Source: an optimization exercise on an open RTL-to-GDS flow (aim: small area and a short achievable clock period). Production flows keep margins and buffers that such runs may drop.
At most, simulation tests tie the RTL to the original design; equivalence was not proved.
Not every run is shown, and edits may drop behaviour that the tests do not exercise.
No functional check of the RTL was part of runs 6 and 13 to 15.

<file path="flow/flow/run.sh">
#!/bin/bash
# Standard layout (standard.sh, unchanged synthesis), with two changes:
# - the port buffers are sky130_fd_sc_hd__buf_1 instead of the default
#   clkdlybuf4s50_1, which is larger and slower;
# - clock tree synthesis does not add dummy loads (it otherwise uses the same
#   arguments as ORFS: sink clustering, clock-net repair, CTS_BUF_LIST).
set -euo pipefail
export BUFFER_PORTS_ARGS="-buffer_cell sky130_fd_sc_hd__buf_1"
export CTS_ARGS="-sink_clustering_enable -repair_clock_nets -dont_use_dummy_load -buf_list {sky130_fd_sc_hd__clkbuf_4 sky130_fd_sc_hd__clkbuf_8}"
bash standard.sh finish > flow_make.log 2>&1
</file>
<file path="flow/standard.sh">
#!/bin/bash
# synth_recipe.tcl (not shown) runs the flow's synth.tcl, then flattens the netlist and writes it again
# the make line also repeats each setting of config.mk as NAME=value (left out here)
make -C /OpenROAD-flow-scripts/flow DESIGN_CONFIG=/design/flow/config.mk WORK_HOME=/design/flow/orfs CLKGATE_MAP_FILE= SYNTH_SCRIPT=/design/flow/synth_recipe.tcl "${@:-finish}"
</file>
<file path="flow/config.mk">
export PLATFORM = sky130hd
export DESIGN_NAME = BMD_64_RWDMA_FSM
export DESIGN_NICKNAME = BMD_64_RWDMA_FSM
export VERILOG_FILES = /design/flow/design.v
export SDC_FILE = /design/flow/constraint.sdc
export NUM_CORES = 4
export LEC_CHECK = 0
export CAP_MARGIN = 20
export CORE_MARGIN = 2
export CORE_UTILIZATION = 70
export CTS_BUF_LIST = sky130_fd_sc_hd__clkbuf_4 sky130_fd_sc_hd__clkbuf_8
export PLACE_DENSITY = 0.8
export SETUP_SLACK_MARGIN = 4.0
export SLEW_MARGIN = 20
export SYNTH_HIERARCHICAL = 1
export SYNTH_MINIMUM_KEEP_SIZE = 0
</file>
<file path="flow/constraint.sdc">
create_clock -name core_clock -period 8.5 [get_ports {clk}]
set_input_delay 1.7000 -clock core_clock [delete_from_list [all_inputs] [get_ports {clk}]]
set_output_delay 1.7000 -clock core_clock [all_outputs]
set_load 0.01 [all_outputs]
</file>
<file path="flow/design.v">
`timescale 1ns/1ns
module BMD_64_RWDMA_FSM (
    clk,
    rst_n,
    init_rst_i,
    wdma_rst_o,
    mwr_len_i,
    mwr_count_i,
    wdma_start_o,
    wdma_addr_o,
    wdma_done_i,
    wdma_irq_o,
    next_wdma_addr_i,
    next_wdma_up_addr_i,
    next_wdma_valid_i,
    wdma_start_i,
    wdma_stop_i,
    wdma_running_o,
    wdma_frame_len_i,
    timeframe_end_i,
    wdma_buf_ptr_o,
    wdma_status_o,
    cc_timeout_o
);
input           clk;
input           rst_n;
input           init_rst_i;
output          wdma_rst_o;
input  [9:0]    mwr_len_i;
input  [15:0]   mwr_count_i;
output          wdma_start_o;
output [39:0]   wdma_addr_o;
input           wdma_done_i;
output          wdma_irq_o;
input  [31:0]   next_wdma_addr_i;
input  [7:0]    next_wdma_up_addr_i;
input           next_wdma_valid_i;
input           wdma_start_i;
input           wdma_stop_i;
output          wdma_running_o;
input  [15:0]   wdma_frame_len_i;
input           timeframe_end_i;
output [15:0]   wdma_buf_ptr_o;
output [3:0]    wdma_status_o;
output          cc_timeout_o;
reg             wdma_irq_o;
reg             wdma_start_o;
reg             wdma_running_o;
reg    [3:0]    wdma_status_o;
reg             st_idle, st_load, st_wait, st_dma, st_check, st_stop;
reg             prev_check;          
reg             timeframe_end_prev;
reg [15:0]      wdma_buf_cnt;
reg             next_wdma_valid;
reg             wdma_stop;
reg [14:0]      to_lfsr;
reg             cc_timeout_q;
reg [1:0]       a_lo;
reg [11:0]      a_hi;
reg [26:0]      s_q;
reg [26:0]      c_q;
wire            cc_timeout_o = cc_timeout_q;
wire            wdma_rst_o = timeframe_end_i & st_wait;
wire [15:0]     wdma_buf_ptr_o = wdma_buf_cnt;
wire [26:0]     mid;
    wire gn0, pn0;
    rw_nand2 u_g0 (.a(s_q[0]), .b(c_q[0]), .y(gn0));
    rw_xn2 u_p0 (.a(s_q[0]), .b(c_q[0]), .y(pn0));
    wire gn1, pn1;
    rw_nand2 u_g1 (.a(s_q[1]), .b(c_q[1]), .y(gn1));
    rw_xn2 u_p1 (.a(s_q[1]), .b(c_q[1]), .y(pn1));
    wire gn2, pn2;
    rw_nand2 u_g2 (.a(s_q[2]), .b(c_q[2]), .y(gn2));
    rw_xn2 u_p2 (.a(s_q[2]), .b(c_q[2]), .y(pn2));
    wire gn3, pn3;
    rw_nand2 u_g3 (.a(s_q[3]), .b(c_q[3]), .y(gn3));
    rw_xn2 u_p3 (.a(s_q[3]), .b(c_q[3]), .y(pn3));
    wire gn4, pn4;
    rw_nand2 u_g4 (.a(s_q[4]), .b(c_q[4]), .y(gn4));
    rw_xn2 u_p4 (.a(s_q[4]), .b(c_q[4]), .y(pn4));
    wire gn5, pn5;
    rw_nand2 u_g5 (.a(s_q[5]), .b(c_q[5]), .y(gn5));
    rw_xn2 u_p5 (.a(s_q[5]), .b(c_q[5]), .y(pn5));
    wire gn6, pn6;
    rw_nand2 u_g6 (.a(s_q[6]), .b(c_q[6]), .y(gn6));
    rw_xn2 u_p6 (.a(s_q[6]), .b(c_q[6]), .y(pn6));
    wire gn7, pn7;
    rw_nand2 u_g7 (.a(s_q[7]), .b(c_q[7]), .y(gn7));
    rw_xn2 u_p7 (.a(s_q[7]), .b(c_q[7]), .y(pn7));
    wire gn8, pn8;
    rw_nand2 u_g8 (.a(s_q[8]), .b(c_q[8]), .y(gn8));
    rw_xn2 u_p8 (.a(s_q[8]), .b(c_q[8]), .y(pn8));
    wire gn9, pn9;
    rw_nand2 u_g9 (.a(s_q[9]), .b(c_q[9]), .y(gn9));
    rw_xn2 u_p9 (.a(s_q[9]), .b(c_q[9]), .y(pn9));
    wire gn10, pn10;
    rw_nand2 u_g10 (.a(s_q[10]), .b(c_q[10]), .y(gn10));
    rw_xn2 u_p10 (.a(s_q[10]), .b(c_q[10]), .y(pn10));
    wire gn11, pn11;
    rw_nand2 u_g11 (.a(s_q[11]), .b(c_q[11]), .y(gn11));
    rw_xn2 u_p11 (.a(s_q[11]), .b(c_q[11]), .y(pn11));
    wire gn12, pn12;
    rw_nand2 u_g12 (.a(s_q[12]), .b(c_q[12]), .y(gn12));
    rw_xn2 u_p12 (.a(s_q[12]), .b(c_q[12]), .y(pn12));
    wire gn13, pn13;
    rw_nand2 u_g13 (.a(s_q[13]), .b(c_q[13]), .y(gn13));
    rw_xn2 u_p13 (.a(s_q[13]), .b(c_q[13]), .y(pn13));
    wire gn14, pn14;
    rw_nand2 u_g14 (.a(s_q[14]), .b(c_q[14]), .y(gn14));
    rw_xn2 u_p14 (.a(s_q[14]), .b(c_q[14]), .y(pn14));
    wire gn15, pn15;
    rw_nand2 u_g15 (.a(s_q[15]), .b(c_q[15]), .y(gn15));
    rw_xn2 u_p15 (.a(s_q[15]), .b(c_q[15]), .y(pn15));
    wire gn16, pn16;
    rw_nand2 u_g16 (.a(s_q[16]), .b(c_q[16]), .y(gn16));
    rw_xn2 u_p16 (.a(s_q[16]), .b(c_q[16]), .y(pn16));
    wire gn17, pn17;
    rw_nand2 u_g17 (.a(s_q[17]), .b(c_q[17]), .y(gn17));
    rw_xn2 u_p17 (.a(s_q[17]), .b(c_q[17]), .y(pn17));
    wire gn18, pn18;
    rw_nand2 u_g18 (.a(s_q[18]), .b(c_q[18]), .y(gn18));
    rw_xn2 u_p18 (.a(s_q[18]), .b(c_q[18]), .y(pn18));
    wire gn19, pn19;
    rw_nand2 u_g19 (.a(s_q[19]), .b(c_q[19]), .y(gn19));
    rw_xn2 u_p19 (.a(s_q[19]), .b(c_q[19]), .y(pn19));
    wire gn20, pn20;
    rw_nand2 u_g20 (.a(s_q[20]), .b(c_q[20]), .y(gn20));
    rw_xn2 u_p20 (.a(s_q[20]), .b(c_q[20]), .y(pn20));
    wire gn21, pn21;
    rw_nand2 u_g21 (.a(s_q[21]), .b(c_q[21]), .y(gn21));
    rw_xn2 u_p21 (.a(s_q[21]), .b(c_q[21]), .y(pn21));
    wire gn22, pn22;
    rw_nand2 u_g22 (.a(s_q[22]), .b(c_q[22]), .y(gn22));
    rw_xn2 u_p22 (.a(s_q[22]), .b(c_q[22]), .y(pn22));
    wire gn23, pn23;
    rw_nand2 u_g23 (.a(s_q[23]), .b(c_q[23]), .y(gn23));
    rw_xn2 u_p23 (.a(s_q[23]), .b(c_q[23]), .y(pn23));
    wire gn24, pn24;
    rw_nand2 u_g24 (.a(s_q[24]), .b(c_q[24]), .y(gn24));
    rw_xn2 u_p24 (.a(s_q[24]), .b(c_q[24]), .y(pn24));
    wire gn25, pn25;
    rw_nand2 u_g25 (.a(s_q[25]), .b(c_q[25]), .y(gn25));
    rw_xn2 u_p25 (.a(s_q[25]), .b(c_q[25]), .y(pn25));
    wire gn26, pn26;
    rw_nand2 u_g26 (.a(s_q[26]), .b(c_q[26]), .y(gn26));
    rw_xn2 u_p26 (.a(s_q[26]), .b(c_q[26]), .y(pn26));
    wire G1_1;
    rw_oai21 u_G1_1 (.a1(pn1), .a2(gn0), .b1(gn1), .y(G1_1));
    wire G1_3;
    rw_oai21 u_G1_3 (.a1(pn3), .a2(gn2), .b1(gn3), .y(G1_3));
    wire P1_3;
    rw_nor2 u_P1_3 (.a(pn3), .b(pn2), .y(P1_3));
    wire G1_5;
    rw_oai21 u_G1_5 (.a1(pn5), .a2(gn4), .b1(gn5), .y(G1_5));
    wire P1_5;
    rw_nor2 u_P1_5 (.a(pn5), .b(pn4), .y(P1_5));
    wire G1_7;
    rw_oai21 u_G1_7 (.a1(pn7), .a2(gn6), .b1(gn7), .y(G1_7));
    wire P1_7;
    rw_nor2 u_P1_7 (.a(pn7), .b(pn6), .y(P1_7));
    wire G1_9;
    rw_oai21 u_G1_9 (.a1(pn9), .a2(gn8), .b1(gn9), .y(G1_9));
    wire P1_9;
    rw_nor2 u_P1_9 (.a(pn9), .b(pn8), .y(P1_9));
    wire G1_11;
    rw_oai21 u_G1_11 (.a1(pn11), .a2(gn10), .b1(gn11), .y(G1_11));
    wire P1_11;
    rw_nor2 u_P1_11 (.a(pn11), .b(pn10), .y(P1_11));
    wire G1_13;
    rw_oai21 u_G1_13 (.a1(pn13), .a2(gn12), .b1(gn13), .y(G1_13));
    wire P1_13;
    rw_nor2 u_P1_13 (.a(pn13), .b(pn12), .y(P1_13));
    wire G1_15;
    rw_oai21 u_G1_15 (.a1(pn15), .a2(gn14), .b1(gn15), .y(G1_15));
    wire P1_15;
    rw_nor2 u_P1_15 (.a(pn15), .b(pn14), .y(P1_15));
    wire G1_17;
    rw_oai21 u_G1_17 (.a1(pn17), .a2(gn16), .b1(gn17), .y(G1_17));
    wire P1_17;
    rw_nor2 u_P1_17 (.a(pn17), .b(pn16), .y(P1_17));
    wire G1_19;
    rw_oai21 u_G1_19 (.a1(pn19), .a2(gn18), .b1(gn19), .y(G1_19));
    wire P1_19;
    rw_nor2 u_P1_19 (.a(pn19), .b(pn18), .y(P1_19));
    wire G1_21;
    rw_oai21 u_G1_21 (.a1(pn21), .a2(gn20), .b1(gn21), .y(G1_21));
    wire P1_21;
    rw_nor2 u_P1_21 (.a(pn21), .b(pn20), .y(P1_21));
    wire G1_23;
    rw_oai21 u_G1_23 (.a1(pn23), .a2(gn22), .b1(gn23), .y(G1_23));
    wire P1_23;
    rw_nor2 u_P1_23 (.a(pn23), .b(pn22), .y(P1_23));
    wire G1_25;
    rw_oai21 u_G1_25 (.a1(pn25), .a2(gn24), .b1(gn25), .y(G1_25));
    wire P1_25;
    rw_nor2 u_P1_25 (.a(pn25), .b(pn24), .y(P1_25));
    wire G1_1_i = ~G1_1;
    wire G2_2;
    rw_oai21 u_G2_2 (.a1(pn2), .a2(G1_1_i), .b1(gn2), .y(G2_2));
    wire G2_3;
    rw_aoi21 u_G2_3 (.a1(P1_3), .a2(G1_1), .b1(G1_3), .y(G2_3));
    wire G1_5_i = ~G1_5;
    wire G2_6;
    rw_oai21 u_G2_6 (.a1(pn6), .a2(G1_5_i), .b1(gn6), .y(G2_6));
    wire P1_5_i = ~P1_5;
    wire P2_6;
    rw_nor2 u_P2_6 (.a(pn6), .b(P1_5_i), .y(P2_6));
    wire G2_7;
    rw_aoi21 u_G2_7 (.a1(P1_7), .a2(G1_5), .b1(G1_7), .y(G2_7));
    wire P2_7;
    rw_nand2 u_P2_7 (.a(P1_7), .b(P1_5), .y(P2_7));
    wire G1_9_i = ~G1_9;
    wire G2_10;
    rw_oai21 u_G2_10 (.a1(pn10), .a2(G1_9_i), .b1(gn10), .y(G2_10));
    wire P1_9_i = ~P1_9;
    wire P2_10;
    rw_nor2 u_P2_10 (.a(pn10), .b(P1_9_i), .y(P2_10));
    wire G2_11;
    rw_aoi21 u_G2_11 (.a1(P1_11), .a2(G1_9), .b1(G1_11), .y(G2_11));
    wire P2_11;
    rw_nand2 u_P2_11 (.a(P1_11), .b(P1_9), .y(P2_11));
    wire G1_13_i = ~G1_13;
    wire G2_14;
    rw_oai21 u_G2_14 (.a1(pn14), .a2(G1_13_i), .b1(gn14), .y(G2_14));
    wire P1_13_i = ~P1_13;
    wire P2_14;
    rw_nor2 u_P2_14 (.a(pn14), .b(P1_13_i), .y(P2_14));
    wire G2_15;
    rw_aoi21 u_G2_15 (.a1(P1_15), .a2(G1_13), .b1(G1_15), .y(G2_15));
    wire P2_15;
    rw_nand2 u_P2_15 (.a(P1_15), .b(P1_13), .y(P2_15));
    wire G1_17_i = ~G1_17;
    wire G2_18;
    rw_oai21 u_G2_18 (.a1(pn18), .a2(G1_17_i), .b1(gn18), .y(G2_18));
    wire P1_17_i = ~P1_17;
    wire P2_18;
    rw_nor2 u_P2_18 (.a(pn18), .b(P1_17_i), .y(P2_18));
    wire G2_19;
    rw_aoi21 u_G2_19 (.a1(P1_19), .a2(G1_17), .b1(G1_19), .y(G2_19));
    wire P2_19;
    rw_nand2 u_P2_19 (.a(P1_19), .b(P1_17), .y(P2_19));
    wire G1_21_i = ~G1_21;
    wire G2_22;
    rw_oai21 u_G2_22 (.a1(pn22), .a2(G1_21_i), .b1(gn22), .y(G2_22));
    wire P1_21_i = ~P1_21;
    wire P2_22;
    rw_nor2 u_P2_22 (.a(pn22), .b(P1_21_i), .y(P2_22));
    wire G2_23;
    rw_aoi21 u_G2_23 (.a1(P1_23), .a2(G1_21), .b1(G1_23), .y(G2_23));
    wire P2_23;
    rw_nand2 u_P2_23 (.a(P1_23), .b(P1_21), .y(P2_23));
    wire G4_4;
    rw_oai21 u_G4_4 (.a1(pn4), .a2(G2_3), .b1(gn4), .y(G4_4));
    wire G2_3_i = ~G2_3;
    wire G4_5;
    rw_aoi21 u_G4_5 (.a1(P1_5), .a2(G2_3_i), .b1(G1_5), .y(G4_5));
    wire G4_6;
    rw_aoi21 u_G4_6 (.a1(P2_6), .a2(G2_3_i), .b1(G2_6), .y(G4_6));
    wire G4_7;
    rw_oai21 u_G4_7 (.a1(P2_7), .a2(G2_3), .b1(G2_7), .y(G4_7));
    wire G4_12;
    rw_oai21 u_G4_12 (.a1(pn12), .a2(G2_11), .b1(gn12), .y(G4_12));
    wire P4_12;
    rw_nor2 u_P4_12 (.a(pn12), .b(P2_11), .y(P4_12));
    wire G2_11_i = ~G2_11;
    wire G4_13;
    rw_aoi21 u_G4_13 (.a1(P1_13), .a2(G2_11_i), .b1(G1_13), .y(G4_13));
    wire P2_11_i = ~P2_11;
    wire P4_13;
    rw_nand2 u_P4_13 (.a(P1_13), .b(P2_11_i), .y(P4_13));
    wire G4_14;
    rw_aoi21 u_G4_14 (.a1(P2_14), .a2(G2_11_i), .b1(G2_14), .y(G4_14));
    wire P4_14;
    rw_nand2 u_P4_14 (.a(P2_14), .b(P2_11_i), .y(P4_14));
    wire G4_15;
    rw_oai21 u_G4_15 (.a1(P2_15), .a2(G2_11), .b1(G2_15), .y(G4_15));
    wire P4_15;
    rw_nor2 u_P4_15 (.a(P2_15), .b(P2_11), .y(P4_15));
    wire G4_20;
    rw_oai21 u_G4_20 (.a1(pn20), .a2(G2_19), .b1(gn20), .y(G4_20));
    wire P4_20;
    rw_nor2 u_P4_20 (.a(pn20), .b(P2_19), .y(P4_20));
    wire G2_19_i = ~G2_19;
    wire G4_21;
    rw_aoi21 u_G4_21 (.a1(P1_21), .a2(G2_19_i), .b1(G1_21), .y(G4_21));
    wire P2_19_i = ~P2_19;
    wire P4_21;
    rw_nand2 u_P4_21 (.a(P1_21), .b(P2_19_i), .y(P4_21));
    wire G4_22;
    rw_aoi21 u_G4_22 (.a1(P2_22), .a2(G2_19_i), .b1(G2_22), .y(G4_22));
    wire P4_22;
    rw_nand2 u_P4_22 (.a(P2_22), .b(P2_19_i), .y(P4_22));
    wire G4_23;
    rw_oai21 u_G4_23 (.a1(P2_23), .a2(G2_19), .b1(G2_23), .y(G4_23));
    wire P4_23;
    rw_nor2 u_P4_23 (.a(P2_23), .b(P2_19), .y(P4_23));
    wire G4_7_i = ~G4_7;
    wire G8_8;
    rw_oai21 u_G8_8 (.a1(pn8), .a2(G4_7_i), .b1(gn8), .y(G8_8));
    wire G8_9;
    rw_aoi21 u_G8_9 (.a1(P1_9), .a2(G4_7), .b1(G1_9), .y(G8_9));
    wire G8_10;
    rw_aoi21 u_G8_10 (.a1(P2_10), .a2(G4_7), .b1(G2_10), .y(G8_10));
    wire G8_11;
    rw_oai21 u_G8_11 (.a1(P2_11), .a2(G4_7_i), .b1(G2_11), .y(G8_11));
    wire G8_12;
    rw_aoi21 u_G8_12 (.a1(P4_12), .a2(G4_7), .b1(G4_12), .y(G8_12));
    wire G8_13;
    rw_oai21 u_G8_13 (.a1(P4_13), .a2(G4_7_i), .b1(G4_13), .y(G8_13));
    wire G8_14;
    rw_oai21 u_G8_14 (.a1(P4_14), .a2(G4_7_i), .b1(G4_14), .y(G8_14));
    wire G8_15;
    rw_aoi21 u_G8_15 (.a1(P4_15), .a2(G4_7), .b1(G4_15), .y(G8_15));
    wire G4_23_i = ~G4_23;
    wire G8_24;
    rw_oai21 u_G8_24 (.a1(pn24), .a2(G4_23_i), .b1(gn24), .y(G8_24));
    wire P4_23_i = ~P4_23;
    wire P8_24;
    rw_nor2 u_P8_24 (.a(pn24), .b(P4_23_i), .y(P8_24));
    wire G8_25;
    rw_aoi21 u_G8_25 (.a1(P1_25), .a2(G4_23), .b1(G1_25), .y(G8_25));
    wire P8_25;
    rw_nand2 u_P8_25 (.a(P1_25), .b(P4_23), .y(P8_25));
    wire G16_16;
    rw_oai21 u_G16_16 (.a1(pn16), .a2(G8_15), .b1(gn16), .y(G16_16));
    wire G8_15_i = ~G8_15;
    wire G16_17;
    rw_aoi21 u_G16_17 (.a1(P1_17), .a2(G8_15_i), .b1(G1_17), .y(G16_17));
    wire G16_18;
    rw_aoi21 u_G16_18 (.a1(P2_18), .a2(G8_15_i), .b1(G2_18), .y(G16_18));
    wire G16_19;
    rw_oai21 u_G16_19 (.a1(P2_19), .a2(G8_15), .b1(G2_19), .y(G16_19));
    wire G16_20;
    rw_aoi21 u_G16_20 (.a1(P4_20), .a2(G8_15_i), .b1(G4_20), .y(G16_20));
    wire G16_21;
    rw_oai21 u_G16_21 (.a1(P4_21), .a2(G8_15), .b1(G4_21), .y(G16_21));
    wire G16_22;
    rw_oai21 u_G16_22 (.a1(P4_22), .a2(G8_15), .b1(G4_22), .y(G16_22));
    wire G16_23;
    rw_aoi21 u_G16_23 (.a1(P4_23), .a2(G8_15_i), .b1(G4_23), .y(G16_23));
    wire G16_24;
    rw_aoi21 u_G16_24 (.a1(P8_24), .a2(G8_15_i), .b1(G8_24), .y(G16_24));
    wire G16_25;
    rw_oai21 u_G16_25 (.a1(P8_25), .a2(G8_15), .b1(G8_25), .y(G16_25));
    assign mid[0] = ~pn0;
    rw_x2 u_sum1 (.a(pn1), .b(gn0), .y(mid[1]));
    rw_xn2 u_sum2 (.a(pn2), .b(G1_1), .y(mid[2]));
    rw_xn2 u_sum3 (.a(pn3), .b(G2_2), .y(mid[3]));
    rw_x2 u_sum4 (.a(pn4), .b(G2_3), .y(mid[4]));
    rw_xn2 u_sum5 (.a(pn5), .b(G4_4), .y(mid[5]));
    rw_x2 u_sum6 (.a(pn6), .b(G4_5), .y(mid[6]));
    rw_x2 u_sum7 (.a(pn7), .b(G4_6), .y(mid[7]));
    rw_xn2 u_sum8 (.a(pn8), .b(G4_7), .y(mid[8]));
    rw_xn2 u_sum9 (.a(pn9), .b(G8_8), .y(mid[9]));
    rw_x2 u_sum10 (.a(pn10), .b(G8_9), .y(mid[10]));
    rw_x2 u_sum11 (.a(pn11), .b(G8_10), .y(mid[11]));
    rw_xn2 u_sum12 (.a(pn12), .b(G8_11), .y(mid[12]));
    rw_x2 u_sum13 (.a(pn13), .b(G8_12), .y(mid[13]));
    rw_xn2 u_sum14 (.a(pn14), .b(G8_13), .y(mid[14]));
    rw_xn2 u_sum15 (.a(pn15), .b(G8_14), .y(mid[15]));
    rw_x2 u_sum16 (.a(pn16), .b(G8_15), .y(mid[16]));
    rw_xn2 u_sum17 (.a(pn17), .b(G16_16), .y(mid[17]));
    rw_x2 u_sum18 (.a(pn18), .b(G16_17), .y(mid[18]));
    rw_x2 u_sum19 (.a(pn19), .b(G16_18), .y(mid[19]));
    rw_xn2 u_sum20 (.a(pn20), .b(G16_19), .y(mid[20]));
    rw_x2 u_sum21 (.a(pn21), .b(G16_20), .y(mid[21]));
    rw_xn2 u_sum22 (.a(pn22), .b(G16_21), .y(mid[22]));
    rw_xn2 u_sum23 (.a(pn23), .b(G16_22), .y(mid[23]));
    rw_x2 u_sum24 (.a(pn24), .b(G16_23), .y(mid[24]));
    rw_x2 u_sum25 (.a(pn25), .b(G16_24), .y(mid[25]));
    rw_xn2 u_sum26 (.a(pn26), .b(G16_25), .y(mid[26]));
    assign c26 = G16_25;
    assign p26 = ~pn26;
wire            c26;
wire            p26;
wire [11:0]     hi_ones;
wire [11:0]     out_hi;
assign hi_ones[0] = 1'b1;
genvar gi;
generate for (gi = 1; gi < 12; gi = gi + 1) begin : g_hi
    assign hi_ones[gi] = hi_ones[gi-1] & a_hi[gi-1];
end endgenerate
wire [11:0]     hi_c0 = a_hi ^ (hi_ones & {12{p26}});
wire [11:0]     hi_c1 = a_hi ^ (hi_ones & {12{~p26}});
generate for (gi = 0; gi < 12; gi = gi + 1) begin : g_hx
    rw_mux2 u_hm (.a(hi_c0[gi]), .b(hi_c1[gi]), .s(c26), .y(out_hi[gi]));
end endgenerate
assign wdma_addr_o = {out_hi, mid[25:0], a_lo};
wire [25:0]     x = s_q[25:0];
wire [26:0]     ts_n;
wire [26:0]     tc_n;
    wire pp0_0 = ~(mwr_len_i[0] & mwr_count_i[0]);
    wire pp0_1 = ~(mwr_len_i[0] & mwr_count_i[1]);
    wire pp0_2 = ~(mwr_len_i[0] & mwr_count_i[2]);
    wire pp0_3 = ~(mwr_len_i[0] & mwr_count_i[3]);
    wire pp0_4 = ~(mwr_len_i[0] & mwr_count_i[4]);
    wire pp0_5 = ~(mwr_len_i[0] & mwr_count_i[5]);
    wire pp0_6 = ~(mwr_len_i[0] & mwr_count_i[6]);
    wire pp0_7 = ~(mwr_len_i[0] & mwr_count_i[7]);
    wire pp0_8 = ~(mwr_len_i[0] & mwr_count_i[8]);
    wire pp0_9 = ~(mwr_len_i[0] & mwr_count_i[9]);
    wire pp0_10 = ~(mwr_len_i[0] & mwr_count_i[10]);
    wire pp0_11 = ~(mwr_len_i[0] & mwr_count_i[11]);
    wire pp0_12 = ~(mwr_len_i[0] & mwr_count_i[12]);
    wire pp0_13 = ~(mwr_len_i[0] & mwr_count_i[13]);
    wire pp0_14 = ~(mwr_len_i[0] & mwr_count_i[14]);
    wire pp0_15 = ~(mwr_len_i[0] & mwr_count_i[15]);
    wire pp1_0 = ~(mwr_len_i[1] & mwr_count_i[0]);
    wire pp1_1 = ~(mwr_len_i[1] & mwr_count_i[1]);
    wire pp1_2 = ~(mwr_len_i[1] & mwr_count_i[2]);
    wire pp1_3 = ~(mwr_len_i[1] & mwr_count_i[3]);
    wire pp1_4 = ~(mwr_len_i[1] & mwr_count_i[4]);
    wire pp1_5 = ~(mwr_len_i[1] & mwr_count_i[5]);
    wire pp1_6 = ~(mwr_len_i[1] & mwr_count_i[6]);
    wire pp1_7 = ~(mwr_len_i[1] & mwr_count_i[7]);
    wire pp1_8 = ~(mwr_len_i[1] & mwr_count_i[8]);
    wire pp1_9 = ~(mwr_len_i[1] & mwr_count_i[9]);
    wire pp1_10 = ~(mwr_len_i[1] & mwr_count_i[10]);
    wire pp1_11 = ~(mwr_len_i[1] & mwr_count_i[11]);
    wire pp1_12 = ~(mwr_len_i[1] & mwr_count_i[12]);
    wire pp1_13 = ~(mwr_len_i[1] & mwr_count_i[13]);
    wire pp1_14 = ~(mwr_len_i[1] & mwr_count_i[14]);
    wire pp1_15 = ~(mwr_len_i[1] & mwr_count_i[15]);
    wire pp2_0 = ~(mwr_len_i[2] & mwr_count_i[0]);
    wire pp2_1 = ~(mwr_len_i[2] & mwr_count_i[1]);
    wire pp2_2 = ~(mwr_len_i[2] & mwr_count_i[2]);
    wire pp2_3 = ~(mwr_len_i[2] & mwr_count_i[3]);
    wire pp2_4 = ~(mwr_len_i[2] & mwr_count_i[4]);
    wire pp2_5 = ~(mwr_len_i[2] & mwr_count_i[5]);
    wire pp2_6 = ~(mwr_len_i[2] & mwr_count_i[6]);
    wire pp2_7 = ~(mwr_len_i[2] & mwr_count_i[7]);
    wire pp2_8 = ~(mwr_len_i[2] & mwr_count_i[8]);
    wire pp2_9 = ~(mwr_len_i[2] & mwr_count_i[9]);
    wire pp2_10 = ~(mwr_len_i[2] & mwr_count_i[10]);
    wire pp2_11 = ~(mwr_len_i[2] & mwr_count_i[11]);
    wire pp2_12 = ~(mwr_len_i[2] & mwr_count_i[12]);
    wire pp2_13 = ~(mwr_len_i[2] & mwr_count_i[13]);
    wire pp2_14 = ~(mwr_len_i[2] & mwr_count_i[14]);
    wire pp2_15 = ~(mwr_len_i[2] & mwr_count_i[15]);
    wire pp3_0 = ~(mwr_len_i[3] & mwr_count_i[0]);
    wire pp3_1 = ~(mwr_len_i[3] & mwr_count_i[1]);
    wire pp3_2 = ~(mwr_len_i[3] & mwr_count_i[2]);
    wire pp3_3 = ~(mwr_len_i[3] & mwr_count_i[3]);
    wire pp3_4 = ~(mwr_len_i[3] & mwr_count_i[4]);
    wire pp3_5 = ~(mwr_len_i[3] & mwr_count_i[5]);
    wire pp3_6 = ~(mwr_len_i[3] & mwr_count_i[6]);
    wire pp3_7 = ~(mwr_len_i[3] & mwr_count_i[7]);
    wire pp3_8 = ~(mwr_len_i[3] & mwr_count_i[8]);
    wire pp3_9 = ~(mwr_len_i[3] & mwr_count_i[9]);
    wire pp3_10 = ~(mwr_len_i[3] & mwr_count_i[10]);
    wire pp3_11 = ~(mwr_len_i[3] & mwr_count_i[11]);
    wire pp3_12 = ~(mwr_len_i[3] & mwr_count_i[12]);
    wire pp3_13 = ~(mwr_len_i[3] & mwr_count_i[13]);
    wire pp3_14 = ~(mwr_len_i[3] & mwr_count_i[14]);
    wire pp3_15 = ~(mwr_len_i[3] & mwr_count_i[15]);
    wire pp4_0 = ~(mwr_len_i[4] & mwr_count_i[0]);
    wire pp4_1 = ~(mwr_len_i[4] & mwr_count_i[1]);
    wire pp4_2 = ~(mwr_len_i[4] & mwr_count_i[2]);
    wire pp4_3 = ~(mwr_len_i[4] & mwr_count_i[3]);
    wire pp4_4 = ~(mwr_len_i[4] & mwr_count_i[4]);
    wire pp4_5 = ~(mwr_len_i[4] & mwr_count_i[5]);
    wire pp4_6 = ~(mwr_len_i[4] & mwr_count_i[6]);
    wire pp4_7 = ~(mwr_len_i[4] & mwr_count_i[7]);
    wire pp4_8 = ~(mwr_len_i[4] & mwr_count_i[8]);
    wire pp4_9 = ~(mwr_len_i[4] & mwr_count_i[9]);
    wire pp4_10 = ~(mwr_len_i[4] & mwr_count_i[10]);
    wire pp4_11 = ~(mwr_len_i[4] & mwr_count_i[11]);
    wire pp4_12 = ~(mwr_len_i[4] & mwr_count_i[12]);
    wire pp4_13 = ~(mwr_len_i[4] & mwr_count_i[13]);
    wire pp4_14 = ~(mwr_len_i[4] & mwr_count_i[14]);
    wire pp4_15 = ~(mwr_len_i[4] & mwr_count_i[15]);
    wire pp5_0 = ~(mwr_len_i[5] & mwr_count_i[0]);
    wire pp5_1 = ~(mwr_len_i[5] & mwr_count_i[1]);
    wire pp5_2 = ~(mwr_len_i[5] & mwr_count_i[2]);
    wire pp5_3 = ~(mwr_len_i[5] & mwr_count_i[3]);
    wire pp5_4 = ~(mwr_len_i[5] & mwr_count_i[4]);
    wire pp5_5 = ~(mwr_len_i[5] & mwr_count_i[5]);
    wire pp5_6 = ~(mwr_len_i[5] & mwr_count_i[6]);
    wire pp5_7 = ~(mwr_len_i[5] & mwr_count_i[7]);
    wire pp5_8 = ~(mwr_len_i[5] & mwr_count_i[8]);
    wire pp5_9 = ~(mwr_len_i[5] & mwr_count_i[9]);
    wire pp5_10 = ~(mwr_len_i[5] & mwr_count_i[10]);
    wire pp5_11 = ~(mwr_len_i[5] & mwr_count_i[11]);
    wire pp5_12 = ~(mwr_len_i[5] & mwr_count_i[12]);
    wire pp5_13 = ~(mwr_len_i[5] & mwr_count_i[13]);
    wire pp5_14 = ~(mwr_len_i[5] & mwr_count_i[14]);
    wire pp5_15 = ~(mwr_len_i[5] & mwr_count_i[15]);
    wire pp6_0 = ~(mwr_len_i[6] & mwr_count_i[0]);
    wire pp6_1 = ~(mwr_len_i[6] & mwr_count_i[1]);
    wire pp6_2 = ~(mwr_len_i[6] & mwr_count_i[2]);
    wire pp6_3 = ~(mwr_len_i[6] & mwr_count_i[3]);
    wire pp6_4 = ~(mwr_len_i[6] & mwr_count_i[4]);
    wire pp6_5 = ~(mwr_len_i[6] & mwr_count_i[5]);
    wire pp6_6 = ~(mwr_len_i[6] & mwr_count_i[6]);
    wire pp6_7 = ~(mwr_len_i[6] & mwr_count_i[7]);
    wire pp6_8 = ~(mwr_len_i[6] & mwr_count_i[8]);
    wire pp6_9 = ~(mwr_len_i[6] & mwr_count_i[9]);
    wire pp6_10 = ~(mwr_len_i[6] & mwr_count_i[10]);
    wire pp6_11 = ~(mwr_len_i[6] & mwr_count_i[11]);
    wire pp6_12 = ~(mwr_len_i[6] & mwr_count_i[12]);
    wire pp6_13 = ~(mwr_len_i[6] & mwr_count_i[13]);
    wire pp6_14 = ~(mwr_len_i[6] & mwr_count_i[14]);
    wire pp6_15 = ~(mwr_len_i[6] & mwr_count_i[15]);
    wire pp7_0 = ~(mwr_len_i[7] & mwr_count_i[0]);
    wire pp7_1 = ~(mwr_len_i[7] & mwr_count_i[1]);
    wire pp7_2 = ~(mwr_len_i[7] & mwr_count_i[2]);
    wire pp7_3 = ~(mwr_len_i[7] & mwr_count_i[3]);
    wire pp7_4 = ~(mwr_len_i[7] & mwr_count_i[4]);
    wire pp7_5 = ~(mwr_len_i[7] & mwr_count_i[5]);
    wire pp7_6 = ~(mwr_len_i[7] & mwr_count_i[6]);
    wire pp7_7 = ~(mwr_len_i[7] & mwr_count_i[7]);
    wire pp7_8 = ~(mwr_len_i[7] & mwr_count_i[8]);
    wire pp7_9 = ~(mwr_len_i[7] & mwr_count_i[9]);
    wire pp7_10 = ~(mwr_len_i[7] & mwr_count_i[10]);
    wire pp7_11 = ~(mwr_len_i[7] & mwr_count_i[11]);
    wire pp7_12 = ~(mwr_len_i[7] & mwr_count_i[12]);
    wire pp7_13 = ~(mwr_len_i[7] & mwr_count_i[13]);
    wire pp7_14 = ~(mwr_len_i[7] & mwr_count_i[14]);
    wire pp7_15 = ~(mwr_len_i[7] & mwr_count_i[15]);
    wire pp8_0 = ~(mwr_len_i[8] & mwr_count_i[0]);
    wire pp8_1 = ~(mwr_len_i[8] & mwr_count_i[1]);
    wire pp8_2 = ~(mwr_len_i[8] & mwr_count_i[2]);
    wire pp8_3 = ~(mwr_len_i[8] & mwr_count_i[3]);
    wire pp8_4 = ~(mwr_len_i[8] & mwr_count_i[4]);
    wire pp8_5 = ~(mwr_len_i[8] & mwr_count_i[5]);
    wire pp8_6 = ~(mwr_len_i[8] & mwr_count_i[6]);
    wire pp8_7 = ~(mwr_len_i[8] & mwr_count_i[7]);
    wire pp8_8 = ~(mwr_len_i[8] & mwr_count_i[8]);
    wire pp8_9 = ~(mwr_len_i[8] & mwr_count_i[9]);
    wire pp8_10 = ~(mwr_len_i[8] & mwr_count_i[10]);
    wire pp8_11 = ~(mwr_len_i[8] & mwr_count_i[11]);
    wire pp8_12 = ~(mwr_len_i[8] & mwr_count_i[12]);
    wire pp8_13 = ~(mwr_len_i[8] & mwr_count_i[13]);
    wire pp8_14 = ~(mwr_len_i[8] & mwr_count_i[14]);
    wire pp8_15 = ~(mwr_len_i[8] & mwr_count_i[15]);
    wire pp9_0 = ~(mwr_len_i[9] & mwr_count_i[0]);
    wire pp9_1 = ~(mwr_len_i[9] & mwr_count_i[1]);
    wire pp9_2 = ~(mwr_len_i[9] & mwr_count_i[2]);
    wire pp9_3 = ~(mwr_len_i[9] & mwr_count_i[3]);
    wire pp9_4 = ~(mwr_len_i[9] & mwr_count_i[4]);
    wire pp9_5 = ~(mwr_len_i[9] & mwr_count_i[5]);
    wire pp9_6 = ~(mwr_len_i[9] & mwr_count_i[6]);
    wire pp9_7 = ~(mwr_len_i[9] & mwr_count_i[7]);
    wire pp9_8 = ~(mwr_len_i[9] & mwr_count_i[8]);
    wire pp9_9 = ~(mwr_len_i[9] & mwr_count_i[9]);
    wire pp9_10 = ~(mwr_len_i[9] & mwr_count_i[10]);
    wire pp9_11 = ~(mwr_len_i[9] & mwr_count_i[11]);
    wire pp9_12 = ~(mwr_len_i[9] & mwr_count_i[12]);
    wire pp9_13 = ~(mwr_len_i[9] & mwr_count_i[13]);
    wire pp9_14 = ~(mwr_len_i[9] & mwr_count_i[14]);
    wire pp9_15 = ~(mwr_len_i[9] & mwr_count_i[15]);
    wire [25:0] xn = ~x;
    wire hs0, hc0;
    rw_xn2 u_hs0 (.a(xn[8]), .b(pp0_8), .y(hs0));
    rw_or2 u_hc0 (.a(xn[8]), .b(pp0_8), .y(hc0));
    wire fs0, fc0;
    rw_fa u_fs0 (.a(xn[9]), .b(pp0_9), .c(pp1_8), .s(fs0), .co(fc0));
    wire hs1, hc1;
    rw_xn2 u_hs1 (.a(pp2_7), .b(pp3_6), .y(hs1));
    rw_or2 u_hc1 (.a(pp2_7), .b(pp3_6), .y(hc1));
    wire fs1, fc1;
    rw_fa u_fs1 (.a(xn[10]), .b(pp0_10), .c(pp1_9), .s(fs1), .co(fc1));
    wire fs2, fc2;
    rw_fa u_fs2 (.a(pp2_8), .b(pp3_7), .c(pp4_6), .s(fs2), .co(fc2));
    wire fs3, fc3;
    rw_fa u_fs3 (.a(xn[11]), .b(pp0_11), .c(pp1_10), .s(fs3), .co(fc3));
    wire fs4, fc4;
    rw_fa u_fs4 (.a(pp2_9), .b(pp3_8), .c(pp4_7), .s(fs4), .co(fc4));
    wire fs5, fc5;
    rw_fa u_fs5 (.a(xn[12]), .b(pp0_12), .c(pp1_11), .s(fs5), .co(fc5));
    wire fs6, fc6;
    rw_fa u_fs6 (.a(pp2_10), .b(pp3_9), .c(pp4_8), .s(fs6), .co(fc6));
    wire fs7, fc7;
    rw_fa u_fs7 (.a(xn[13]), .b(pp0_13), .c(pp1_12), .s(fs7), .co(fc7));
    wire fs8, fc8;
    rw_fa u_fs8 (.a(pp2_11), .b(pp3_10), .c(pp4_9), .s(fs8), .co(fc8));
    wire fs9, fc9;
    rw_fa u_fs9 (.a(xn[14]), .b(pp0_14), .c(pp1_13), .s(fs9), .co(fc9));
    wire fs10, fc10;
    rw_fa u_fs10 (.a(pp2_12), .b(pp3_11), .c(pp4_10), .s(fs10), .co(fc10));
    wire fs11, fc11;
    rw_fa u_fs11 (.a(xn[15]), .b(pp0_15), .c(pp1_14), .s(fs11), .co(fc11));
    wire fs12, fc12;
    rw_fa u_fs12 (.a(pp2_13), .b(pp3_12), .c(pp4_11), .s(fs12), .co(fc12));
    wire fs13, fc13;
    rw_fa u_fs13 (.a(xn[16]), .b(pp1_15), .c(pp2_14), .s(fs13), .co(fc13));
    wire hs2, hc2;
    rw_xn2 u_hs2 (.a(pp3_13), .b(pp4_12), .y(hs2));
    rw_or2 u_hc2 (.a(pp3_13), .b(pp4_12), .y(hc2));
    wire fs14, fc14;
    rw_fa u_fs14 (.a(xn[17]), .b(pp2_15), .c(pp3_14), .s(fs14), .co(fc14));
    wire hs3, hc3;
    rw_xn2 u_hs3 (.a(xn[5]), .b(pp0_5), .y(hs3));
    rw_or2 u_hc3 (.a(xn[5]), .b(pp0_5), .y(hc3));
    wire fs15, fc15;
    rw_fa u_fs15 (.a(xn[6]), .b(pp0_6), .c(pp1_5), .s(fs15), .co(fc15));
    wire hs4, hc4;
    rw_xn2 u_hs4 (.a(pp2_4), .b(pp3_3), .y(hs4));
    rw_or2 u_hc4 (.a(pp2_4), .b(pp3_3), .y(hc4));
    wire fs16, fc16;
    rw_fa u_fs16 (.a(xn[7]), .b(pp0_7), .c(pp1_6), .s(fs16), .co(fc16));
    wire fs17, fc17;
    rw_fa u_fs17 (.a(pp2_5), .b(pp3_4), .c(pp4_3), .s(fs17), .co(fc17));
    wire hs5, hc5;
    rw_xn2 u_hs5 (.a(pp5_2), .b(pp6_1), .y(hs5));
    rw_or2 u_hc5 (.a(pp5_2), .b(pp6_1), .y(hc5));
    wire fs18, fc18;
    rw_fa u_fs18 (.a(pp1_7), .b(pp2_6), .c(pp3_5), .s(fs18), .co(fc18));
    wire fs19, fc19;
    rw_fa u_fs19 (.a(pp4_4), .b(pp5_3), .c(pp6_2), .s(fs19), .co(fc19));
    wire fs20, fc20;
    rw_fa u_fs20 (.a(pp7_1), .b(pp8_0), .c(hs0), .s(fs20), .co(fc20));
    wire fs21, fc21;
    rw_fa u_fs21 (.a(pp4_5), .b(pp5_4), .c(pp6_3), .s(fs21), .co(fc21));
    wire fs22, fc22;
    rw_fa u_fs22 (.a(pp7_2), .b(pp8_1), .c(pp9_0), .s(fs22), .co(fc22));
    wire fs23, fc23;
    rw_fa u_fs23 (.a(hc0), .b(hs1), .c(fs0), .s(fs23), .co(fc23));
    wire fs24, fc24;
    rw_fa u_fs24 (.a(pp5_5), .b(pp6_4), .c(pp7_3), .s(fs24), .co(fc24));
    wire fs25, fc25;
    rw_fa u_fs25 (.a(pp8_2), .b(pp9_1), .c(hc1), .s(fs25), .co(fc25));
    wire fs26, fc26;
    rw_fa u_fs26 (.a(fs1), .b(fs2), .c(fc0), .s(fs26), .co(fc26));
    wire fs27, fc27;
    rw_fa u_fs27 (.a(pp5_6), .b(pp6_5), .c(pp7_4), .s(fs27), .co(fc27));
    wire fs28, fc28;
    rw_fa u_fs28 (.a(pp8_3), .b(pp9_2), .c(fs3), .s(fs28), .co(fc28));
    wire fs29, fc29;
    rw_fa u_fs29 (.a(fs4), .b(fc1), .c(fc2), .s(fs29), .co(fc29));
    wire fs30, fc30;
    rw_fa u_fs30 (.a(pp5_7), .b(pp6_6), .c(pp7_5), .s(fs30), .co(fc30));
    wire fs31, fc31;
    rw_fa u_fs31 (.a(pp8_4), .b(pp9_3), .c(fs5), .s(fs31), .co(fc31));
    wire fs32, fc32;
    rw_fa u_fs32 (.a(fs6), .b(fc3), .c(fc4), .s(fs32), .co(fc32));
    wire fs33, fc33;
    rw_fa u_fs33 (.a(pp5_8), .b(pp6_7), .c(pp7_6), .s(fs33), .co(fc33));
    wire fs34, fc34;
    rw_fa u_fs34 (.a(pp8_5), .b(pp9_4), .c(fs7), .s(fs34), .co(fc34));
    wire fs35, fc35;
    rw_fa u_fs35 (.a(fs8), .b(fc5), .c(fc6), .s(fs35), .co(fc35));
    wire fs36, fc36;
    rw_fa u_fs36 (.a(pp5_9), .b(pp6_8), .c(pp7_7), .s(fs36), .co(fc36));
    wire fs37, fc37;
    rw_fa u_fs37 (.a(pp8_6), .b(pp9_5), .c(fs9), .s(fs37), .co(fc37));
    wire fs38, fc38;
    rw_fa u_fs38 (.a(fs10), .b(fc7), .c(fc8), .s(fs38), .co(fc38));
    wire fs39, fc39;
    rw_fa u_fs39 (.a(pp5_10), .b(pp6_9), .c(pp7_8), .s(fs39), .co(fc39));
    wire fs40, fc40;
    rw_fa u_fs40 (.a(pp8_7), .b(pp9_6), .c(fs11), .s(fs40), .co(fc40));
    wire fs41, fc41;
    rw_fa u_fs41 (.a(fs12), .b(fc9), .c(fc10), .s(fs41), .co(fc41));
    wire fs42, fc42;
    rw_fa u_fs42 (.a(pp5_11), .b(pp6_10), .c(pp7_9), .s(fs42), .co(fc42));
    wire fs43, fc43;
    rw_fa u_fs43 (.a(pp8_8), .b(pp9_7), .c(hs2), .s(fs43), .co(fc43));
    wire fs44, fc44;
    rw_fa u_fs44 (.a(fs13), .b(fc11), .c(fc12), .s(fs44), .co(fc44));
    wire fs45, fc45;
    rw_fa u_fs45 (.a(pp4_13), .b(pp5_12), .c(pp6_11), .s(fs45), .co(fc45));
    wire fs46, fc46;
    rw_fa u_fs46 (.a(pp7_10), .b(pp8_9), .c(pp9_8), .s(fs46), .co(fc46));
    wire fs47, fc47;
    rw_fa u_fs47 (.a(hc2), .b(fs14), .c(fc13), .s(fs47), .co(fc47));
    wire fs48, fc48;
    rw_fa u_fs48 (.a(xn[18]), .b(pp3_15), .c(pp4_14), .s(fs48), .co(fc48));
    wire fs49, fc49;
    rw_fa u_fs49 (.a(pp5_13), .b(pp6_12), .c(pp7_11), .s(fs49), .co(fc49));
    wire fs50, fc50;
    rw_fa u_fs50 (.a(pp8_10), .b(pp9_9), .c(fc14), .s(fs50), .co(fc50));
    wire fs51, fc51;
    rw_fa u_fs51 (.a(xn[19]), .b(pp4_15), .c(pp5_14), .s(fs51), .co(fc51));
    wire fs52, fc52;
    rw_fa u_fs52 (.a(pp6_13), .b(pp7_12), .c(pp8_11), .s(fs52), .co(fc52));
    wire fs53, fc53;
    rw_fa u_fs53 (.a(xn[20]), .b(pp5_15), .c(pp6_14), .s(fs53), .co(fc53));
    wire hs6, hc6;
    rw_xn2 u_hs6 (.a(xn[3]), .b(pp0_3), .y(hs6));
    rw_or2 u_hc6 (.a(xn[3]), .b(pp0_3), .y(hc6));
    wire fs54, fc54;
    rw_fa u_fs54 (.a(xn[4]), .b(pp0_4), .c(pp1_3), .s(fs54), .co(fc54));
    wire hs7, hc7;
    rw_xn2 u_hs7 (.a(pp2_2), .b(pp3_1), .y(hs7));
    rw_or2 u_hc7 (.a(pp2_2), .b(pp3_1), .y(hc7));
    wire fs55, fc55;
    rw_fa u_fs55 (.a(pp1_4), .b(pp2_3), .c(pp3_2), .s(fs55), .co(fc55));
    wire fs56, fc56;
    rw_fa u_fs56 (.a(pp4_1), .b(pp5_0), .c(hs3), .s(fs56), .co(fc56));
    wire fs57, fc57;
    rw_fa u_fs57 (.a(pp4_2), .b(pp5_1), .c(pp6_0), .s(fs57), .co(fc57));
    wire fs58, fc58;
    rw_fa u_fs58 (.a(hc3), .b(hs4), .c(fs15), .s(fs58), .co(fc58));
    wire fs59, fc59;
    rw_fa u_fs59 (.a(pp7_0), .b(hc4), .c(hs5), .s(fs59), .co(fc59));
    wire fs60, fc60;
    rw_fa u_fs60 (.a(fs16), .b(fs17), .c(fc15), .s(fs60), .co(fc60));
    wire fs61, fc61;
    rw_fa u_fs61 (.a(hc5), .b(fs18), .c(fs19), .s(fs61), .co(fc61));
    wire fs62, fc62;
    rw_fa u_fs62 (.a(fc16), .b(fc17), .c(fs20), .s(fs62), .co(fc62));
    wire fs63, fc63;
    rw_fa u_fs63 (.a(fs21), .b(fs22), .c(fc18), .s(fs63), .co(fc63));
    wire fs64, fc64;
    rw_fa u_fs64 (.a(fc19), .b(fs23), .c(fc20), .s(fs64), .co(fc64));
    wire fs65, fc65;
    rw_fa u_fs65 (.a(fs24), .b(fc21), .c(fc22), .s(fs65), .co(fc65));
    wire fs66, fc66;
    rw_fa u_fs66 (.a(fs25), .b(fs26), .c(fc23), .s(fs66), .co(fc66));
    wire fs67, fc67;
    rw_fa u_fs67 (.a(fs27), .b(fc24), .c(fs28), .s(fs67), .co(fc67));
    wire fs68, fc68;
    rw_fa u_fs68 (.a(fc25), .b(fs29), .c(fc26), .s(fs68), .co(fc68));
    wire fs69, fc69;
    rw_fa u_fs69 (.a(fs30), .b(fc27), .c(fs31), .s(fs69), .co(fc69));
    wire fs70, fc70;
    rw_fa u_fs70 (.a(fc28), .b(fs32), .c(fc29), .s(fs70), .co(fc70));
    wire fs71, fc71;
    rw_fa u_fs71 (.a(fs33), .b(fc30), .c(fs34), .s(fs71), .co(fc71));
    wire fs72, fc72;
    rw_fa u_fs72 (.a(fc31), .b(fs35), .c(fc32), .s(fs72), .co(fc72));
    wire fs73, fc73;
    rw_fa u_fs73 (.a(fs36), .b(fc33), .c(fs37), .s(fs73), .co(fc73));
    wire fs74, fc74;
    rw_fa u_fs74 (.a(fc34), .b(fs38), .c(fc35), .s(fs74), .co(fc74));
    wire fs75, fc75;
    rw_fa u_fs75 (.a(fs39), .b(fc36), .c(fs40), .s(fs75), .co(fc75));
    wire fs76, fc76;
    rw_fa u_fs76 (.a(fc37), .b(fs41), .c(fc38), .s(fs76), .co(fc76));
    wire fs77, fc77;
    rw_fa u_fs77 (.a(fs42), .b(fc39), .c(fs43), .s(fs77), .co(fc77));
    wire fs78, fc78;
    rw_fa u_fs78 (.a(fc40), .b(fs44), .c(fc41), .s(fs78), .co(fc78));
    wire fs79, fc79;
    rw_fa u_fs79 (.a(fs45), .b(fs46), .c(fc42), .s(fs79), .co(fc79));
    wire fs80, fc80;
    rw_fa u_fs80 (.a(fc43), .b(fs47), .c(fc44), .s(fs80), .co(fc80));
    wire fs81, fc81;
    rw_fa u_fs81 (.a(fs48), .b(fs49), .c(fc45), .s(fs81), .co(fc81));
    wire fs82, fc82;
    rw_fa u_fs82 (.a(fc46), .b(fs50), .c(fc47), .s(fs82), .co(fc82));
    wire fs83, fc83;
    rw_fa u_fs83 (.a(pp9_10), .b(fs51), .c(fs52), .s(fs83), .co(fc83));
    wire fs84, fc84;
    rw_fa u_fs84 (.a(fc48), .b(fc49), .c(fc50), .s(fs84), .co(fc84));
    wire fs85, fc85;
    rw_fa u_fs85 (.a(pp7_13), .b(pp8_12), .c(pp9_11), .s(fs85), .co(fc85));
    wire fs86, fc86;
    rw_fa u_fs86 (.a(fs53), .b(fc51), .c(fc52), .s(fs86), .co(fc86));
    wire fs87, fc87;
    rw_fa u_fs87 (.a(xn[21]), .b(pp6_15), .c(pp7_14), .s(fs87), .co(fc87));
    wire fs88, fc88;
    rw_fa u_fs88 (.a(pp8_13), .b(pp9_12), .c(fc53), .s(fs88), .co(fc88));
    wire fs89, fc89;
    rw_fa u_fs89 (.a(xn[22]), .b(pp7_15), .c(pp8_14), .s(fs89), .co(fc89));
    wire hs8, hc8;
    rw_xn2 u_hs8 (.a(xn[2]), .b(pp0_2), .y(hs8));
    rw_or2 u_hc8 (.a(xn[2]), .b(pp0_2), .y(hc8));
    wire fs90, fc90;
    rw_fa u_fs90 (.a(pp1_2), .b(pp2_1), .c(pp3_0), .s(fs90), .co(fc90));
    wire fs91, fc91;
    rw_fa u_fs91 (.a(pp4_0), .b(hc6), .c(hs7), .s(fs91), .co(fc91));
    wire fs92, fc92;
    rw_fa u_fs92 (.a(hc7), .b(fs55), .c(fc54), .s(fs92), .co(fc92));
    wire fs93, fc93;
    rw_fa u_fs93 (.a(fs57), .b(fc55), .c(fs58), .s(fs93), .co(fc93));
    wire fs94, fc94;
    rw_fa u_fs94 (.a(fc57), .b(fs59), .c(fs60), .s(fs94), .co(fc94));
    wire fs95, fc95;
    rw_fa u_fs95 (.a(fc59), .b(fs61), .c(fs62), .s(fs95), .co(fc95));
    wire fs96, fc96;
    rw_fa u_fs96 (.a(fs63), .b(fc61), .c(fc62), .s(fs96), .co(fc96));
    wire fs97, fc97;
    rw_fa u_fs97 (.a(fs65), .b(fc63), .c(fc64), .s(fs97), .co(fc97));
    wire fs98, fc98;
    rw_fa u_fs98 (.a(fs67), .b(fc65), .c(fs68), .s(fs98), .co(fc98));
    wire fs99, fc99;
    rw_fa u_fs99 (.a(fs69), .b(fc67), .c(fs70), .s(fs99), .co(fc99));
    wire fs100, fc100;
    rw_fa u_fs100 (.a(fs71), .b(fc69), .c(fs72), .s(fs100), .co(fc100));
    wire fs101, fc101;
    rw_fa u_fs101 (.a(fs73), .b(fc71), .c(fs74), .s(fs101), .co(fc101));
    wire fs102, fc102;
    rw_fa u_fs102 (.a(fs75), .b(fc73), .c(fs76), .s(fs102), .co(fc102));
    wire fs103, fc103;
    rw_fa u_fs103 (.a(fs77), .b(fc75), .c(fs78), .s(fs103), .co(fc103));
    wire fs104, fc104;
    rw_fa u_fs104 (.a(fs79), .b(fc77), .c(fs80), .s(fs104), .co(fc104));
    wire fs105, fc105;
    rw_fa u_fs105 (.a(fs81), .b(fc79), .c(fs82), .s(fs105), .co(fc105));
    wire fs106, fc106;
    rw_fa u_fs106 (.a(fs83), .b(fc81), .c(fs84), .s(fs106), .co(fc106));
    wire fs107, fc107;
    rw_fa u_fs107 (.a(fs85), .b(fc83), .c(fs86), .s(fs107), .co(fc107));
    wire fs108, fc108;
    rw_fa u_fs108 (.a(fs87), .b(fc85), .c(fs88), .s(fs108), .co(fc108));
    wire fs109, fc109;
    rw_fa u_fs109 (.a(pp9_13), .b(fs89), .c(fc87), .s(fs109), .co(fc109));
    wire fs110, fc110;
    rw_fa u_fs110 (.a(xn[23]), .b(pp8_15), .c(pp9_14), .s(fs110), .co(fc110));
    wire hs9, hc9;
    rw_xn2 u_hs9 (.a(xn[1]), .b(pp0_1), .y(hs9));
    rw_or2 u_hc9 (.a(xn[1]), .b(pp0_1), .y(hc9));
    wire fs111, fc111;
    rw_fa u_fs111 (.a(pp1_1), .b(pp2_0), .c(hs8), .s(fs111), .co(fc111));
    wire fs112, fc112;
    rw_fa u_fs112 (.a(hc8), .b(hs6), .c(fs90), .s(fs112), .co(fc112));
    wire fs113, fc113;
    rw_fa u_fs113 (.a(fs54), .b(fc90), .c(fs91), .s(fs113), .co(fc113));
    wire fs114, fc114;
    rw_fa u_fs114 (.a(fs56), .b(fc91), .c(fs92), .s(fs114), .co(fc114));
    wire fs115, fc115;
    rw_fa u_fs115 (.a(fc56), .b(fc92), .c(fs93), .s(fs115), .co(fc115));
    wire fs116, fc116;
    rw_fa u_fs116 (.a(fc58), .b(fs94), .c(fc93), .s(fs116), .co(fc116));
    wire fs117, fc117;
    rw_fa u_fs117 (.a(fc60), .b(fs95), .c(fc94), .s(fs117), .co(fc117));
    wire fs118, fc118;
    rw_fa u_fs118 (.a(fs64), .b(fs96), .c(fc95), .s(fs118), .co(fc118));
    wire fs119, fc119;
    rw_fa u_fs119 (.a(fs66), .b(fs97), .c(fc96), .s(fs119), .co(fc119));
    wire fs120, fc120;
    rw_fa u_fs120 (.a(fc66), .b(fs98), .c(fc97), .s(fs120), .co(fc120));
    wire fs121, fc121;
    rw_fa u_fs121 (.a(fc68), .b(fs99), .c(fc98), .s(fs121), .co(fc121));
    wire fs122, fc122;
    rw_fa u_fs122 (.a(fc70), .b(fs100), .c(fc99), .s(fs122), .co(fc122));
    wire fs123, fc123;
    rw_fa u_fs123 (.a(fc72), .b(fs101), .c(fc100), .s(fs123), .co(fc123));
    wire fs124, fc124;
    rw_fa u_fs124 (.a(fc74), .b(fs102), .c(fc101), .s(fs124), .co(fc124));
    wire fs125, fc125;
    rw_fa u_fs125 (.a(fc76), .b(fs103), .c(fc102), .s(fs125), .co(fc125));
    wire fs126, fc126;
    rw_fa u_fs126 (.a(fc78), .b(fs104), .c(fc103), .s(fs126), .co(fc126));
    wire fs127, fc127;
    rw_fa u_fs127 (.a(fc80), .b(fs105), .c(fc104), .s(fs127), .co(fc127));
    wire fs128, fc128;
    rw_fa u_fs128 (.a(fc82), .b(fs106), .c(fc105), .s(fs128), .co(fc128));
    wire fs129, fc129;
    rw_fa u_fs129 (.a(fs107), .b(fc84), .c(fc106), .s(fs129), .co(fc129));
    wire fs130, fc130;
    rw_fa u_fs130 (.a(fc86), .b(fs108), .c(fc107), .s(fs130), .co(fc130));
    wire fs131, fc131;
    rw_fa u_fs131 (.a(fs109), .b(fc88), .c(fc108), .s(fs131), .co(fc131));
    wire fs132, fc132;
    rw_fa u_fs132 (.a(fs110), .b(fc89), .c(fc109), .s(fs132), .co(fc132));
    wire fs133, fc133;
    rw_fa u_fs133 (.a(xn[24]), .b(pp9_15), .c(fc110), .s(fs133), .co(fc133));
    assign ts_n[0] = xn[0];
    assign tc_n[0] = pp0_0;
    assign ts_n[1] = hs9;
    assign tc_n[1] = pp1_0;
    assign ts_n[2] = hc9;
    assign tc_n[2] = fs111;
    assign ts_n[3] = fc111;
    assign tc_n[3] = fs112;
    assign ts_n[4] = fc112;
    assign tc_n[4] = fs113;
    assign ts_n[5] = fc113;
    assign tc_n[5] = fs114;
    assign ts_n[6] = fc114;
    assign tc_n[6] = fs115;
    assign ts_n[7] = fc115;
    assign tc_n[7] = fs116;
    assign ts_n[8] = fc116;
    assign tc_n[8] = fs117;
    assign ts_n[9] = fc117;
    assign tc_n[9] = fs118;
    assign ts_n[10] = fc118;
    assign tc_n[10] = fs119;
    assign ts_n[11] = fc119;
    assign tc_n[11] = fs120;
    assign ts_n[12] = fc120;
    assign tc_n[12] = fs121;
    assign ts_n[13] = fc121;
    assign tc_n[13] = fs122;
    assign ts_n[14] = fc122;
    assign tc_n[14] = fs123;
    assign ts_n[15] = fc123;
    assign tc_n[15] = fs124;
    assign ts_n[16] = fc124;
    assign tc_n[16] = fs125;
    assign ts_n[17] = fc125;
    assign tc_n[17] = fs126;
    assign ts_n[18] = fc126;
    assign tc_n[18] = fs127;
    assign ts_n[19] = fc127;
    assign tc_n[19] = fs128;
    assign ts_n[20] = fc128;
    assign tc_n[20] = fs129;
    assign ts_n[21] = fc129;
    assign tc_n[21] = fs130;
    assign ts_n[22] = fc130;
    assign tc_n[22] = fs131;
    assign ts_n[23] = fc131;
    assign tc_n[23] = fs132;
    assign ts_n[24] = fc132;
    assign tc_n[24] = fs133;
    assign ts_n[25] = fc133;
    assign tc_n[25] = xn[25];
    assign ts_n[26] = 1'b1;
    assign tc_n[26] = 1'b1;
wire            load_go  = st_load & next_wdma_valid & ~wdma_stop;
wire            dma_done = st_dma & wdma_done_i;
wire            buf_full = (wdma_buf_cnt == wdma_frame_len_i);
wire            ld_r   = rst_n & load_go;
wire            dd_r   = rst_n & dma_done;
wire            dd_n   = ~dd_r;
wire            hold_r = rst_n & ~load_go & ~dma_done & ~init_rst_i;
wire [26:0]     rest_n = ~(({27{ld_r}} & {1'b0, next_wdma_addr_i[27:2]})
                         | ({27{hold_r}} & {1'b0, mid[25:0]}));
wire [26:0]     s_d;
wire [26:0]     c_d;
genvar gk;
generate for (gk = 0; gk < 27; gk = gk + 1) begin : g_sc
    rw_o21ai u_s (.a1(ts_n[gk]), .a2(dd_n), .b1(rest_n[gk]), .y(s_d[gk]));
    rw_nor2  u_c (.a(tc_n[gk]), .b(dd_n), .y(c_d[gk]));
end endgenerate
always @(posedge clk) begin
    s_q <= s_d;
    c_q <= c_d;
end
always @(posedge clk) begin
    if (!rst_n) begin
        a_lo <= 2'b0;
        a_hi <= 12'b0;
    end
    else if (load_go) begin
        a_lo <= next_wdma_addr_i[1:0];
        a_hi <= {next_wdma_up_addr_i, next_wdma_addr_i[31:28]};
    end
    else if (dma_done) begin
        a_hi <= out_hi;
    end
    else if (init_rst_i) begin
        a_lo <= 2'b0;
        a_hi <= 12'b0;
    end
    else begin
        a_hi <= out_hi;
    end
end
wire            to_fb = to_lfsr[14] ^ to_lfsr[13] ^ (to_lfsr[13:0] == 14'd0);
always @(posedge clk) begin
    if (!rst_n || init_rst_i || timeframe_end_i) begin
        to_lfsr <= 15'd0;
        cc_timeout_q <= 1'b0;
    end
    else if (!cc_timeout_q && st_wait) begin
        to_lfsr <= {to_lfsr[13:0], to_fb};
        if (to_lfsr == 15'h4000)
            cc_timeout_q <= 1'b1;
    end
end
always @(posedge clk) begin
    prev_check <= st_check;
end
always @(posedge clk) begin
    if (!rst_n) begin
        st_idle  <= 1'b1;
        st_load  <= 1'b0;
        st_wait  <= 1'b0;
        st_dma   <= 1'b0;
        st_check <= 1'b0;
        st_stop  <= 1'b0;
        timeframe_end_prev <= 1'b0;
        wdma_irq_o <= 1'b0;
        wdma_start_o <= 1'b0;
        wdma_buf_cnt <= 16'h0;
        next_wdma_valid <= 1'b0;
        wdma_running_o <= 1'b0;
        wdma_status_o <= 4'b0000;
        wdma_stop <= 1'b0;
    end
    else begin
        timeframe_end_prev <= timeframe_end_i;
        st_idle  <= (st_idle & ~wdma_start_i)
                  | (init_rst_i & ((st_wait & ~cc_timeout_o & ~timeframe_end_prev)
                                   | (st_dma & ~wdma_done_i) | st_stop));
        st_load  <= (st_idle & wdma_start_i) | (st_check & ~wdma_stop & buf_full);
        st_wait  <= load_go
                  | (st_wait & ~cc_timeout_o & ~timeframe_end_prev & ~init_rst_i)
                  | (st_check & ~wdma_stop & ~buf_full);
        st_dma   <= (st_wait & ~cc_timeout_o & timeframe_end_prev)
                  | (st_dma & ~wdma_done_i & ~init_rst_i);
        st_check <= dma_done;
        st_stop  <= (st_load & ~(next_wdma_valid & ~wdma_stop))
                  | (st_wait & cc_timeout_o)
                  | (st_check & wdma_stop)
                  | (st_stop & ~init_rst_i);
        if (next_wdma_valid_i)
            next_wdma_valid <= 1'b1;
        else if (load_go || st_stop)
            next_wdma_valid <= 1'b0;
        if (wdma_stop_i)
            wdma_stop <= 1'b1;
        else if (st_stop || init_rst_i)
            wdma_stop <= 1'b0;
        if (st_load)
            wdma_irq_o <= (~next_wdma_valid | wdma_stop) & ~prev_check;
        else if ((st_wait & cc_timeout_o) | (st_check & (wdma_stop | buf_full)))
            wdma_irq_o <= 1'b1;
        else if (st_stop || init_rst_i)
            wdma_irq_o <= 1'b0;
        if (st_wait & ~cc_timeout_o & timeframe_end_prev)
            wdma_start_o <= 1'b1;
        else if (st_dma || init_rst_i)
            wdma_start_o <= 1'b0;
        if (st_load || (init_rst_i && !dma_done))
            wdma_buf_cnt <= 16'h0;
        else if (dma_done)
            wdma_buf_cnt <= wdma_buf_cnt + 16'd1;
        if (load_go)
            wdma_running_o <= 1'b1;
        else if (st_stop || init_rst_i)
            wdma_running_o <= 1'b0;
        if (st_load & ~wdma_stop & (prev_check | ~next_wdma_valid))
            wdma_status_o <= {2'b00, ~next_wdma_valid, prev_check};
        else if ((st_check | st_load) & wdma_stop)
            wdma_status_o <= 4'b0100;
        else if (st_wait & cc_timeout_o)
            wdma_status_o <= 4'b1000;
        else if (init_rst_i)
            wdma_status_o <= 4'b0000;
    end
end
endmodule
module rw_fa (input a, input b, input c, output s, output co);
assign s = a ^ b ^ c;
assign co = (a & b) | (a & c) | (b & c);
endmodule
module rw_ao21 (input a, input b, input c, output y);
assign y = a | (b & c);
endmodule
module rw_xn2 (input a, input b, output y);
assign y = ~(a ^ b);
endmodule
module rw_or2 (input a, input b, output y);
assign y = a | b;
endmodule
module rw_o21ai (input a1, input a2, input b1, output y);
assign y = ~((a1 | a2) & b1);
endmodule
module rw_nor2 (input a, input b, output y);
assign y = ~(a | b);
endmodule
module rw_mux2 (input a, input b, input s, output y);
assign y = s ? b : a;
endmodule
module rw_aoi21 (input a1, input a2, input b1, output y);
assign y = ~((a1 & a2) | b1);
endmodule
module rw_oai21 (input a1, input a2, input b1, output y);
assign y = ~((a1 | a2) & b1);
endmodule
module rw_nand2 (input a, input b, output y);
assign y = ~(a & b);
endmodule
module rw_gfa (input a, input b, input c, output s, output co);
wire ab;
rw_x2 u_ab (.a(a), .b(b), .y(ab));
rw_x2 u_s (.a(ab), .b(c), .y(s));
rw_mj3 u_co (.a(a), .b(b), .c(c), .y(co));
endmodule
module rw_mj3 (input a, input b, input c, output y);
assign y = (a & b) | (a & c) | (b & c);
endmodule
module rw_a2 (input a, input b, output y);
assign y = a & b;
endmodule
module rw_x2 (input a, input b, output y);
assign y = a ^ b;
endmodule
</file>
**Run 1: ports around the boundary**

Bar = 20 um. Pins as bars across the die edge, other pins in grey.
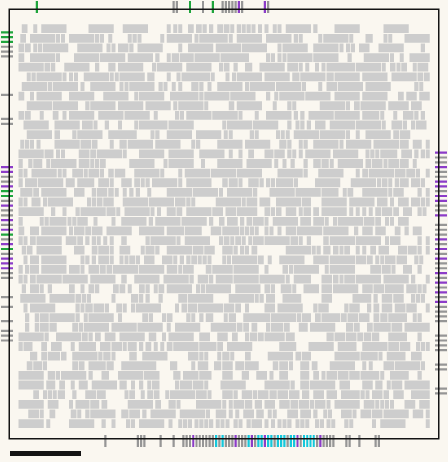
| colour | port | pins | direction | edge |
|---|---|---|---|---|
| purple | `next_wdma_addr_i` | 32 | input | 14 right, 10 left, 6 bottom, 2 top |
| green | `mwr_len_i` | 10 | input | 7 left, 3 top |
| cyan | `wdma_frame_len_i` | 16 | input | bottom |
all pins by edge: 58 bottom, 43 right, 39 left, 15 top
die width: 120.9 um
Die Span Y: 120.9 um

**Run 1: M3 wires**

Bar = 20 um.
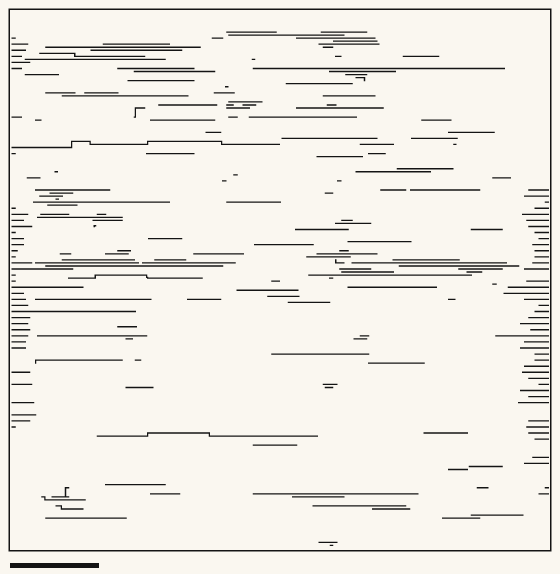
share of all routed wire: 8.6%
main direction: horizontal
nets with wire on the layer: 168
GR Util met3: 8.459%
Vias: 8,050
Routed WL: 23.37 mm

**Run 1: layout detail**

Region (18, 18) to (43, 43) um. Cells in grey, sequential cells in the stronger grey; small squares are vias.
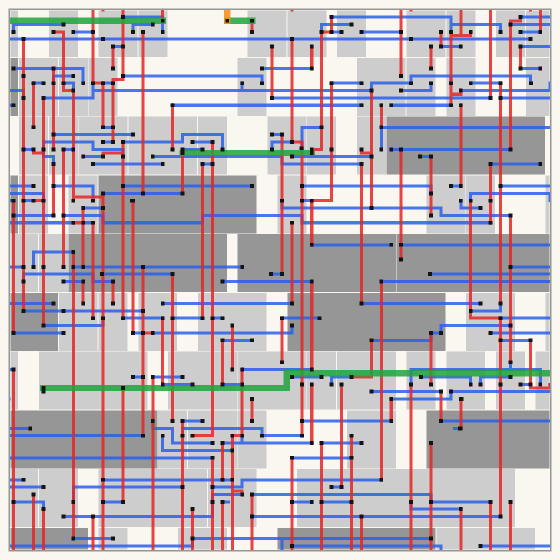
| colour | layer |
|---|---|
| blue | M1 |
| green | M3 |
| orange | M4 |
| red | M2 |
sequential cells in the window: 8
most frequent: nand2_1 (24), a21oi_1 (12), dfxtp_1 (8)
cells with their middle in the window: 63
netlist names of flops here include: `to_lfsr` (6)

**Run 1: finished layout with every layer on**

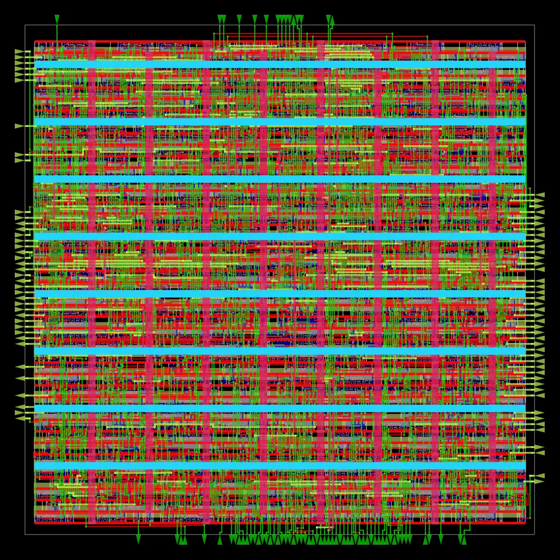
final core utilization: 79.15%
non-filler cells, final: 1,363

==> out/summary.txt, run 1 <==
status -> finished clean
Arr. time, crit path -> 4.70 ns
Max-Cap Viols -> 0
worst setup margin -> 4.096 ns
Fin Clk Skew -> 0.03265 ns
routability cong. -> 0.8613
CP max stage delay -> 0.56 ns
Cell Area, Placed -> 0.01018 mm^2
Signal buf overhead -> 6.361%
Min-Delay Path Class -> reg2reg
fin area -> 0.01052 mm^2
clk slew on worst S/H paths -> 0.07 ns
Synth Cell Area -> 0.009562 mm^2
adder-cell share of the synthesized area -> 28.45%
CTS tree -> done
WL met2 -> 11.26 mm
largest cells by area after synthesis -> fa_1 (28%), dfxtp_1 (24%), nand2_1 (9.5%), xnor2_1 (5.8%), xor2_1 (4.3%)
Crit Path Category -> in2reg
largest area contributor in the netlist -> fa_1
DRC Markers -> 0
Max Clock Freq -> 227.1 MHz
antenna violations before repair -> 0
largest net degree at the start of global routing -> 55
reg2reg start -> s_q[15]
total die area -> 0.01461 mm^2
ys async rst share -> 0%
Well Taps -> 176
Seq area share -> 22.26%
fillcell total -> 961
Initial Util -> 71.92%
sequential area share after synthesis -> 24.50%
DRT antenna net count -> 0
==> run 2, diff against run 1 <==
--- a/flow/config.mk
+++ b/flow/config.mk
@@ -10,7 +10,7 @@
 export CORE_UTILIZATION = 70
 export CTS_BUF_LIST = sky130_fd_sc_hd__clkbuf_4 sky130_fd_sc_hd__clkbuf_8
 export PLACE_DENSITY = 0.8
-export SETUP_SLACK_MARGIN = 4.0
+export SETUP_SLACK_MARGIN = 3.9
 export SLEW_MARGIN = 20
 export SYNTH_HIERARCHICAL = 1
 export SYNTH_MINIMUM_KEEP_SIZE = 0
==> run 2 against run 1 <==
  * Still clean on timing, DRC and antenna
  * Synthesized area unchanged
  * Global-route usage barely moved
  * Core utilization fell by 0.42 points
  * Critical path type unchanged
==> out/summary.txt, run 2 <==
clk slew on worst S/H paths -> 0.06 ns
cell breakdown of the critical path -> buf_1 > nand2_1 > fa_1 > fa_1 > fa_1 > fa_1 > nor2_1
Vias -> 7,992
antenna violations before repair -> 0
Routed WL -> 23.39 mm
hold path depth -> 2
Root Driver -> clkbuf_8
Synth Area in Compound Gates -> 12.35%
CP max stage delay -> 0.73 ns
Initial Util -> 71.92%
Worst Setup SP -> mwr_len_i[6]
Clock-cell share -> 2.235%
Synth Cell Area -> 0.009562 mm^2
Min-Delay Path Class -> reg2reg
sequential area share after synthesis -> 24.50%
I/O pins -> 155
critical path required time -> 8.79 ns
multi-input combinational area share -> 65.01%
ys async rst share -> 0%
final core utilization -> 78.73%
die width -> 120.9 um
Arr. time, crit path -> 4.79 ns
largest area contributor in the netlist -> fa_1
Cell Area, Placed -> 0.01016 mm^2
Worst Hold End -> c_q[25]
worst setup margin -> 3.993 ns
status -> finished clean
fillcell total -> 971
Crit Path Category -> in2reg
largest family of logic cells by synthesized area -> adder cells
commonest non-fill, non-tap cells in the layout -> nand2_1 (240), buf_1 (144), fa_1 (130), dfxtp_1 (117), nor2_1 (78)
DRT antenna net count -> 0
Nets -> 1,416
Max-Cap Viols -> 0
Die Span Y -> 120.9 um
Reg-to-Reg End -> c_q[16]
post-synth top area share -> 28.06%
fin area -> 0.01047 mm^2
layout cell share with drive strength beyond 1 -> 6.992%
non-filler cells, final -> 1,363
routability cong. -> 0.8601
adder-cell share of the synthesized area -> 28.45%
CTS tree -> done
largest cells by area after synthesis -> fa_1 (28%), dfxtp_1 (24%), nand2_1 (9.5%), xnor2_1 (5.8%), xor2_1 (4.3%)
DRC Markers -> 0
Max-Slew Margin vs Limit -> 20.64%
min cycle time layout -> 4.507 ns
reg2reg start -> s_q[16]
Max Clock Freq -> 221.9 MHz
Seq area share -> 22.38%
WL met2 -> 11.23 mm
Fin. Hold Viols -> 0
largest net degree at the start of global routing -> 55
GR Util met3 -> 5.921%
Fin Clk Skew -> 0.02753 ns
**Run 2: finished layout with every layer on**

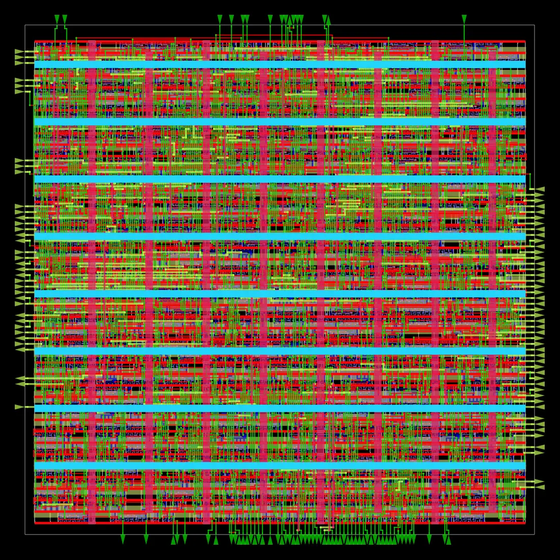
num rows: 42
total die area: 0.01461 mm^2

**Run 2: ports around the boundary**

Bar = 20 um. Pins as bars across the die edge, other pins in grey.
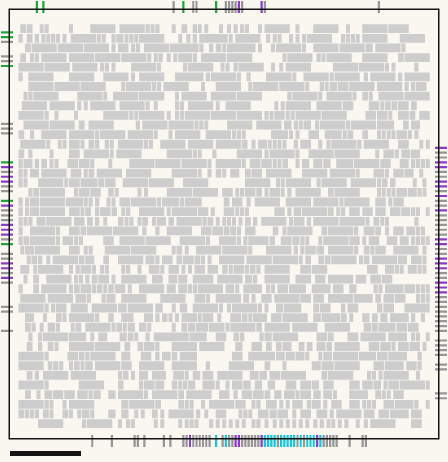
port buffer count: 154

==> run 3, diff against run 2 <==
--- a/flow/config.mk
+++ b/flow/config.mk
@@ -10,7 +10,7 @@
 export CORE_UTILIZATION = 70
 export CTS_BUF_LIST = sky130_fd_sc_hd__clkbuf_4 sky130_fd_sc_hd__clkbuf_8
 export PLACE_DENSITY = 0.8
-export SETUP_SLACK_MARGIN = 3.9
+export SETUP_SLACK_MARGIN = 4.2
 export SLEW_MARGIN = 20
 export SYNTH_HIERARCHICAL = 1
 export SYNTH_MINIMUM_KEEP_SIZE = 0
==> run 3 against run 2 <==
  * Clock-buffer cell count did not move
  * Non-clock buffer count up 3
  * Largest cell class unchanged
  * Synthesized cell count unchanged
  * Routed wire length up 2.5%
  * Cell area is 2.7% higher
  * Die area did not move
  * Still clean on timing, DRC and antenna
  * Sequential share of layout area down 0.58 points
  * Setup slack improved by 0.25 ns
==> out/summary.txt, run 3 <==
hold path depth -> 2
Die Span Y -> 120.9 um
Cell Area, Placed -> 0.01021 mm^2
Reg-to-Reg End -> c_q[15]
Signal buf overhead -> 7.113%
status -> finished clean
layout cell share with drive strength beyond 1 -> 11.26%
WL met2 -> 11.72 mm
sequential area share after synthesis -> 24.50%
antenna violations before repair -> 0
largest family of logic cells by synthesized area -> adder cells
commonest non-fill, non-tap cells in the layout -> nand2_1 (234), buf_1 (133), fa_1 (117), dfxtp_1 (117), nor2_1 (72)
clk slew on worst S/H paths -> 0.07 ns
DRT antenna net count -> 0
largest cells by area after synthesis -> fa_1 (28%), dfxtp_1 (24%), nand2_1 (9.5%), xnor2_1 (5.8%), xor2_1 (4.3%)
ys async rst share -> 0%
CTS tree -> done
Worst Hold End -> c_q[25]
Well Taps -> 176
adder-cell share of the synthesized area -> 28.45%
Synth Area in Compound Gates -> 12.35%
DRC Markers -> 0
fin area -> 0.01075 mm^2
routability cong. -> 0.8725
cell breakdown of the critical path -> clkbuf_4 > nand2_1 > fa_2 > fa_1 > fa_1 > fa_2 > fa_2 > nor2_1
multi-input combinational area share -> 64.84%
Initial Util -> 71.92%
Clock-cell share -> 2.177%
Nets -> 1,419
fillcell total -> 896
Arr. time, crit path -> 4.56 ns
worst setup margin -> 4.244 ns
Max-Cap Viols -> 0
Root Driver -> clkbuf_8
largest area contributor in the netlist -> fa_1
cells after synthesis -> 1,069
num rows -> 42
Max-Slew Margin vs Limit -> 26.03%
final core utilization -> 80.84%
reg2reg start -> s_q[15]
I/O pins -> 155
Max Clock Freq -> 235.0 MHz
CP max stage delay -> 0.54 ns
Fin. Hold Viols -> 0
port buffer count -> 154
CP max-delay cell -> fa_2
total die area -> 0.01461 mm^2
Min-Delay Path Class -> reg2reg
non-filler cells, final -> 1,366
die width -> 120.9 um
R2R Setup Slk -> 5.27 ns
**Run 3: M3 wires**

Bar = 20 um.
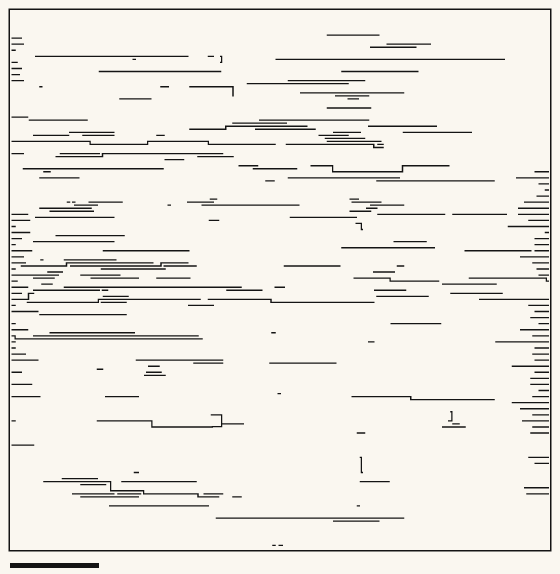
longest straight run: 51.1 um
share of all routed wire: 8.9%
wire length on this layer: 2,130 um
nets with wire on the layer: 180
Routed WL: 23.97 mm
GR Util met3: 7.519%
Vias: 8,047

**Run 3: layout detail**

Region (18, 18) to (43, 43) um. Cells in grey, sequential cells in the stronger grey; small squares are vias.
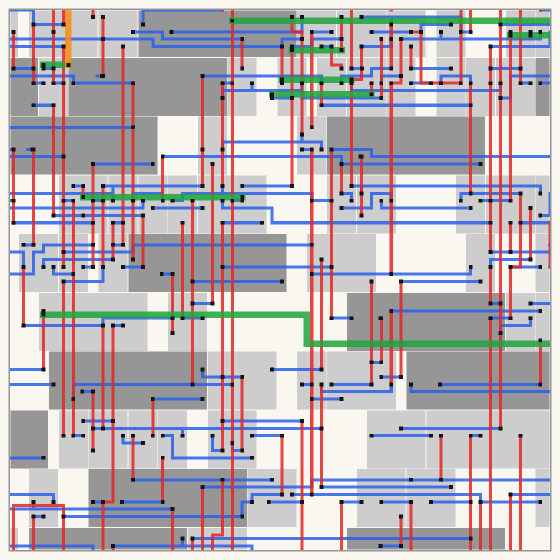
| colour | layer |
|---|---|
| red | M2 |
| green | M3 |
| orange | M4 |
| blue | M1 |
sequential cells in the window: 9
most frequent: nand2_1 (21), a21oi_1 (9), dfxtp_1 (9)
netlist names of flops here include: `to_lfsr` (8), `cc_timeout_q` (1)
cells with their middle in the window: 58

==> run 4, diff against run 3 <==
--- a/flow/config.mk
+++ b/flow/config.mk
@@ -9,7 +9,7 @@
 export CORE_MARGIN = 2
 export CORE_UTILIZATION = 70
 export CTS_BUF_LIST = sky130_fd_sc_hd__clkbuf_4 sky130_fd_sc_hd__clkbuf_8
-export PLACE_DENSITY = 0.8
+export PLACE_DENSITY = 0.7
 export SETUP_SLACK_MARGIN = 4.2
 export SLEW_MARGIN = 20
 export SYNTH_HIERARCHICAL = 1
==> run 4 against run 3 <==
  * Register-to-register slack barely moved
  * Via count did not move
  * Die area did not move
  * Largest cell class unchanged
  * Critical endpoint unchanged
  * Maximum frequency unchanged
  * Cell area did not move
  * Core utilization is the same
  * Synthesized cell count unchanged
==> out/summary.txt, run 4 <==
status -> finished clean
Nets -> 1,419
total die area -> 0.01461 mm^2
hold path depth -> 2
antenna violations before repair -> 0
Max Clock Freq -> 235.0 MHz
Vias -> 8,047
cells after synthesis -> 1,069
Clock-cell share -> 2.177%
CP max-delay cell -> fa_2
largest family of logic cells by synthesized area -> adder cells
Initial Util -> 71.92%
Worst Hold End -> c_q[25]
Well Taps -> 176
Routed WL -> 23.97 mm
Signal buf overhead -> 7.113%
R2R Setup Slk -> 5.27 ns
Cell Area, Placed -> 0.01021 mm^2
clk slew on worst S/H paths -> 0.07 ns
Crit Path Category -> in2reg
largest area contributor in the netlist -> fa_1
Min-Delay Path Class -> reg2reg
worst setup margin -> 4.244 ns
Fin. Hold Viols -> 0
Root Driver -> clkbuf_8
Arr. time, crit path -> 4.56 ns
Fin Clk Skew -> 0.03409 ns
critical path required time -> 8.80 ns
fin area -> 0.01075 mm^2
largest net degree at the start of global routing -> 55
reg2reg start -> s_q[15]
GR Util met3 -> 7.519%
fillcell total -> 896
post-synth top area share -> 28.06%
largest cells by area after synthesis -> fa_1 (28%), dfxtp_1 (24%), nand2_1 (9.5%), xnor2_1 (5.8%), xor2_1 (4.3%)
Reg-to-Reg End -> c_q[15]
Synth Cell Area -> 0.009562 mm^2
**Run 4: finished layout with every layer on**

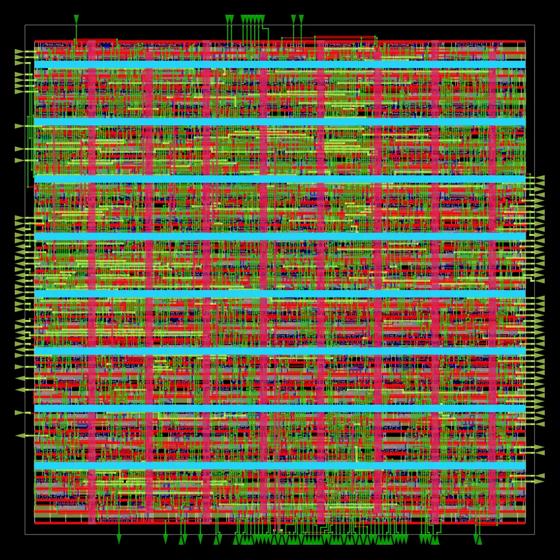
I/O pins: 155
final core utilization: 80.84%
non-filler cells, final: 1,366

**Run 4: ports around the boundary**

Bar = 20 um. Pins as bars across the die edge, other pins in grey.
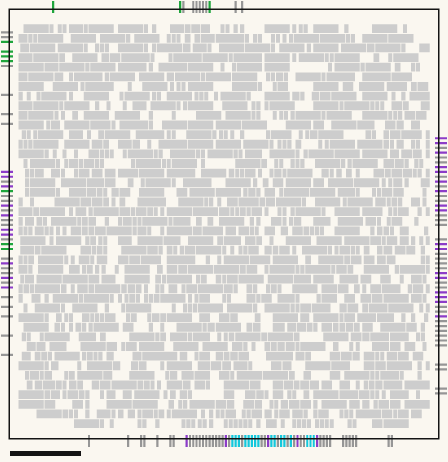
| colour | port | pins | direction | edge |
|---|---|---|---|---|
| green | `mwr_len_i` | 10 | input | 7 left, 3 top |
| cyan | `wdma_frame_len_i` | 16 | input | bottom |
| purple | `next_wdma_addr_i` | 32 | input | 17 right, 10 left, 5 bottom |
all pins by edge: 59 bottom, 46 right, 39 left, 11 top

==> run 5, diff against run 4 <==
==> flow/flow/run.sh (replaced) <==
#!/bin/bash
# The standard layout (standard.sh, synthesis unchanged), with two layout choices:
# - the port buffers are sky130_fd_sc_hd__buf_1 (the default pick, clkdlybuf4s50_1,
#   is larger and slower);
# - clock tree synthesis adds no dummy loads and clusters up to 30 sinks per
#   buffer (otherwise the same arguments as ORFS: sink clustering, clock-net repair,
#   the CTS_BUF_LIST buffers).
set -euo pipefail
export BUFFER_PORTS_ARGS="-buffer_cell sky130_fd_sc_hd__buf_1"
export CTS_ARGS="-sink_clustering_enable -repair_clock_nets -dont_use_dummy_load -sink_clustering_size 30 -sink_clustering_max_diameter 200 -buf_list {sky130_fd_sc_hd__clkbuf_4 sky130_fd_sc_hd__clkbuf_8}"
bash standard.sh finish > flow_make.log 2>&1
--- a/flow/config.mk
+++ b/flow/config.mk
@@ -9,7 +9,7 @@
 export CORE_MARGIN = 2
 export CORE_UTILIZATION = 70
 export CTS_BUF_LIST = sky130_fd_sc_hd__clkbuf_4 sky130_fd_sc_hd__clkbuf_8
-export PLACE_DENSITY = 0.7
+export PLACE_DENSITY = 0.8
 export SETUP_SLACK_MARGIN = 4.2
 export SLEW_MARGIN = 20
 export SYNTH_HIERARCHICAL = 1
==> run 5 against run 4 <==
  * Still clean
  * Setup slack unchanged
  * Clock skew unchanged
  * Critical path depth unchanged
  * Die area unchanged
  * Synthesized cell count unchanged
  * Cell area unchanged
  * Register-to-register slack about the same
  * Clock-buffer cell count unchanged
  * Via count unchanged
  * Non-clock buffer count unchanged
  * Cell count unchanged
  * Highest routed layer unchanged
==> out/summary.txt, run 5 <==
status -> finished clean
Signal buf overhead -> 7.113%
multi-input combinational area share -> 64.84%
Nets -> 1,419
sequential area share after synthesis -> 24.50%
cells after synthesis -> 1,069
Initial Util -> 71.92%
largest area contributor in the netlist -> fa_1
largest net degree at the start of global routing -> 55
clk slew on worst S/H paths -> 0.07 ns
Die Span Y -> 120.9 um
post-synth top area share -> 28.06%
largest family of logic cells by synthesized area -> adder cells
die width -> 120.9 um
Arr. time, crit path -> 4.56 ns
Synth Cell Area -> 0.009562 mm^2
Clock-cell share -> 2.177%
final core utilization -> 80.84%
total die area -> 0.01461 mm^2
cell breakdown of the critical path -> clkbuf_4 > nand2_1 > fa_2 > fa_1 > fa_1 > fa_2 > fa_2 > nor2_1
reg2reg start -> s_q[15]
adder-cell share of the synthesized area -> 28.45%
DRC Markers -> 0
layout cell share with drive strength beyond 1 -> 11.26%
port buffer count -> 154
R2R Setup Slk -> 5.27 ns
Cell Area, Placed -> 0.01021 mm^2
Well Taps -> 176
I/O pins -> 155
hold path depth -> 2
routability cong. -> 0.8725
Min-Delay Path Class -> reg2reg
largest cells by area after synthesis -> fa_1 (28%), dfxtp_1 (24%), nand2_1 (9.5%), xnor2_1 (5.8%), xor2_1 (4.3%)
commonest non-fill, non-tap cells in the layout -> nand2_1 (234), buf_1 (133), fa_1 (117), dfxtp_1 (117), nor2_1 (72)
**Run 5: wires at chosen ports, followed through buffers**

Bar = 20 um.
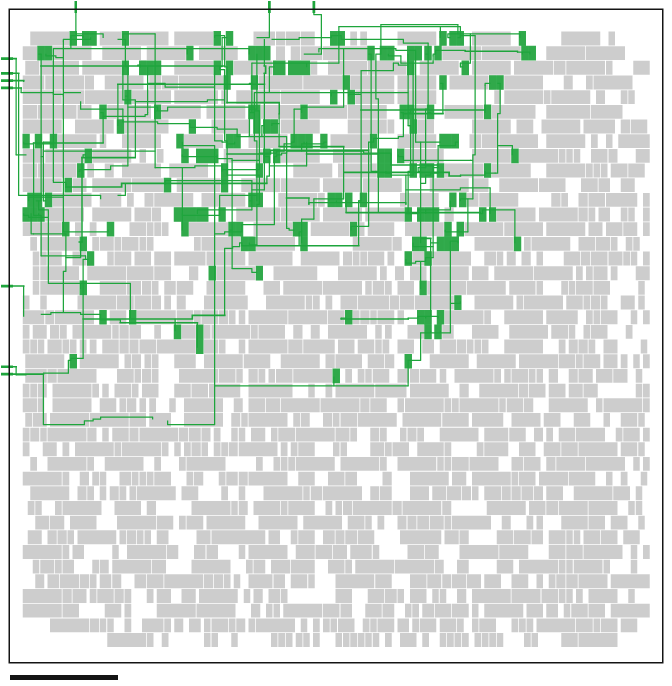
| colour | port | bits | direction | end cells | buffers | wire |
|---|---|---|---|---|---|---|
| green | `mwr_len_i` | 10 | input | 160 | 10 | 2,470 um |

==> run 6: a larger rewrite; changed files in full <==
==> flow/design.v <==
`timescale 1ns/1ns
module BMD_64_RWDMA_FSM (
    clk,
    rst_n,
    init_rst_i,
    wdma_rst_o,
    mwr_len_i,
    mwr_count_i,
    wdma_start_o,
    wdma_addr_o,
    wdma_done_i,
    wdma_irq_o,
    next_wdma_addr_i,
    next_wdma_up_addr_i,
    next_wdma_valid_i,
    wdma_start_i,
    wdma_stop_i,
    wdma_running_o,
    wdma_frame_len_i,
    timeframe_end_i,
    wdma_buf_ptr_o,
    wdma_status_o,
    cc_timeout_o
);
input           clk;
input           rst_n;
input           init_rst_i;
output          wdma_rst_o;
input  [9:0]    mwr_len_i;
input  [15:0]   mwr_count_i;
output          wdma_start_o;
output [39:0]   wdma_addr_o;
input           wdma_done_i;
output          wdma_irq_o;
input  [31:0]   next_wdma_addr_i;
input  [7:0]    next_wdma_up_addr_i;
input           next_wdma_valid_i;
input           wdma_start_i;
input           wdma_stop_i;
output          wdma_running_o;
input  [15:0]   wdma_frame_len_i;
input           timeframe_end_i;
output [15:0]   wdma_buf_ptr_o;
output [3:0]    wdma_status_o;
output          cc_timeout_o;
reg             wdma_irq_o;
reg             wdma_start_o;
reg             wdma_running_o;
reg    [3:0]    wdma_status_o;
reg             st_idle, st_load, st_wait, st_dma, st_check, st_stop;
reg             prev_check;          
reg             timeframe_end_prev;
reg [15:0]      wdma_buf_cnt;
reg             next_wdma_valid;
reg             wdma_stop;
reg [14:0]      to_lfsr;
reg             cc_timeout_q;
reg [1:0]       a_lo;
reg [11:0]      a_hi;
reg [26:0]      s_q;
reg [26:0]      c_q;
wire            cc_timeout_o = cc_timeout_q;
wire            wdma_rst_o = timeframe_end_i & st_wait;
wire [15:0]     wdma_buf_ptr_o = wdma_buf_cnt;
wire [26:0]     mid;
wire            c26;             
wire            p26;
    wire gn0, pn0, tn0;
    rw_nand2 u_g0 (.a(s_q[0]), .b(c_q[0]), .y(gn0));
    rw_xn2 u_p0 (.a(s_q[0]), .b(c_q[0]), .y(pn0));
    rw_nor2 u_t0 (.a(s_q[0]), .b(c_q[0]), .y(tn0));
    wire gn1, pn1, tn1;
    rw_nand2 u_g1 (.a(s_q[1]), .b(c_q[1]), .y(gn1));
    rw_xn2 u_p1 (.a(s_q[1]), .b(c_q[1]), .y(pn1));
    rw_nor2 u_t1 (.a(s_q[1]), .b(c_q[1]), .y(tn1));
    wire gn2, pn2, tn2;
    rw_nand2 u_g2 (.a(s_q[2]), .b(c_q[2]), .y(gn2));
    rw_xn2 u_p2 (.a(s_q[2]), .b(c_q[2]), .y(pn2));
    rw_nor2 u_t2 (.a(s_q[2]), .b(c_q[2]), .y(tn2));
    wire gn3, pn3, tn3;
    rw_nand2 u_g3 (.a(s_q[3]), .b(c_q[3]), .y(gn3));
    rw_xn2 u_p3 (.a(s_q[3]), .b(c_q[3]), .y(pn3));
    rw_nor2 u_t3 (.a(s_q[3]), .b(c_q[3]), .y(tn3));
    wire gn4, pn4, tn4;
    rw_nand2 u_g4 (.a(s_q[4]), .b(c_q[4]), .y(gn4));
    rw_xn2 u_p4 (.a(s_q[4]), .b(c_q[4]), .y(pn4));
    rw_nor2 u_t4 (.a(s_q[4]), .b(c_q[4]), .y(tn4));
    wire gn5, pn5, tn5;
    rw_nand2 u_g5 (.a(s_q[5]), .b(c_q[5]), .y(gn5));
    rw_xn2 u_p5 (.a(s_q[5]), .b(c_q[5]), .y(pn5));
    rw_nor2 u_t5 (.a(s_q[5]), .b(c_q[5]), .y(tn5));
    wire gn6, pn6, tn6;
    rw_nand2 u_g6 (.a(s_q[6]), .b(c_q[6]), .y(gn6));
    rw_xn2 u_p6 (.a(s_q[6]), .b(c_q[6]), .y(pn6));
    rw_nor2 u_t6 (.a(s_q[6]), .b(c_q[6]), .y(tn6));
    wire gn7, pn7, tn7;
    rw_nand2 u_g7 (.a(s_q[7]), .b(c_q[7]), .y(gn7));
    rw_xn2 u_p7 (.a(s_q[7]), .b(c_q[7]), .y(pn7));
    rw_nor2 u_t7 (.a(s_q[7]), .b(c_q[7]), .y(tn7));
    wire gn8, pn8, tn8;
    rw_nand2 u_g8 (.a(s_q[8]), .b(c_q[8]), .y(gn8));
    rw_xn2 u_p8 (.a(s_q[8]), .b(c_q[8]), .y(pn8));
    rw_nor2 u_t8 (.a(s_q[8]), .b(c_q[8]), .y(tn8));
    wire gn9, pn9, tn9;
    rw_nand2 u_g9 (.a(s_q[9]), .b(c_q[9]), .y(gn9));
    rw_xn2 u_p9 (.a(s_q[9]), .b(c_q[9]), .y(pn9));
    rw_nor2 u_t9 (.a(s_q[9]), .b(c_q[9]), .y(tn9));
    wire gn10, pn10, tn10;
    rw_nand2 u_g10 (.a(s_q[10]), .b(c_q[10]), .y(gn10));
    rw_xn2 u_p10 (.a(s_q[10]), .b(c_q[10]), .y(pn10));
    rw_nor2 u_t10 (.a(s_q[10]), .b(c_q[10]), .y(tn10));
    wire gn11, pn11, tn11;
    rw_nand2 u_g11 (.a(s_q[11]), .b(c_q[11]), .y(gn11));
    rw_xn2 u_p11 (.a(s_q[11]), .b(c_q[11]), .y(pn11));
    rw_nor2 u_t11 (.a(s_q[11]), .b(c_q[11]), .y(tn11));
    wire gn12, pn12, tn12;
    rw_nand2 u_g12 (.a(s_q[12]), .b(c_q[12]), .y(gn12));
    rw_xn2 u_p12 (.a(s_q[12]), .b(c_q[12]), .y(pn12));
    rw_nor2 u_t12 (.a(s_q[12]), .b(c_q[12]), .y(tn12));
    wire gn13, pn13, tn13;
    rw_nand2 u_g13 (.a(s_q[13]), .b(c_q[13]), .y(gn13));
    rw_xn2 u_p13 (.a(s_q[13]), .b(c_q[13]), .y(pn13));
    rw_nor2 u_t13 (.a(s_q[13]), .b(c_q[13]), .y(tn13));
    wire gn14, pn14, tn14;
    rw_nand2 u_g14 (.a(s_q[14]), .b(c_q[14]), .y(gn14));
    rw_xn2 u_p14 (.a(s_q[14]), .b(c_q[14]), .y(pn14));
    rw_nor2 u_t14 (.a(s_q[14]), .b(c_q[14]), .y(tn14));
    wire gn15, pn15, tn15;
    rw_nand2 u_g15 (.a(s_q[15]), .b(c_q[15]), .y(gn15));
    rw_xn2 u_p15 (.a(s_q[15]), .b(c_q[15]), .y(pn15));
    rw_nor2 u_t15 (.a(s_q[15]), .b(c_q[15]), .y(tn15));
    wire gn16, pn16, tn16;
    rw_nand2 u_g16 (.a(s_q[16]), .b(c_q[16]), .y(gn16));
    rw_xn2 u_p16 (.a(s_q[16]), .b(c_q[16]), .y(pn16));
    rw_nor2 u_t16 (.a(s_q[16]), .b(c_q[16]), .y(tn16));
    wire gn17, pn17, tn17;
    rw_nand2 u_g17 (.a(s_q[17]), .b(c_q[17]), .y(gn17));
    rw_xn2 u_p17 (.a(s_q[17]), .b(c_q[17]), .y(pn17));
    rw_nor2 u_t17 (.a(s_q[17]), .b(c_q[17]), .y(tn17));
    wire gn18, pn18, tn18;
    rw_nand2 u_g18 (.a(s_q[18]), .b(c_q[18]), .y(gn18));
    rw_xn2 u_p18 (.a(s_q[18]), .b(c_q[18]), .y(pn18));
    rw_nor2 u_t18 (.a(s_q[18]), .b(c_q[18]), .y(tn18));
    wire gn19, pn19, tn19;
    rw_nand2 u_g19 (.a(s_q[19]), .b(c_q[19]), .y(gn19));
    rw_xn2 u_p19 (.a(s_q[19]), .b(c_q[19]), .y(pn19));
    rw_nor2 u_t19 (.a(s_q[19]), .b(c_q[19]), .y(tn19));
    wire gn20, pn20, tn20;
    rw_nand2 u_g20 (.a(s_q[20]), .b(c_q[20]), .y(gn20));
    rw_xn2 u_p20 (.a(s_q[20]), .b(c_q[20]), .y(pn20));
    rw_nor2 u_t20 (.a(s_q[20]), .b(c_q[20]), .y(tn20));
    wire gn21, pn21, tn21;
    rw_nand2 u_g21 (.a(s_q[21]), .b(c_q[21]), .y(gn21));
    rw_xn2 u_p21 (.a(s_q[21]), .b(c_q[21]), .y(pn21));
    rw_nor2 u_t21 (.a(s_q[21]), .b(c_q[21]), .y(tn21));
    wire gn22, pn22, tn22;
    rw_nand2 u_g22 (.a(s_q[22]), .b(c_q[22]), .y(gn22));
    rw_xn2 u_p22 (.a(s_q[22]), .b(c_q[22]), .y(pn22));
    rw_nor2 u_t22 (.a(s_q[22]), .b(c_q[22]), .y(tn22));
    wire gn23, pn23, tn23;
    rw_nand2 u_g23 (.a(s_q[23]), .b(c_q[23]), .y(gn23));
    rw_xn2 u_p23 (.a(s_q[23]), .b(c_q[23]), .y(pn23));
    rw_nor2 u_t23 (.a(s_q[23]), .b(c_q[23]), .y(tn23));
    wire gn24, pn24, tn24;
    rw_nand2 u_g24 (.a(s_q[24]), .b(c_q[24]), .y(gn24));
    rw_xn2 u_p24 (.a(s_q[24]), .b(c_q[24]), .y(pn24));
    rw_nor2 u_t24 (.a(s_q[24]), .b(c_q[24]), .y(tn24));
    wire gn25, pn25, tn25;
    rw_nand2 u_g25 (.a(s_q[25]), .b(c_q[25]), .y(gn25));
    rw_xn2 u_p25 (.a(s_q[25]), .b(c_q[25]), .y(pn25));
    rw_nor2 u_t25 (.a(s_q[25]), .b(c_q[25]), .y(tn25));
    wire gn26, pn26, tn26;
    rw_nand2 u_g26 (.a(s_q[26]), .b(c_q[26]), .y(gn26));
    rw_xn2 u_p26 (.a(s_q[26]), .b(c_q[26]), .y(pn26));
    rw_nor2 u_t26 (.a(s_q[26]), .b(c_q[26]), .y(tn26));
    wire G1_1;
    rw_oai21 u_G1_1 (.a1(tn1), .a2(gn0), .b1(gn1), .y(G1_1));
    wire G1_3;
    rw_oai21 u_G1_3 (.a1(tn3), .a2(gn2), .b1(gn3), .y(G1_3));
    wire P1_3;
    rw_nor2 u_P1_3 (.a(tn3), .b(tn2), .y(P1_3));
    wire G1_5;
    rw_oai21 u_G1_5 (.a1(tn5), .a2(gn4), .b1(gn5), .y(G1_5));
    wire P1_5;
    rw_nor2 u_P1_5 (.a(tn5), .b(tn4), .y(P1_5));
    wire G1_7;
    rw_oai21 u_G1_7 (.a1(tn7), .a2(gn6), .b1(gn7), .y(G1_7));
    wire P1_7;
    rw_nor2 u_P1_7 (.a(tn7), .b(tn6), .y(P1_7));
    wire G1_9;
    rw_oai21 u_G1_9 (.a1(tn9), .a2(gn8), .b1(gn9), .y(G1_9));
    wire P1_9;
    rw_nor2 u_P1_9 (.a(tn9), .b(tn8), .y(P1_9));
    wire G1_11;
    rw_oai21 u_G1_11 (.a1(tn11), .a2(gn10), .b1(gn11), .y(G1_11));
    wire P1_11;
    rw_nor2 u_P1_11 (.a(tn11), .b(tn10), .y(P1_11));
    wire G1_13;
    rw_oai21 u_G1_13 (.a1(tn13), .a2(gn12), .b1(gn13), .y(G1_13));
    wire P1_13;
    rw_nor2 u_P1_13 (.a(tn13), .b(tn12), .y(P1_13));
    wire G1_15;
    rw_oai21 u_G1_15 (.a1(tn15), .a2(gn14), .b1(gn15), .y(G1_15));
    wire P1_15;
    rw_nor2 u_P1_15 (.a(tn15), .b(tn14), .y(P1_15));
    wire G1_17;
    rw_oai21 u_G1_17 (.a1(tn17), .a2(gn16), .b1(gn17), .y(G1_17));
    wire P1_17;
    rw_nor2 u_P1_17 (.a(tn17), .b(tn16), .y(P1_17));
    wire G1_19;
    rw_oai21 u_G1_19 (.a1(tn19), .a2(gn18), .b1(gn19), .y(G1_19));
    wire P1_19;
    rw_nor2 u_P1_19 (.a(tn19), .b(tn18), .y(P1_19));
    wire G1_21;
    rw_oai21 u_G1_21 (.a1(tn21), .a2(gn20), .b1(gn21), .y(G1_21));
    wire P1_21;
    rw_nor2 u_P1_21 (.a(tn21), .b(tn20), .y(P1_21));
    wire G1_23;
    rw_oai21 u_G1_23 (.a1(tn23), .a2(gn22), .b1(gn23), .y(G1_23));
    wire P1_23;
    rw_nor2 u_P1_23 (.a(tn23), .b(tn22), .y(P1_23));
    wire G1_25;
    rw_oai21 u_G1_25 (.a1(tn25), .a2(gn24), .b1(gn25), .y(G1_25));
    wire P1_25;
    rw_nor2 u_P1_25 (.a(tn25), .b(tn24), .y(P1_25));
    wire G1_1_i = ~G1_1;
    wire G2_2;
    rw_oai21 u_G2_2 (.a1(tn2), .a2(G1_1_i), .b1(gn2), .y(G2_2));
    wire G2_3;
    rw_aoi21 u_G2_3 (.a1(P1_3), .a2(G1_1), .b1(G1_3), .y(G2_3));
    wire G1_5_i = ~G1_5;
    wire G2_6;
    rw_oai21 u_G2_6 (.a1(tn6), .a2(G1_5_i), .b1(gn6), .y(G2_6));
    wire P1_5_i = ~P1_5;
    wire P2_6;
    rw_nor2 u_P2_6 (.a(tn6), .b(P1_5_i), .y(P2_6));
    wire G2_7;
    rw_aoi21 u_G2_7 (.a1(P1_7), .a2(G1_5), .b1(G1_7), .y(G2_7));
    wire P2_7;
    rw_nand2 u_P2_7 (.a(P1_7), .b(P1_5), .y(P2_7));
    wire G1_9_i = ~G1_9;
    wire G2_10;
    rw_oai21 u_G2_10 (.a1(tn10), .a2(G1_9_i), .b1(gn10), .y(G2_10));
    wire P1_9_i = ~P1_9;
    wire P2_10;
    rw_nor2 u_P2_10 (.a(tn10), .b(P1_9_i), .y(P2_10));
    wire G2_11;
    rw_aoi21 u_G2_11 (.a1(P1_11), .a2(G1_9), .b1(G1_11), .y(G2_11));
    wire P2_11;
    rw_nand2 u_P2_11 (.a(P1_11), .b(P1_9), .y(P2_11));
    wire G1_13_i = ~G1_13;
    wire G2_14;
    rw_oai21 u_G2_14 (.a1(tn14), .a2(G1_13_i), .b1(gn14), .y(G2_14));
    wire P1_13_i = ~P1_13;
    wire P2_14;
    rw_nor2 u_P2_14 (.a(tn14), .b(P1_13_i), .y(P2_14));
    wire G2_15;
    rw_aoi21 u_G2_15 (.a1(P1_15), .a2(G1_13), .b1(G1_15), .y(G2_15));
    wire P2_15;
    rw_nand2 u_P2_15 (.a(P1_15), .b(P1_13), .y(P2_15));
    wire G1_17_i = ~G1_17;
    wire G2_18;
    rw_oai21 u_G2_18 (.a1(tn18), .a2(G1_17_i), .b1(gn18), .y(G2_18));
    wire P1_17_i = ~P1_17;
    wire P2_18;
    rw_nor2 u_P2_18 (.a(tn18), .b(P1_17_i), .y(P2_18));
    wire G2_19;
    rw_aoi21 u_G2_19 (.a1(P1_19), .a2(G1_17), .b1(G1_19), .y(G2_19));
    wire P2_19;
    rw_nand2 u_P2_19 (.a(P1_19), .b(P1_17), .y(P2_19));
    wire G1_21_i = ~G1_21;
    wire G2_22;
    rw_oai21 u_G2_22 (.a1(tn22), .a2(G1_21_i), .b1(gn22), .y(G2_22));
    wire P1_21_i = ~P1_21;
    wire P2_22;
    rw_nor2 u_P2_22 (.a(tn22), .b(P1_21_i), .y(P2_22));
    wire G2_23;
    rw_aoi21 u_G2_23 (.a1(P1_23), .a2(G1_21), .b1(G1_23), .y(G2_23));
    wire P2_23;
    rw_nand2 u_P2_23 (.a(P1_23), .b(P1_21), .y(P2_23));
    wire G4_4;
    rw_oai21 u_G4_4 (.a1(tn4), .a2(G2_3), .b1(gn4), .y(G4_4));
    wire G2_3_i = ~G2_3;
    wire G4_5;
    rw_aoi21 u_G4_5 (.a1(P1_5), .a2(G2_3_i), .b1(G1_5), .y(G4_5));
    wire G4_6;
    rw_aoi21 u_G4_6 (.a1(P2_6), .a2(G2_3_i), .b1(G2_6), .y(G4_6));
    wire G4_7;
    rw_oai21 u_G4_7 (.a1(P2_7), .a2(G2_3), .b1(G2_7), .y(G4_7));
    wire G4_12;
    rw_oai21 u_G4_12 (.a1(tn12), .a2(G2_11), .b1(gn12), .y(G4_12));
    wire P4_12;
    rw_nor2 u_P4_12 (.a(tn12), .b(P2_11), .y(P4_12));
    wire G2_11_i = ~G2_11;
    wire G4_13;
    rw_aoi21 u_G4_13 (.a1(P1_13), .a2(G2_11_i), .b1(G1_13), .y(G4_13));
    wire P2_11_i = ~P2_11;
    wire P4_13;
    rw_nand2 u_P4_13 (.a(P1_13), .b(P2_11_i), .y(P4_13));
    wire G4_14;
    rw_aoi21 u_G4_14 (.a1(P2_14), .a2(G2_11_i), .b1(G2_14), .y(G4_14));
    wire P4_14;
    rw_nand2 u_P4_14 (.a(P2_14), .b(P2_11_i), .y(P4_14));
    wire G4_15;
    rw_oai21 u_G4_15 (.a1(P2_15), .a2(G2_11), .b1(G2_15), .y(G4_15));
    wire P4_15;
    rw_nor2 u_P4_15 (.a(P2_15), .b(P2_11), .y(P4_15));
    wire G4_20;
    rw_oai21 u_G4_20 (.a1(tn20), .a2(G2_19), .b1(gn20), .y(G4_20));
    wire P4_20;
    rw_nor2 u_P4_20 (.a(tn20), .b(P2_19), .y(P4_20));
    wire G2_19_i = ~G2_19;
    wire G4_21;
    rw_aoi21 u_G4_21 (.a1(P1_21), .a2(G2_19_i), .b1(G1_21), .y(G4_21));
    wire P2_19_i = ~P2_19;
    wire P4_21;
    rw_nand2 u_P4_21 (.a(P1_21), .b(P2_19_i), .y(P4_21));
    wire G4_22;
    rw_aoi21 u_G4_22 (.a1(P2_22), .a2(G2_19_i), .b1(G2_22), .y(G4_22));
    wire P4_22;
    rw_nand2 u_P4_22 (.a(P2_22), .b(P2_19_i), .y(P4_22));
    wire G4_23;
    rw_oai21 u_G4_23 (.a1(P2_23), .a2(G2_19), .b1(G2_23), .y(G4_23));
    wire P4_23;
    rw_nor2 u_P4_23 (.a(P2_23), .b(P2_19), .y(P4_23));
    wire G4_7_i = ~G4_7;
    wire G8_8;
    rw_oai21 u_G8_8 (.a1(tn8), .a2(G4_7_i), .b1(gn8), .y(G8_8));
    wire G8_9;
    rw_aoi21 u_G8_9 (.a1(P1_9), .a2(G4_7), .b1(G1_9), .y(G8_9));
    wire G8_10;
    rw_aoi21 u_G8_10 (.a1(P2_10), .a2(G4_7), .b1(G2_10), .y(G8_10));
    wire G8_11;
    rw_oai21 u_G8_11 (.a1(P2_11), .a2(G4_7_i), .b1(G2_11), .y(G8_11));
    wire G8_12;
    rw_aoi21 u_G8_12 (.a1(P4_12), .a2(G4_7), .b1(G4_12), .y(G8_12));
    wire G8_13;
    rw_oai21 u_G8_13 (.a1(P4_13), .a2(G4_7_i), .b1(G4_13), .y(G8_13));
    wire G8_14;
    rw_oai21 u_G8_14 (.a1(P4_14), .a2(G4_7_i), .b1(G4_14), .y(G8_14));
    wire G8_15;
    rw_aoi21 u_G8_15 (.a1(P4_15), .a2(G4_7), .b1(G4_15), .y(G8_15));
    wire G4_23_i = ~G4_23;
    wire G8_24;
    rw_oai21 u_G8_24 (.a1(tn24), .a2(G4_23_i), .b1(gn24), .y(G8_24));
    wire P4_23_i = ~P4_23;
    wire P8_24;
    rw_nor2 u_P8_24 (.a(tn24), .b(P4_23_i), .y(P8_24));
    wire G8_25;
    rw_aoi21 u_G8_25 (.a1(P1_25), .a2(G4_23), .b1(G1_25), .y(G8_25));
    wire P8_25;
    rw_nand2 u_P8_25 (.a(P1_25), .b(P4_23), .y(P8_25));
    wire G16_16;
    rw_oai21 u_G16_16 (.a1(tn16), .a2(G8_15), .b1(gn16), .y(G16_16));
    wire G8_15_i = ~G8_15;
    wire G16_17;
    rw_aoi21 u_G16_17 (.a1(P1_17), .a2(G8_15_i), .b1(G1_17), .y(G16_17));
    wire G16_18;
    rw_aoi21 u_G16_18 (.a1(P2_18), .a2(G8_15_i), .b1(G2_18), .y(G16_18));
    wire G16_19;
    rw_oai21 u_G16_19 (.a1(P2_19), .a2(G8_15), .b1(G2_19), .y(G16_19));
    wire G16_20;
    rw_aoi21 u_G16_20 (.a1(P4_20), .a2(G8_15_i), .b1(G4_20), .y(G16_20));
    wire G16_21;
    rw_oai21 u_G16_21 (.a1(P4_21), .a2(G8_15), .b1(G4_21), .y(G16_21));
    wire G16_22;
    rw_oai21 u_G16_22 (.a1(P4_22), .a2(G8_15), .b1(G4_22), .y(G16_22));
    wire G16_23;
    rw_aoi21 u_G16_23 (.a1(P4_23), .a2(G8_15_i), .b1(G4_23), .y(G16_23));
    wire G16_24;
    rw_aoi21 u_G16_24 (.a1(P8_24), .a2(G8_15_i), .b1(G8_24), .y(G16_24));
    wire G16_25;
    rw_oai21 u_G16_25 (.a1(P8_25), .a2(G8_15), .b1(G8_25), .y(G16_25));
    assign mid[0] = ~pn0;
    rw_x2 u_sum1 (.a(pn1), .b(gn0), .y(mid[1]));
    rw_xn2 u_sum2 (.a(pn2), .b(G1_1), .y(mid[2]));
    rw_xn2 u_sum3 (.a(pn3), .b(G2_2), .y(mid[3]));
    rw_x2 u_sum4 (.a(pn4), .b(G2_3), .y(mid[4]));
    rw_xn2 u_sum5 (.a(pn5), .b(G4_4), .y(mid[5]));
    rw_x2 u_sum6 (.a(pn6), .b(G4_5), .y(mid[6]));
    rw_x2 u_sum7 (.a(pn7), .b(G4_6), .y(mid[7]));
    rw_xn2 u_sum8 (.a(pn8), .b(G4_7), .y(mid[8]));
    rw_xn2 u_sum9 (.a(pn9), .b(G8_8), .y(mid[9]));
    rw_x2 u_sum10 (.a(pn10), .b(G8_9), .y(mid[10]));
    rw_x2 u_sum11 (.a(pn11), .b(G8_10), .y(mid[11]));
    rw_xn2 u_sum12 (.a(pn12), .b(G8_11), .y(mid[12]));
    rw_x2 u_sum13 (.a(pn13), .b(G8_12), .y(mid[13]));
    rw_xn2 u_sum14 (.a(pn14), .b(G8_13), .y(mid[14]));
    rw_xn2 u_sum15 (.a(pn15), .b(G8_14), .y(mid[15]));
    rw_x2 u_sum16 (.a(pn16), .b(G8_15), .y(mid[16]));
    rw_xn2 u_sum17 (.a(pn17), .b(G16_16), .y(mid[17]));
    rw_x2 u_sum18 (.a(pn18), .b(G16_17), .y(mid[18]));
    rw_x2 u_sum19 (.a(pn19), .b(G16_18), .y(mid[19]));
    rw_xn2 u_sum20 (.a(pn20), .b(G16_19), .y(mid[20]));
    rw_x2 u_sum21 (.a(pn21), .b(G16_20), .y(mid[21]));
    rw_xn2 u_sum22 (.a(pn22), .b(G16_21), .y(mid[22]));
    rw_xn2 u_sum23 (.a(pn23), .b(G16_22), .y(mid[23]));
    rw_x2 u_sum24 (.a(pn24), .b(G16_23), .y(mid[24]));
    rw_x2 u_sum25 (.a(pn25), .b(G16_24), .y(mid[25]));
    rw_xn2 u_sum26 (.a(pn26), .b(G16_25), .y(mid[26]));
    assign c26 = G16_25;
    assign p26 = ~pn26;
wire [11:0]     hi_ones;
wire [11:0]     out_hi;
assign hi_ones[0] = 1'b1;
genvar gi;
generate for (gi = 1; gi < 12; gi = gi + 1) begin : g_hi
    assign hi_ones[gi] = hi_ones[gi-1] & a_hi[gi-1];
end endgenerate
wire [11:0]     hi_c0 = a_hi ^ (hi_ones & {12{p26}});
wire [11:0]     hi_c1 = a_hi ^ (hi_ones & {12{~p26}});
generate for (gi = 0; gi < 12; gi = gi + 1) begin : g_hx
    rw_mux2 u_hm (.a(hi_c0[gi]), .b(hi_c1[gi]), .s(c26), .y(out_hi[gi]));
end endgenerate
assign wdma_addr_o = {out_hi, mid[25:0], a_lo};
wire [25:0]     x = s_q[25:0];
wire [26:0]     ts_n;
wire [26:0]     tc_n;
    wire pp0_0 = ~(mwr_len_i[0] & mwr_count_i[0]);
    wire pp0_1 = ~(mwr_len_i[0] & mwr_count_i[1]);
    wire pp0_2 = ~(mwr_len_i[0] & mwr_count_i[2]);
    wire pp0_3 = ~(mwr_len_i[0] & mwr_count_i[3]);
    wire pp0_4 = ~(mwr_len_i[0] & mwr_count_i[4]);
    wire pp0_5 = ~(mwr_len_i[0] & mwr_count_i[5]);
    wire pp0_6 = ~(mwr_len_i[0] & mwr_count_i[6]);
    wire pp0_7 = ~(mwr_len_i[0] & mwr_count_i[7]);
    wire pp0_8 = ~(mwr_len_i[0] & mwr_count_i[8]);
    wire pp0_9 = ~(mwr_len_i[0] & mwr_count_i[9]);
    wire pp0_10 = ~(mwr_len_i[0] & mwr_count_i[10]);
    wire pp0_11 = ~(mwr_len_i[0] & mwr_count_i[11]);
    wire pp0_12 = ~(mwr_len_i[0] & mwr_count_i[12]);
    wire pp0_13 = ~(mwr_len_i[0] & mwr_count_i[13]);
    wire pp0_14 = ~(mwr_len_i[0] & mwr_count_i[14]);
    wire pp0_15 = ~(mwr_len_i[0] & mwr_count_i[15]);
    wire pp1_0 = ~(mwr_len_i[1] & mwr_count_i[0]);
    wire pp1_1 = ~(mwr_len_i[1] & mwr_count_i[1]);
    wire pp1_2 = ~(mwr_len_i[1] & mwr_count_i[2]);
    wire pp1_3 = ~(mwr_len_i[1] & mwr_count_i[3]);
    wire pp1_4 = ~(mwr_len_i[1] & mwr_count_i[4]);
    wire pp1_5 = ~(mwr_len_i[1] & mwr_count_i[5]);
    wire pp1_6 = ~(mwr_len_i[1] & mwr_count_i[6]);
    wire pp1_7 = ~(mwr_len_i[1] & mwr_count_i[7]);
    wire pp1_8 = ~(mwr_len_i[1] & mwr_count_i[8]);
    wire pp1_9 = ~(mwr_len_i[1] & mwr_count_i[9]);
    wire pp1_10 = ~(mwr_len_i[1] & mwr_count_i[10]);
    wire pp1_11 = ~(mwr_len_i[1] & mwr_count_i[11]);
    wire pp1_12 = ~(mwr_len_i[1] & mwr_count_i[12]);
    wire pp1_13 = ~(mwr_len_i[1] & mwr_count_i[13]);
    wire pp1_14 = ~(mwr_len_i[1] & mwr_count_i[14]);
    wire pp1_15 = ~(mwr_len_i[1] & mwr_count_i[15]);
    wire pp2_0 = ~(mwr_len_i[2] & mwr_count_i[0]);
    wire pp2_1 = ~(mwr_len_i[2] & mwr_count_i[1]);
    wire pp2_2 = ~(mwr_len_i[2] & mwr_count_i[2]);
    wire pp2_3 = ~(mwr_len_i[2] & mwr_count_i[3]);
    wire pp2_4 = ~(mwr_len_i[2] & mwr_count_i[4]);
    wire pp2_5 = ~(mwr_len_i[2] & mwr_count_i[5]);
    wire pp2_6 = ~(mwr_len_i[2] & mwr_count_i[6]);
    wire pp2_7 = ~(mwr_len_i[2] & mwr_count_i[7]);
    wire pp2_8 = ~(mwr_len_i[2] & mwr_count_i[8]);
    wire pp2_9 = ~(mwr_len_i[2] & mwr_count_i[9]);
    wire pp2_10 = ~(mwr_len_i[2] & mwr_count_i[10]);
    wire pp2_11 = ~(mwr_len_i[2] & mwr_count_i[11]);
    wire pp2_12 = ~(mwr_len_i[2] & mwr_count_i[12]);
    wire pp2_13 = ~(mwr_len_i[2] & mwr_count_i[13]);
    wire pp2_14 = ~(mwr_len_i[2] & mwr_count_i[14]);
    wire pp2_15 = ~(mwr_len_i[2] & mwr_count_i[15]);
    wire pp3_0 = ~(mwr_len_i[3] & mwr_count_i[0]);
    wire pp3_1 = ~(mwr_len_i[3] & mwr_count_i[1]);
    wire pp3_2 = ~(mwr_len_i[3] & mwr_count_i[2]);
    wire pp3_3 = ~(mwr_len_i[3] & mwr_count_i[3]);
    wire pp3_4 = ~(mwr_len_i[3] & mwr_count_i[4]);
    wire pp3_5 = ~(mwr_len_i[3] & mwr_count_i[5]);
    wire pp3_6 = ~(mwr_len_i[3] & mwr_count_i[6]);
    wire pp3_7 = ~(mwr_len_i[3] & mwr_count_i[7]);
    wire pp3_8 = ~(mwr_len_i[3] & mwr_count_i[8]);
    wire pp3_9 = ~(mwr_len_i[3] & mwr_count_i[9]);
    wire pp3_10 = ~(mwr_len_i[3] & mwr_count_i[10]);
    wire pp3_11 = ~(mwr_len_i[3] & mwr_count_i[11]);
    wire pp3_12 = ~(mwr_len_i[3] & mwr_count_i[12]);
    wire pp3_13 = ~(mwr_len_i[3] & mwr_count_i[13]);
    wire pp3_14 = ~(mwr_len_i[3] & mwr_count_i[14]);
    wire pp3_15 = ~(mwr_len_i[3] & mwr_count_i[15]);
    wire pp4_0 = ~(mwr_len_i[4] & mwr_count_i[0]);
    wire pp4_1 = ~(mwr_len_i[4] & mwr_count_i[1]);
    wire pp4_2 = ~(mwr_len_i[4] & mwr_count_i[2]);
    wire pp4_3 = ~(mwr_len_i[4] & mwr_count_i[3]);
    wire pp4_4 = ~(mwr_len_i[4] & mwr_count_i[4]);
    wire pp4_5 = ~(mwr_len_i[4] & mwr_count_i[5]);
    wire pp4_6 = ~(mwr_len_i[4] & mwr_count_i[6]);
    wire pp4_7 = ~(mwr_len_i[4] & mwr_count_i[7]);
    wire pp4_8 = ~(mwr_len_i[4] & mwr_count_i[8]);
    wire pp4_9 = ~(mwr_len_i[4] & mwr_count_i[9]);
    wire pp4_10 = ~(mwr_len_i[4] & mwr_count_i[10]);
    wire pp4_11 = ~(mwr_len_i[4] & mwr_count_i[11]);
    wire pp4_12 = ~(mwr_len_i[4] & mwr_count_i[12]);
    wire pp4_13 = ~(mwr_len_i[4] & mwr_count_i[13]);
    wire pp4_14 = ~(mwr_len_i[4] & mwr_count_i[14]);
    wire pp4_15 = ~(mwr_len_i[4] & mwr_count_i[15]);
    wire pp5_0 = ~(mwr_len_i[5] & mwr_count_i[0]);
    wire pp5_1 = ~(mwr_len_i[5] & mwr_count_i[1]);
    wire pp5_2 = ~(mwr_len_i[5] & mwr_count_i[2]);
    wire pp5_3 = ~(mwr_len_i[5] & mwr_count_i[3]);
    wire pp5_4 = ~(mwr_len_i[5] & mwr_count_i[4]);
    wire pp5_5 = ~(mwr_len_i[5] & mwr_count_i[5]);
    wire pp5_6 = ~(mwr_len_i[5] & mwr_count_i[6]);
    wire pp5_7 = ~(mwr_len_i[5] & mwr_count_i[7]);
    wire pp5_8 = ~(mwr_len_i[5] & mwr_count_i[8]);
    wire pp5_9 = ~(mwr_len_i[5] & mwr_count_i[9]);
    wire pp5_10 = ~(mwr_len_i[5] & mwr_count_i[10]);
    wire pp5_11 = ~(mwr_len_i[5] & mwr_count_i[11]);
    wire pp5_12 = ~(mwr_len_i[5] & mwr_count_i[12]);
    wire pp5_13 = ~(mwr_len_i[5] & mwr_count_i[13]);
    wire pp5_14 = ~(mwr_len_i[5] & mwr_count_i[14]);
    wire pp5_15 = ~(mwr_len_i[5] & mwr_count_i[15]);
    wire pp6_0 = ~(mwr_len_i[6] & mwr_count_i[0]);
    wire pp6_1 = ~(mwr_len_i[6] & mwr_count_i[1]);
    wire pp6_2 = ~(mwr_len_i[6] & mwr_count_i[2]);
    wire pp6_3 = ~(mwr_len_i[6] & mwr_count_i[3]);
    wire pp6_4 = ~(mwr_len_i[6] & mwr_count_i[4]);
    wire pp6_5 = ~(mwr_len_i[6] & mwr_count_i[5]);
    wire pp6_6 = ~(mwr_len_i[6] & mwr_count_i[6]);
    wire pp6_7 = ~(mwr_len_i[6] & mwr_count_i[7]);
    wire pp6_8 = ~(mwr_len_i[6] & mwr_count_i[8]);
    wire pp6_9 = ~(mwr_len_i[6] & mwr_count_i[9]);
    wire pp6_10 = ~(mwr_len_i[6] & mwr_count_i[10]);
    wire pp6_11 = ~(mwr_len_i[6] & mwr_count_i[11]);
    wire pp6_12 = ~(mwr_len_i[6] & mwr_count_i[12]);
    wire pp6_13 = ~(mwr_len_i[6] & mwr_count_i[13]);
    wire pp6_14 = ~(mwr_len_i[6] & mwr_count_i[14]);
    wire pp6_15 = ~(mwr_len_i[6] & mwr_count_i[15]);
    wire pp7_0 = ~(mwr_len_i[7] & mwr_count_i[0]);
    wire pp7_1 = ~(mwr_len_i[7] & mwr_count_i[1]);
    wire pp7_2 = ~(mwr_len_i[7] & mwr_count_i[2]);
    wire pp7_3 = ~(mwr_len_i[7] & mwr_count_i[3]);
    wire pp7_4 = ~(mwr_len_i[7] & mwr_count_i[4]);
    wire pp7_5 = ~(mwr_len_i[7] & mwr_count_i[5]);
    wire pp7_6 = ~(mwr_len_i[7] & mwr_count_i[6]);
    wire pp7_7 = ~(mwr_len_i[7] & mwr_count_i[7]);
    wire pp7_8 = ~(mwr_len_i[7] & mwr_count_i[8]);
    wire pp7_9 = ~(mwr_len_i[7] & mwr_count_i[9]);
    wire pp7_10 = ~(mwr_len_i[7] & mwr_count_i[10]);
    wire pp7_11 = ~(mwr_len_i[7] & mwr_count_i[11]);
    wire pp7_12 = ~(mwr_len_i[7] & mwr_count_i[12]);
    wire pp7_13 = ~(mwr_len_i[7] & mwr_count_i[13]);
    wire pp7_14 = ~(mwr_len_i[7] & mwr_count_i[14]);
    wire pp7_15 = ~(mwr_len_i[7] & mwr_count_i[15]);
    wire pp8_0 = ~(mwr_len_i[8] & mwr_count_i[0]);
    wire pp8_1 = ~(mwr_len_i[8] & mwr_count_i[1]);
    wire pp8_2 = ~(mwr_len_i[8] & mwr_count_i[2]);
    wire pp8_3 = ~(mwr_len_i[8] & mwr_count_i[3]);
    wire pp8_4 = ~(mwr_len_i[8] & mwr_count_i[4]);
    wire pp8_5 = ~(mwr_len_i[8] & mwr_count_i[5]);
    wire pp8_6 = ~(mwr_len_i[8] & mwr_count_i[6]);
    wire pp8_7 = ~(mwr_len_i[8] & mwr_count_i[7]);
    wire pp8_8 = ~(mwr_len_i[8] & mwr_count_i[8]);
    wire pp8_9 = ~(mwr_len_i[8] & mwr_count_i[9]);
    wire pp8_10 = ~(mwr_len_i[8] & mwr_count_i[10]);
    wire pp8_11 = ~(mwr_len_i[8] & mwr_count_i[11]);
    wire pp8_12 = ~(mwr_len_i[8] & mwr_count_i[12]);
    wire pp8_13 = ~(mwr_len_i[8] & mwr_count_i[13]);
    wire pp8_14 = ~(mwr_len_i[8] & mwr_count_i[14]);
    wire pp8_15 = ~(mwr_len_i[8] & mwr_count_i[15]);
    wire pp9_0 = ~(mwr_len_i[9] & mwr_count_i[0]);
    wire pp9_1 = ~(mwr_len_i[9] & mwr_count_i[1]);
    wire pp9_2 = ~(mwr_len_i[9] & mwr_count_i[2]);
    wire pp9_3 = ~(mwr_len_i[9] & mwr_count_i[3]);
    wire pp9_4 = ~(mwr_len_i[9] & mwr_count_i[4]);
    wire pp9_5 = ~(mwr_len_i[9] & mwr_count_i[5]);
    wire pp9_6 = ~(mwr_len_i[9] & mwr_count_i[6]);
    wire pp9_7 = ~(mwr_len_i[9] & mwr_count_i[7]);
    wire pp9_8 = ~(mwr_len_i[9] & mwr_count_i[8]);
    wire pp9_9 = ~(mwr_len_i[9] & mwr_count_i[9]);
    wire pp9_10 = ~(mwr_len_i[9] & mwr_count_i[10]);
    wire pp9_11 = ~(mwr_len_i[9] & mwr_count_i[11]);
    wire pp9_12 = ~(mwr_len_i[9] & mwr_count_i[12]);
    wire pp9_13 = ~(mwr_len_i[9] & mwr_count_i[13]);
    wire pp9_14 = ~(mwr_len_i[9] & mwr_count_i[14]);
    wire pp9_15 = ~(mwr_len_i[9] & mwr_count_i[15]);
    wire [25:0] xn = ~x;
    wire hs0, hc0;
    rw_xn2 u_hs0 (.a(xn[8]), .b(pp0_8), .y(hs0));
    rw_or2 u_hc0 (.a(xn[8]), .b(pp0_8), .y(hc0));
    wire fs0, fc0;
    rw_fa u_fs0 (.a(xn[9]), .b(pp0_9), .c(pp1_8), .s(fs0), .co(fc0));
    wire hs1, hc1;
    rw_xn2 u_hs1 (.a(pp2_7), .b(pp3_6), .y(hs1));
    rw_or2 u_hc1 (.a(pp2_7), .b(pp3_6), .y(hc1));
    wire fs1, fc1;
    rw_fa u_fs1 (.a(xn[10]), .b(pp0_10), .c(pp1_9), .s(fs1), .co(fc1));
    wire fs2, fc2;
    rw_fa u_fs2 (.a(pp2_8), .b(pp3_7), .c(pp4_6), .s(fs2), .co(fc2));
    wire fs3, fc3;
    rw_fa u_fs3 (.a(xn[11]), .b(pp0_11), .c(pp1_10), .s(fs3), .co(fc3));
    wire fs4, fc4;
    rw_fa u_fs4 (.a(pp2_9), .b(pp3_8), .c(pp4_7), .s(fs4), .co(fc4));
    wire fs5, fc5;
    rw_fa u_fs5 (.a(xn[12]), .b(pp0_12), .c(pp1_11), .s(fs5), .co(fc5));
    wire fs6, fc6;
    rw_fa u_fs6 (.a(pp2_10), .b(pp3_9), .c(pp4_8), .s(fs6), .co(fc6));
    wire fs7, fc7;
    rw_fa u_fs7 (.a(xn[13]), .b(pp0_13), .c(pp1_12), .s(fs7), .co(fc7));
    wire fs8, fc8;
    rw_fa u_fs8 (.a(pp2_11), .b(pp3_10), .c(pp4_9), .s(fs8), .co(fc8));
    wire fs9, fc9;
    rw_fa u_fs9 (.a(xn[14]), .b(pp0_14), .c(pp1_13), .s(fs9), .co(fc9));
    wire fs10, fc10;
    rw_fa u_fs10 (.a(pp2_12), .b(pp3_11), .c(pp4_10), .s(fs10), .co(fc10));
    wire fs11, fc11;
    rw_fa u_fs11 (.a(xn[15]), .b(pp0_15), .c(pp1_14), .s(fs11), .co(fc11));
    wire fs12, fc12;
    rw_fa u_fs12 (.a(pp2_13), .b(pp3_12), .c(pp4_11), .s(fs12), .co(fc12));
    wire fs13, fc13;
    rw_fa u_fs13 (.a(xn[16]), .b(pp1_15), .c(pp2_14), .s(fs13), .co(fc13));
    wire hs2, hc2;
    rw_xn2 u_hs2 (.a(pp3_13), .b(pp4_12), .y(hs2));
    rw_or2 u_hc2 (.a(pp3_13), .b(pp4_12), .y(hc2));
    wire fs14, fc14;
    rw_fa u_fs14 (.a(xn[17]), .b(pp2_15), .c(pp3_14), .s(fs14), .co(fc14));
    wire hs3, hc3;
    rw_xn2 u_hs3 (.a(xn[5]), .b(pp0_5), .y(hs3));
    rw_or2 u_hc3 (.a(xn[5]), .b(pp0_5), .y(hc3));
    wire fs15, fc15;
    rw_fa u_fs15 (.a(xn[6]), .b(pp0_6), .c(pp1_5), .s(fs15), .co(fc15));
    wire hs4, hc4;
    rw_xn2 u_hs4 (.a(pp2_4), .b(pp3_3), .y(hs4));
    rw_or2 u_hc4 (.a(pp2_4), .b(pp3_3), .y(hc4));
    wire fs16, fc16;
    rw_fa u_fs16 (.a(xn[7]), .b(pp0_7), .c(pp1_6), .s(fs16), .co(fc16));
    wire fs17, fc17;
    rw_fa u_fs17 (.a(pp2_5), .b(pp3_4), .c(pp4_3), .s(fs17), .co(fc17));
    wire hs5, hc5;
    rw_xn2 u_hs5 (.a(pp5_2), .b(pp6_1), .y(hs5));
    rw_or2 u_hc5 (.a(pp5_2), .b(pp6_1), .y(hc5));
    wire fs18, fc18;
    rw_fa u_fs18 (.a(pp1_7), .b(pp2_6), .c(pp3_5), .s(fs18), .co(fc18));
    wire fs19, fc19;
    rw_fa u_fs19 (.a(pp4_4), .b(pp5_3), .c(pp6_2), .s(fs19), .co(fc19));
    wire fs20, fc20;
    rw_fa u_fs20 (.a(pp7_1), .b(pp8_0), .c(hs0), .s(fs20), .co(fc20));
    wire fs21, fc21;
    rw_fa u_fs21 (.a(pp4_5), .b(pp5_4), .c(pp6_3), .s(fs21), .co(fc21));
    wire fs22, fc22;
    rw_fa u_fs22 (.a(pp7_2), .b(pp8_1), .c(pp9_0), .s(fs22), .co(fc22));
    wire fs23, fc23;
    rw_fa u_fs23 (.a(hc0), .b(hs1), .c(fs0), .s(fs23), .co(fc23));
    wire fs24, fc24;
    rw_fa u_fs24 (.a(pp5_5), .b(pp6_4), .c(pp7_3), .s(fs24), .co(fc24));
    wire fs25, fc25;
    rw_fa u_fs25 (.a(pp8_2), .b(pp9_1), .c(hc1), .s(fs25), .co(fc25));
    wire fs26, fc26;
    rw_fa u_fs26 (.a(fc0), .b(fs1), .c(fs2), .s(fs26), .co(fc26));
    wire fs27, fc27;
    rw_fa u_fs27 (.a(pp5_6), .b(pp6_5), .c(pp7_4), .s(fs27), .co(fc27));
    wire fs28, fc28;
    rw_fa u_fs28 (.a(pp8_3), .b(pp9_2), .c(fc1), .s(fs28), .co(fc28));
    wire fs29, fc29;
    rw_fa u_fs29 (.a(fc2), .b(fs3), .c(fs4), .s(fs29), .co(fc29));
    wire fs30, fc30;
    rw_fa u_fs30 (.a(pp5_7), .b(pp6_6), .c(pp7_5), .s(fs30), .co(fc30));
    wire fs31, fc31;
    rw_fa u_fs31 (.a(pp8_4), .b(pp9_3), .c(fc3), .s(fs31), .co(fc31));
    wire fs32, fc32;
    rw_fa u_fs32 (.a(fc4), .b(fs5), .c(fs6), .s(fs32), .co(fc32));
    wire fs33, fc33;
    rw_fa u_fs33 (.a(pp5_8), .b(pp6_7), .c(pp7_6), .s(fs33), .co(fc33));
    wire fs34, fc34;
    rw_fa u_fs34 (.a(pp8_5), .b(pp9_4), .c(fc5), .s(fs34), .co(fc34));
    wire fs35, fc35;
    rw_fa u_fs35 (.a(fc6), .b(fs7), .c(fs8), .s(fs35), .co(fc35));
    wire fs36, fc36;
    rw_fa u_fs36 (.a(pp5_9), .b(pp6_8), .c(pp7_7), .s(fs36), .co(fc36));
    wire fs37, fc37;
    rw_fa u_fs37 (.a(pp8_6), .b(pp9_5), .c(fc7), .s(fs37), .co(fc37));
    wire fs38, fc38;
    rw_fa u_fs38 (.a(fc8), .b(fs9), .c(fs10), .s(fs38), .co(fc38));
    wire fs39, fc39;
    rw_fa u_fs39 (.a(pp5_10), .b(pp6_9), .c(pp7_8), .s(fs39), .co(fc39));
    wire fs40, fc40;
    rw_fa u_fs40 (.a(pp8_7), .b(pp9_6), .c(fc9), .s(fs40), .co(fc40));
    wire fs41, fc41;
    rw_fa u_fs41 (.a(fc10), .b(fs11), .c(fs12), .s(fs41), .co(fc41));
    wire fs42, fc42;
    rw_fa u_fs42 (.a(pp5_11), .b(pp6_10), .c(pp7_9), .s(fs42), .co(fc42));
    wire fs43, fc43;
    rw_fa u_fs43 (.a(pp8_8), .b(pp9_7), .c(hs2), .s(fs43), .co(fc43));
    wire fs44, fc44;
    rw_fa u_fs44 (.a(fc11), .b(fc12), .c(fs13), .s(fs44), .co(fc44));
    wire fs45, fc45;
    rw_fa u_fs45 (.a(pp4_13), .b(pp5_12), .c(pp6_11), .s(fs45), .co(fc45));
    wire fs46, fc46;
    rw_fa u_fs46 (.a(pp7_10), .b(pp8_9), .c(pp9_8), .s(fs46), .co(fc46));
    wire fs47, fc47;
    rw_fa u_fs47 (.a(hc2), .b(fc13), .c(fs14), .s(fs47), .co(fc47));
    wire fs48, fc48;
    rw_fa u_fs48 (.a(xn[18]), .b(pp3_15), .c(pp4_14), .s(fs48), .co(fc48));
    wire fs49, fc49;
    rw_fa u_fs49 (.a(pp5_13), .b(pp6_12), .c(pp7_11), .s(fs49), .co(fc49));
    wire fs50, fc50;
    rw_fa u_fs50 (.a(pp8_10), .b(pp9_9), .c(fc14), .s(fs50), .co(fc50));
    wire fs51, fc51;
    rw_fa u_fs51 (.a(xn[19]), .b(pp4_15), .c(pp5_14), .s(fs51), .co(fc51));
    wire fs52, fc52;
    rw_fa u_fs52 (.a(pp6_13), .b(pp7_12), .c(pp8_11), .s(fs52), .co(fc52));
    wire fs53, fc53;
    rw_fa u_fs53 (.a(xn[20]), .b(pp5_15), .c(pp6_14), .s(fs53), .co(fc53));
    wire hs6, hc6;
    rw_xn2 u_hs6 (.a(xn[3]), .b(pp0_3), .y(hs6));
    rw_or2 u_hc6 (.a(xn[3]), .b(pp0_3), .y(hc6));
    wire fs54, fc54;
    rw_fa u_fs54 (.a(xn[4]), .b(pp0_4), .c(pp1_3), .s(fs54), .co(fc54));
    wire hs7, hc7;
    rw_xn2 u_hs7 (.a(pp2_2), .b(pp3_1), .y(hs7));
    rw_or2 u_hc7 (.a(pp2_2), .b(pp3_1), .y(hc7));
    wire fs55, fc55;
    rw_fa u_fs55 (.a(pp1_4), .b(pp2_3), .c(pp3_2), .s(fs55), .co(fc55));
    wire fs56, fc56;
    rw_fa u_fs56 (.a(pp4_1), .b(pp5_0), .c(hs3), .s(fs56), .co(fc56));
    wire fs57, fc57;
    rw_fa u_fs57 (.a(pp4_2), .b(pp5_1), .c(pp6_0), .s(fs57), .co(fc57));
    wire fs58, fc58;
    rw_fa u_fs58 (.a(hc3), .b(hs4), .c(fs15), .s(fs58), .co(fc58));
    wire fs59, fc59;
    rw_fa u_fs59 (.a(pp7_0), .b(hc4), .c(hs5), .s(fs59), .co(fc59));
    wire fs60, fc60;
    rw_fa u_fs60 (.a(fc15), .b(fs16), .c(fs17), .s(fs60), .co(fc60));
    wire fs61, fc61;
    rw_fa u_fs61 (.a(hc5), .b(fc16), .c(fc17), .s(fs61), .co(fc61));
    wire fs62, fc62;
    rw_fa u_fs62 (.a(fs18), .b(fs19), .c(fs20), .s(fs62), .co(fc62));
    wire fs63, fc63;
    rw_fa u_fs63 (.a(fc18), .b(fc19), .c(fs21), .s(fs63), .co(fc63));
    wire fs64, fc64;
    rw_fa u_fs64 (.a(fs22), .b(fc20), .c(fs23), .s(fs64), .co(fc64));
    wire fs65, fc65;
    rw_fa u_fs65 (.a(fc21), .b(fc22), .c(fs24), .s(fs65), .co(fc65));
    wire fs66, fc66;
    rw_fa u_fs66 (.a(fs25), .b(fc23), .c(fs26), .s(fs66), .co(fc66));
    wire fs67, fc67;
    rw_fa u_fs67 (.a(fc24), .b(fs27), .c(fc25), .s(fs67), .co(fc67));
    wire fs68, fc68;
    rw_fa u_fs68 (.a(fs28), .b(fc26), .c(fs29), .s(fs68), .co(fc68));
    wire fs69, fc69;
    rw_fa u_fs69 (.a(fc27), .b(fs30), .c(fc28), .s(fs69), .co(fc69));
    wire fs70, fc70;
    rw_fa u_fs70 (.a(fs31), .b(fc29), .c(fs32), .s(fs70), .co(fc70));
    wire fs71, fc71;
    rw_fa u_fs71 (.a(fc30), .b(fs33), .c(fc31), .s(fs71), .co(fc71));
    wire fs72, fc72;
    rw_fa u_fs72 (.a(fs34), .b(fc32), .c(fs35), .s(fs72), .co(fc72));
    wire fs73, fc73;
    rw_fa u_fs73 (.a(fc33), .b(fs36), .c(fc34), .s(fs73), .co(fc73));
    wire fs74, fc74;
    rw_fa u_fs74 (.a(fs37), .b(fc35), .c(fs38), .s(fs74), .co(fc74));
    wire fs75, fc75;
    rw_fa u_fs75 (.a(fc36), .b(fs39), .c(fc37), .s(fs75), .co(fc75));
    wire fs76, fc76;
    rw_fa u_fs76 (.a(fs40), .b(fc38), .c(fs41), .s(fs76), .co(fc76));
    wire fs77, fc77;
    rw_fa u_fs77 (.a(fc39), .b(fs42), .c(fs43), .s(fs77), .co(fc77));
    wire fs78, fc78;
    rw_fa u_fs78 (.a(fc40), .b(fc41), .c(fs44), .s(fs78), .co(fc78));
    wire fs79, fc79;
    rw_fa u_fs79 (.a(fc42), .b(fs45), .c(fs46), .s(fs79), .co(fc79));
    wire fs80, fc80;
    rw_fa u_fs80 (.a(fc43), .b(fc44), .c(fs47), .s(fs80), .co(fc80));
    wire fs81, fc81;
    rw_fa u_fs81 (.a(fc45), .b(fc46), .c(fs48), .s(fs81), .co(fc81));
    wire fs82, fc82;
    rw_fa u_fs82 (.a(fs49), .b(fs50), .c(fc47), .s(fs82), .co(fc82));
    wire fs83, fc83;
    rw_fa u_fs83 (.a(pp9_10), .b(fc48), .c(fc49), .s(fs83), .co(fc83));
    wire fs84, fc84;
    rw_fa u_fs84 (.a(fs51), .b(fs52), .c(fc50), .s(fs84), .co(fc84));
    wire fs85, fc85;
    rw_fa u_fs85 (.a(pp7_13), .b(pp8_12), .c(pp9_11), .s(fs85), .co(fc85));
    wire fs86, fc86;
    rw_fa u_fs86 (.a(fc51), .b(fc52), .c(fs53), .s(fs86), .co(fc86));
    wire fs87, fc87;
    rw_fa u_fs87 (.a(xn[21]), .b(pp6_15), .c(pp7_14), .s(fs87), .co(fc87));
    wire fs88, fc88;
    rw_fa u_fs88 (.a(pp8_13), .b(pp9_12), .c(fc53), .s(fs88), .co(fc88));
    wire fs89, fc89;
    rw_fa u_fs89 (.a(xn[22]), .b(pp7_15), .c(pp8_14), .s(fs89), .co(fc89));
    wire hs8, hc8;
    rw_xn2 u_hs8 (.a(xn[2]), .b(pp0_2), .y(hs8));
    rw_or2 u_hc8 (.a(xn[2]), .b(pp0_2), .y(hc8));
    wire fs90, fc90;
    rw_fa u_fs90 (.a(pp1_2), .b(pp2_1), .c(pp3_0), .s(fs90), .co(fc90));
    wire fs91, fc91;
    rw_fa u_fs91 (.a(pp4_0), .b(hc6), .c(hs7), .s(fs91), .co(fc91));
    wire fs92, fc92;
    rw_fa u_fs92 (.a(hc7), .b(fc54), .c(fs55), .s(fs92), .co(fc92));
    wire fs93, fc93;
    rw_fa u_fs93 (.a(fc55), .b(fs57), .c(fc56), .s(fs93), .co(fc93));
    wire fs94, fc94;
    rw_fa u_fs94 (.a(fc57), .b(fs59), .c(fc58), .s(fs94), .co(fc94));
    wire fs95, fc95;
    rw_fa u_fs95 (.a(fc59), .b(fs61), .c(fc60), .s(fs95), .co(fc95));
    wire fs96, fc96;
    rw_fa u_fs96 (.a(fc61), .b(fs63), .c(fc62), .s(fs96), .co(fc96));
    wire fs97, fc97;
    rw_fa u_fs97 (.a(fc63), .b(fs65), .c(fc64), .s(fs97), .co(fc97));
    wire fs98, fc98;
    rw_fa u_fs98 (.a(fc65), .b(fs67), .c(fc66), .s(fs98), .co(fc98));
    wire fs99, fc99;
    rw_fa u_fs99 (.a(fc67), .b(fs69), .c(fc68), .s(fs99), .co(fc99));
    wire fs100, fc100;
    rw_fa u_fs100 (.a(fc69), .b(fs71), .c(fc70), .s(fs100), .co(fc100));
    wire fs101, fc101;
    rw_fa u_fs101 (.a(fc71), .b(fs73), .c(fc72), .s(fs101), .co(fc101));
    wire fs102, fc102;
    rw_fa u_fs102 (.a(fc73), .b(fs75), .c(fc74), .s(fs102), .co(fc102));
    wire fs103, fc103;
    rw_fa u_fs103 (.a(fc75), .b(fs77), .c(fc76), .s(fs103), .co(fc103));
    wire fs104, fc104;
    rw_fa u_fs104 (.a(fc77), .b(fs79), .c(fc78), .s(fs104), .co(fc104));
    wire fs105, fc105;
    rw_fa u_fs105 (.a(fc79), .b(fs81), .c(fc80), .s(fs105), .co(fc105));
    wire fs106, fc106;
    rw_fa u_fs106 (.a(fc81), .b(fs83), .c(fs84), .s(fs106), .co(fc106));
    wire fs107, fc107;
    rw_fa u_fs107 (.a(fs85), .b(fc83), .c(fs86), .s(fs107), .co(fc107));
    wire fs108, fc108;
    rw_fa u_fs108 (.a(fc85), .b(fs87), .c(fs88), .s(fs108), .co(fc108));
    wire fs109, fc109;
    rw_fa u_fs109 (.a(pp9_13), .b(fc87), .c(fs89), .s(fs109), .co(fc109));
    wire fs110, fc110;
    rw_fa u_fs110 (.a(xn[23]), .b(pp8_15), .c(pp9_14), .s(fs110), .co(fc110));
    wire hs9, hc9;
    rw_xn2 u_hs9 (.a(xn[1]), .b(pp0_1), .y(hs9));
    rw_or2 u_hc9 (.a(xn[1]), .b(pp0_1), .y(hc9));
    wire fs111, fc111;
    rw_fa u_fs111 (.a(pp1_1), .b(pp2_0), .c(hs8), .s(fs111), .co(fc111));
    wire fs112, fc112;
    rw_fa u_fs112 (.a(hc8), .b(hs6), .c(fs90), .s(fs112), .co(fc112));
    wire fs113, fc113;
    rw_fa u_fs113 (.a(fc90), .b(fs54), .c(fs91), .s(fs113), .co(fc113));
    wire fs114, fc114;
    rw_fa u_fs114 (.a(fc91), .b(fs56), .c(fs92), .s(fs114), .co(fc114));
    wire fs115, fc115;
    rw_fa u_fs115 (.a(fc92), .b(fs58), .c(fs93), .s(fs115), .co(fc115));
    wire fs116, fc116;
    rw_fa u_fs116 (.a(fc93), .b(fs60), .c(fs94), .s(fs116), .co(fc116));
    wire fs117, fc117;
    rw_fa u_fs117 (.a(fs62), .b(fc94), .c(fs95), .s(fs117), .co(fc117));
    wire fs118, fc118;
    rw_fa u_fs118 (.a(fc95), .b(fs64), .c(fs96), .s(fs118), .co(fc118));
    wire fs119, fc119;
    rw_fa u_fs119 (.a(fc96), .b(fs66), .c(fs97), .s(fs119), .co(fc119));
    wire fs120, fc120;
    rw_fa u_fs120 (.a(fs68), .b(fc97), .c(fs98), .s(fs120), .co(fc120));
    wire fs121, fc121;
    rw_fa u_fs121 (.a(fs70), .b(fc98), .c(fs99), .s(fs121), .co(fc121));
    wire fs122, fc122;
    rw_fa u_fs122 (.a(fs72), .b(fc99), .c(fs100), .s(fs122), .co(fc122));
    wire fs123, fc123;
    rw_fa u_fs123 (.a(fs74), .b(fc100), .c(fs101), .s(fs123), .co(fc123));
    wire fs124, fc124;
    rw_fa u_fs124 (.a(fs76), .b(fc101), .c(fs102), .s(fs124), .co(fc124));
    wire fs125, fc125;
    rw_fa u_fs125 (.a(fs78), .b(fc102), .c(fs103), .s(fs125), .co(fc125));
    wire fs126, fc126;
    rw_fa u_fs126 (.a(fs80), .b(fc103), .c(fs104), .s(fs126), .co(fc126));
    wire fs127, fc127;
    rw_fa u_fs127 (.a(fs82), .b(fc104), .c(fs105), .s(fs127), .co(fc127));
    wire fs128, fc128;
    rw_fa u_fs128 (.a(fc82), .b(fs106), .c(fc105), .s(fs128), .co(fc128));
    wire fs129, fc129;
    rw_fa u_fs129 (.a(fc84), .b(fs107), .c(fc106), .s(fs129), .co(fc129));
    wire fs130, fc130;
    rw_fa u_fs130 (.a(fc86), .b(fs108), .c(fc107), .s(fs130), .co(fc130));
    wire fs131, fc131;
    rw_fa u_fs131 (.a(fc88), .b(fs109), .c(fc108), .s(fs131), .co(fc131));
    wire fs132, fc132;
    rw_fa u_fs132 (.a(fc89), .b(fs110), .c(fc109), .s(fs132), .co(fc132));
    wire fs133, fc133;
    rw_fa u_fs133 (.a(xn[24]), .b(pp9_15), .c(fc110), .s(fs133), .co(fc133));
    assign ts_n[0] = xn[0];
    assign tc_n[0] = pp0_0;
    assign ts_n[1] = hs9;
    assign tc_n[1] = pp1_0;
    assign ts_n[2] = hc9;
    assign tc_n[2] = fs111;
    assign ts_n[3] = fc111;
    assign tc_n[3] = fs112;
    assign ts_n[4] = fc112;
    assign tc_n[4] = fs113;
    assign ts_n[5] = fc113;
    assign tc_n[5] = fs114;
    assign ts_n[6] = fc114;
    assign tc_n[6] = fs115;
    assign ts_n[7] = fc115;
    assign tc_n[7] = fs116;
    assign ts_n[8] = fc116;
    assign tc_n[8] = fs117;
    assign ts_n[9] = fc117;
    assign tc_n[9] = fs118;
    assign ts_n[10] = fc118;
    assign tc_n[10] = fs119;
    assign ts_n[11] = fc119;
    assign tc_n[11] = fs120;
    assign ts_n[12] = fc120;
    assign tc_n[12] = fs121;
    assign ts_n[13] = fc121;
    assign tc_n[13] = fs122;
    assign ts_n[14] = fc122;
    assign tc_n[14] = fs123;
    assign ts_n[15] = fc123;
    assign tc_n[15] = fs124;
    assign ts_n[16] = fc124;
    assign tc_n[16] = fs125;
    assign ts_n[17] = fc125;
    assign tc_n[17] = fs126;
    assign ts_n[18] = fc126;
    assign tc_n[18] = fs127;
    assign ts_n[19] = fc127;
    assign tc_n[19] = fs128;
    assign ts_n[20] = fc128;
    assign tc_n[20] = fs129;
    assign ts_n[21] = fc129;
    assign tc_n[21] = fs130;
    assign ts_n[22] = fc130;
    assign tc_n[22] = fs131;
    assign ts_n[23] = fc131;
    assign tc_n[23] = fs132;
    assign ts_n[24] = fc132;
    assign tc_n[24] = fs133;
    assign ts_n[25] = fc133;
    assign tc_n[25] = xn[25];
    assign ts_n[26] = 1'b1;
    assign tc_n[26] = 1'b1;
wire            load_go  = st_load & next_wdma_valid & ~wdma_stop;
wire            dma_done = st_dma & wdma_done_i;
wire            buf_full = (wdma_buf_cnt == wdma_frame_len_i);
wire            ld_r   = rst_n & load_go;
wire            dd_r   = rst_n & dma_done;
wire            dd_n   = ~dd_r;
wire            hold_r = rst_n & ~load_go & ~dma_done & ~init_rst_i;
wire [26:0]     rest_n = ~(({27{ld_r}} & {1'b0, next_wdma_addr_i[27:2]})
                         | ({27{hold_r}} & {1'b0, mid[25:0]}));
wire [26:0]     s_d;
wire [26:0]     c_d;
genvar gk;
generate for (gk = 0; gk < 27; gk = gk + 1) begin : g_sc
    rw_o21ai u_s (.a1(ts_n[gk]), .a2(dd_n), .b1(rest_n[gk]), .y(s_d[gk]));
    rw_nor2  u_c (.a(tc_n[gk]), .b(dd_n), .y(c_d[gk]));
end endgenerate
always @(posedge clk) begin
    s_q <= s_d;
    c_q <= c_d;
end
always @(posedge clk) begin
    if (!rst_n) begin
        a_lo <= 2'b0;
        a_hi <= 12'b0;
    end
    else if (load_go) begin
        a_lo <= next_wdma_addr_i[1:0];
        a_hi <= {next_wdma_up_addr_i, next_wdma_addr_i[31:28]};
    end
    else if (dma_done) begin
        a_hi <= out_hi;
    end
    else if (init_rst_i) begin
        a_lo <= 2'b0;
        a_hi <= 12'b0;
    end
    else begin
        a_hi <= out_hi;
    end
end
wire            to_fb = to_lfsr[14] ^ to_lfsr[13] ^ (to_lfsr[13:0] == 14'd0);
always @(posedge clk) begin
    if (!rst_n || init_rst_i || timeframe_end_i) begin
        to_lfsr <= 15'd0;
        cc_timeout_q <= 1'b0;
    end
    else if (!cc_timeout_q && st_wait) begin
        to_lfsr <= {to_lfsr[13:0], to_fb};
        if (to_lfsr == 15'h4000)
            cc_timeout_q <= 1'b1;
    end
end
always @(posedge clk) begin
    prev_check <= st_check;
end
always @(posedge clk) begin
    if (!rst_n) begin
        st_idle  <= 1'b1;
        st_load  <= 1'b0;
        st_wait  <= 1'b0;
        st_dma   <= 1'b0;
        st_check <= 1'b0;
        st_stop  <= 1'b0;
        timeframe_end_prev <= 1'b0;
        wdma_irq_o <= 1'b0;
        wdma_start_o <= 1'b0;
        wdma_buf_cnt <= 16'h0;
        next_wdma_valid <= 1'b0;
        wdma_running_o <= 1'b0;
        wdma_status_o <= 4'b0000;
        wdma_stop <= 1'b0;
    end
    else begin
        timeframe_end_prev <= timeframe_end_i;
        st_idle  <= (st_idle & ~wdma_start_i)
                  | (init_rst_i & ((st_wait & ~cc_timeout_o & ~timeframe_end_prev)
                                   | (st_dma & ~wdma_done_i) | st_stop));
        st_load  <= (st_idle & wdma_start_i) | (st_check & ~wdma_stop & buf_full);
        st_wait  <= load_go
                  | (st_wait & ~cc_timeout_o & ~timeframe_end_prev & ~init_rst_i)
                  | (st_check & ~wdma_stop & ~buf_full);
        st_dma   <= (st_wait & ~cc_timeout_o & timeframe_end_prev)
                  | (st_dma & ~wdma_done_i & ~init_rst_i);
        st_check <= dma_done;
        st_stop  <= (st_load & ~(next_wdma_valid & ~wdma_stop))
                  | (st_wait & cc_timeout_o)
                  | (st_check & wdma_stop)
                  | (st_stop & ~init_rst_i);
        if (next_wdma_valid_i)
            next_wdma_valid <= 1'b1;
        else if (load_go || st_stop)
            next_wdma_valid <= 1'b0;
        if (wdma_stop_i)
            wdma_stop <= 1'b1;
        else if (st_stop || init_rst_i)
            wdma_stop <= 1'b0;
        if (st_load)
            wdma_irq_o <= (~next_wdma_valid | wdma_stop) & ~prev_check;
        else if ((st_wait & cc_timeout_o) | (st_check & (wdma_stop | buf_full)))
            wdma_irq_o <= 1'b1;
        else if (st_stop || init_rst_i)
            wdma_irq_o <= 1'b0;
        if (st_wait & ~cc_timeout_o & timeframe_end_prev)
            wdma_start_o <= 1'b1;
        else if (st_dma || init_rst_i)
            wdma_start_o <= 1'b0;
        if (st_load || (init_rst_i && !dma_done))
            wdma_buf_cnt <= 16'h0;
        else if (dma_done)
            wdma_buf_cnt <= wdma_buf_cnt + 16'd1;
        if (load_go)
            wdma_running_o <= 1'b1;
        else if (st_stop || init_rst_i)
            wdma_running_o <= 1'b0;
        if (st_load & ~wdma_stop & (prev_check | ~next_wdma_valid))
            wdma_status_o <= {2'b00, ~next_wdma_valid, prev_check};
        else if ((st_check | st_load) & wdma_stop)
            wdma_status_o <= 4'b0100;
        else if (st_wait & cc_timeout_o)
            wdma_status_o <= 4'b1000;
        else if (init_rst_i)
            wdma_status_o <= 4'b0000;
    end
end
endmodule
module rw_fa (input a, input b, input c, output s, output co);
assign s = a ^ b ^ c;
assign co = (a & b) | (a & c) | (b & c);
endmodule
module rw_ao21 (input a, input b, input c, output y);
assign y = a | (b & c);
endmodule
module rw_xn2 (input a, input b, output y);
assign y = ~(a ^ b);
endmodule
module rw_or2 (input a, input b, output y);
assign y = a | b;
endmodule
module rw_o21ai (input a1, input a2, input b1, output y);
assign y = ~((a1 | a2) & b1);
endmodule
module rw_nor2 (input a, input b, output y);
assign y = ~(a | b);
endmodule
module rw_mux2 (input a, input b, input s, output y);
assign y = s ? b : a;
endmodule
module rw_aoi21 (input a1, input a2, input b1, output y);
assign y = ~((a1 & a2) | b1);
endmodule
module rw_oai21 (input a1, input a2, input b1, output y);
assign y = ~((a1 | a2) & b1);
endmodule
module rw_nand2 (input a, input b, output y);
assign y = ~(a & b);
endmodule
module rw_gfa (input a, input b, input c, output s, output co);
wire ab;
rw_x2 u_ab (.a(a), .b(b), .y(ab));
rw_x2 u_s (.a(ab), .b(c), .y(s));
rw_mj3 u_co (.a(a), .b(b), .c(c), .y(co));
endmodule
module rw_mj3 (input a, input b, input c, output y);
assign y = (a & b) | (a & c) | (b & c);
endmodule
module rw_a2 (input a, input b, output y);
assign y = a & b;
endmodule
module rw_x2 (input a, input b, output y);
assign y = a ^ b;
endmodule
==> flow/flow/run.sh <==
#!/bin/bash
# Standard layout (standard.sh, unchanged synthesis), with two changes:
# - the port buffers are sky130_fd_sc_hd__buf_1 instead of the default
#   clkdlybuf4s50_1, which is larger and slower;
# - clock tree synthesis does not add dummy loads (it otherwise uses the same
#   arguments as ORFS: sink clustering, clock-net repair, CTS_BUF_LIST).
set -euo pipefail
export BUFFER_PORTS_ARGS="-buffer_cell sky130_fd_sc_hd__buf_1"
export CTS_ARGS="-sink_clustering_enable -repair_clock_nets -dont_use_dummy_load -buf_list {sky130_fd_sc_hd__clkbuf_4 sky130_fd_sc_hd__clkbuf_8}"
bash standard.sh finish > flow_make.log 2>&1
==> run 6 against run 5 <==
  * Maximum frequency grew 0.32%
  * Global-route usage shrank 0.48 points
  * Non-clock buffer count shrank 2
  * Sequential share of layout area grew 0.20 points
  * Synthesized cell count grew 2.0%
  * Largest cell class unchanged
  * Critical path type unchanged
  * Highest routed layer unchanged
==> out/summary.txt, run 6 <==
largest cells by area after synthesis -> fa_1 (28%), dfxtp_1 (24%), nand2_1 (9.4%), xnor2_1 (6.2%), xor2_1 (3.8%)
critical path required time -> 8.79 ns
final core utilization -> 79.77%
CP max-delay cell -> fa_1
Fin. Hold Viols -> 0
port buffer count -> 154
non-filler cells, final -> 1,385
Initial Util -> 72.24%
cells after synthesis -> 1,090
layout cell share with drive strength beyond 1 -> 9.677%
Seq area share -> 22.00%
routability cong. -> 0.9116
Die Span Y -> 121.4 um
Synth Cell Area -> 0.009643 mm^2
Arr. time, crit path -> 4.53 ns
status -> finished clean
post-synth top area share -> 27.82%
Min-Delay Path Class -> reg2reg
Fin Clk Skew -> 0.02325 ns
Root Driver -> clkbuf_8
antenna violations before repair -> 0
DRC Markers -> 0
adder-cell share of the synthesized area -> 28.21%
Synth Area in Compound Gates -> 12.25%
WL met2 -> 11.26 mm
DRT antenna net count -> 0
sequential area share after synthesis -> 24.29%
Worst Hold End -> wdma_running_o
hold path depth -> 2
Max Clock Freq -> 235.7 MHz
multi-input combinational area share -> 65.38%
Signal buf overhead -> 6.310%
Max-Slew Margin vs Limit -> 27.08%
clk slew on worst S/H paths -> 0.06 ns
**Run 6: M3 wires**

Bar = 20 um.
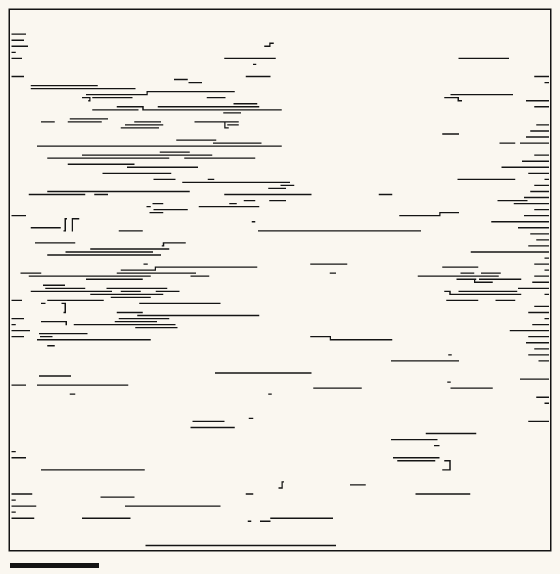
Routed WL: 23.22 mm
Vias: 8,104

**Run 6: layout detail**

Region (18, 18) to (43, 43) um. Cells in grey, sequential cells in the stronger grey; small squares are vias.
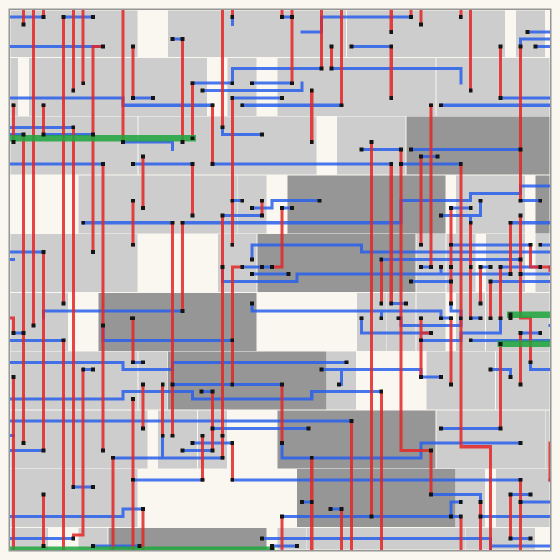

==> run 7, diff against run 6 <==
--- a/flow/design.v
+++ b/flow/design.v
@@ -799,23 +799,23 @@
     wire fs96, fc96;
     rw_fa u_fs96 (.a(fc61), .b(fs63), .c(fc62), .s(fs96), .co(fc96));
     wire fs97, fc97;
-    rw_fa u_fs97 (.a(fc63), .b(fs65), .c(fc64), .s(fs97), .co(fc97));
+    rw_gfa u_fs97 (.a(fc63), .b(fs65), .c(fc64), .s(fs97), .co(fc97));
     wire fs98, fc98;
-    rw_fa u_fs98 (.a(fc65), .b(fs67), .c(fc66), .s(fs98), .co(fc98));
+    rw_gfa u_fs98 (.a(fc65), .b(fs67), .c(fc66), .s(fs98), .co(fc98));
     wire fs99, fc99;
-    rw_fa u_fs99 (.a(fc67), .b(fs69), .c(fc68), .s(fs99), .co(fc99));
+    rw_gfa u_fs99 (.a(fc67), .b(fs69), .c(fc68), .s(fs99), .co(fc99));
     wire fs100, fc100;
-    rw_fa u_fs100 (.a(fc69), .b(fs71), .c(fc70), .s(fs100), .co(fc100));
+    rw_gfa u_fs100 (.a(fc69), .b(fs71), .c(fc70), .s(fs100), .co(fc100));
     wire fs101, fc101;
-    rw_fa u_fs101 (.a(fc71), .b(fs73), .c(fc72), .s(fs101), .co(fc101));
+    rw_gfa u_fs101 (.a(fc71), .b(fs73), .c(fc72), .s(fs101), .co(fc101));
     wire fs102, fc102;
-    rw_fa u_fs102 (.a(fc73), .b(fs75), .c(fc74), .s(fs102), .co(fc102));
+    rw_gfa u_fs102 (.a(fc73), .b(fs75), .c(fc74), .s(fs102), .co(fc102));
     wire fs103, fc103;
-    rw_fa u_fs103 (.a(fc75), .b(fs77), .c(fc76), .s(fs103), .co(fc103));
+    rw_gfa u_fs103 (.a(fc75), .b(fs77), .c(fc76), .s(fs103), .co(fc103));
     wire fs104, fc104;
-    rw_fa u_fs104 (.a(fc77), .b(fs79), .c(fc78), .s(fs104), .co(fc104));
+    rw_gfa u_fs104 (.a(fc77), .b(fs79), .c(fc78), .s(fs104), .co(fc104));
     wire fs105, fc105;
-    rw_fa u_fs105 (.a(fc79), .b(fs81), .c(fc80), .s(fs105), .co(fc105));
+    rw_gfa u_fs105 (.a(fc79), .b(fs81), .c(fc80), .s(fs105), .co(fc105));
     wire fs106, fc106;
     rw_fa u_fs106 (.a(fc81), .b(fs83), .c(fs84), .s(fs106), .co(fc106));
     wire fs107, fc107;
@@ -846,25 +846,25 @@
     wire fs118, fc118;
     rw_fa u_fs118 (.a(fc95), .b(fs64), .c(fs96), .s(fs118), .co(fc118));
     wire fs119, fc119;
-    rw_fa u_fs119 (.a(fc96), .b(fs66), .c(fs97), .s(fs119), .co(fc119));
+    rw_gfa u_fs119 (.a(fc96), .b(fs66), .c(fs97), .s(fs119), .co(fc119));
     wire fs120, fc120;
-    rw_fa u_fs120 (.a(fs68), .b(fc97), .c(fs98), .s(fs120), .co(fc120));
+    rw_gfa u_fs120 (.a(fs68), .b(fc97), .c(fs98), .s(fs120), .co(fc120));
     wire fs121, fc121;
-    rw_fa u_fs121 (.a(fs70), .b(fc98), .c(fs99), .s(fs121), .co(fc121));
+    rw_gfa u_fs121 (.a(fs70), .b(fc98), .c(fs99), .s(fs121), .co(fc121));
     wire fs122, fc122;
-    rw_fa u_fs122 (.a(fs72), .b(fc99), .c(fs100), .s(fs122), .co(fc122));
+    rw_gfa u_fs122 (.a(fs72), .b(fc99), .c(fs100), .s(fs122), .co(fc122));
     wire fs123, fc123;
-    rw_fa u_fs123 (.a(fs74), .b(fc100), .c(fs101), .s(fs123), .co(fc123));
+    rw_gfa u_fs123 (.a(fs74), .b(fc100), .c(fs101), .s(fs123), .co(fc123));
     wire fs124, fc124;
-    rw_fa u_fs124 (.a(fs76), .b(fc101), .c(fs102), .s(fs124), .co(fc124));
+    rw_gfa u_fs124 (.a(fs76), .b(fc101), .c(fs102), .s(fs124), .co(fc124));
     wire fs125, fc125;
-    rw_fa u_fs125 (.a(fs78), .b(fc102), .c(fs103), .s(fs125), .co(fc125));
+    rw_gfa u_fs125 (.a(fs78), .b(fc102), .c(fs103), .s(fs125), .co(fc125));
     wire fs126, fc126;
-    rw_fa u_fs126 (.a(fs80), .b(fc103), .c(fs104), .s(fs126), .co(fc126));
+    rw_gfa u_fs126 (.a(fs80), .b(fc103), .c(fs104), .s(fs126), .co(fc126));
     wire fs127, fc127;
-    rw_fa u_fs127 (.a(fs82), .b(fc104), .c(fs105), .s(fs127), .co(fc127));
+    rw_gfa u_fs127 (.a(fs82), .b(fc104), .c(fs105), .s(fs127), .co(fc127));
     wire fs128, fc128;
-    rw_fa u_fs128 (.a(fc82), .b(fs106), .c(fc105), .s(fs128), .co(fc128));
+    rw_gfa u_fs128 (.a(fc82), .b(fs106), .c(fc105), .s(fs128), .co(fc128));
     wire fs129, fc129;
     rw_fa u_fs129 (.a(fc84), .b(fs107), .c(fc106), .s(fs129), .co(fc129));
     wire fs130, fc130;
==> run 7 against run 6 <==
  * Flip-flop and latch count did not move
  * Worst hold slack lost 0.011 ns
  * Cell area rose by 0.88%
  * Die area grew 1.7%
  * Maximum frequency rose by 1.4%
  * Non-clock buffer count decreased by 1
  * Critical path type unchanged
  * Critical endpoint is now c_q[9]
==> out/summary.txt, run 7 <==
ys async rst share -> 0%
WL met2 -> 11.26 mm
Signal buf overhead -> 5.987%
critical path required time -> 8.81 ns
hold path depth -> 2
largest area contributor in the netlist -> dfxtp_1
num rows -> 43
Clock-cell share -> 2.178%
antenna violations before repair -> 0
I/O pins -> 155
status -> finished clean
Reg-to-Reg End -> c_q[12]
Nets -> 1,456
DRT antenna net count -> 0
Initial Util -> 71.22%
reg2reg start -> s_q[10]
Vias -> 8,297
Fin Clk Skew -> 0.03106 ns
Synth Cell Area -> 0.009809 mm^2
largest family of logic cells by synthesized area -> adder cells
post-synth top area share -> 23.88%
non-filler cells, final -> 1,427
fin area -> 0.01074 mm^2
Max-Cap Viols -> 0
**Run 7: wires at chosen ports, followed through buffers**

Bar = 20 um.
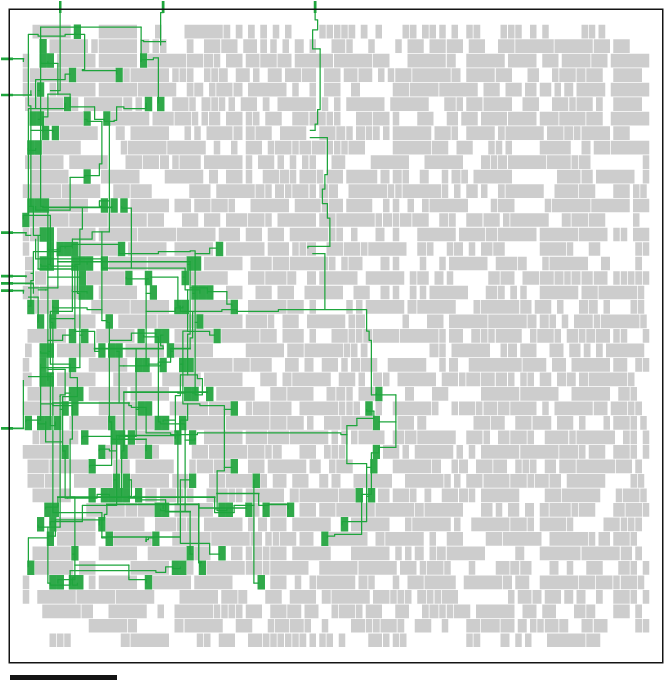

**Run 7: ports around the boundary**

Bar = 20 um. Pins as bars across the die edge, other pins in grey.
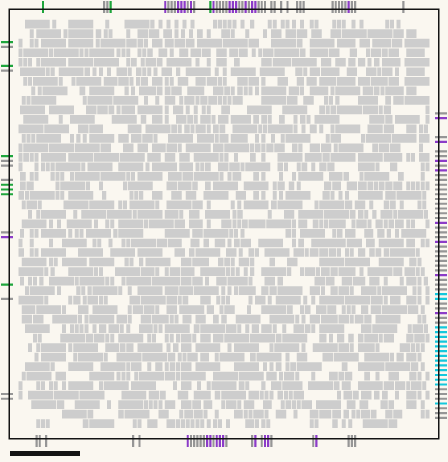
| colour | port | pins | direction | edge |
|---|---|---|---|---|
| green | `mwr_len_i` | 10 | input | 7 left, 3 top |
| purple | `next_wdma_addr_i` | 32 | input | 13 top, 10 bottom, 8 right, 1 left |
| cyan | `wdma_frame_len_i` | 16 | input | right |
all pins by edge: 61 right, 48 top, 29 bottom, 17 left
die width: 122.4 um
Die Span Y: 122.4 um

==> run 8, diff against run 7 <==
--- a/flow/config.mk
+++ b/flow/config.mk
@@ -10,7 +10,7 @@
 export CORE_UTILIZATION = 70
 export CTS_BUF_LIST = sky130_fd_sc_hd__clkbuf_4 sky130_fd_sc_hd__clkbuf_8
 export PLACE_DENSITY = 0.8
-export SETUP_SLACK_MARGIN = 4.2
+export SETUP_SLACK_MARGIN = 4.4
 export SLEW_MARGIN = 20
 export SYNTH_HIERARCHICAL = 1
 export SYNTH_MINIMUM_KEEP_SIZE = 0
==> run 8 against run 7 <==
  * Still clean
  * Cell area grew 3.3%
  * Critical path depth grew 2
  * Global-route usage grew 0.16 points
  * Sequential share of layout area shrank 0.55 points
  * Synthesized cell count is the same
  * Routed wire length grew 3.6%
  * First-iteration DRC count grew 6.0%
==> out/summary.txt, run 8 <==
Initial Util -> 71.22%
largest net degree at the start of global routing -> 55
status -> finished clean
CP max-delay cell -> dfxtp_1
Arr. time, crit path -> 2.37 ns
post-synth top area share -> 23.88%
cells after synthesis -> 1,128
commonest non-fill, non-tap cells in the layout -> nand2_1 (230), buf_1 (131), dfxtp_1 (104), fa_1 (101), xor2_1 (80)
Well Taps -> 180
adder-cell share of the synthesized area -> 26.03%
total die area -> 0.01498 mm^2
Reg-to-Reg End -> c_q[19]
Crit Path Category -> reg2out
hold path depth -> 2
Synth Cell Area -> 0.009809 mm^2
Min-Delay Path Class -> reg2reg
Fin. Hold Viols -> 0
largest area contributor in the netlist -> dfxtp_1
ys async rst share -> 0%
layout cell share with drive strength beyond 1 -> 15.43%
sequential area share after synthesis -> 23.88%
DRC Markers -> 0
reg2reg start -> s_q[17]
worst setup margin -> 4.433 ns
**Run 8: ports around the boundary**

Bar = 20 um. Pins as bars across the die edge, other pins in grey.
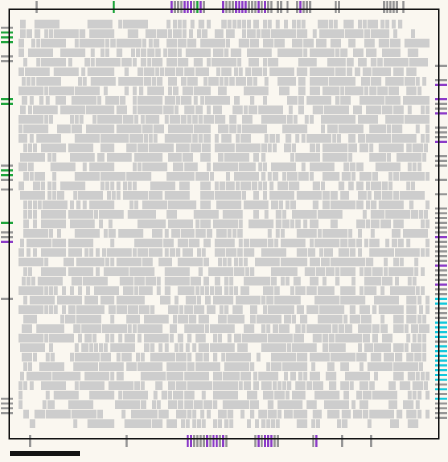
| colour | port | pins | direction | edge |
|---|---|---|---|---|
| green | `mwr_len_i` | 10 | input | 8 left, 2 top |
| purple | `next_wdma_addr_i` | 32 | input | 13 top, 11 bottom, 7 right, 1 left |
| cyan | `wdma_frame_len_i` | 16 | input | right |

**Run 8: finished layout with every layer on**

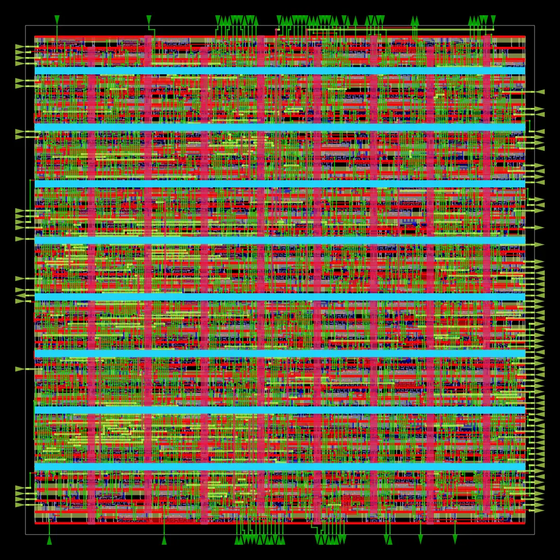
final core utilization: 80.57%
num rows: 43
fin area: 0.01110 mm^2

==> run 9, diff against run 8 <==
--- a/flow/config.mk
+++ b/flow/config.mk
@@ -10,7 +10,7 @@
 export CORE_UTILIZATION = 70
 export CTS_BUF_LIST = sky130_fd_sc_hd__clkbuf_4 sky130_fd_sc_hd__clkbuf_8
 export PLACE_DENSITY = 0.8
-export SETUP_SLACK_MARGIN = 4.4
+export SETUP_SLACK_MARGIN = 4.5
 export SLEW_MARGIN = 20
 export SYNTH_HIERARCHICAL = 1
 export SYNTH_MINIMUM_KEEP_SIZE = 0
==> run 9 against run 8 <==
  * Maximum frequency decreased by 0.62%
  * Critical endpoint is now wdma_addr_o[37]
  * Via count decreased by 0.35%
  * Highest routed layer unchanged
  * Cell count increased by 0.28%
  * Largest cell class unchanged
  * Cell area increased by 1.0%
  * Clock skew increased by 0.0063 ns
  * Synthesized cell count unchanged
==> out/summary.txt, run 9 <==
largest net degree at the start of global routing -> 41
WL met2 -> 11.89 mm
DRT antenna net count -> 0
Arr. time, crit path -> 2.39 ns
layout cell share with drive strength beyond 1 -> 17.45%
Root Driver -> clkbuf_8
CP max-delay cell -> dfxtp_1
routability cong. -> 0.9009
worst setup margin -> 4.407 ns
sequential area share after synthesis -> 23.88%
Fin Clk Skew -> 0.02649 ns
antenna violations before repair -> 0
Reg-to-Reg End -> c_q[19]
Crit Path Category -> reg2out
ys async rst share -> 0%
DRC Markers -> 0
fillcell total -> 914
critical path required time -> 6.80 ns
CTS tree -> done
adder-cell share of the synthesized area -> 26.03%
Max-Cap Viols -> 0
Min-Delay Path Class -> reg2reg
die width -> 122.4 um
largest area contributor in the netlist -> dfxtp_1
I/O pins -> 155
Max Clock Freq -> 244.3 MHz
status -> finished clean
Worst Hold End -> prev_check
CP max stage delay -> 0.38 ns
Signal buf overhead -> 7.322%
Well Taps -> 180
Worst Setup SP -> s_q[8]
commonest non-fill, non-tap cells in the layout -> nand2_1 (229), buf_1 (122), dfxtp_1 (104), fa_1 (96), xor2_1 (79)
R2R Setup Slk -> 5.64 ns
post-synth top area share -> 23.88%
port buffer count -> 154
**Run 9: M3 wires**

Bar = 20 um.
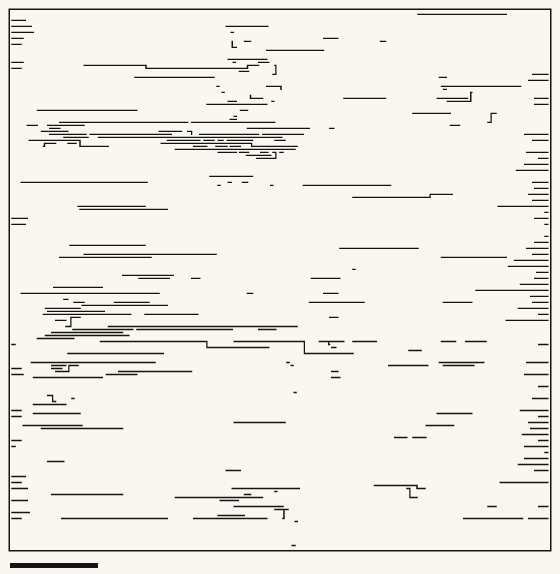
nets with wire on the layer: 188
main direction: horizontal
share of all routed wire: 7.5%
wire length on this layer: 1,830 um
Vias: 8,461
GR Util met3: 5.669%
Routed WL: 24.31 mm

**Run 9: finished layout with every layer on**

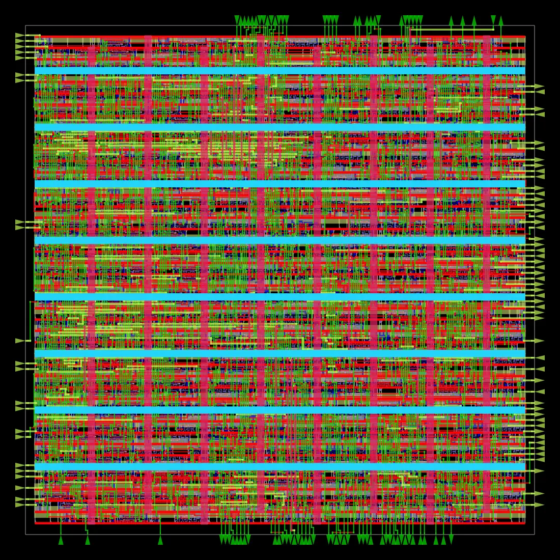
final core utilization: 81.39%
non-filler cells, final: 1,441
fin area: 0.01121 mm^2
total die area: 0.01498 mm^2

==> run 10, diff against run 9 <==
--- a/flow/config.mk
+++ b/flow/config.mk
@@ -10,7 +10,7 @@
 export CORE_UTILIZATION = 70
 export CTS_BUF_LIST = sky130_fd_sc_hd__clkbuf_4 sky130_fd_sc_hd__clkbuf_8
 export PLACE_DENSITY = 0.8
-export SETUP_SLACK_MARGIN = 4.5
+export SETUP_SLACK_MARGIN = 4.3
 export SLEW_MARGIN = 20
 export SYNTH_HIERARCHICAL = 1
 export SYNTH_MINIMUM_KEEP_SIZE = 0
==> run 10 against run 9 <==
  * Clock-buffer cell count did not move
  * Die area is the same
  * Sequential share of layout area is 0.46 points higher
  * Flip-flop and latch count unchanged
  * Critical endpoint is now wdma_addr_o[30]
  * Highest routed layer unchanged
==> out/summary.txt, run 10 <==
I/O pins -> 155
routability cong. -> 0.9059
Max-Slew Margin vs Limit -> 30.47%
Synth Area in Compound Gates -> 12.04%
post-synth top area share -> 23.88%
commonest non-fill, non-tap cells in the layout -> nand2_1 (241), buf_1 (133), dfxtp_1 (113), fa_1 (106), nor2_1 (81)
largest area contributor in the netlist -> dfxtp_1
largest cells by area after synthesis -> dfxtp_1 (24%), fa_1 (23%), nand2_1 (9.3%), xor2_1 (7.1%), xnor2_1 (6.1%)
Min-Delay Path Class -> reg2reg
reg2reg start -> s_q[11]
DRC Markers -> 0
Nets -> 1,461
final core utilization -> 79.25%
Max Clock Freq -> 244.1 MHz
non-filler cells, final -> 1,431
layout cell share with drive strength beyond 1 -> 12.07%
Fin. Hold Viols -> 0
Worst Hold End -> prev_check
status -> finished clean
multi-input combinational area share -> 65.86%
WL met2 -> 11.88 mm
Fin Clk Skew -> 0.03386 ns
Reg-to-Reg End -> c_q[13]
GR Util met3 -> 7.017%
Worst Setup SP -> s_q[0]
Initial Util -> 71.22%
DRT antenna net count -> 0
hold path depth -> 0
clk slew on worst S/H paths -> 0.08 ns
Signal buf overhead -> 6.431%
critical path required time -> 6.80 ns
Die Span Y -> 122.4 um
sequential area share after synthesis -> 23.88%
Max-Cap Viols -> 0
ys async rst share -> 0%
fin area -> 0.01092 mm^2
num rows -> 43
Root Driver -> clkbuf_8
antenna violations before repair -> 0
die width -> 122.4 um
total die area -> 0.01498 mm^2
CTS tree -> done
Clock-cell share -> 2.144%
CP max-delay cell -> dfxtp_1
Arr. time, crit path -> 2.40 ns
R2R Setup Slk -> 5.62 ns
cells after synthesis -> 1,128
adder-cell share of the synthesized area -> 26.03%
largest family of logic cells by synthesized area -> adder cells
fillcell total -> 984
**Run 10: wires at chosen ports, followed through buffers**

Bar = 20 um.
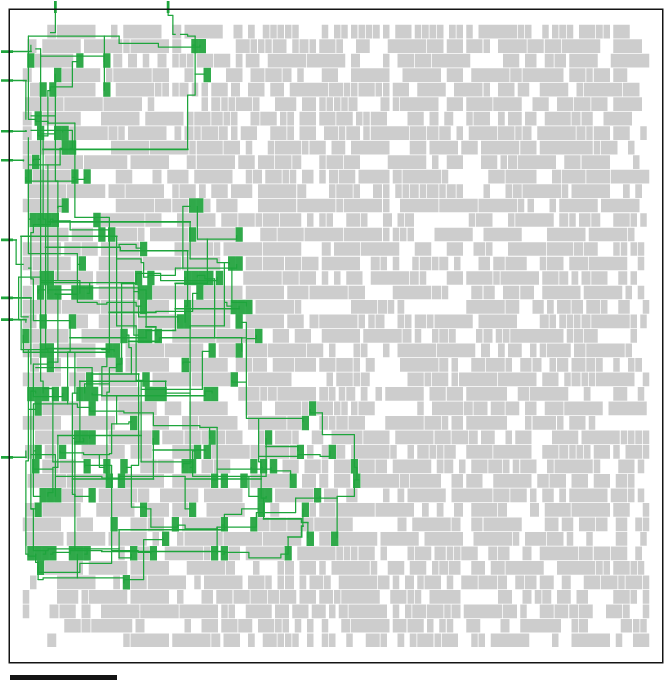

**Run 10: layout detail**

Region (18, 18) to (43, 43) um. Cells in grey, sequential cells in the stronger grey; small squares are vias.
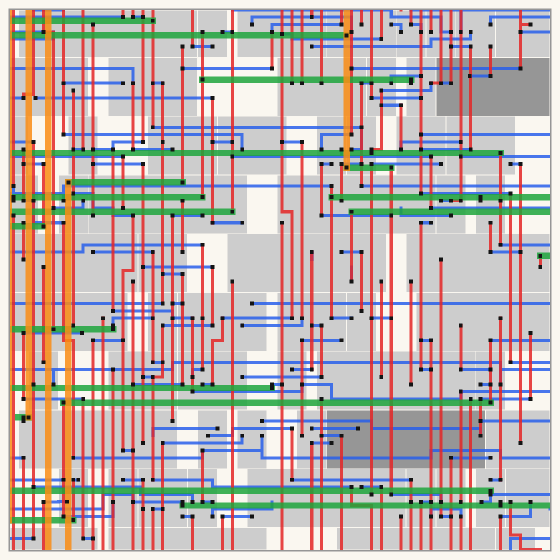

==> run 11, diff against run 10 <==
--- a/flow/config.mk
+++ b/flow/config.mk
@@ -7,7 +7,7 @@
 export LEC_CHECK = 0
 export CAP_MARGIN = 20
 export CORE_MARGIN = 2
-export CORE_UTILIZATION = 70
+export CORE_UTILIZATION = 65
 export CTS_BUF_LIST = sky130_fd_sc_hd__clkbuf_4 sky130_fd_sc_hd__clkbuf_8
 export PLACE_DENSITY = 0.8
 export SETUP_SLACK_MARGIN = 4.3
==> run 11 against run 10 <==
  * Still clean on timing, DRC and antenna
  * Clock skew increased by 0.0020 ns
  * Cell count about the same
  * Sequential share of layout area increased by 0.051 points
  * Register-to-register slack about the same
  * First-iteration DRC count decreased by 13%
  * Via count decreased by 1.0%
==> out/summary.txt, run 11 <==
status -> finished clean
CP max-delay cell -> dfxtp_1
Seq area share -> 21.55%
I/O pins -> 155
multi-input combinational area share -> 65.91%
Max Clock Freq -> 242.9 MHz
Well Taps -> 184
largest net degree at the start of global routing -> 55
WL met2 -> 11.45 mm
Arr. time, crit path -> 2.42 ns
largest area contributor in the netlist -> dfxtp_1
worst setup margin -> 4.384 ns
Signal buf overhead -> 6.241%
sequential area share after synthesis -> 23.88%
clk slew on worst S/H paths -> 0.06 ns
Max-Cap Viols -> 0
cell breakdown of the critical path -> nor2_2 > o21ai_2 > a21oi_2 > o21ai_2 > a21oi_4 > buf_4 > o21ai_1 > xnor2_1 > buf_1
total die area -> 0.01609 mm^2
port buffer count -> 154
Vias -> 8,291
reg2reg start -> s_q[16]
routability cong. -> 0.8786
Worst Hold End -> prev_check
R2R Setup Slk -> 5.63 ns
Clock-cell share -> 2.153%
largest cells by area after synthesis -> dfxtp_1 (24%), fa_1 (23%), nand2_1 (9.3%), xor2_1 (7.1%), xnor2_1 (6.1%)
GR Util met3 -> 7.043%
ys async rst share -> 0%
CP max stage delay -> 0.33 ns
non-filler cells, final -> 1,432
commonest non-fill, non-tap cells in the layout -> nand2_1 (241), buf_1 (134), dfxtp_1 (117), fa_1 (106), nor2_1 (85)
Max-Slew Margin vs Limit -> 33.84%
antenna violations before repair -> 0
DRT antenna net count -> 0
hold path depth -> 0
**Run 11: finished layout with every layer on**

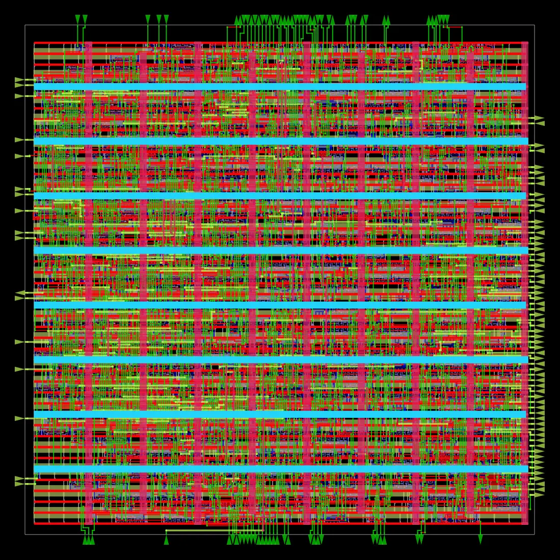
Die Span Y: 126.8 um
Routed WL: 23.65 mm
fin area: 0.01087 mm^2
num rows: 44
final core utilization: 74.21%

**Run 11: layout detail**

Region (19, 19) to (44, 44) um. Cells in grey, sequential cells in the stronger grey; small squares are vias.
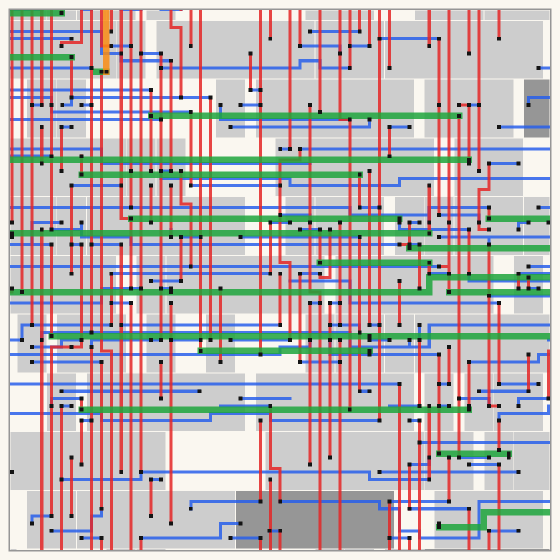
| colour | layer |
|---|---|
| red | M2 |
| green | M3 |
| blue | M1 |
| orange | M4 |
most frequent: nand2_1 (21), fa_1 (16)
sequential cells in the window: 1
netlist names of flops here include: `c_q` (1)
cells with their middle in the window: 50

==> run 12, diff against run 11 <==
--- a/flow/config.mk
+++ b/flow/config.mk
@@ -7,7 +7,7 @@
 export LEC_CHECK = 0
 export CAP_MARGIN = 20
 export CORE_MARGIN = 2
-export CORE_UTILIZATION = 65
+export CORE_UTILIZATION = 75
 export CTS_BUF_LIST = sky130_fd_sc_hd__clkbuf_4 sky130_fd_sc_hd__clkbuf_8
 export PLACE_DENSITY = 0.8
 export SETUP_SLACK_MARGIN = 4.3
==> run 12 against run 11 <==
  * Die area down 13%
  * Critical endpoint is now wdma_addr_o[20]
  * Cell area rose by 2.3%
==> out/summary.txt, run 12 <==
hold path depth -> 2
Well Taps -> 172
Worst Hold End -> to_lfsr[12]
Reg-to-Reg End -> c_q[19]
WL met2 -> 12.72 mm
largest cells by area after synthesis -> dfxtp_1 (24%), fa_1 (23%), nand2_1 (9.3%), xor2_1 (7.1%), xnor2_1 (6.1%)
cell breakdown of the critical path -> nor2_1 > nor2_2 > a21oi_4 > o21ai_4 > a21oi_4 > inv_1 > a21oi_2 > xor2_1 > buf_1
min cycle time layout -> 4.191 ns
ys async rst share -> 0%
Max-Cap Viols -> 0
CP max-delay cell -> dfxtp_4
fin area -> 0.01112 mm^2
status -> finished clean
total die area -> 0.01401 mm^2
Max Clock Freq -> 238.6 MHz
Worst Setup SP -> s_q[11]
layout cell share with drive strength beyond 1 -> 15.46%
adder-cell share of the synthesized area -> 26.03%
Root Driver -> clkbuf_8
Fin Clk Skew -> 0.02540 ns
clk slew on worst S/H paths -> 0.07 ns
Fin. Hold Viols -> 0
GR Util met3 -> 8.060%
DRT antenna net count -> 0
Crit Path Category -> reg2out
post-synth top area share -> 23.88%
Initial Util -> 77.42%
CTS tree -> done
routability cong. -> 0.9140
CP max stage delay -> 0.37 ns
num rows -> 41
Signal buf overhead -> 7.362%
reg2reg start -> s_q[17]
R2R Setup Slk -> 5.63 ns
Clock-cell share -> 2.105%
multi-input combinational area share -> 65.09%
port buffer count -> 154
DRC Markers -> 0
critical path required time -> 6.80 ns
final core utilization -> 87.73%
Synth Cell Area -> 0.009809 mm^2
Nets -> 1,471
**Run 12: M3 wires**

Bar = 20 um.
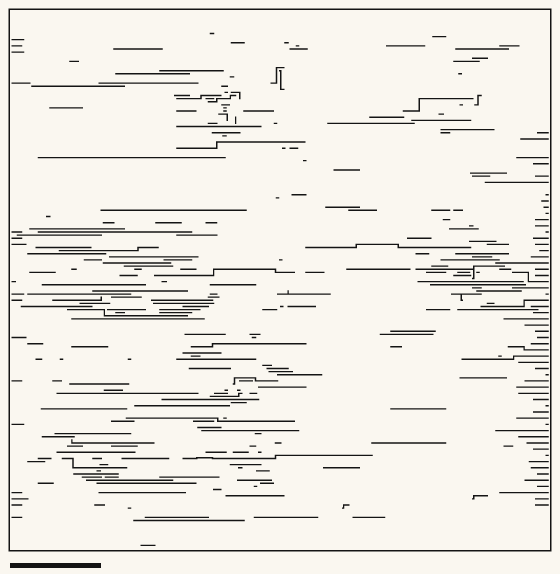
Vias: 8,763
Routed WL: 25.68 mm

**Run 12: ports around the boundary**

Bar = 20 um. Pins as bars across the die edge, other pins in grey.
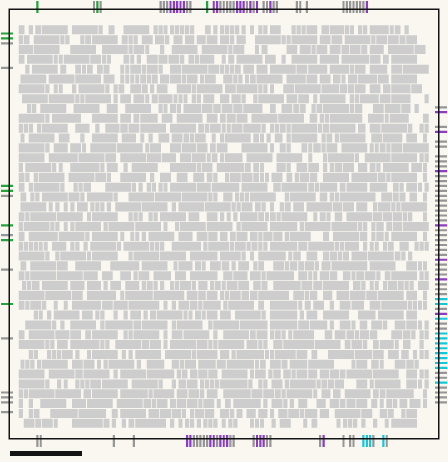
| colour | port | pins | direction | edge |
|---|---|---|---|---|
| purple | `next_wdma_addr_i` | 32 | input | 14 top, 11 bottom, 7 right |
| green | `mwr_len_i` | 10 | input | 7 left, 3 top |
| cyan | `wdma_frame_len_i` | 16 | input | 12 right, 4 bottom |
all pins by edge: 57 right, 45 top, 36 bottom, 17 left
Die Span Y: 118.4 um
die width: 118.4 um

==> run 13, diff against run 12 <==
--- a/flow/design.v
+++ b/flow/design.v
@@ -615,7 +615,7 @@
     rw_xn2 u_hs2 (.a(pp3_13), .b(pp4_12), .y(hs2));
     rw_or2 u_hc2 (.a(pp3_13), .b(pp4_12), .y(hc2));
     wire fs14, fc14;
-    rw_fa u_fs14 (.a(xn[17]), .b(pp2_15), .c(pp3_14), .s(fs14), .co(fc14));
+    rw_gfa u_fs14 (.a(xn[17]), .b(pp2_15), .c(pp3_14), .s(fs14), .co(fc14));
     wire hs3, hc3;
     rw_xn2 u_hs3 (.a(xn[5]), .b(pp0_5), .y(hs3));
     rw_or2 u_hc3 (.a(xn[5]), .b(pp0_5), .y(hc3));
@@ -642,49 +642,49 @@
     wire fs22, fc22;
     rw_fa u_fs22 (.a(pp7_2), .b(pp8_1), .c(pp9_0), .s(fs22), .co(fc22));
     wire fs23, fc23;
-    rw_fa u_fs23 (.a(hc0), .b(hs1), .c(fs0), .s(fs23), .co(fc23));
+    rw_gfa u_fs23 (.a(hc0), .b(hs1), .c(fs0), .s(fs23), .co(fc23));
     wire fs24, fc24;
     rw_fa u_fs24 (.a(pp5_5), .b(pp6_4), .c(pp7_3), .s(fs24), .co(fc24));
     wire fs25, fc25;
     rw_fa u_fs25 (.a(pp8_2), .b(pp9_1), .c(hc1), .s(fs25), .co(fc25));
     wire fs26, fc26;
-    rw_fa u_fs26 (.a(fc0), .b(fs1), .c(fs2), .s(fs26), .co(fc26));
+    rw_gfa u_fs26 (.a(fc0), .b(fs1), .c(fs2), .s(fs26), .co(fc26));
     wire fs27, fc27;
     rw_fa u_fs27 (.a(pp5_6), .b(pp6_5), .c(pp7_4), .s(fs27), .co(fc27));
     wire fs28, fc28;
     rw_fa u_fs28 (.a(pp8_3), .b(pp9_2), .c(fc1), .s(fs28), .co(fc28));
     wire fs29, fc29;
-    rw_fa u_fs29 (.a(fc2), .b(fs3), .c(fs4), .s(fs29), .co(fc29));
+    rw_gfa u_fs29 (.a(fc2), .b(fs3), .c(fs4), .s(fs29), .co(fc29));
     wire fs30, fc30;
     rw_fa u_fs30 (.a(pp5_7), .b(pp6_6), .c(pp7_5), .s(fs30), .co(fc30));
     wire fs31, fc31;
     rw_fa u_fs31 (.a(pp8_4), .b(pp9_3), .c(fc3), .s(fs31), .co(fc31));
     wire fs32, fc32;
-    rw_fa u_fs32 (.a(fc4), .b(fs5), .c(fs6), .s(fs32), .co(fc32));
+    rw_gfa u_fs32 (.a(fc4), .b(fs5), .c(fs6), .s(fs32), .co(fc32));
     wire fs33, fc33;
     rw_fa u_fs33 (.a(pp5_8), .b(pp6_7), .c(pp7_6), .s(fs33), .co(fc33));
     wire fs34, fc34;
     rw_fa u_fs34 (.a(pp8_5), .b(pp9_4), .c(fc5), .s(fs34), .co(fc34));
     wire fs35, fc35;
-    rw_fa u_fs35 (.a(fc6), .b(fs7), .c(fs8), .s(fs35), .co(fc35));
+    rw_gfa u_fs35 (.a(fc6), .b(fs7), .c(fs8), .s(fs35), .co(fc35));
     wire fs36, fc36;
     rw_fa u_fs36 (.a(pp5_9), .b(pp6_8), .c(pp7_7), .s(fs36), .co(fc36));
     wire fs37, fc37;
     rw_fa u_fs37 (.a(pp8_6), .b(pp9_5), .c(fc7), .s(fs37), .co(fc37));
     wire fs38, fc38;
-    rw_fa u_fs38 (.a(fc8), .b(fs9), .c(fs10), .s(fs38), .co(fc38));
+    rw_gfa u_fs38 (.a(fc8), .b(fs9), .c(fs10), .s(fs38), .co(fc38));
     wire fs39, fc39;
     rw_fa u_fs39 (.a(pp5_10), .b(pp6_9), .c(pp7_8), .s(fs39), .co(fc39));
     wire fs40, fc40;
     rw_fa u_fs40 (.a(pp8_7), .b(pp9_6), .c(fc9), .s(fs40), .co(fc40));
     wire fs41, fc41;
-    rw_fa u_fs41 (.a(fc10), .b(fs11), .c(fs12), .s(fs41), .co(fc41));
+    rw_gfa u_fs41 (.a(fc10), .b(fs11), .c(fs12), .s(fs41), .co(fc41));
     wire fs42, fc42;
     rw_fa u_fs42 (.a(pp5_11), .b(pp6_10), .c(pp7_9), .s(fs42), .co(fc42));
     wire fs43, fc43;
     rw_fa u_fs43 (.a(pp8_8), .b(pp9_7), .c(hs2), .s(fs43), .co(fc43));
     wire fs44, fc44;
-    rw_fa u_fs44 (.a(fc11), .b(fc12), .c(fs13), .s(fs44), .co(fc44));
+    rw_gfa u_fs44 (.a(fc11), .b(fc12), .c(fs13), .s(fs44), .co(fc44));
     wire fs45, fc45;
     rw_fa u_fs45 (.a(pp4_13), .b(pp5_12), .c(pp6_11), .s(fs45), .co(fc45));
     wire fs46, fc46;
@@ -730,35 +730,35 @@
     wire fs63, fc63;
     rw_fa u_fs63 (.a(fc18), .b(fc19), .c(fs21), .s(fs63), .co(fc63));
     wire fs64, fc64;
-    rw_fa u_fs64 (.a(fs22), .b(fc20), .c(fs23), .s(fs64), .co(fc64));
+    rw_gfa u_fs64 (.a(fs22), .b(fc20), .c(fs23), .s(fs64), .co(fc64));
     wire fs65, fc65;
     rw_fa u_fs65 (.a(fc21), .b(fc22), .c(fs24), .s(fs65), .co(fc65));
     wire fs66, fc66;
-    rw_fa u_fs66 (.a(fs25), .b(fc23), .c(fs26), .s(fs66), .co(fc66));
+    rw_gfa u_fs66 (.a(fs25), .b(fc23), .c(fs26), .s(fs66), .co(fc66));
     wire fs67, fc67;
     rw_fa u_fs67 (.a(fc24), .b(fs27), .c(fc25), .s(fs67), .co(fc67));
     wire fs68, fc68;
-    rw_fa u_fs68 (.a(fs28), .b(fc26), .c(fs29), .s(fs68), .co(fc68));
+    rw_gfa u_fs68 (.a(fs28), .b(fc26), .c(fs29), .s(fs68), .co(fc68));
     wire fs69, fc69;
     rw_fa u_fs69 (.a(fc27), .b(fs30), .c(fc28), .s(fs69), .co(fc69));
     wire fs70, fc70;
-    rw_fa u_fs70 (.a(fs31), .b(fc29), .c(fs32), .s(fs70), .co(fc70));
+    rw_gfa u_fs70 (.a(fs31), .b(fc29), .c(fs32), .s(fs70), .co(fc70));
     wire fs71, fc71;
     rw_fa u_fs71 (.a(fc30), .b(fs33), .c(fc31), .s(fs71), .co(fc71));
     wire fs72, fc72;
-    rw_fa u_fs72 (.a(fs34), .b(fc32), .c(fs35), .s(fs72), .co(fc72));
+    rw_gfa u_fs72 (.a(fs34), .b(fc32), .c(fs35), .s(fs72), .co(fc72));
     wire fs73, fc73;
     rw_fa u_fs73 (.a(fc33), .b(fs36), .c(fc34), .s(fs73), .co(fc73));
     wire fs74, fc74;
-    rw_fa u_fs74 (.a(fs37), .b(fc35), .c(fs38), .s(fs74), .co(fc74));
+    rw_gfa u_fs74 (.a(fs37), .b(fc35), .c(fs38), .s(fs74), .co(fc74));
     wire fs75, fc75;
     rw_fa u_fs75 (.a(fc36), .b(fs39), .c(fc37), .s(fs75), .co(fc75));
     wire fs76, fc76;
-    rw_fa u_fs76 (.a(fs40), .b(fc38), .c(fs41), .s(fs76), .co(fc76));
+    rw_gfa u_fs76 (.a(fs40), .b(fc38), .c(fs41), .s(fs76), .co(fc76));
     wire fs77, fc77;
     rw_fa u_fs77 (.a(fc39), .b(fs42), .c(fs43), .s(fs77), .co(fc77));
     wire fs78, fc78;
-    rw_fa u_fs78 (.a(fc40), .b(fc41), .c(fs44), .s(fs78), .co(fc78));
+    rw_gfa u_fs78 (.a(fc40), .b(fc41), .c(fs44), .s(fs78), .co(fc78));
     wire fs79, fc79;
     rw_fa u_fs79 (.a(fc42), .b(fs45), .c(fs46), .s(fs79), .co(fc79));
     wire fs80, fc80;
@@ -866,7 +866,7 @@
     wire fs128, fc128;
     rw_gfa u_fs128 (.a(fc82), .b(fs106), .c(fc105), .s(fs128), .co(fc128));
     wire fs129, fc129;
-    rw_fa u_fs129 (.a(fc84), .b(fs107), .c(fc106), .s(fs129), .co(fc129));
+    rw_gfa u_fs129 (.a(fc84), .b(fs107), .c(fc106), .s(fs129), .co(fc129));
     wire fs130, fc130;
     rw_fa u_fs130 (.a(fc86), .b(fs108), .c(fc107), .s(fs130), .co(fc130));
     wire fs131, fc131;
--- a/flow/config.mk
+++ b/flow/config.mk
@@ -7,7 +7,7 @@
 export LEC_CHECK = 0
 export CAP_MARGIN = 20
 export CORE_MARGIN = 2
-export CORE_UTILIZATION = 75
+export CORE_UTILIZATION = 70
 export CTS_BUF_LIST = sky130_fd_sc_hd__clkbuf_4 sky130_fd_sc_hd__clkbuf_8
 export PLACE_DENSITY = 0.8
 export SETUP_SLACK_MARGIN = 4.3
==> run 13 against run 12 <==
  * Core utilization down 8.8 points
  * Die area up 8.6%
  * Clock-buffer cell count unchanged
  * Highest routed layer unchanged
  * Non-clock buffer count down 14
  * Synthesized cell count up 3.2%
  * Critical path depth unchanged
==> out/summary.txt, run 13 <==
status -> finished clean
largest cells by area after synthesis -> dfxtp_1 (23%), fa_1 (19%), xor2_1 (10%), nand2_1 (9.1%), xnor2_1 (6.0%)
Fin. Hold Viols -> 0
Well Taps -> 180
reg2reg start -> s_q[10]
CP max stage delay -> 0.46 ns
cell breakdown of the critical path -> nor2_2 > nor2_1 > nand2_1 > nor2_2 > a21oi_4 > o21ai_4 > buf_12 > mux2_4 > buf_1
Vias -> 8,467
fin area -> 0.01095 mm^2
Nets -> 1,475
Reg-to-Reg End -> c_q[13]
Cell Area, Placed -> 0.01054 mm^2
worst setup margin -> 4.381 ns
Max-Slew Margin vs Limit -> 33.01%
antenna violations before repair -> 0
min cycle time layout -> 4.119 ns
Min-Delay Path Class -> reg2reg
WL met2 -> 11.52 mm
Fin Clk Skew -> 0.01924 ns
GR Util met3 -> 6.089%
I/O pins -> 155
ys async rst share -> 0%
port buffer count -> 154
Clock-cell share -> 2.137%
Synth Area in Compound Gates -> 11.85%
clk slew on worst S/H paths -> 0.06 ns
adder-cell share of the synthesized area -> 24.04%
non-filler cells, final -> 1,463
routability cong. -> 0.9079
num rows -> 43
CP max-delay cell -> dfxtp_1
layout cell share with drive strength beyond 1 -> 10.60%
CTS tree -> done
post-synth top area share -> 23.50%
Synth Cell Area -> 0.009967 mm^2
Max Clock Freq -> 242.8 MHz
sequential area share after synthesis -> 23.50%
largest family of logic cells by synthesized area -> adder cells
multi-input combinational area share -> 66.41%
Root Driver -> clkbuf_8
Seq area share -> 21.39%
cells after synthesis -> 1,164
Arr. time, crit path -> 2.42 ns
**Run 13: finished layout with every layer on**

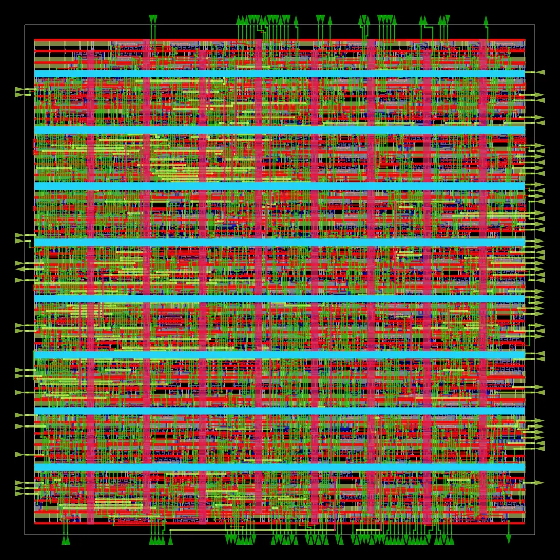
Die Span Y: 123.3 um
total die area: 0.01521 mm^2
die width: 123.3 um
final core utilization: 78.89%

**Run 13: wires at chosen ports, followed through buffers**

Bar = 20 um.
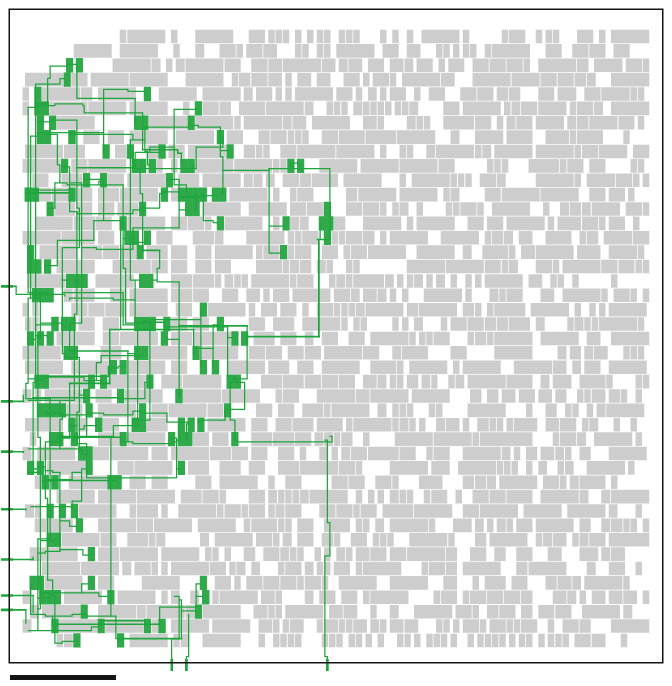

==> run 14, diff against run 13 <==
--- a/flow/config.mk
+++ b/flow/config.mk
@@ -10,7 +10,7 @@
 export CORE_UTILIZATION = 70
 export CTS_BUF_LIST = sky130_fd_sc_hd__clkbuf_4 sky130_fd_sc_hd__clkbuf_8
 export PLACE_DENSITY = 0.8
-export SETUP_SLACK_MARGIN = 4.3
+export SETUP_SLACK_MARGIN = 4.5
 export SLEW_MARGIN = 20
 export SYNTH_HIERARCHICAL = 1
 export SYNTH_MINIMUM_KEEP_SIZE = 0
==> run 14 against run 13 <==
  * Die area did not move
  * Via count rose by 0.77%
  * Core utilization rose by 2.6 points
  * Critical endpoint unchanged
  * Highest routed layer unchanged
==> out/summary.txt, run 14 <==
fillcell total -> 971
die width -> 123.3 um
Initial Util -> 71.80%
status -> finished clean
multi-input combinational area share -> 66.00%
cell breakdown of the critical path -> nor2_2 > nor2_2 > nand2_2 > nor2_2 > nand2_1 > o21ai_4 > buf_12 > mux2_4 > buf_1
port buffer count -> 154
fin area -> 0.01131 mm^2
adder-cell share of the synthesized area -> 24.04%
I/O pins -> 155
total die area -> 0.01521 mm^2
WL met2 -> 11.90 mm
min cycle time layout -> 4.092 ns
Fin. Hold Viols -> 0
Reg-to-Reg End -> c_q[19]
CP max-delay cell -> dfxtp_1
largest net degree at the start of global routing -> 55
CTS tree -> done
Max-Cap Viols -> 0
clk slew on worst S/H paths -> 0.07 ns
layout cell share with drive strength beyond 1 -> 17.93%
CP max stage delay -> 0.41 ns
critical path required time -> 6.80 ns
commonest non-fill, non-tap cells in the layout -> nand2_1 (233), buf_1 (120), xor2_1 (116), dfxtp_1 (97), fa_1 (83)
Cell Area, Placed -> 0.01062 mm^2
routability cong. -> 0.8965
post-synth top area share -> 23.50%
Synth Area in Compound Gates -> 11.85%
Die Span Y -> 123.3 um
DRC Markers -> 0
final core utilization -> 81.49%
Max-Slew Margin vs Limit -> 32.40%
Synth Cell Area -> 0.009967 mm^2
Well Taps -> 180
sequential area share after synthesis -> 23.50%
ys async rst share -> 0%
largest cells by area after synthesis -> dfxtp_1 (23%), fa_1 (19%), xor2_1 (10%), nand2_1 (9.1%), xnor2_1 (6.0%)
Fin Clk Skew -> 0.02338 ns
num rows -> 43
Worst Hold End -> to_lfsr[6]
**Run 14: M3 wires**

Bar = 20 um.
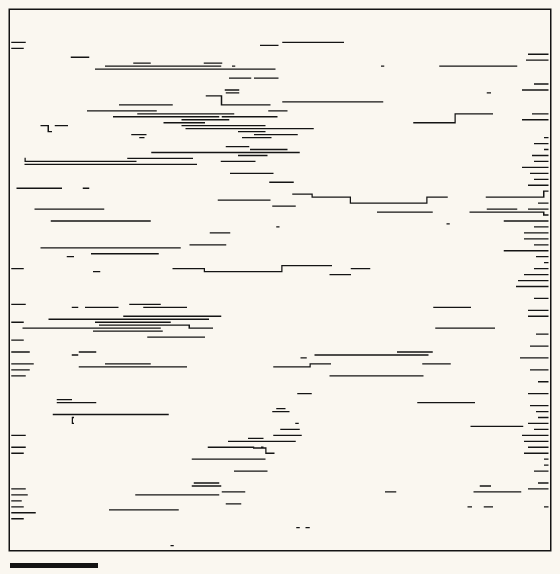
main direction: horizontal
share of all routed wire: 6.6%
nets with wire on the layer: 153
wire length on this layer: 1,610 um
longest straight run: 40.9 um
GR Util met3: 7.795%
Routed WL: 24.31 mm
Vias: 8,532

**Run 14: ports around the boundary**

Bar = 20 um. Pins as bars across the die edge, other pins in grey.
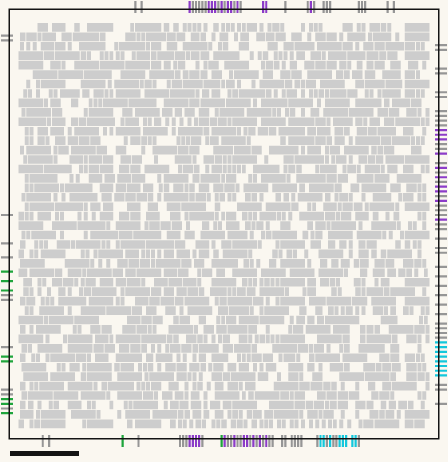

==> run 15: too many edits to list; what changed since run 14 <==
flow/design.v: 1102 -> 1042 lines; modules unchanged: 14
  BMD_64_RWDMA_FSM: edited, 1055 -> 992 lines
  rw_nor3: new, 3 lines
==> module rw_nor3 as of run 15 <==
module rw_nor3 (input a, input b, input c, output y);
assign y = ~(a | b | c);
endmodule
--- a/flow/config.mk
+++ b/flow/config.mk
@@ -11,5 +11,5 @@
 export CTS_BUF_LIST = sky130_fd_sc_hd__clkbuf_4 sky130_fd_sc_hd__clkbuf_8
 export PLACE_DENSITY = 0.8
-export SETUP_SLACK_MARGIN = 4.5
+export SETUP_SLACK_MARGIN = 4.4
 export SLEW_MARGIN = 20
 export SYNTH_HIERARCHICAL = 1
==> run 15 against run 14 <==
  * Cell count grew 0.81%
  * Worst hold slack gained 0.010 ns
  * Register-to-register slack lost 0.25 ns
  * Cell area grew 0.94%
  * Via count grew 0.75%
  * Synthesized cell count grew 1.1%
  * Setup slack lost 0.015 ns
  * Critical path depth is the same
  * Sequential share of layout area shrank 0.56 points
  * Global-route usage shrank 0.82 points
==> out/summary.txt, run 15 <==
status -> finished clean
Max-Cap Viols -> 0
cells after synthesis -> 1,177
sequential area share after synthesis -> 22.73%
adder-cell share of the synthesized area -> 20.80%
ys async rst share -> 0%
CP max-delay cell -> dfxtp_1
cell breakdown of the critical path -> a21oi_2 > o21ai_4 > a21oi_2 > o21ai_1 > a21oi_4 > clkinvlp_4 > buf_12 > mux2_4 > buf_1
CTS tree -> done
largest net degree at the start of global routing -> 54
R2R Setup Slk -> 5.52 ns
Arr. time, crit path -> 2.41 ns
GR Util met3 -> 5.498%
Synth Area in Compound Gates -> 11.39%
Fin. Hold Viols -> 0
Clock-cell share -> 2.049%
Routed WL -> 24.35 mm
Well Taps -> 184
largest family of logic cells by synthesized area -> XOR/XNOR gates
worst setup margin -> 4.393 ns
Root Driver -> clkbuf_8
Cell Area, Placed -> 0.01093 mm^2
final core utilization -> 79.47%
total die area -> 0.01558 mm^2
DRT antenna net count -> 0
CP max stage delay -> 0.37 ns
Worst Setup SP -> p_q[19]
Vias -> 8,596
Initial Util -> 71.09%
port buffer count -> 154
**Run 15: ports around the boundary**

Bar = 20 um. Pins as bars across the die edge, other pins in grey.
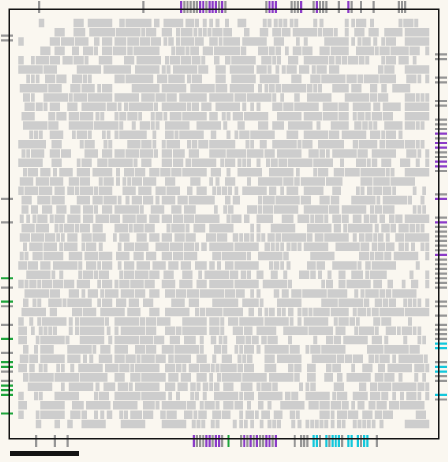
| colour | port | pins | direction | edge |
|---|---|---|---|---|
| green | `mwr_len_i` | 10 | input | 9 left, 1 bottom |
| cyan | `wdma_frame_len_i` | 16 | input | 11 bottom, 5 right |
| purple | `next_wdma_addr_i` | 32 | input | 13 top, 11 bottom, 8 right |
Die Span Y: 124.8 um
die width: 124.8 um

**Run 15: wires at chosen ports, followed through buffers**

Bar = 20 um.
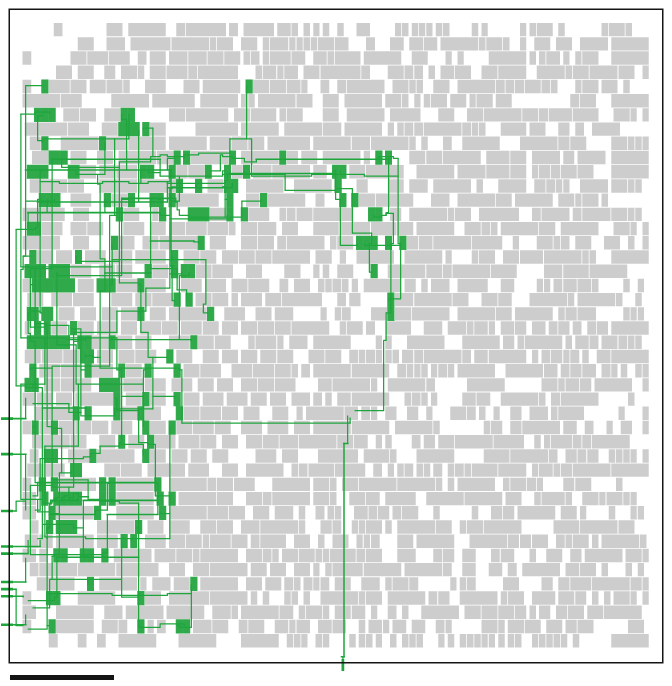
| colour | port | bits | direction | end cells | buffers | wire |
|---|---|---|---|---|---|---|
| green | `mwr_len_i` | 10 | input | 160 | 10 | 2,340 um |


## Gallery

Wires at chosen ports, followed through buffers.
shot_01.png
Bar = 20 um.
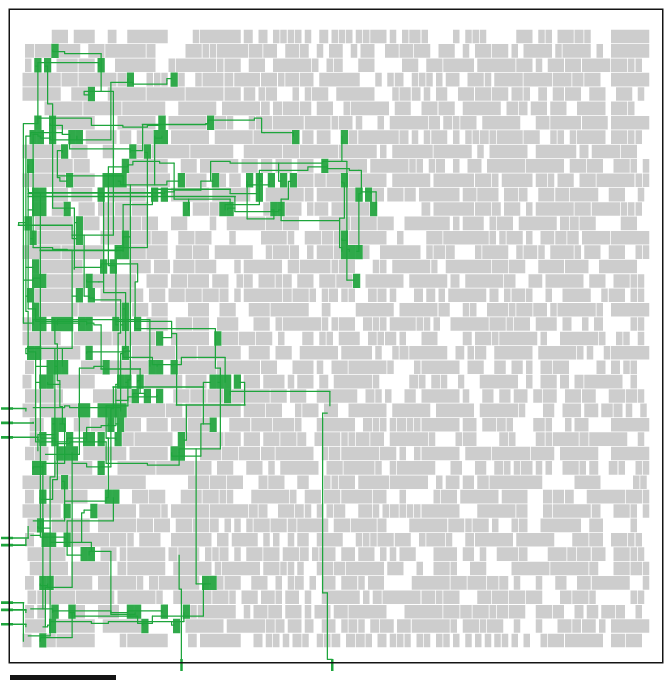
shot_02.png
Bar = 50 um.
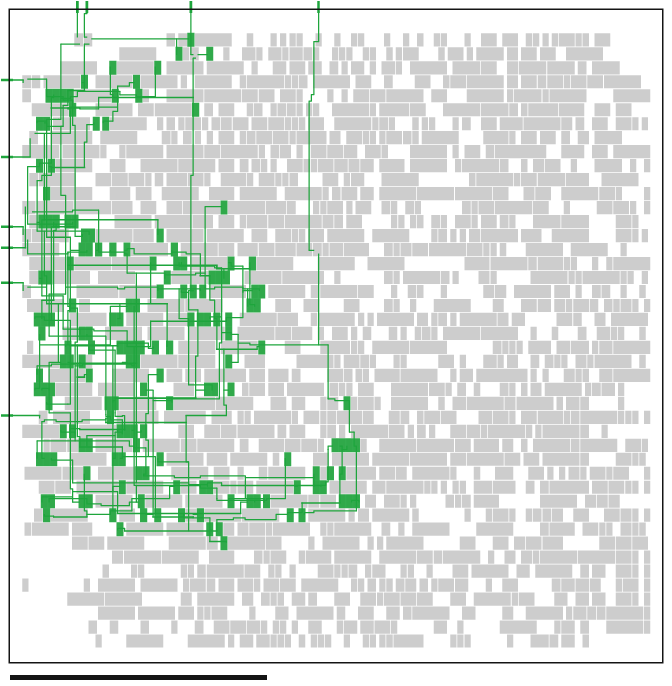
shot_03.png
Bar = 20 um.
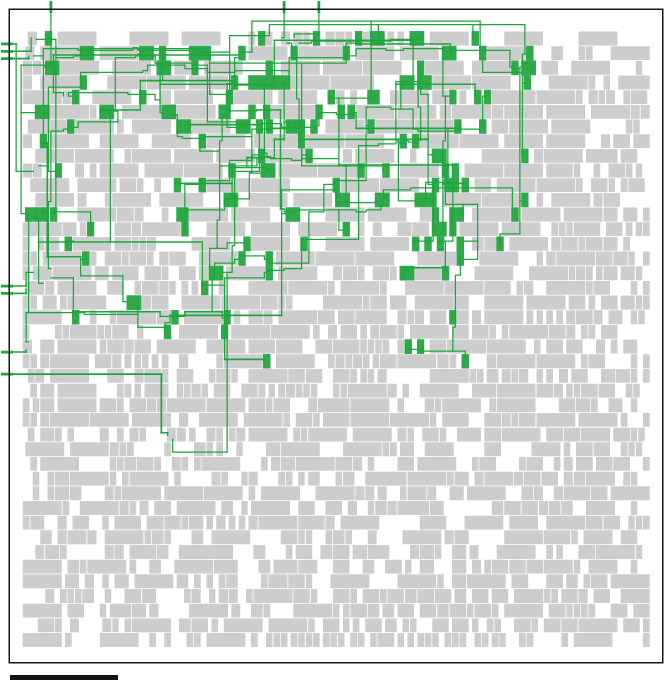
shot_04.png
Bar = 20 um.
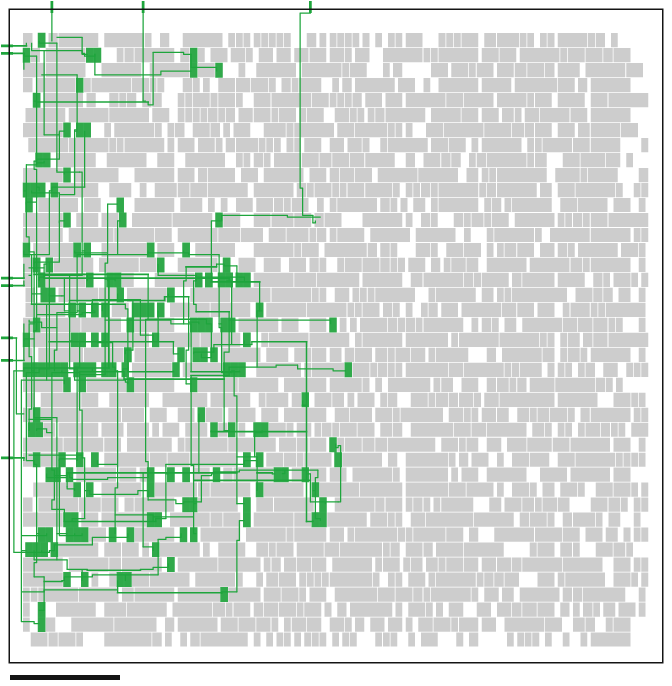
For run 11, see shot_02.png.
For run 12, see shot_04.png.
For run 1, see shot_03.png.
For run 14, see shot_01.png.

Key to shot_01.png:
| colour | port | bits | direction | end cells | buffers | wire |
|---|---|---|---|---|---|---|
| green | `mwr_len_i` | 10 | input | 160 | 10 | 2,130 um |

re-timing with driven ports:
The results above use ideal ports. As a check the final layouts listed here were re-extracted and re-timed, cells and wires unchanged. Step 1 assumes that a clkbuf_16 drives the clock port and a buf_2 every other input. Step 2 adds t to the input delays and takes it off the output delays; t is the mean of the earliest and latest rising clock arrival at the registers after step 1. Input paths then give back, and output paths get back, about the clock's delay inside the block. Three values: no drivers, after step 1, after step 2; two values: the first two.
run	t, ns	setup slack, ns	worst data-port slew with drivers (ns)	pins driven straight from the clock port
run 1	0.469	4.096 / 4.105 / 3.637	0.06	1
run 2	0.468	3.993 / 4.001 / 3.533	0.06	1
run 3	0.468	4.244 / 4.243 / 3.775	0.06	1
run 4	0.468	4.244 / 4.243 / 3.775	0.06	1
run 5	0.468	4.244 / 4.243 / 3.775	0.06	1
run 6	0.472	4.258 / 4.232 / 3.761	0.06	1
run 7	0.474	4.318 / 4.282 / 3.855	0.07	1
run 8	0.473	4.433 / 4.396 / 4.009	0.07	1
run 9	0.454	4.407 / 4.373 / 4.071	0.07	1
run 10	0.464	4.403 / 4.365 / 3.952	0.05	1
run 11	0.460	4.384 / 4.349 / 3.960	0.06	1
run 12	0.472	4.309 / 4.271 / 3.933	0.06	1
run 13	0.465	4.381 / 4.346 / 3.997	0.05	1
run 14	0.469	4.408 / 4.370 / 4.096	0.06	1
run 15	0.466	4.393 / 4.356 / 4.023	0.08	1
After both steps setup and hold are still met in every run listed. For run 6, which loses most, drivers alone change the setup slack by -0.026 ns; drivers and shift together by -0.497 ns.
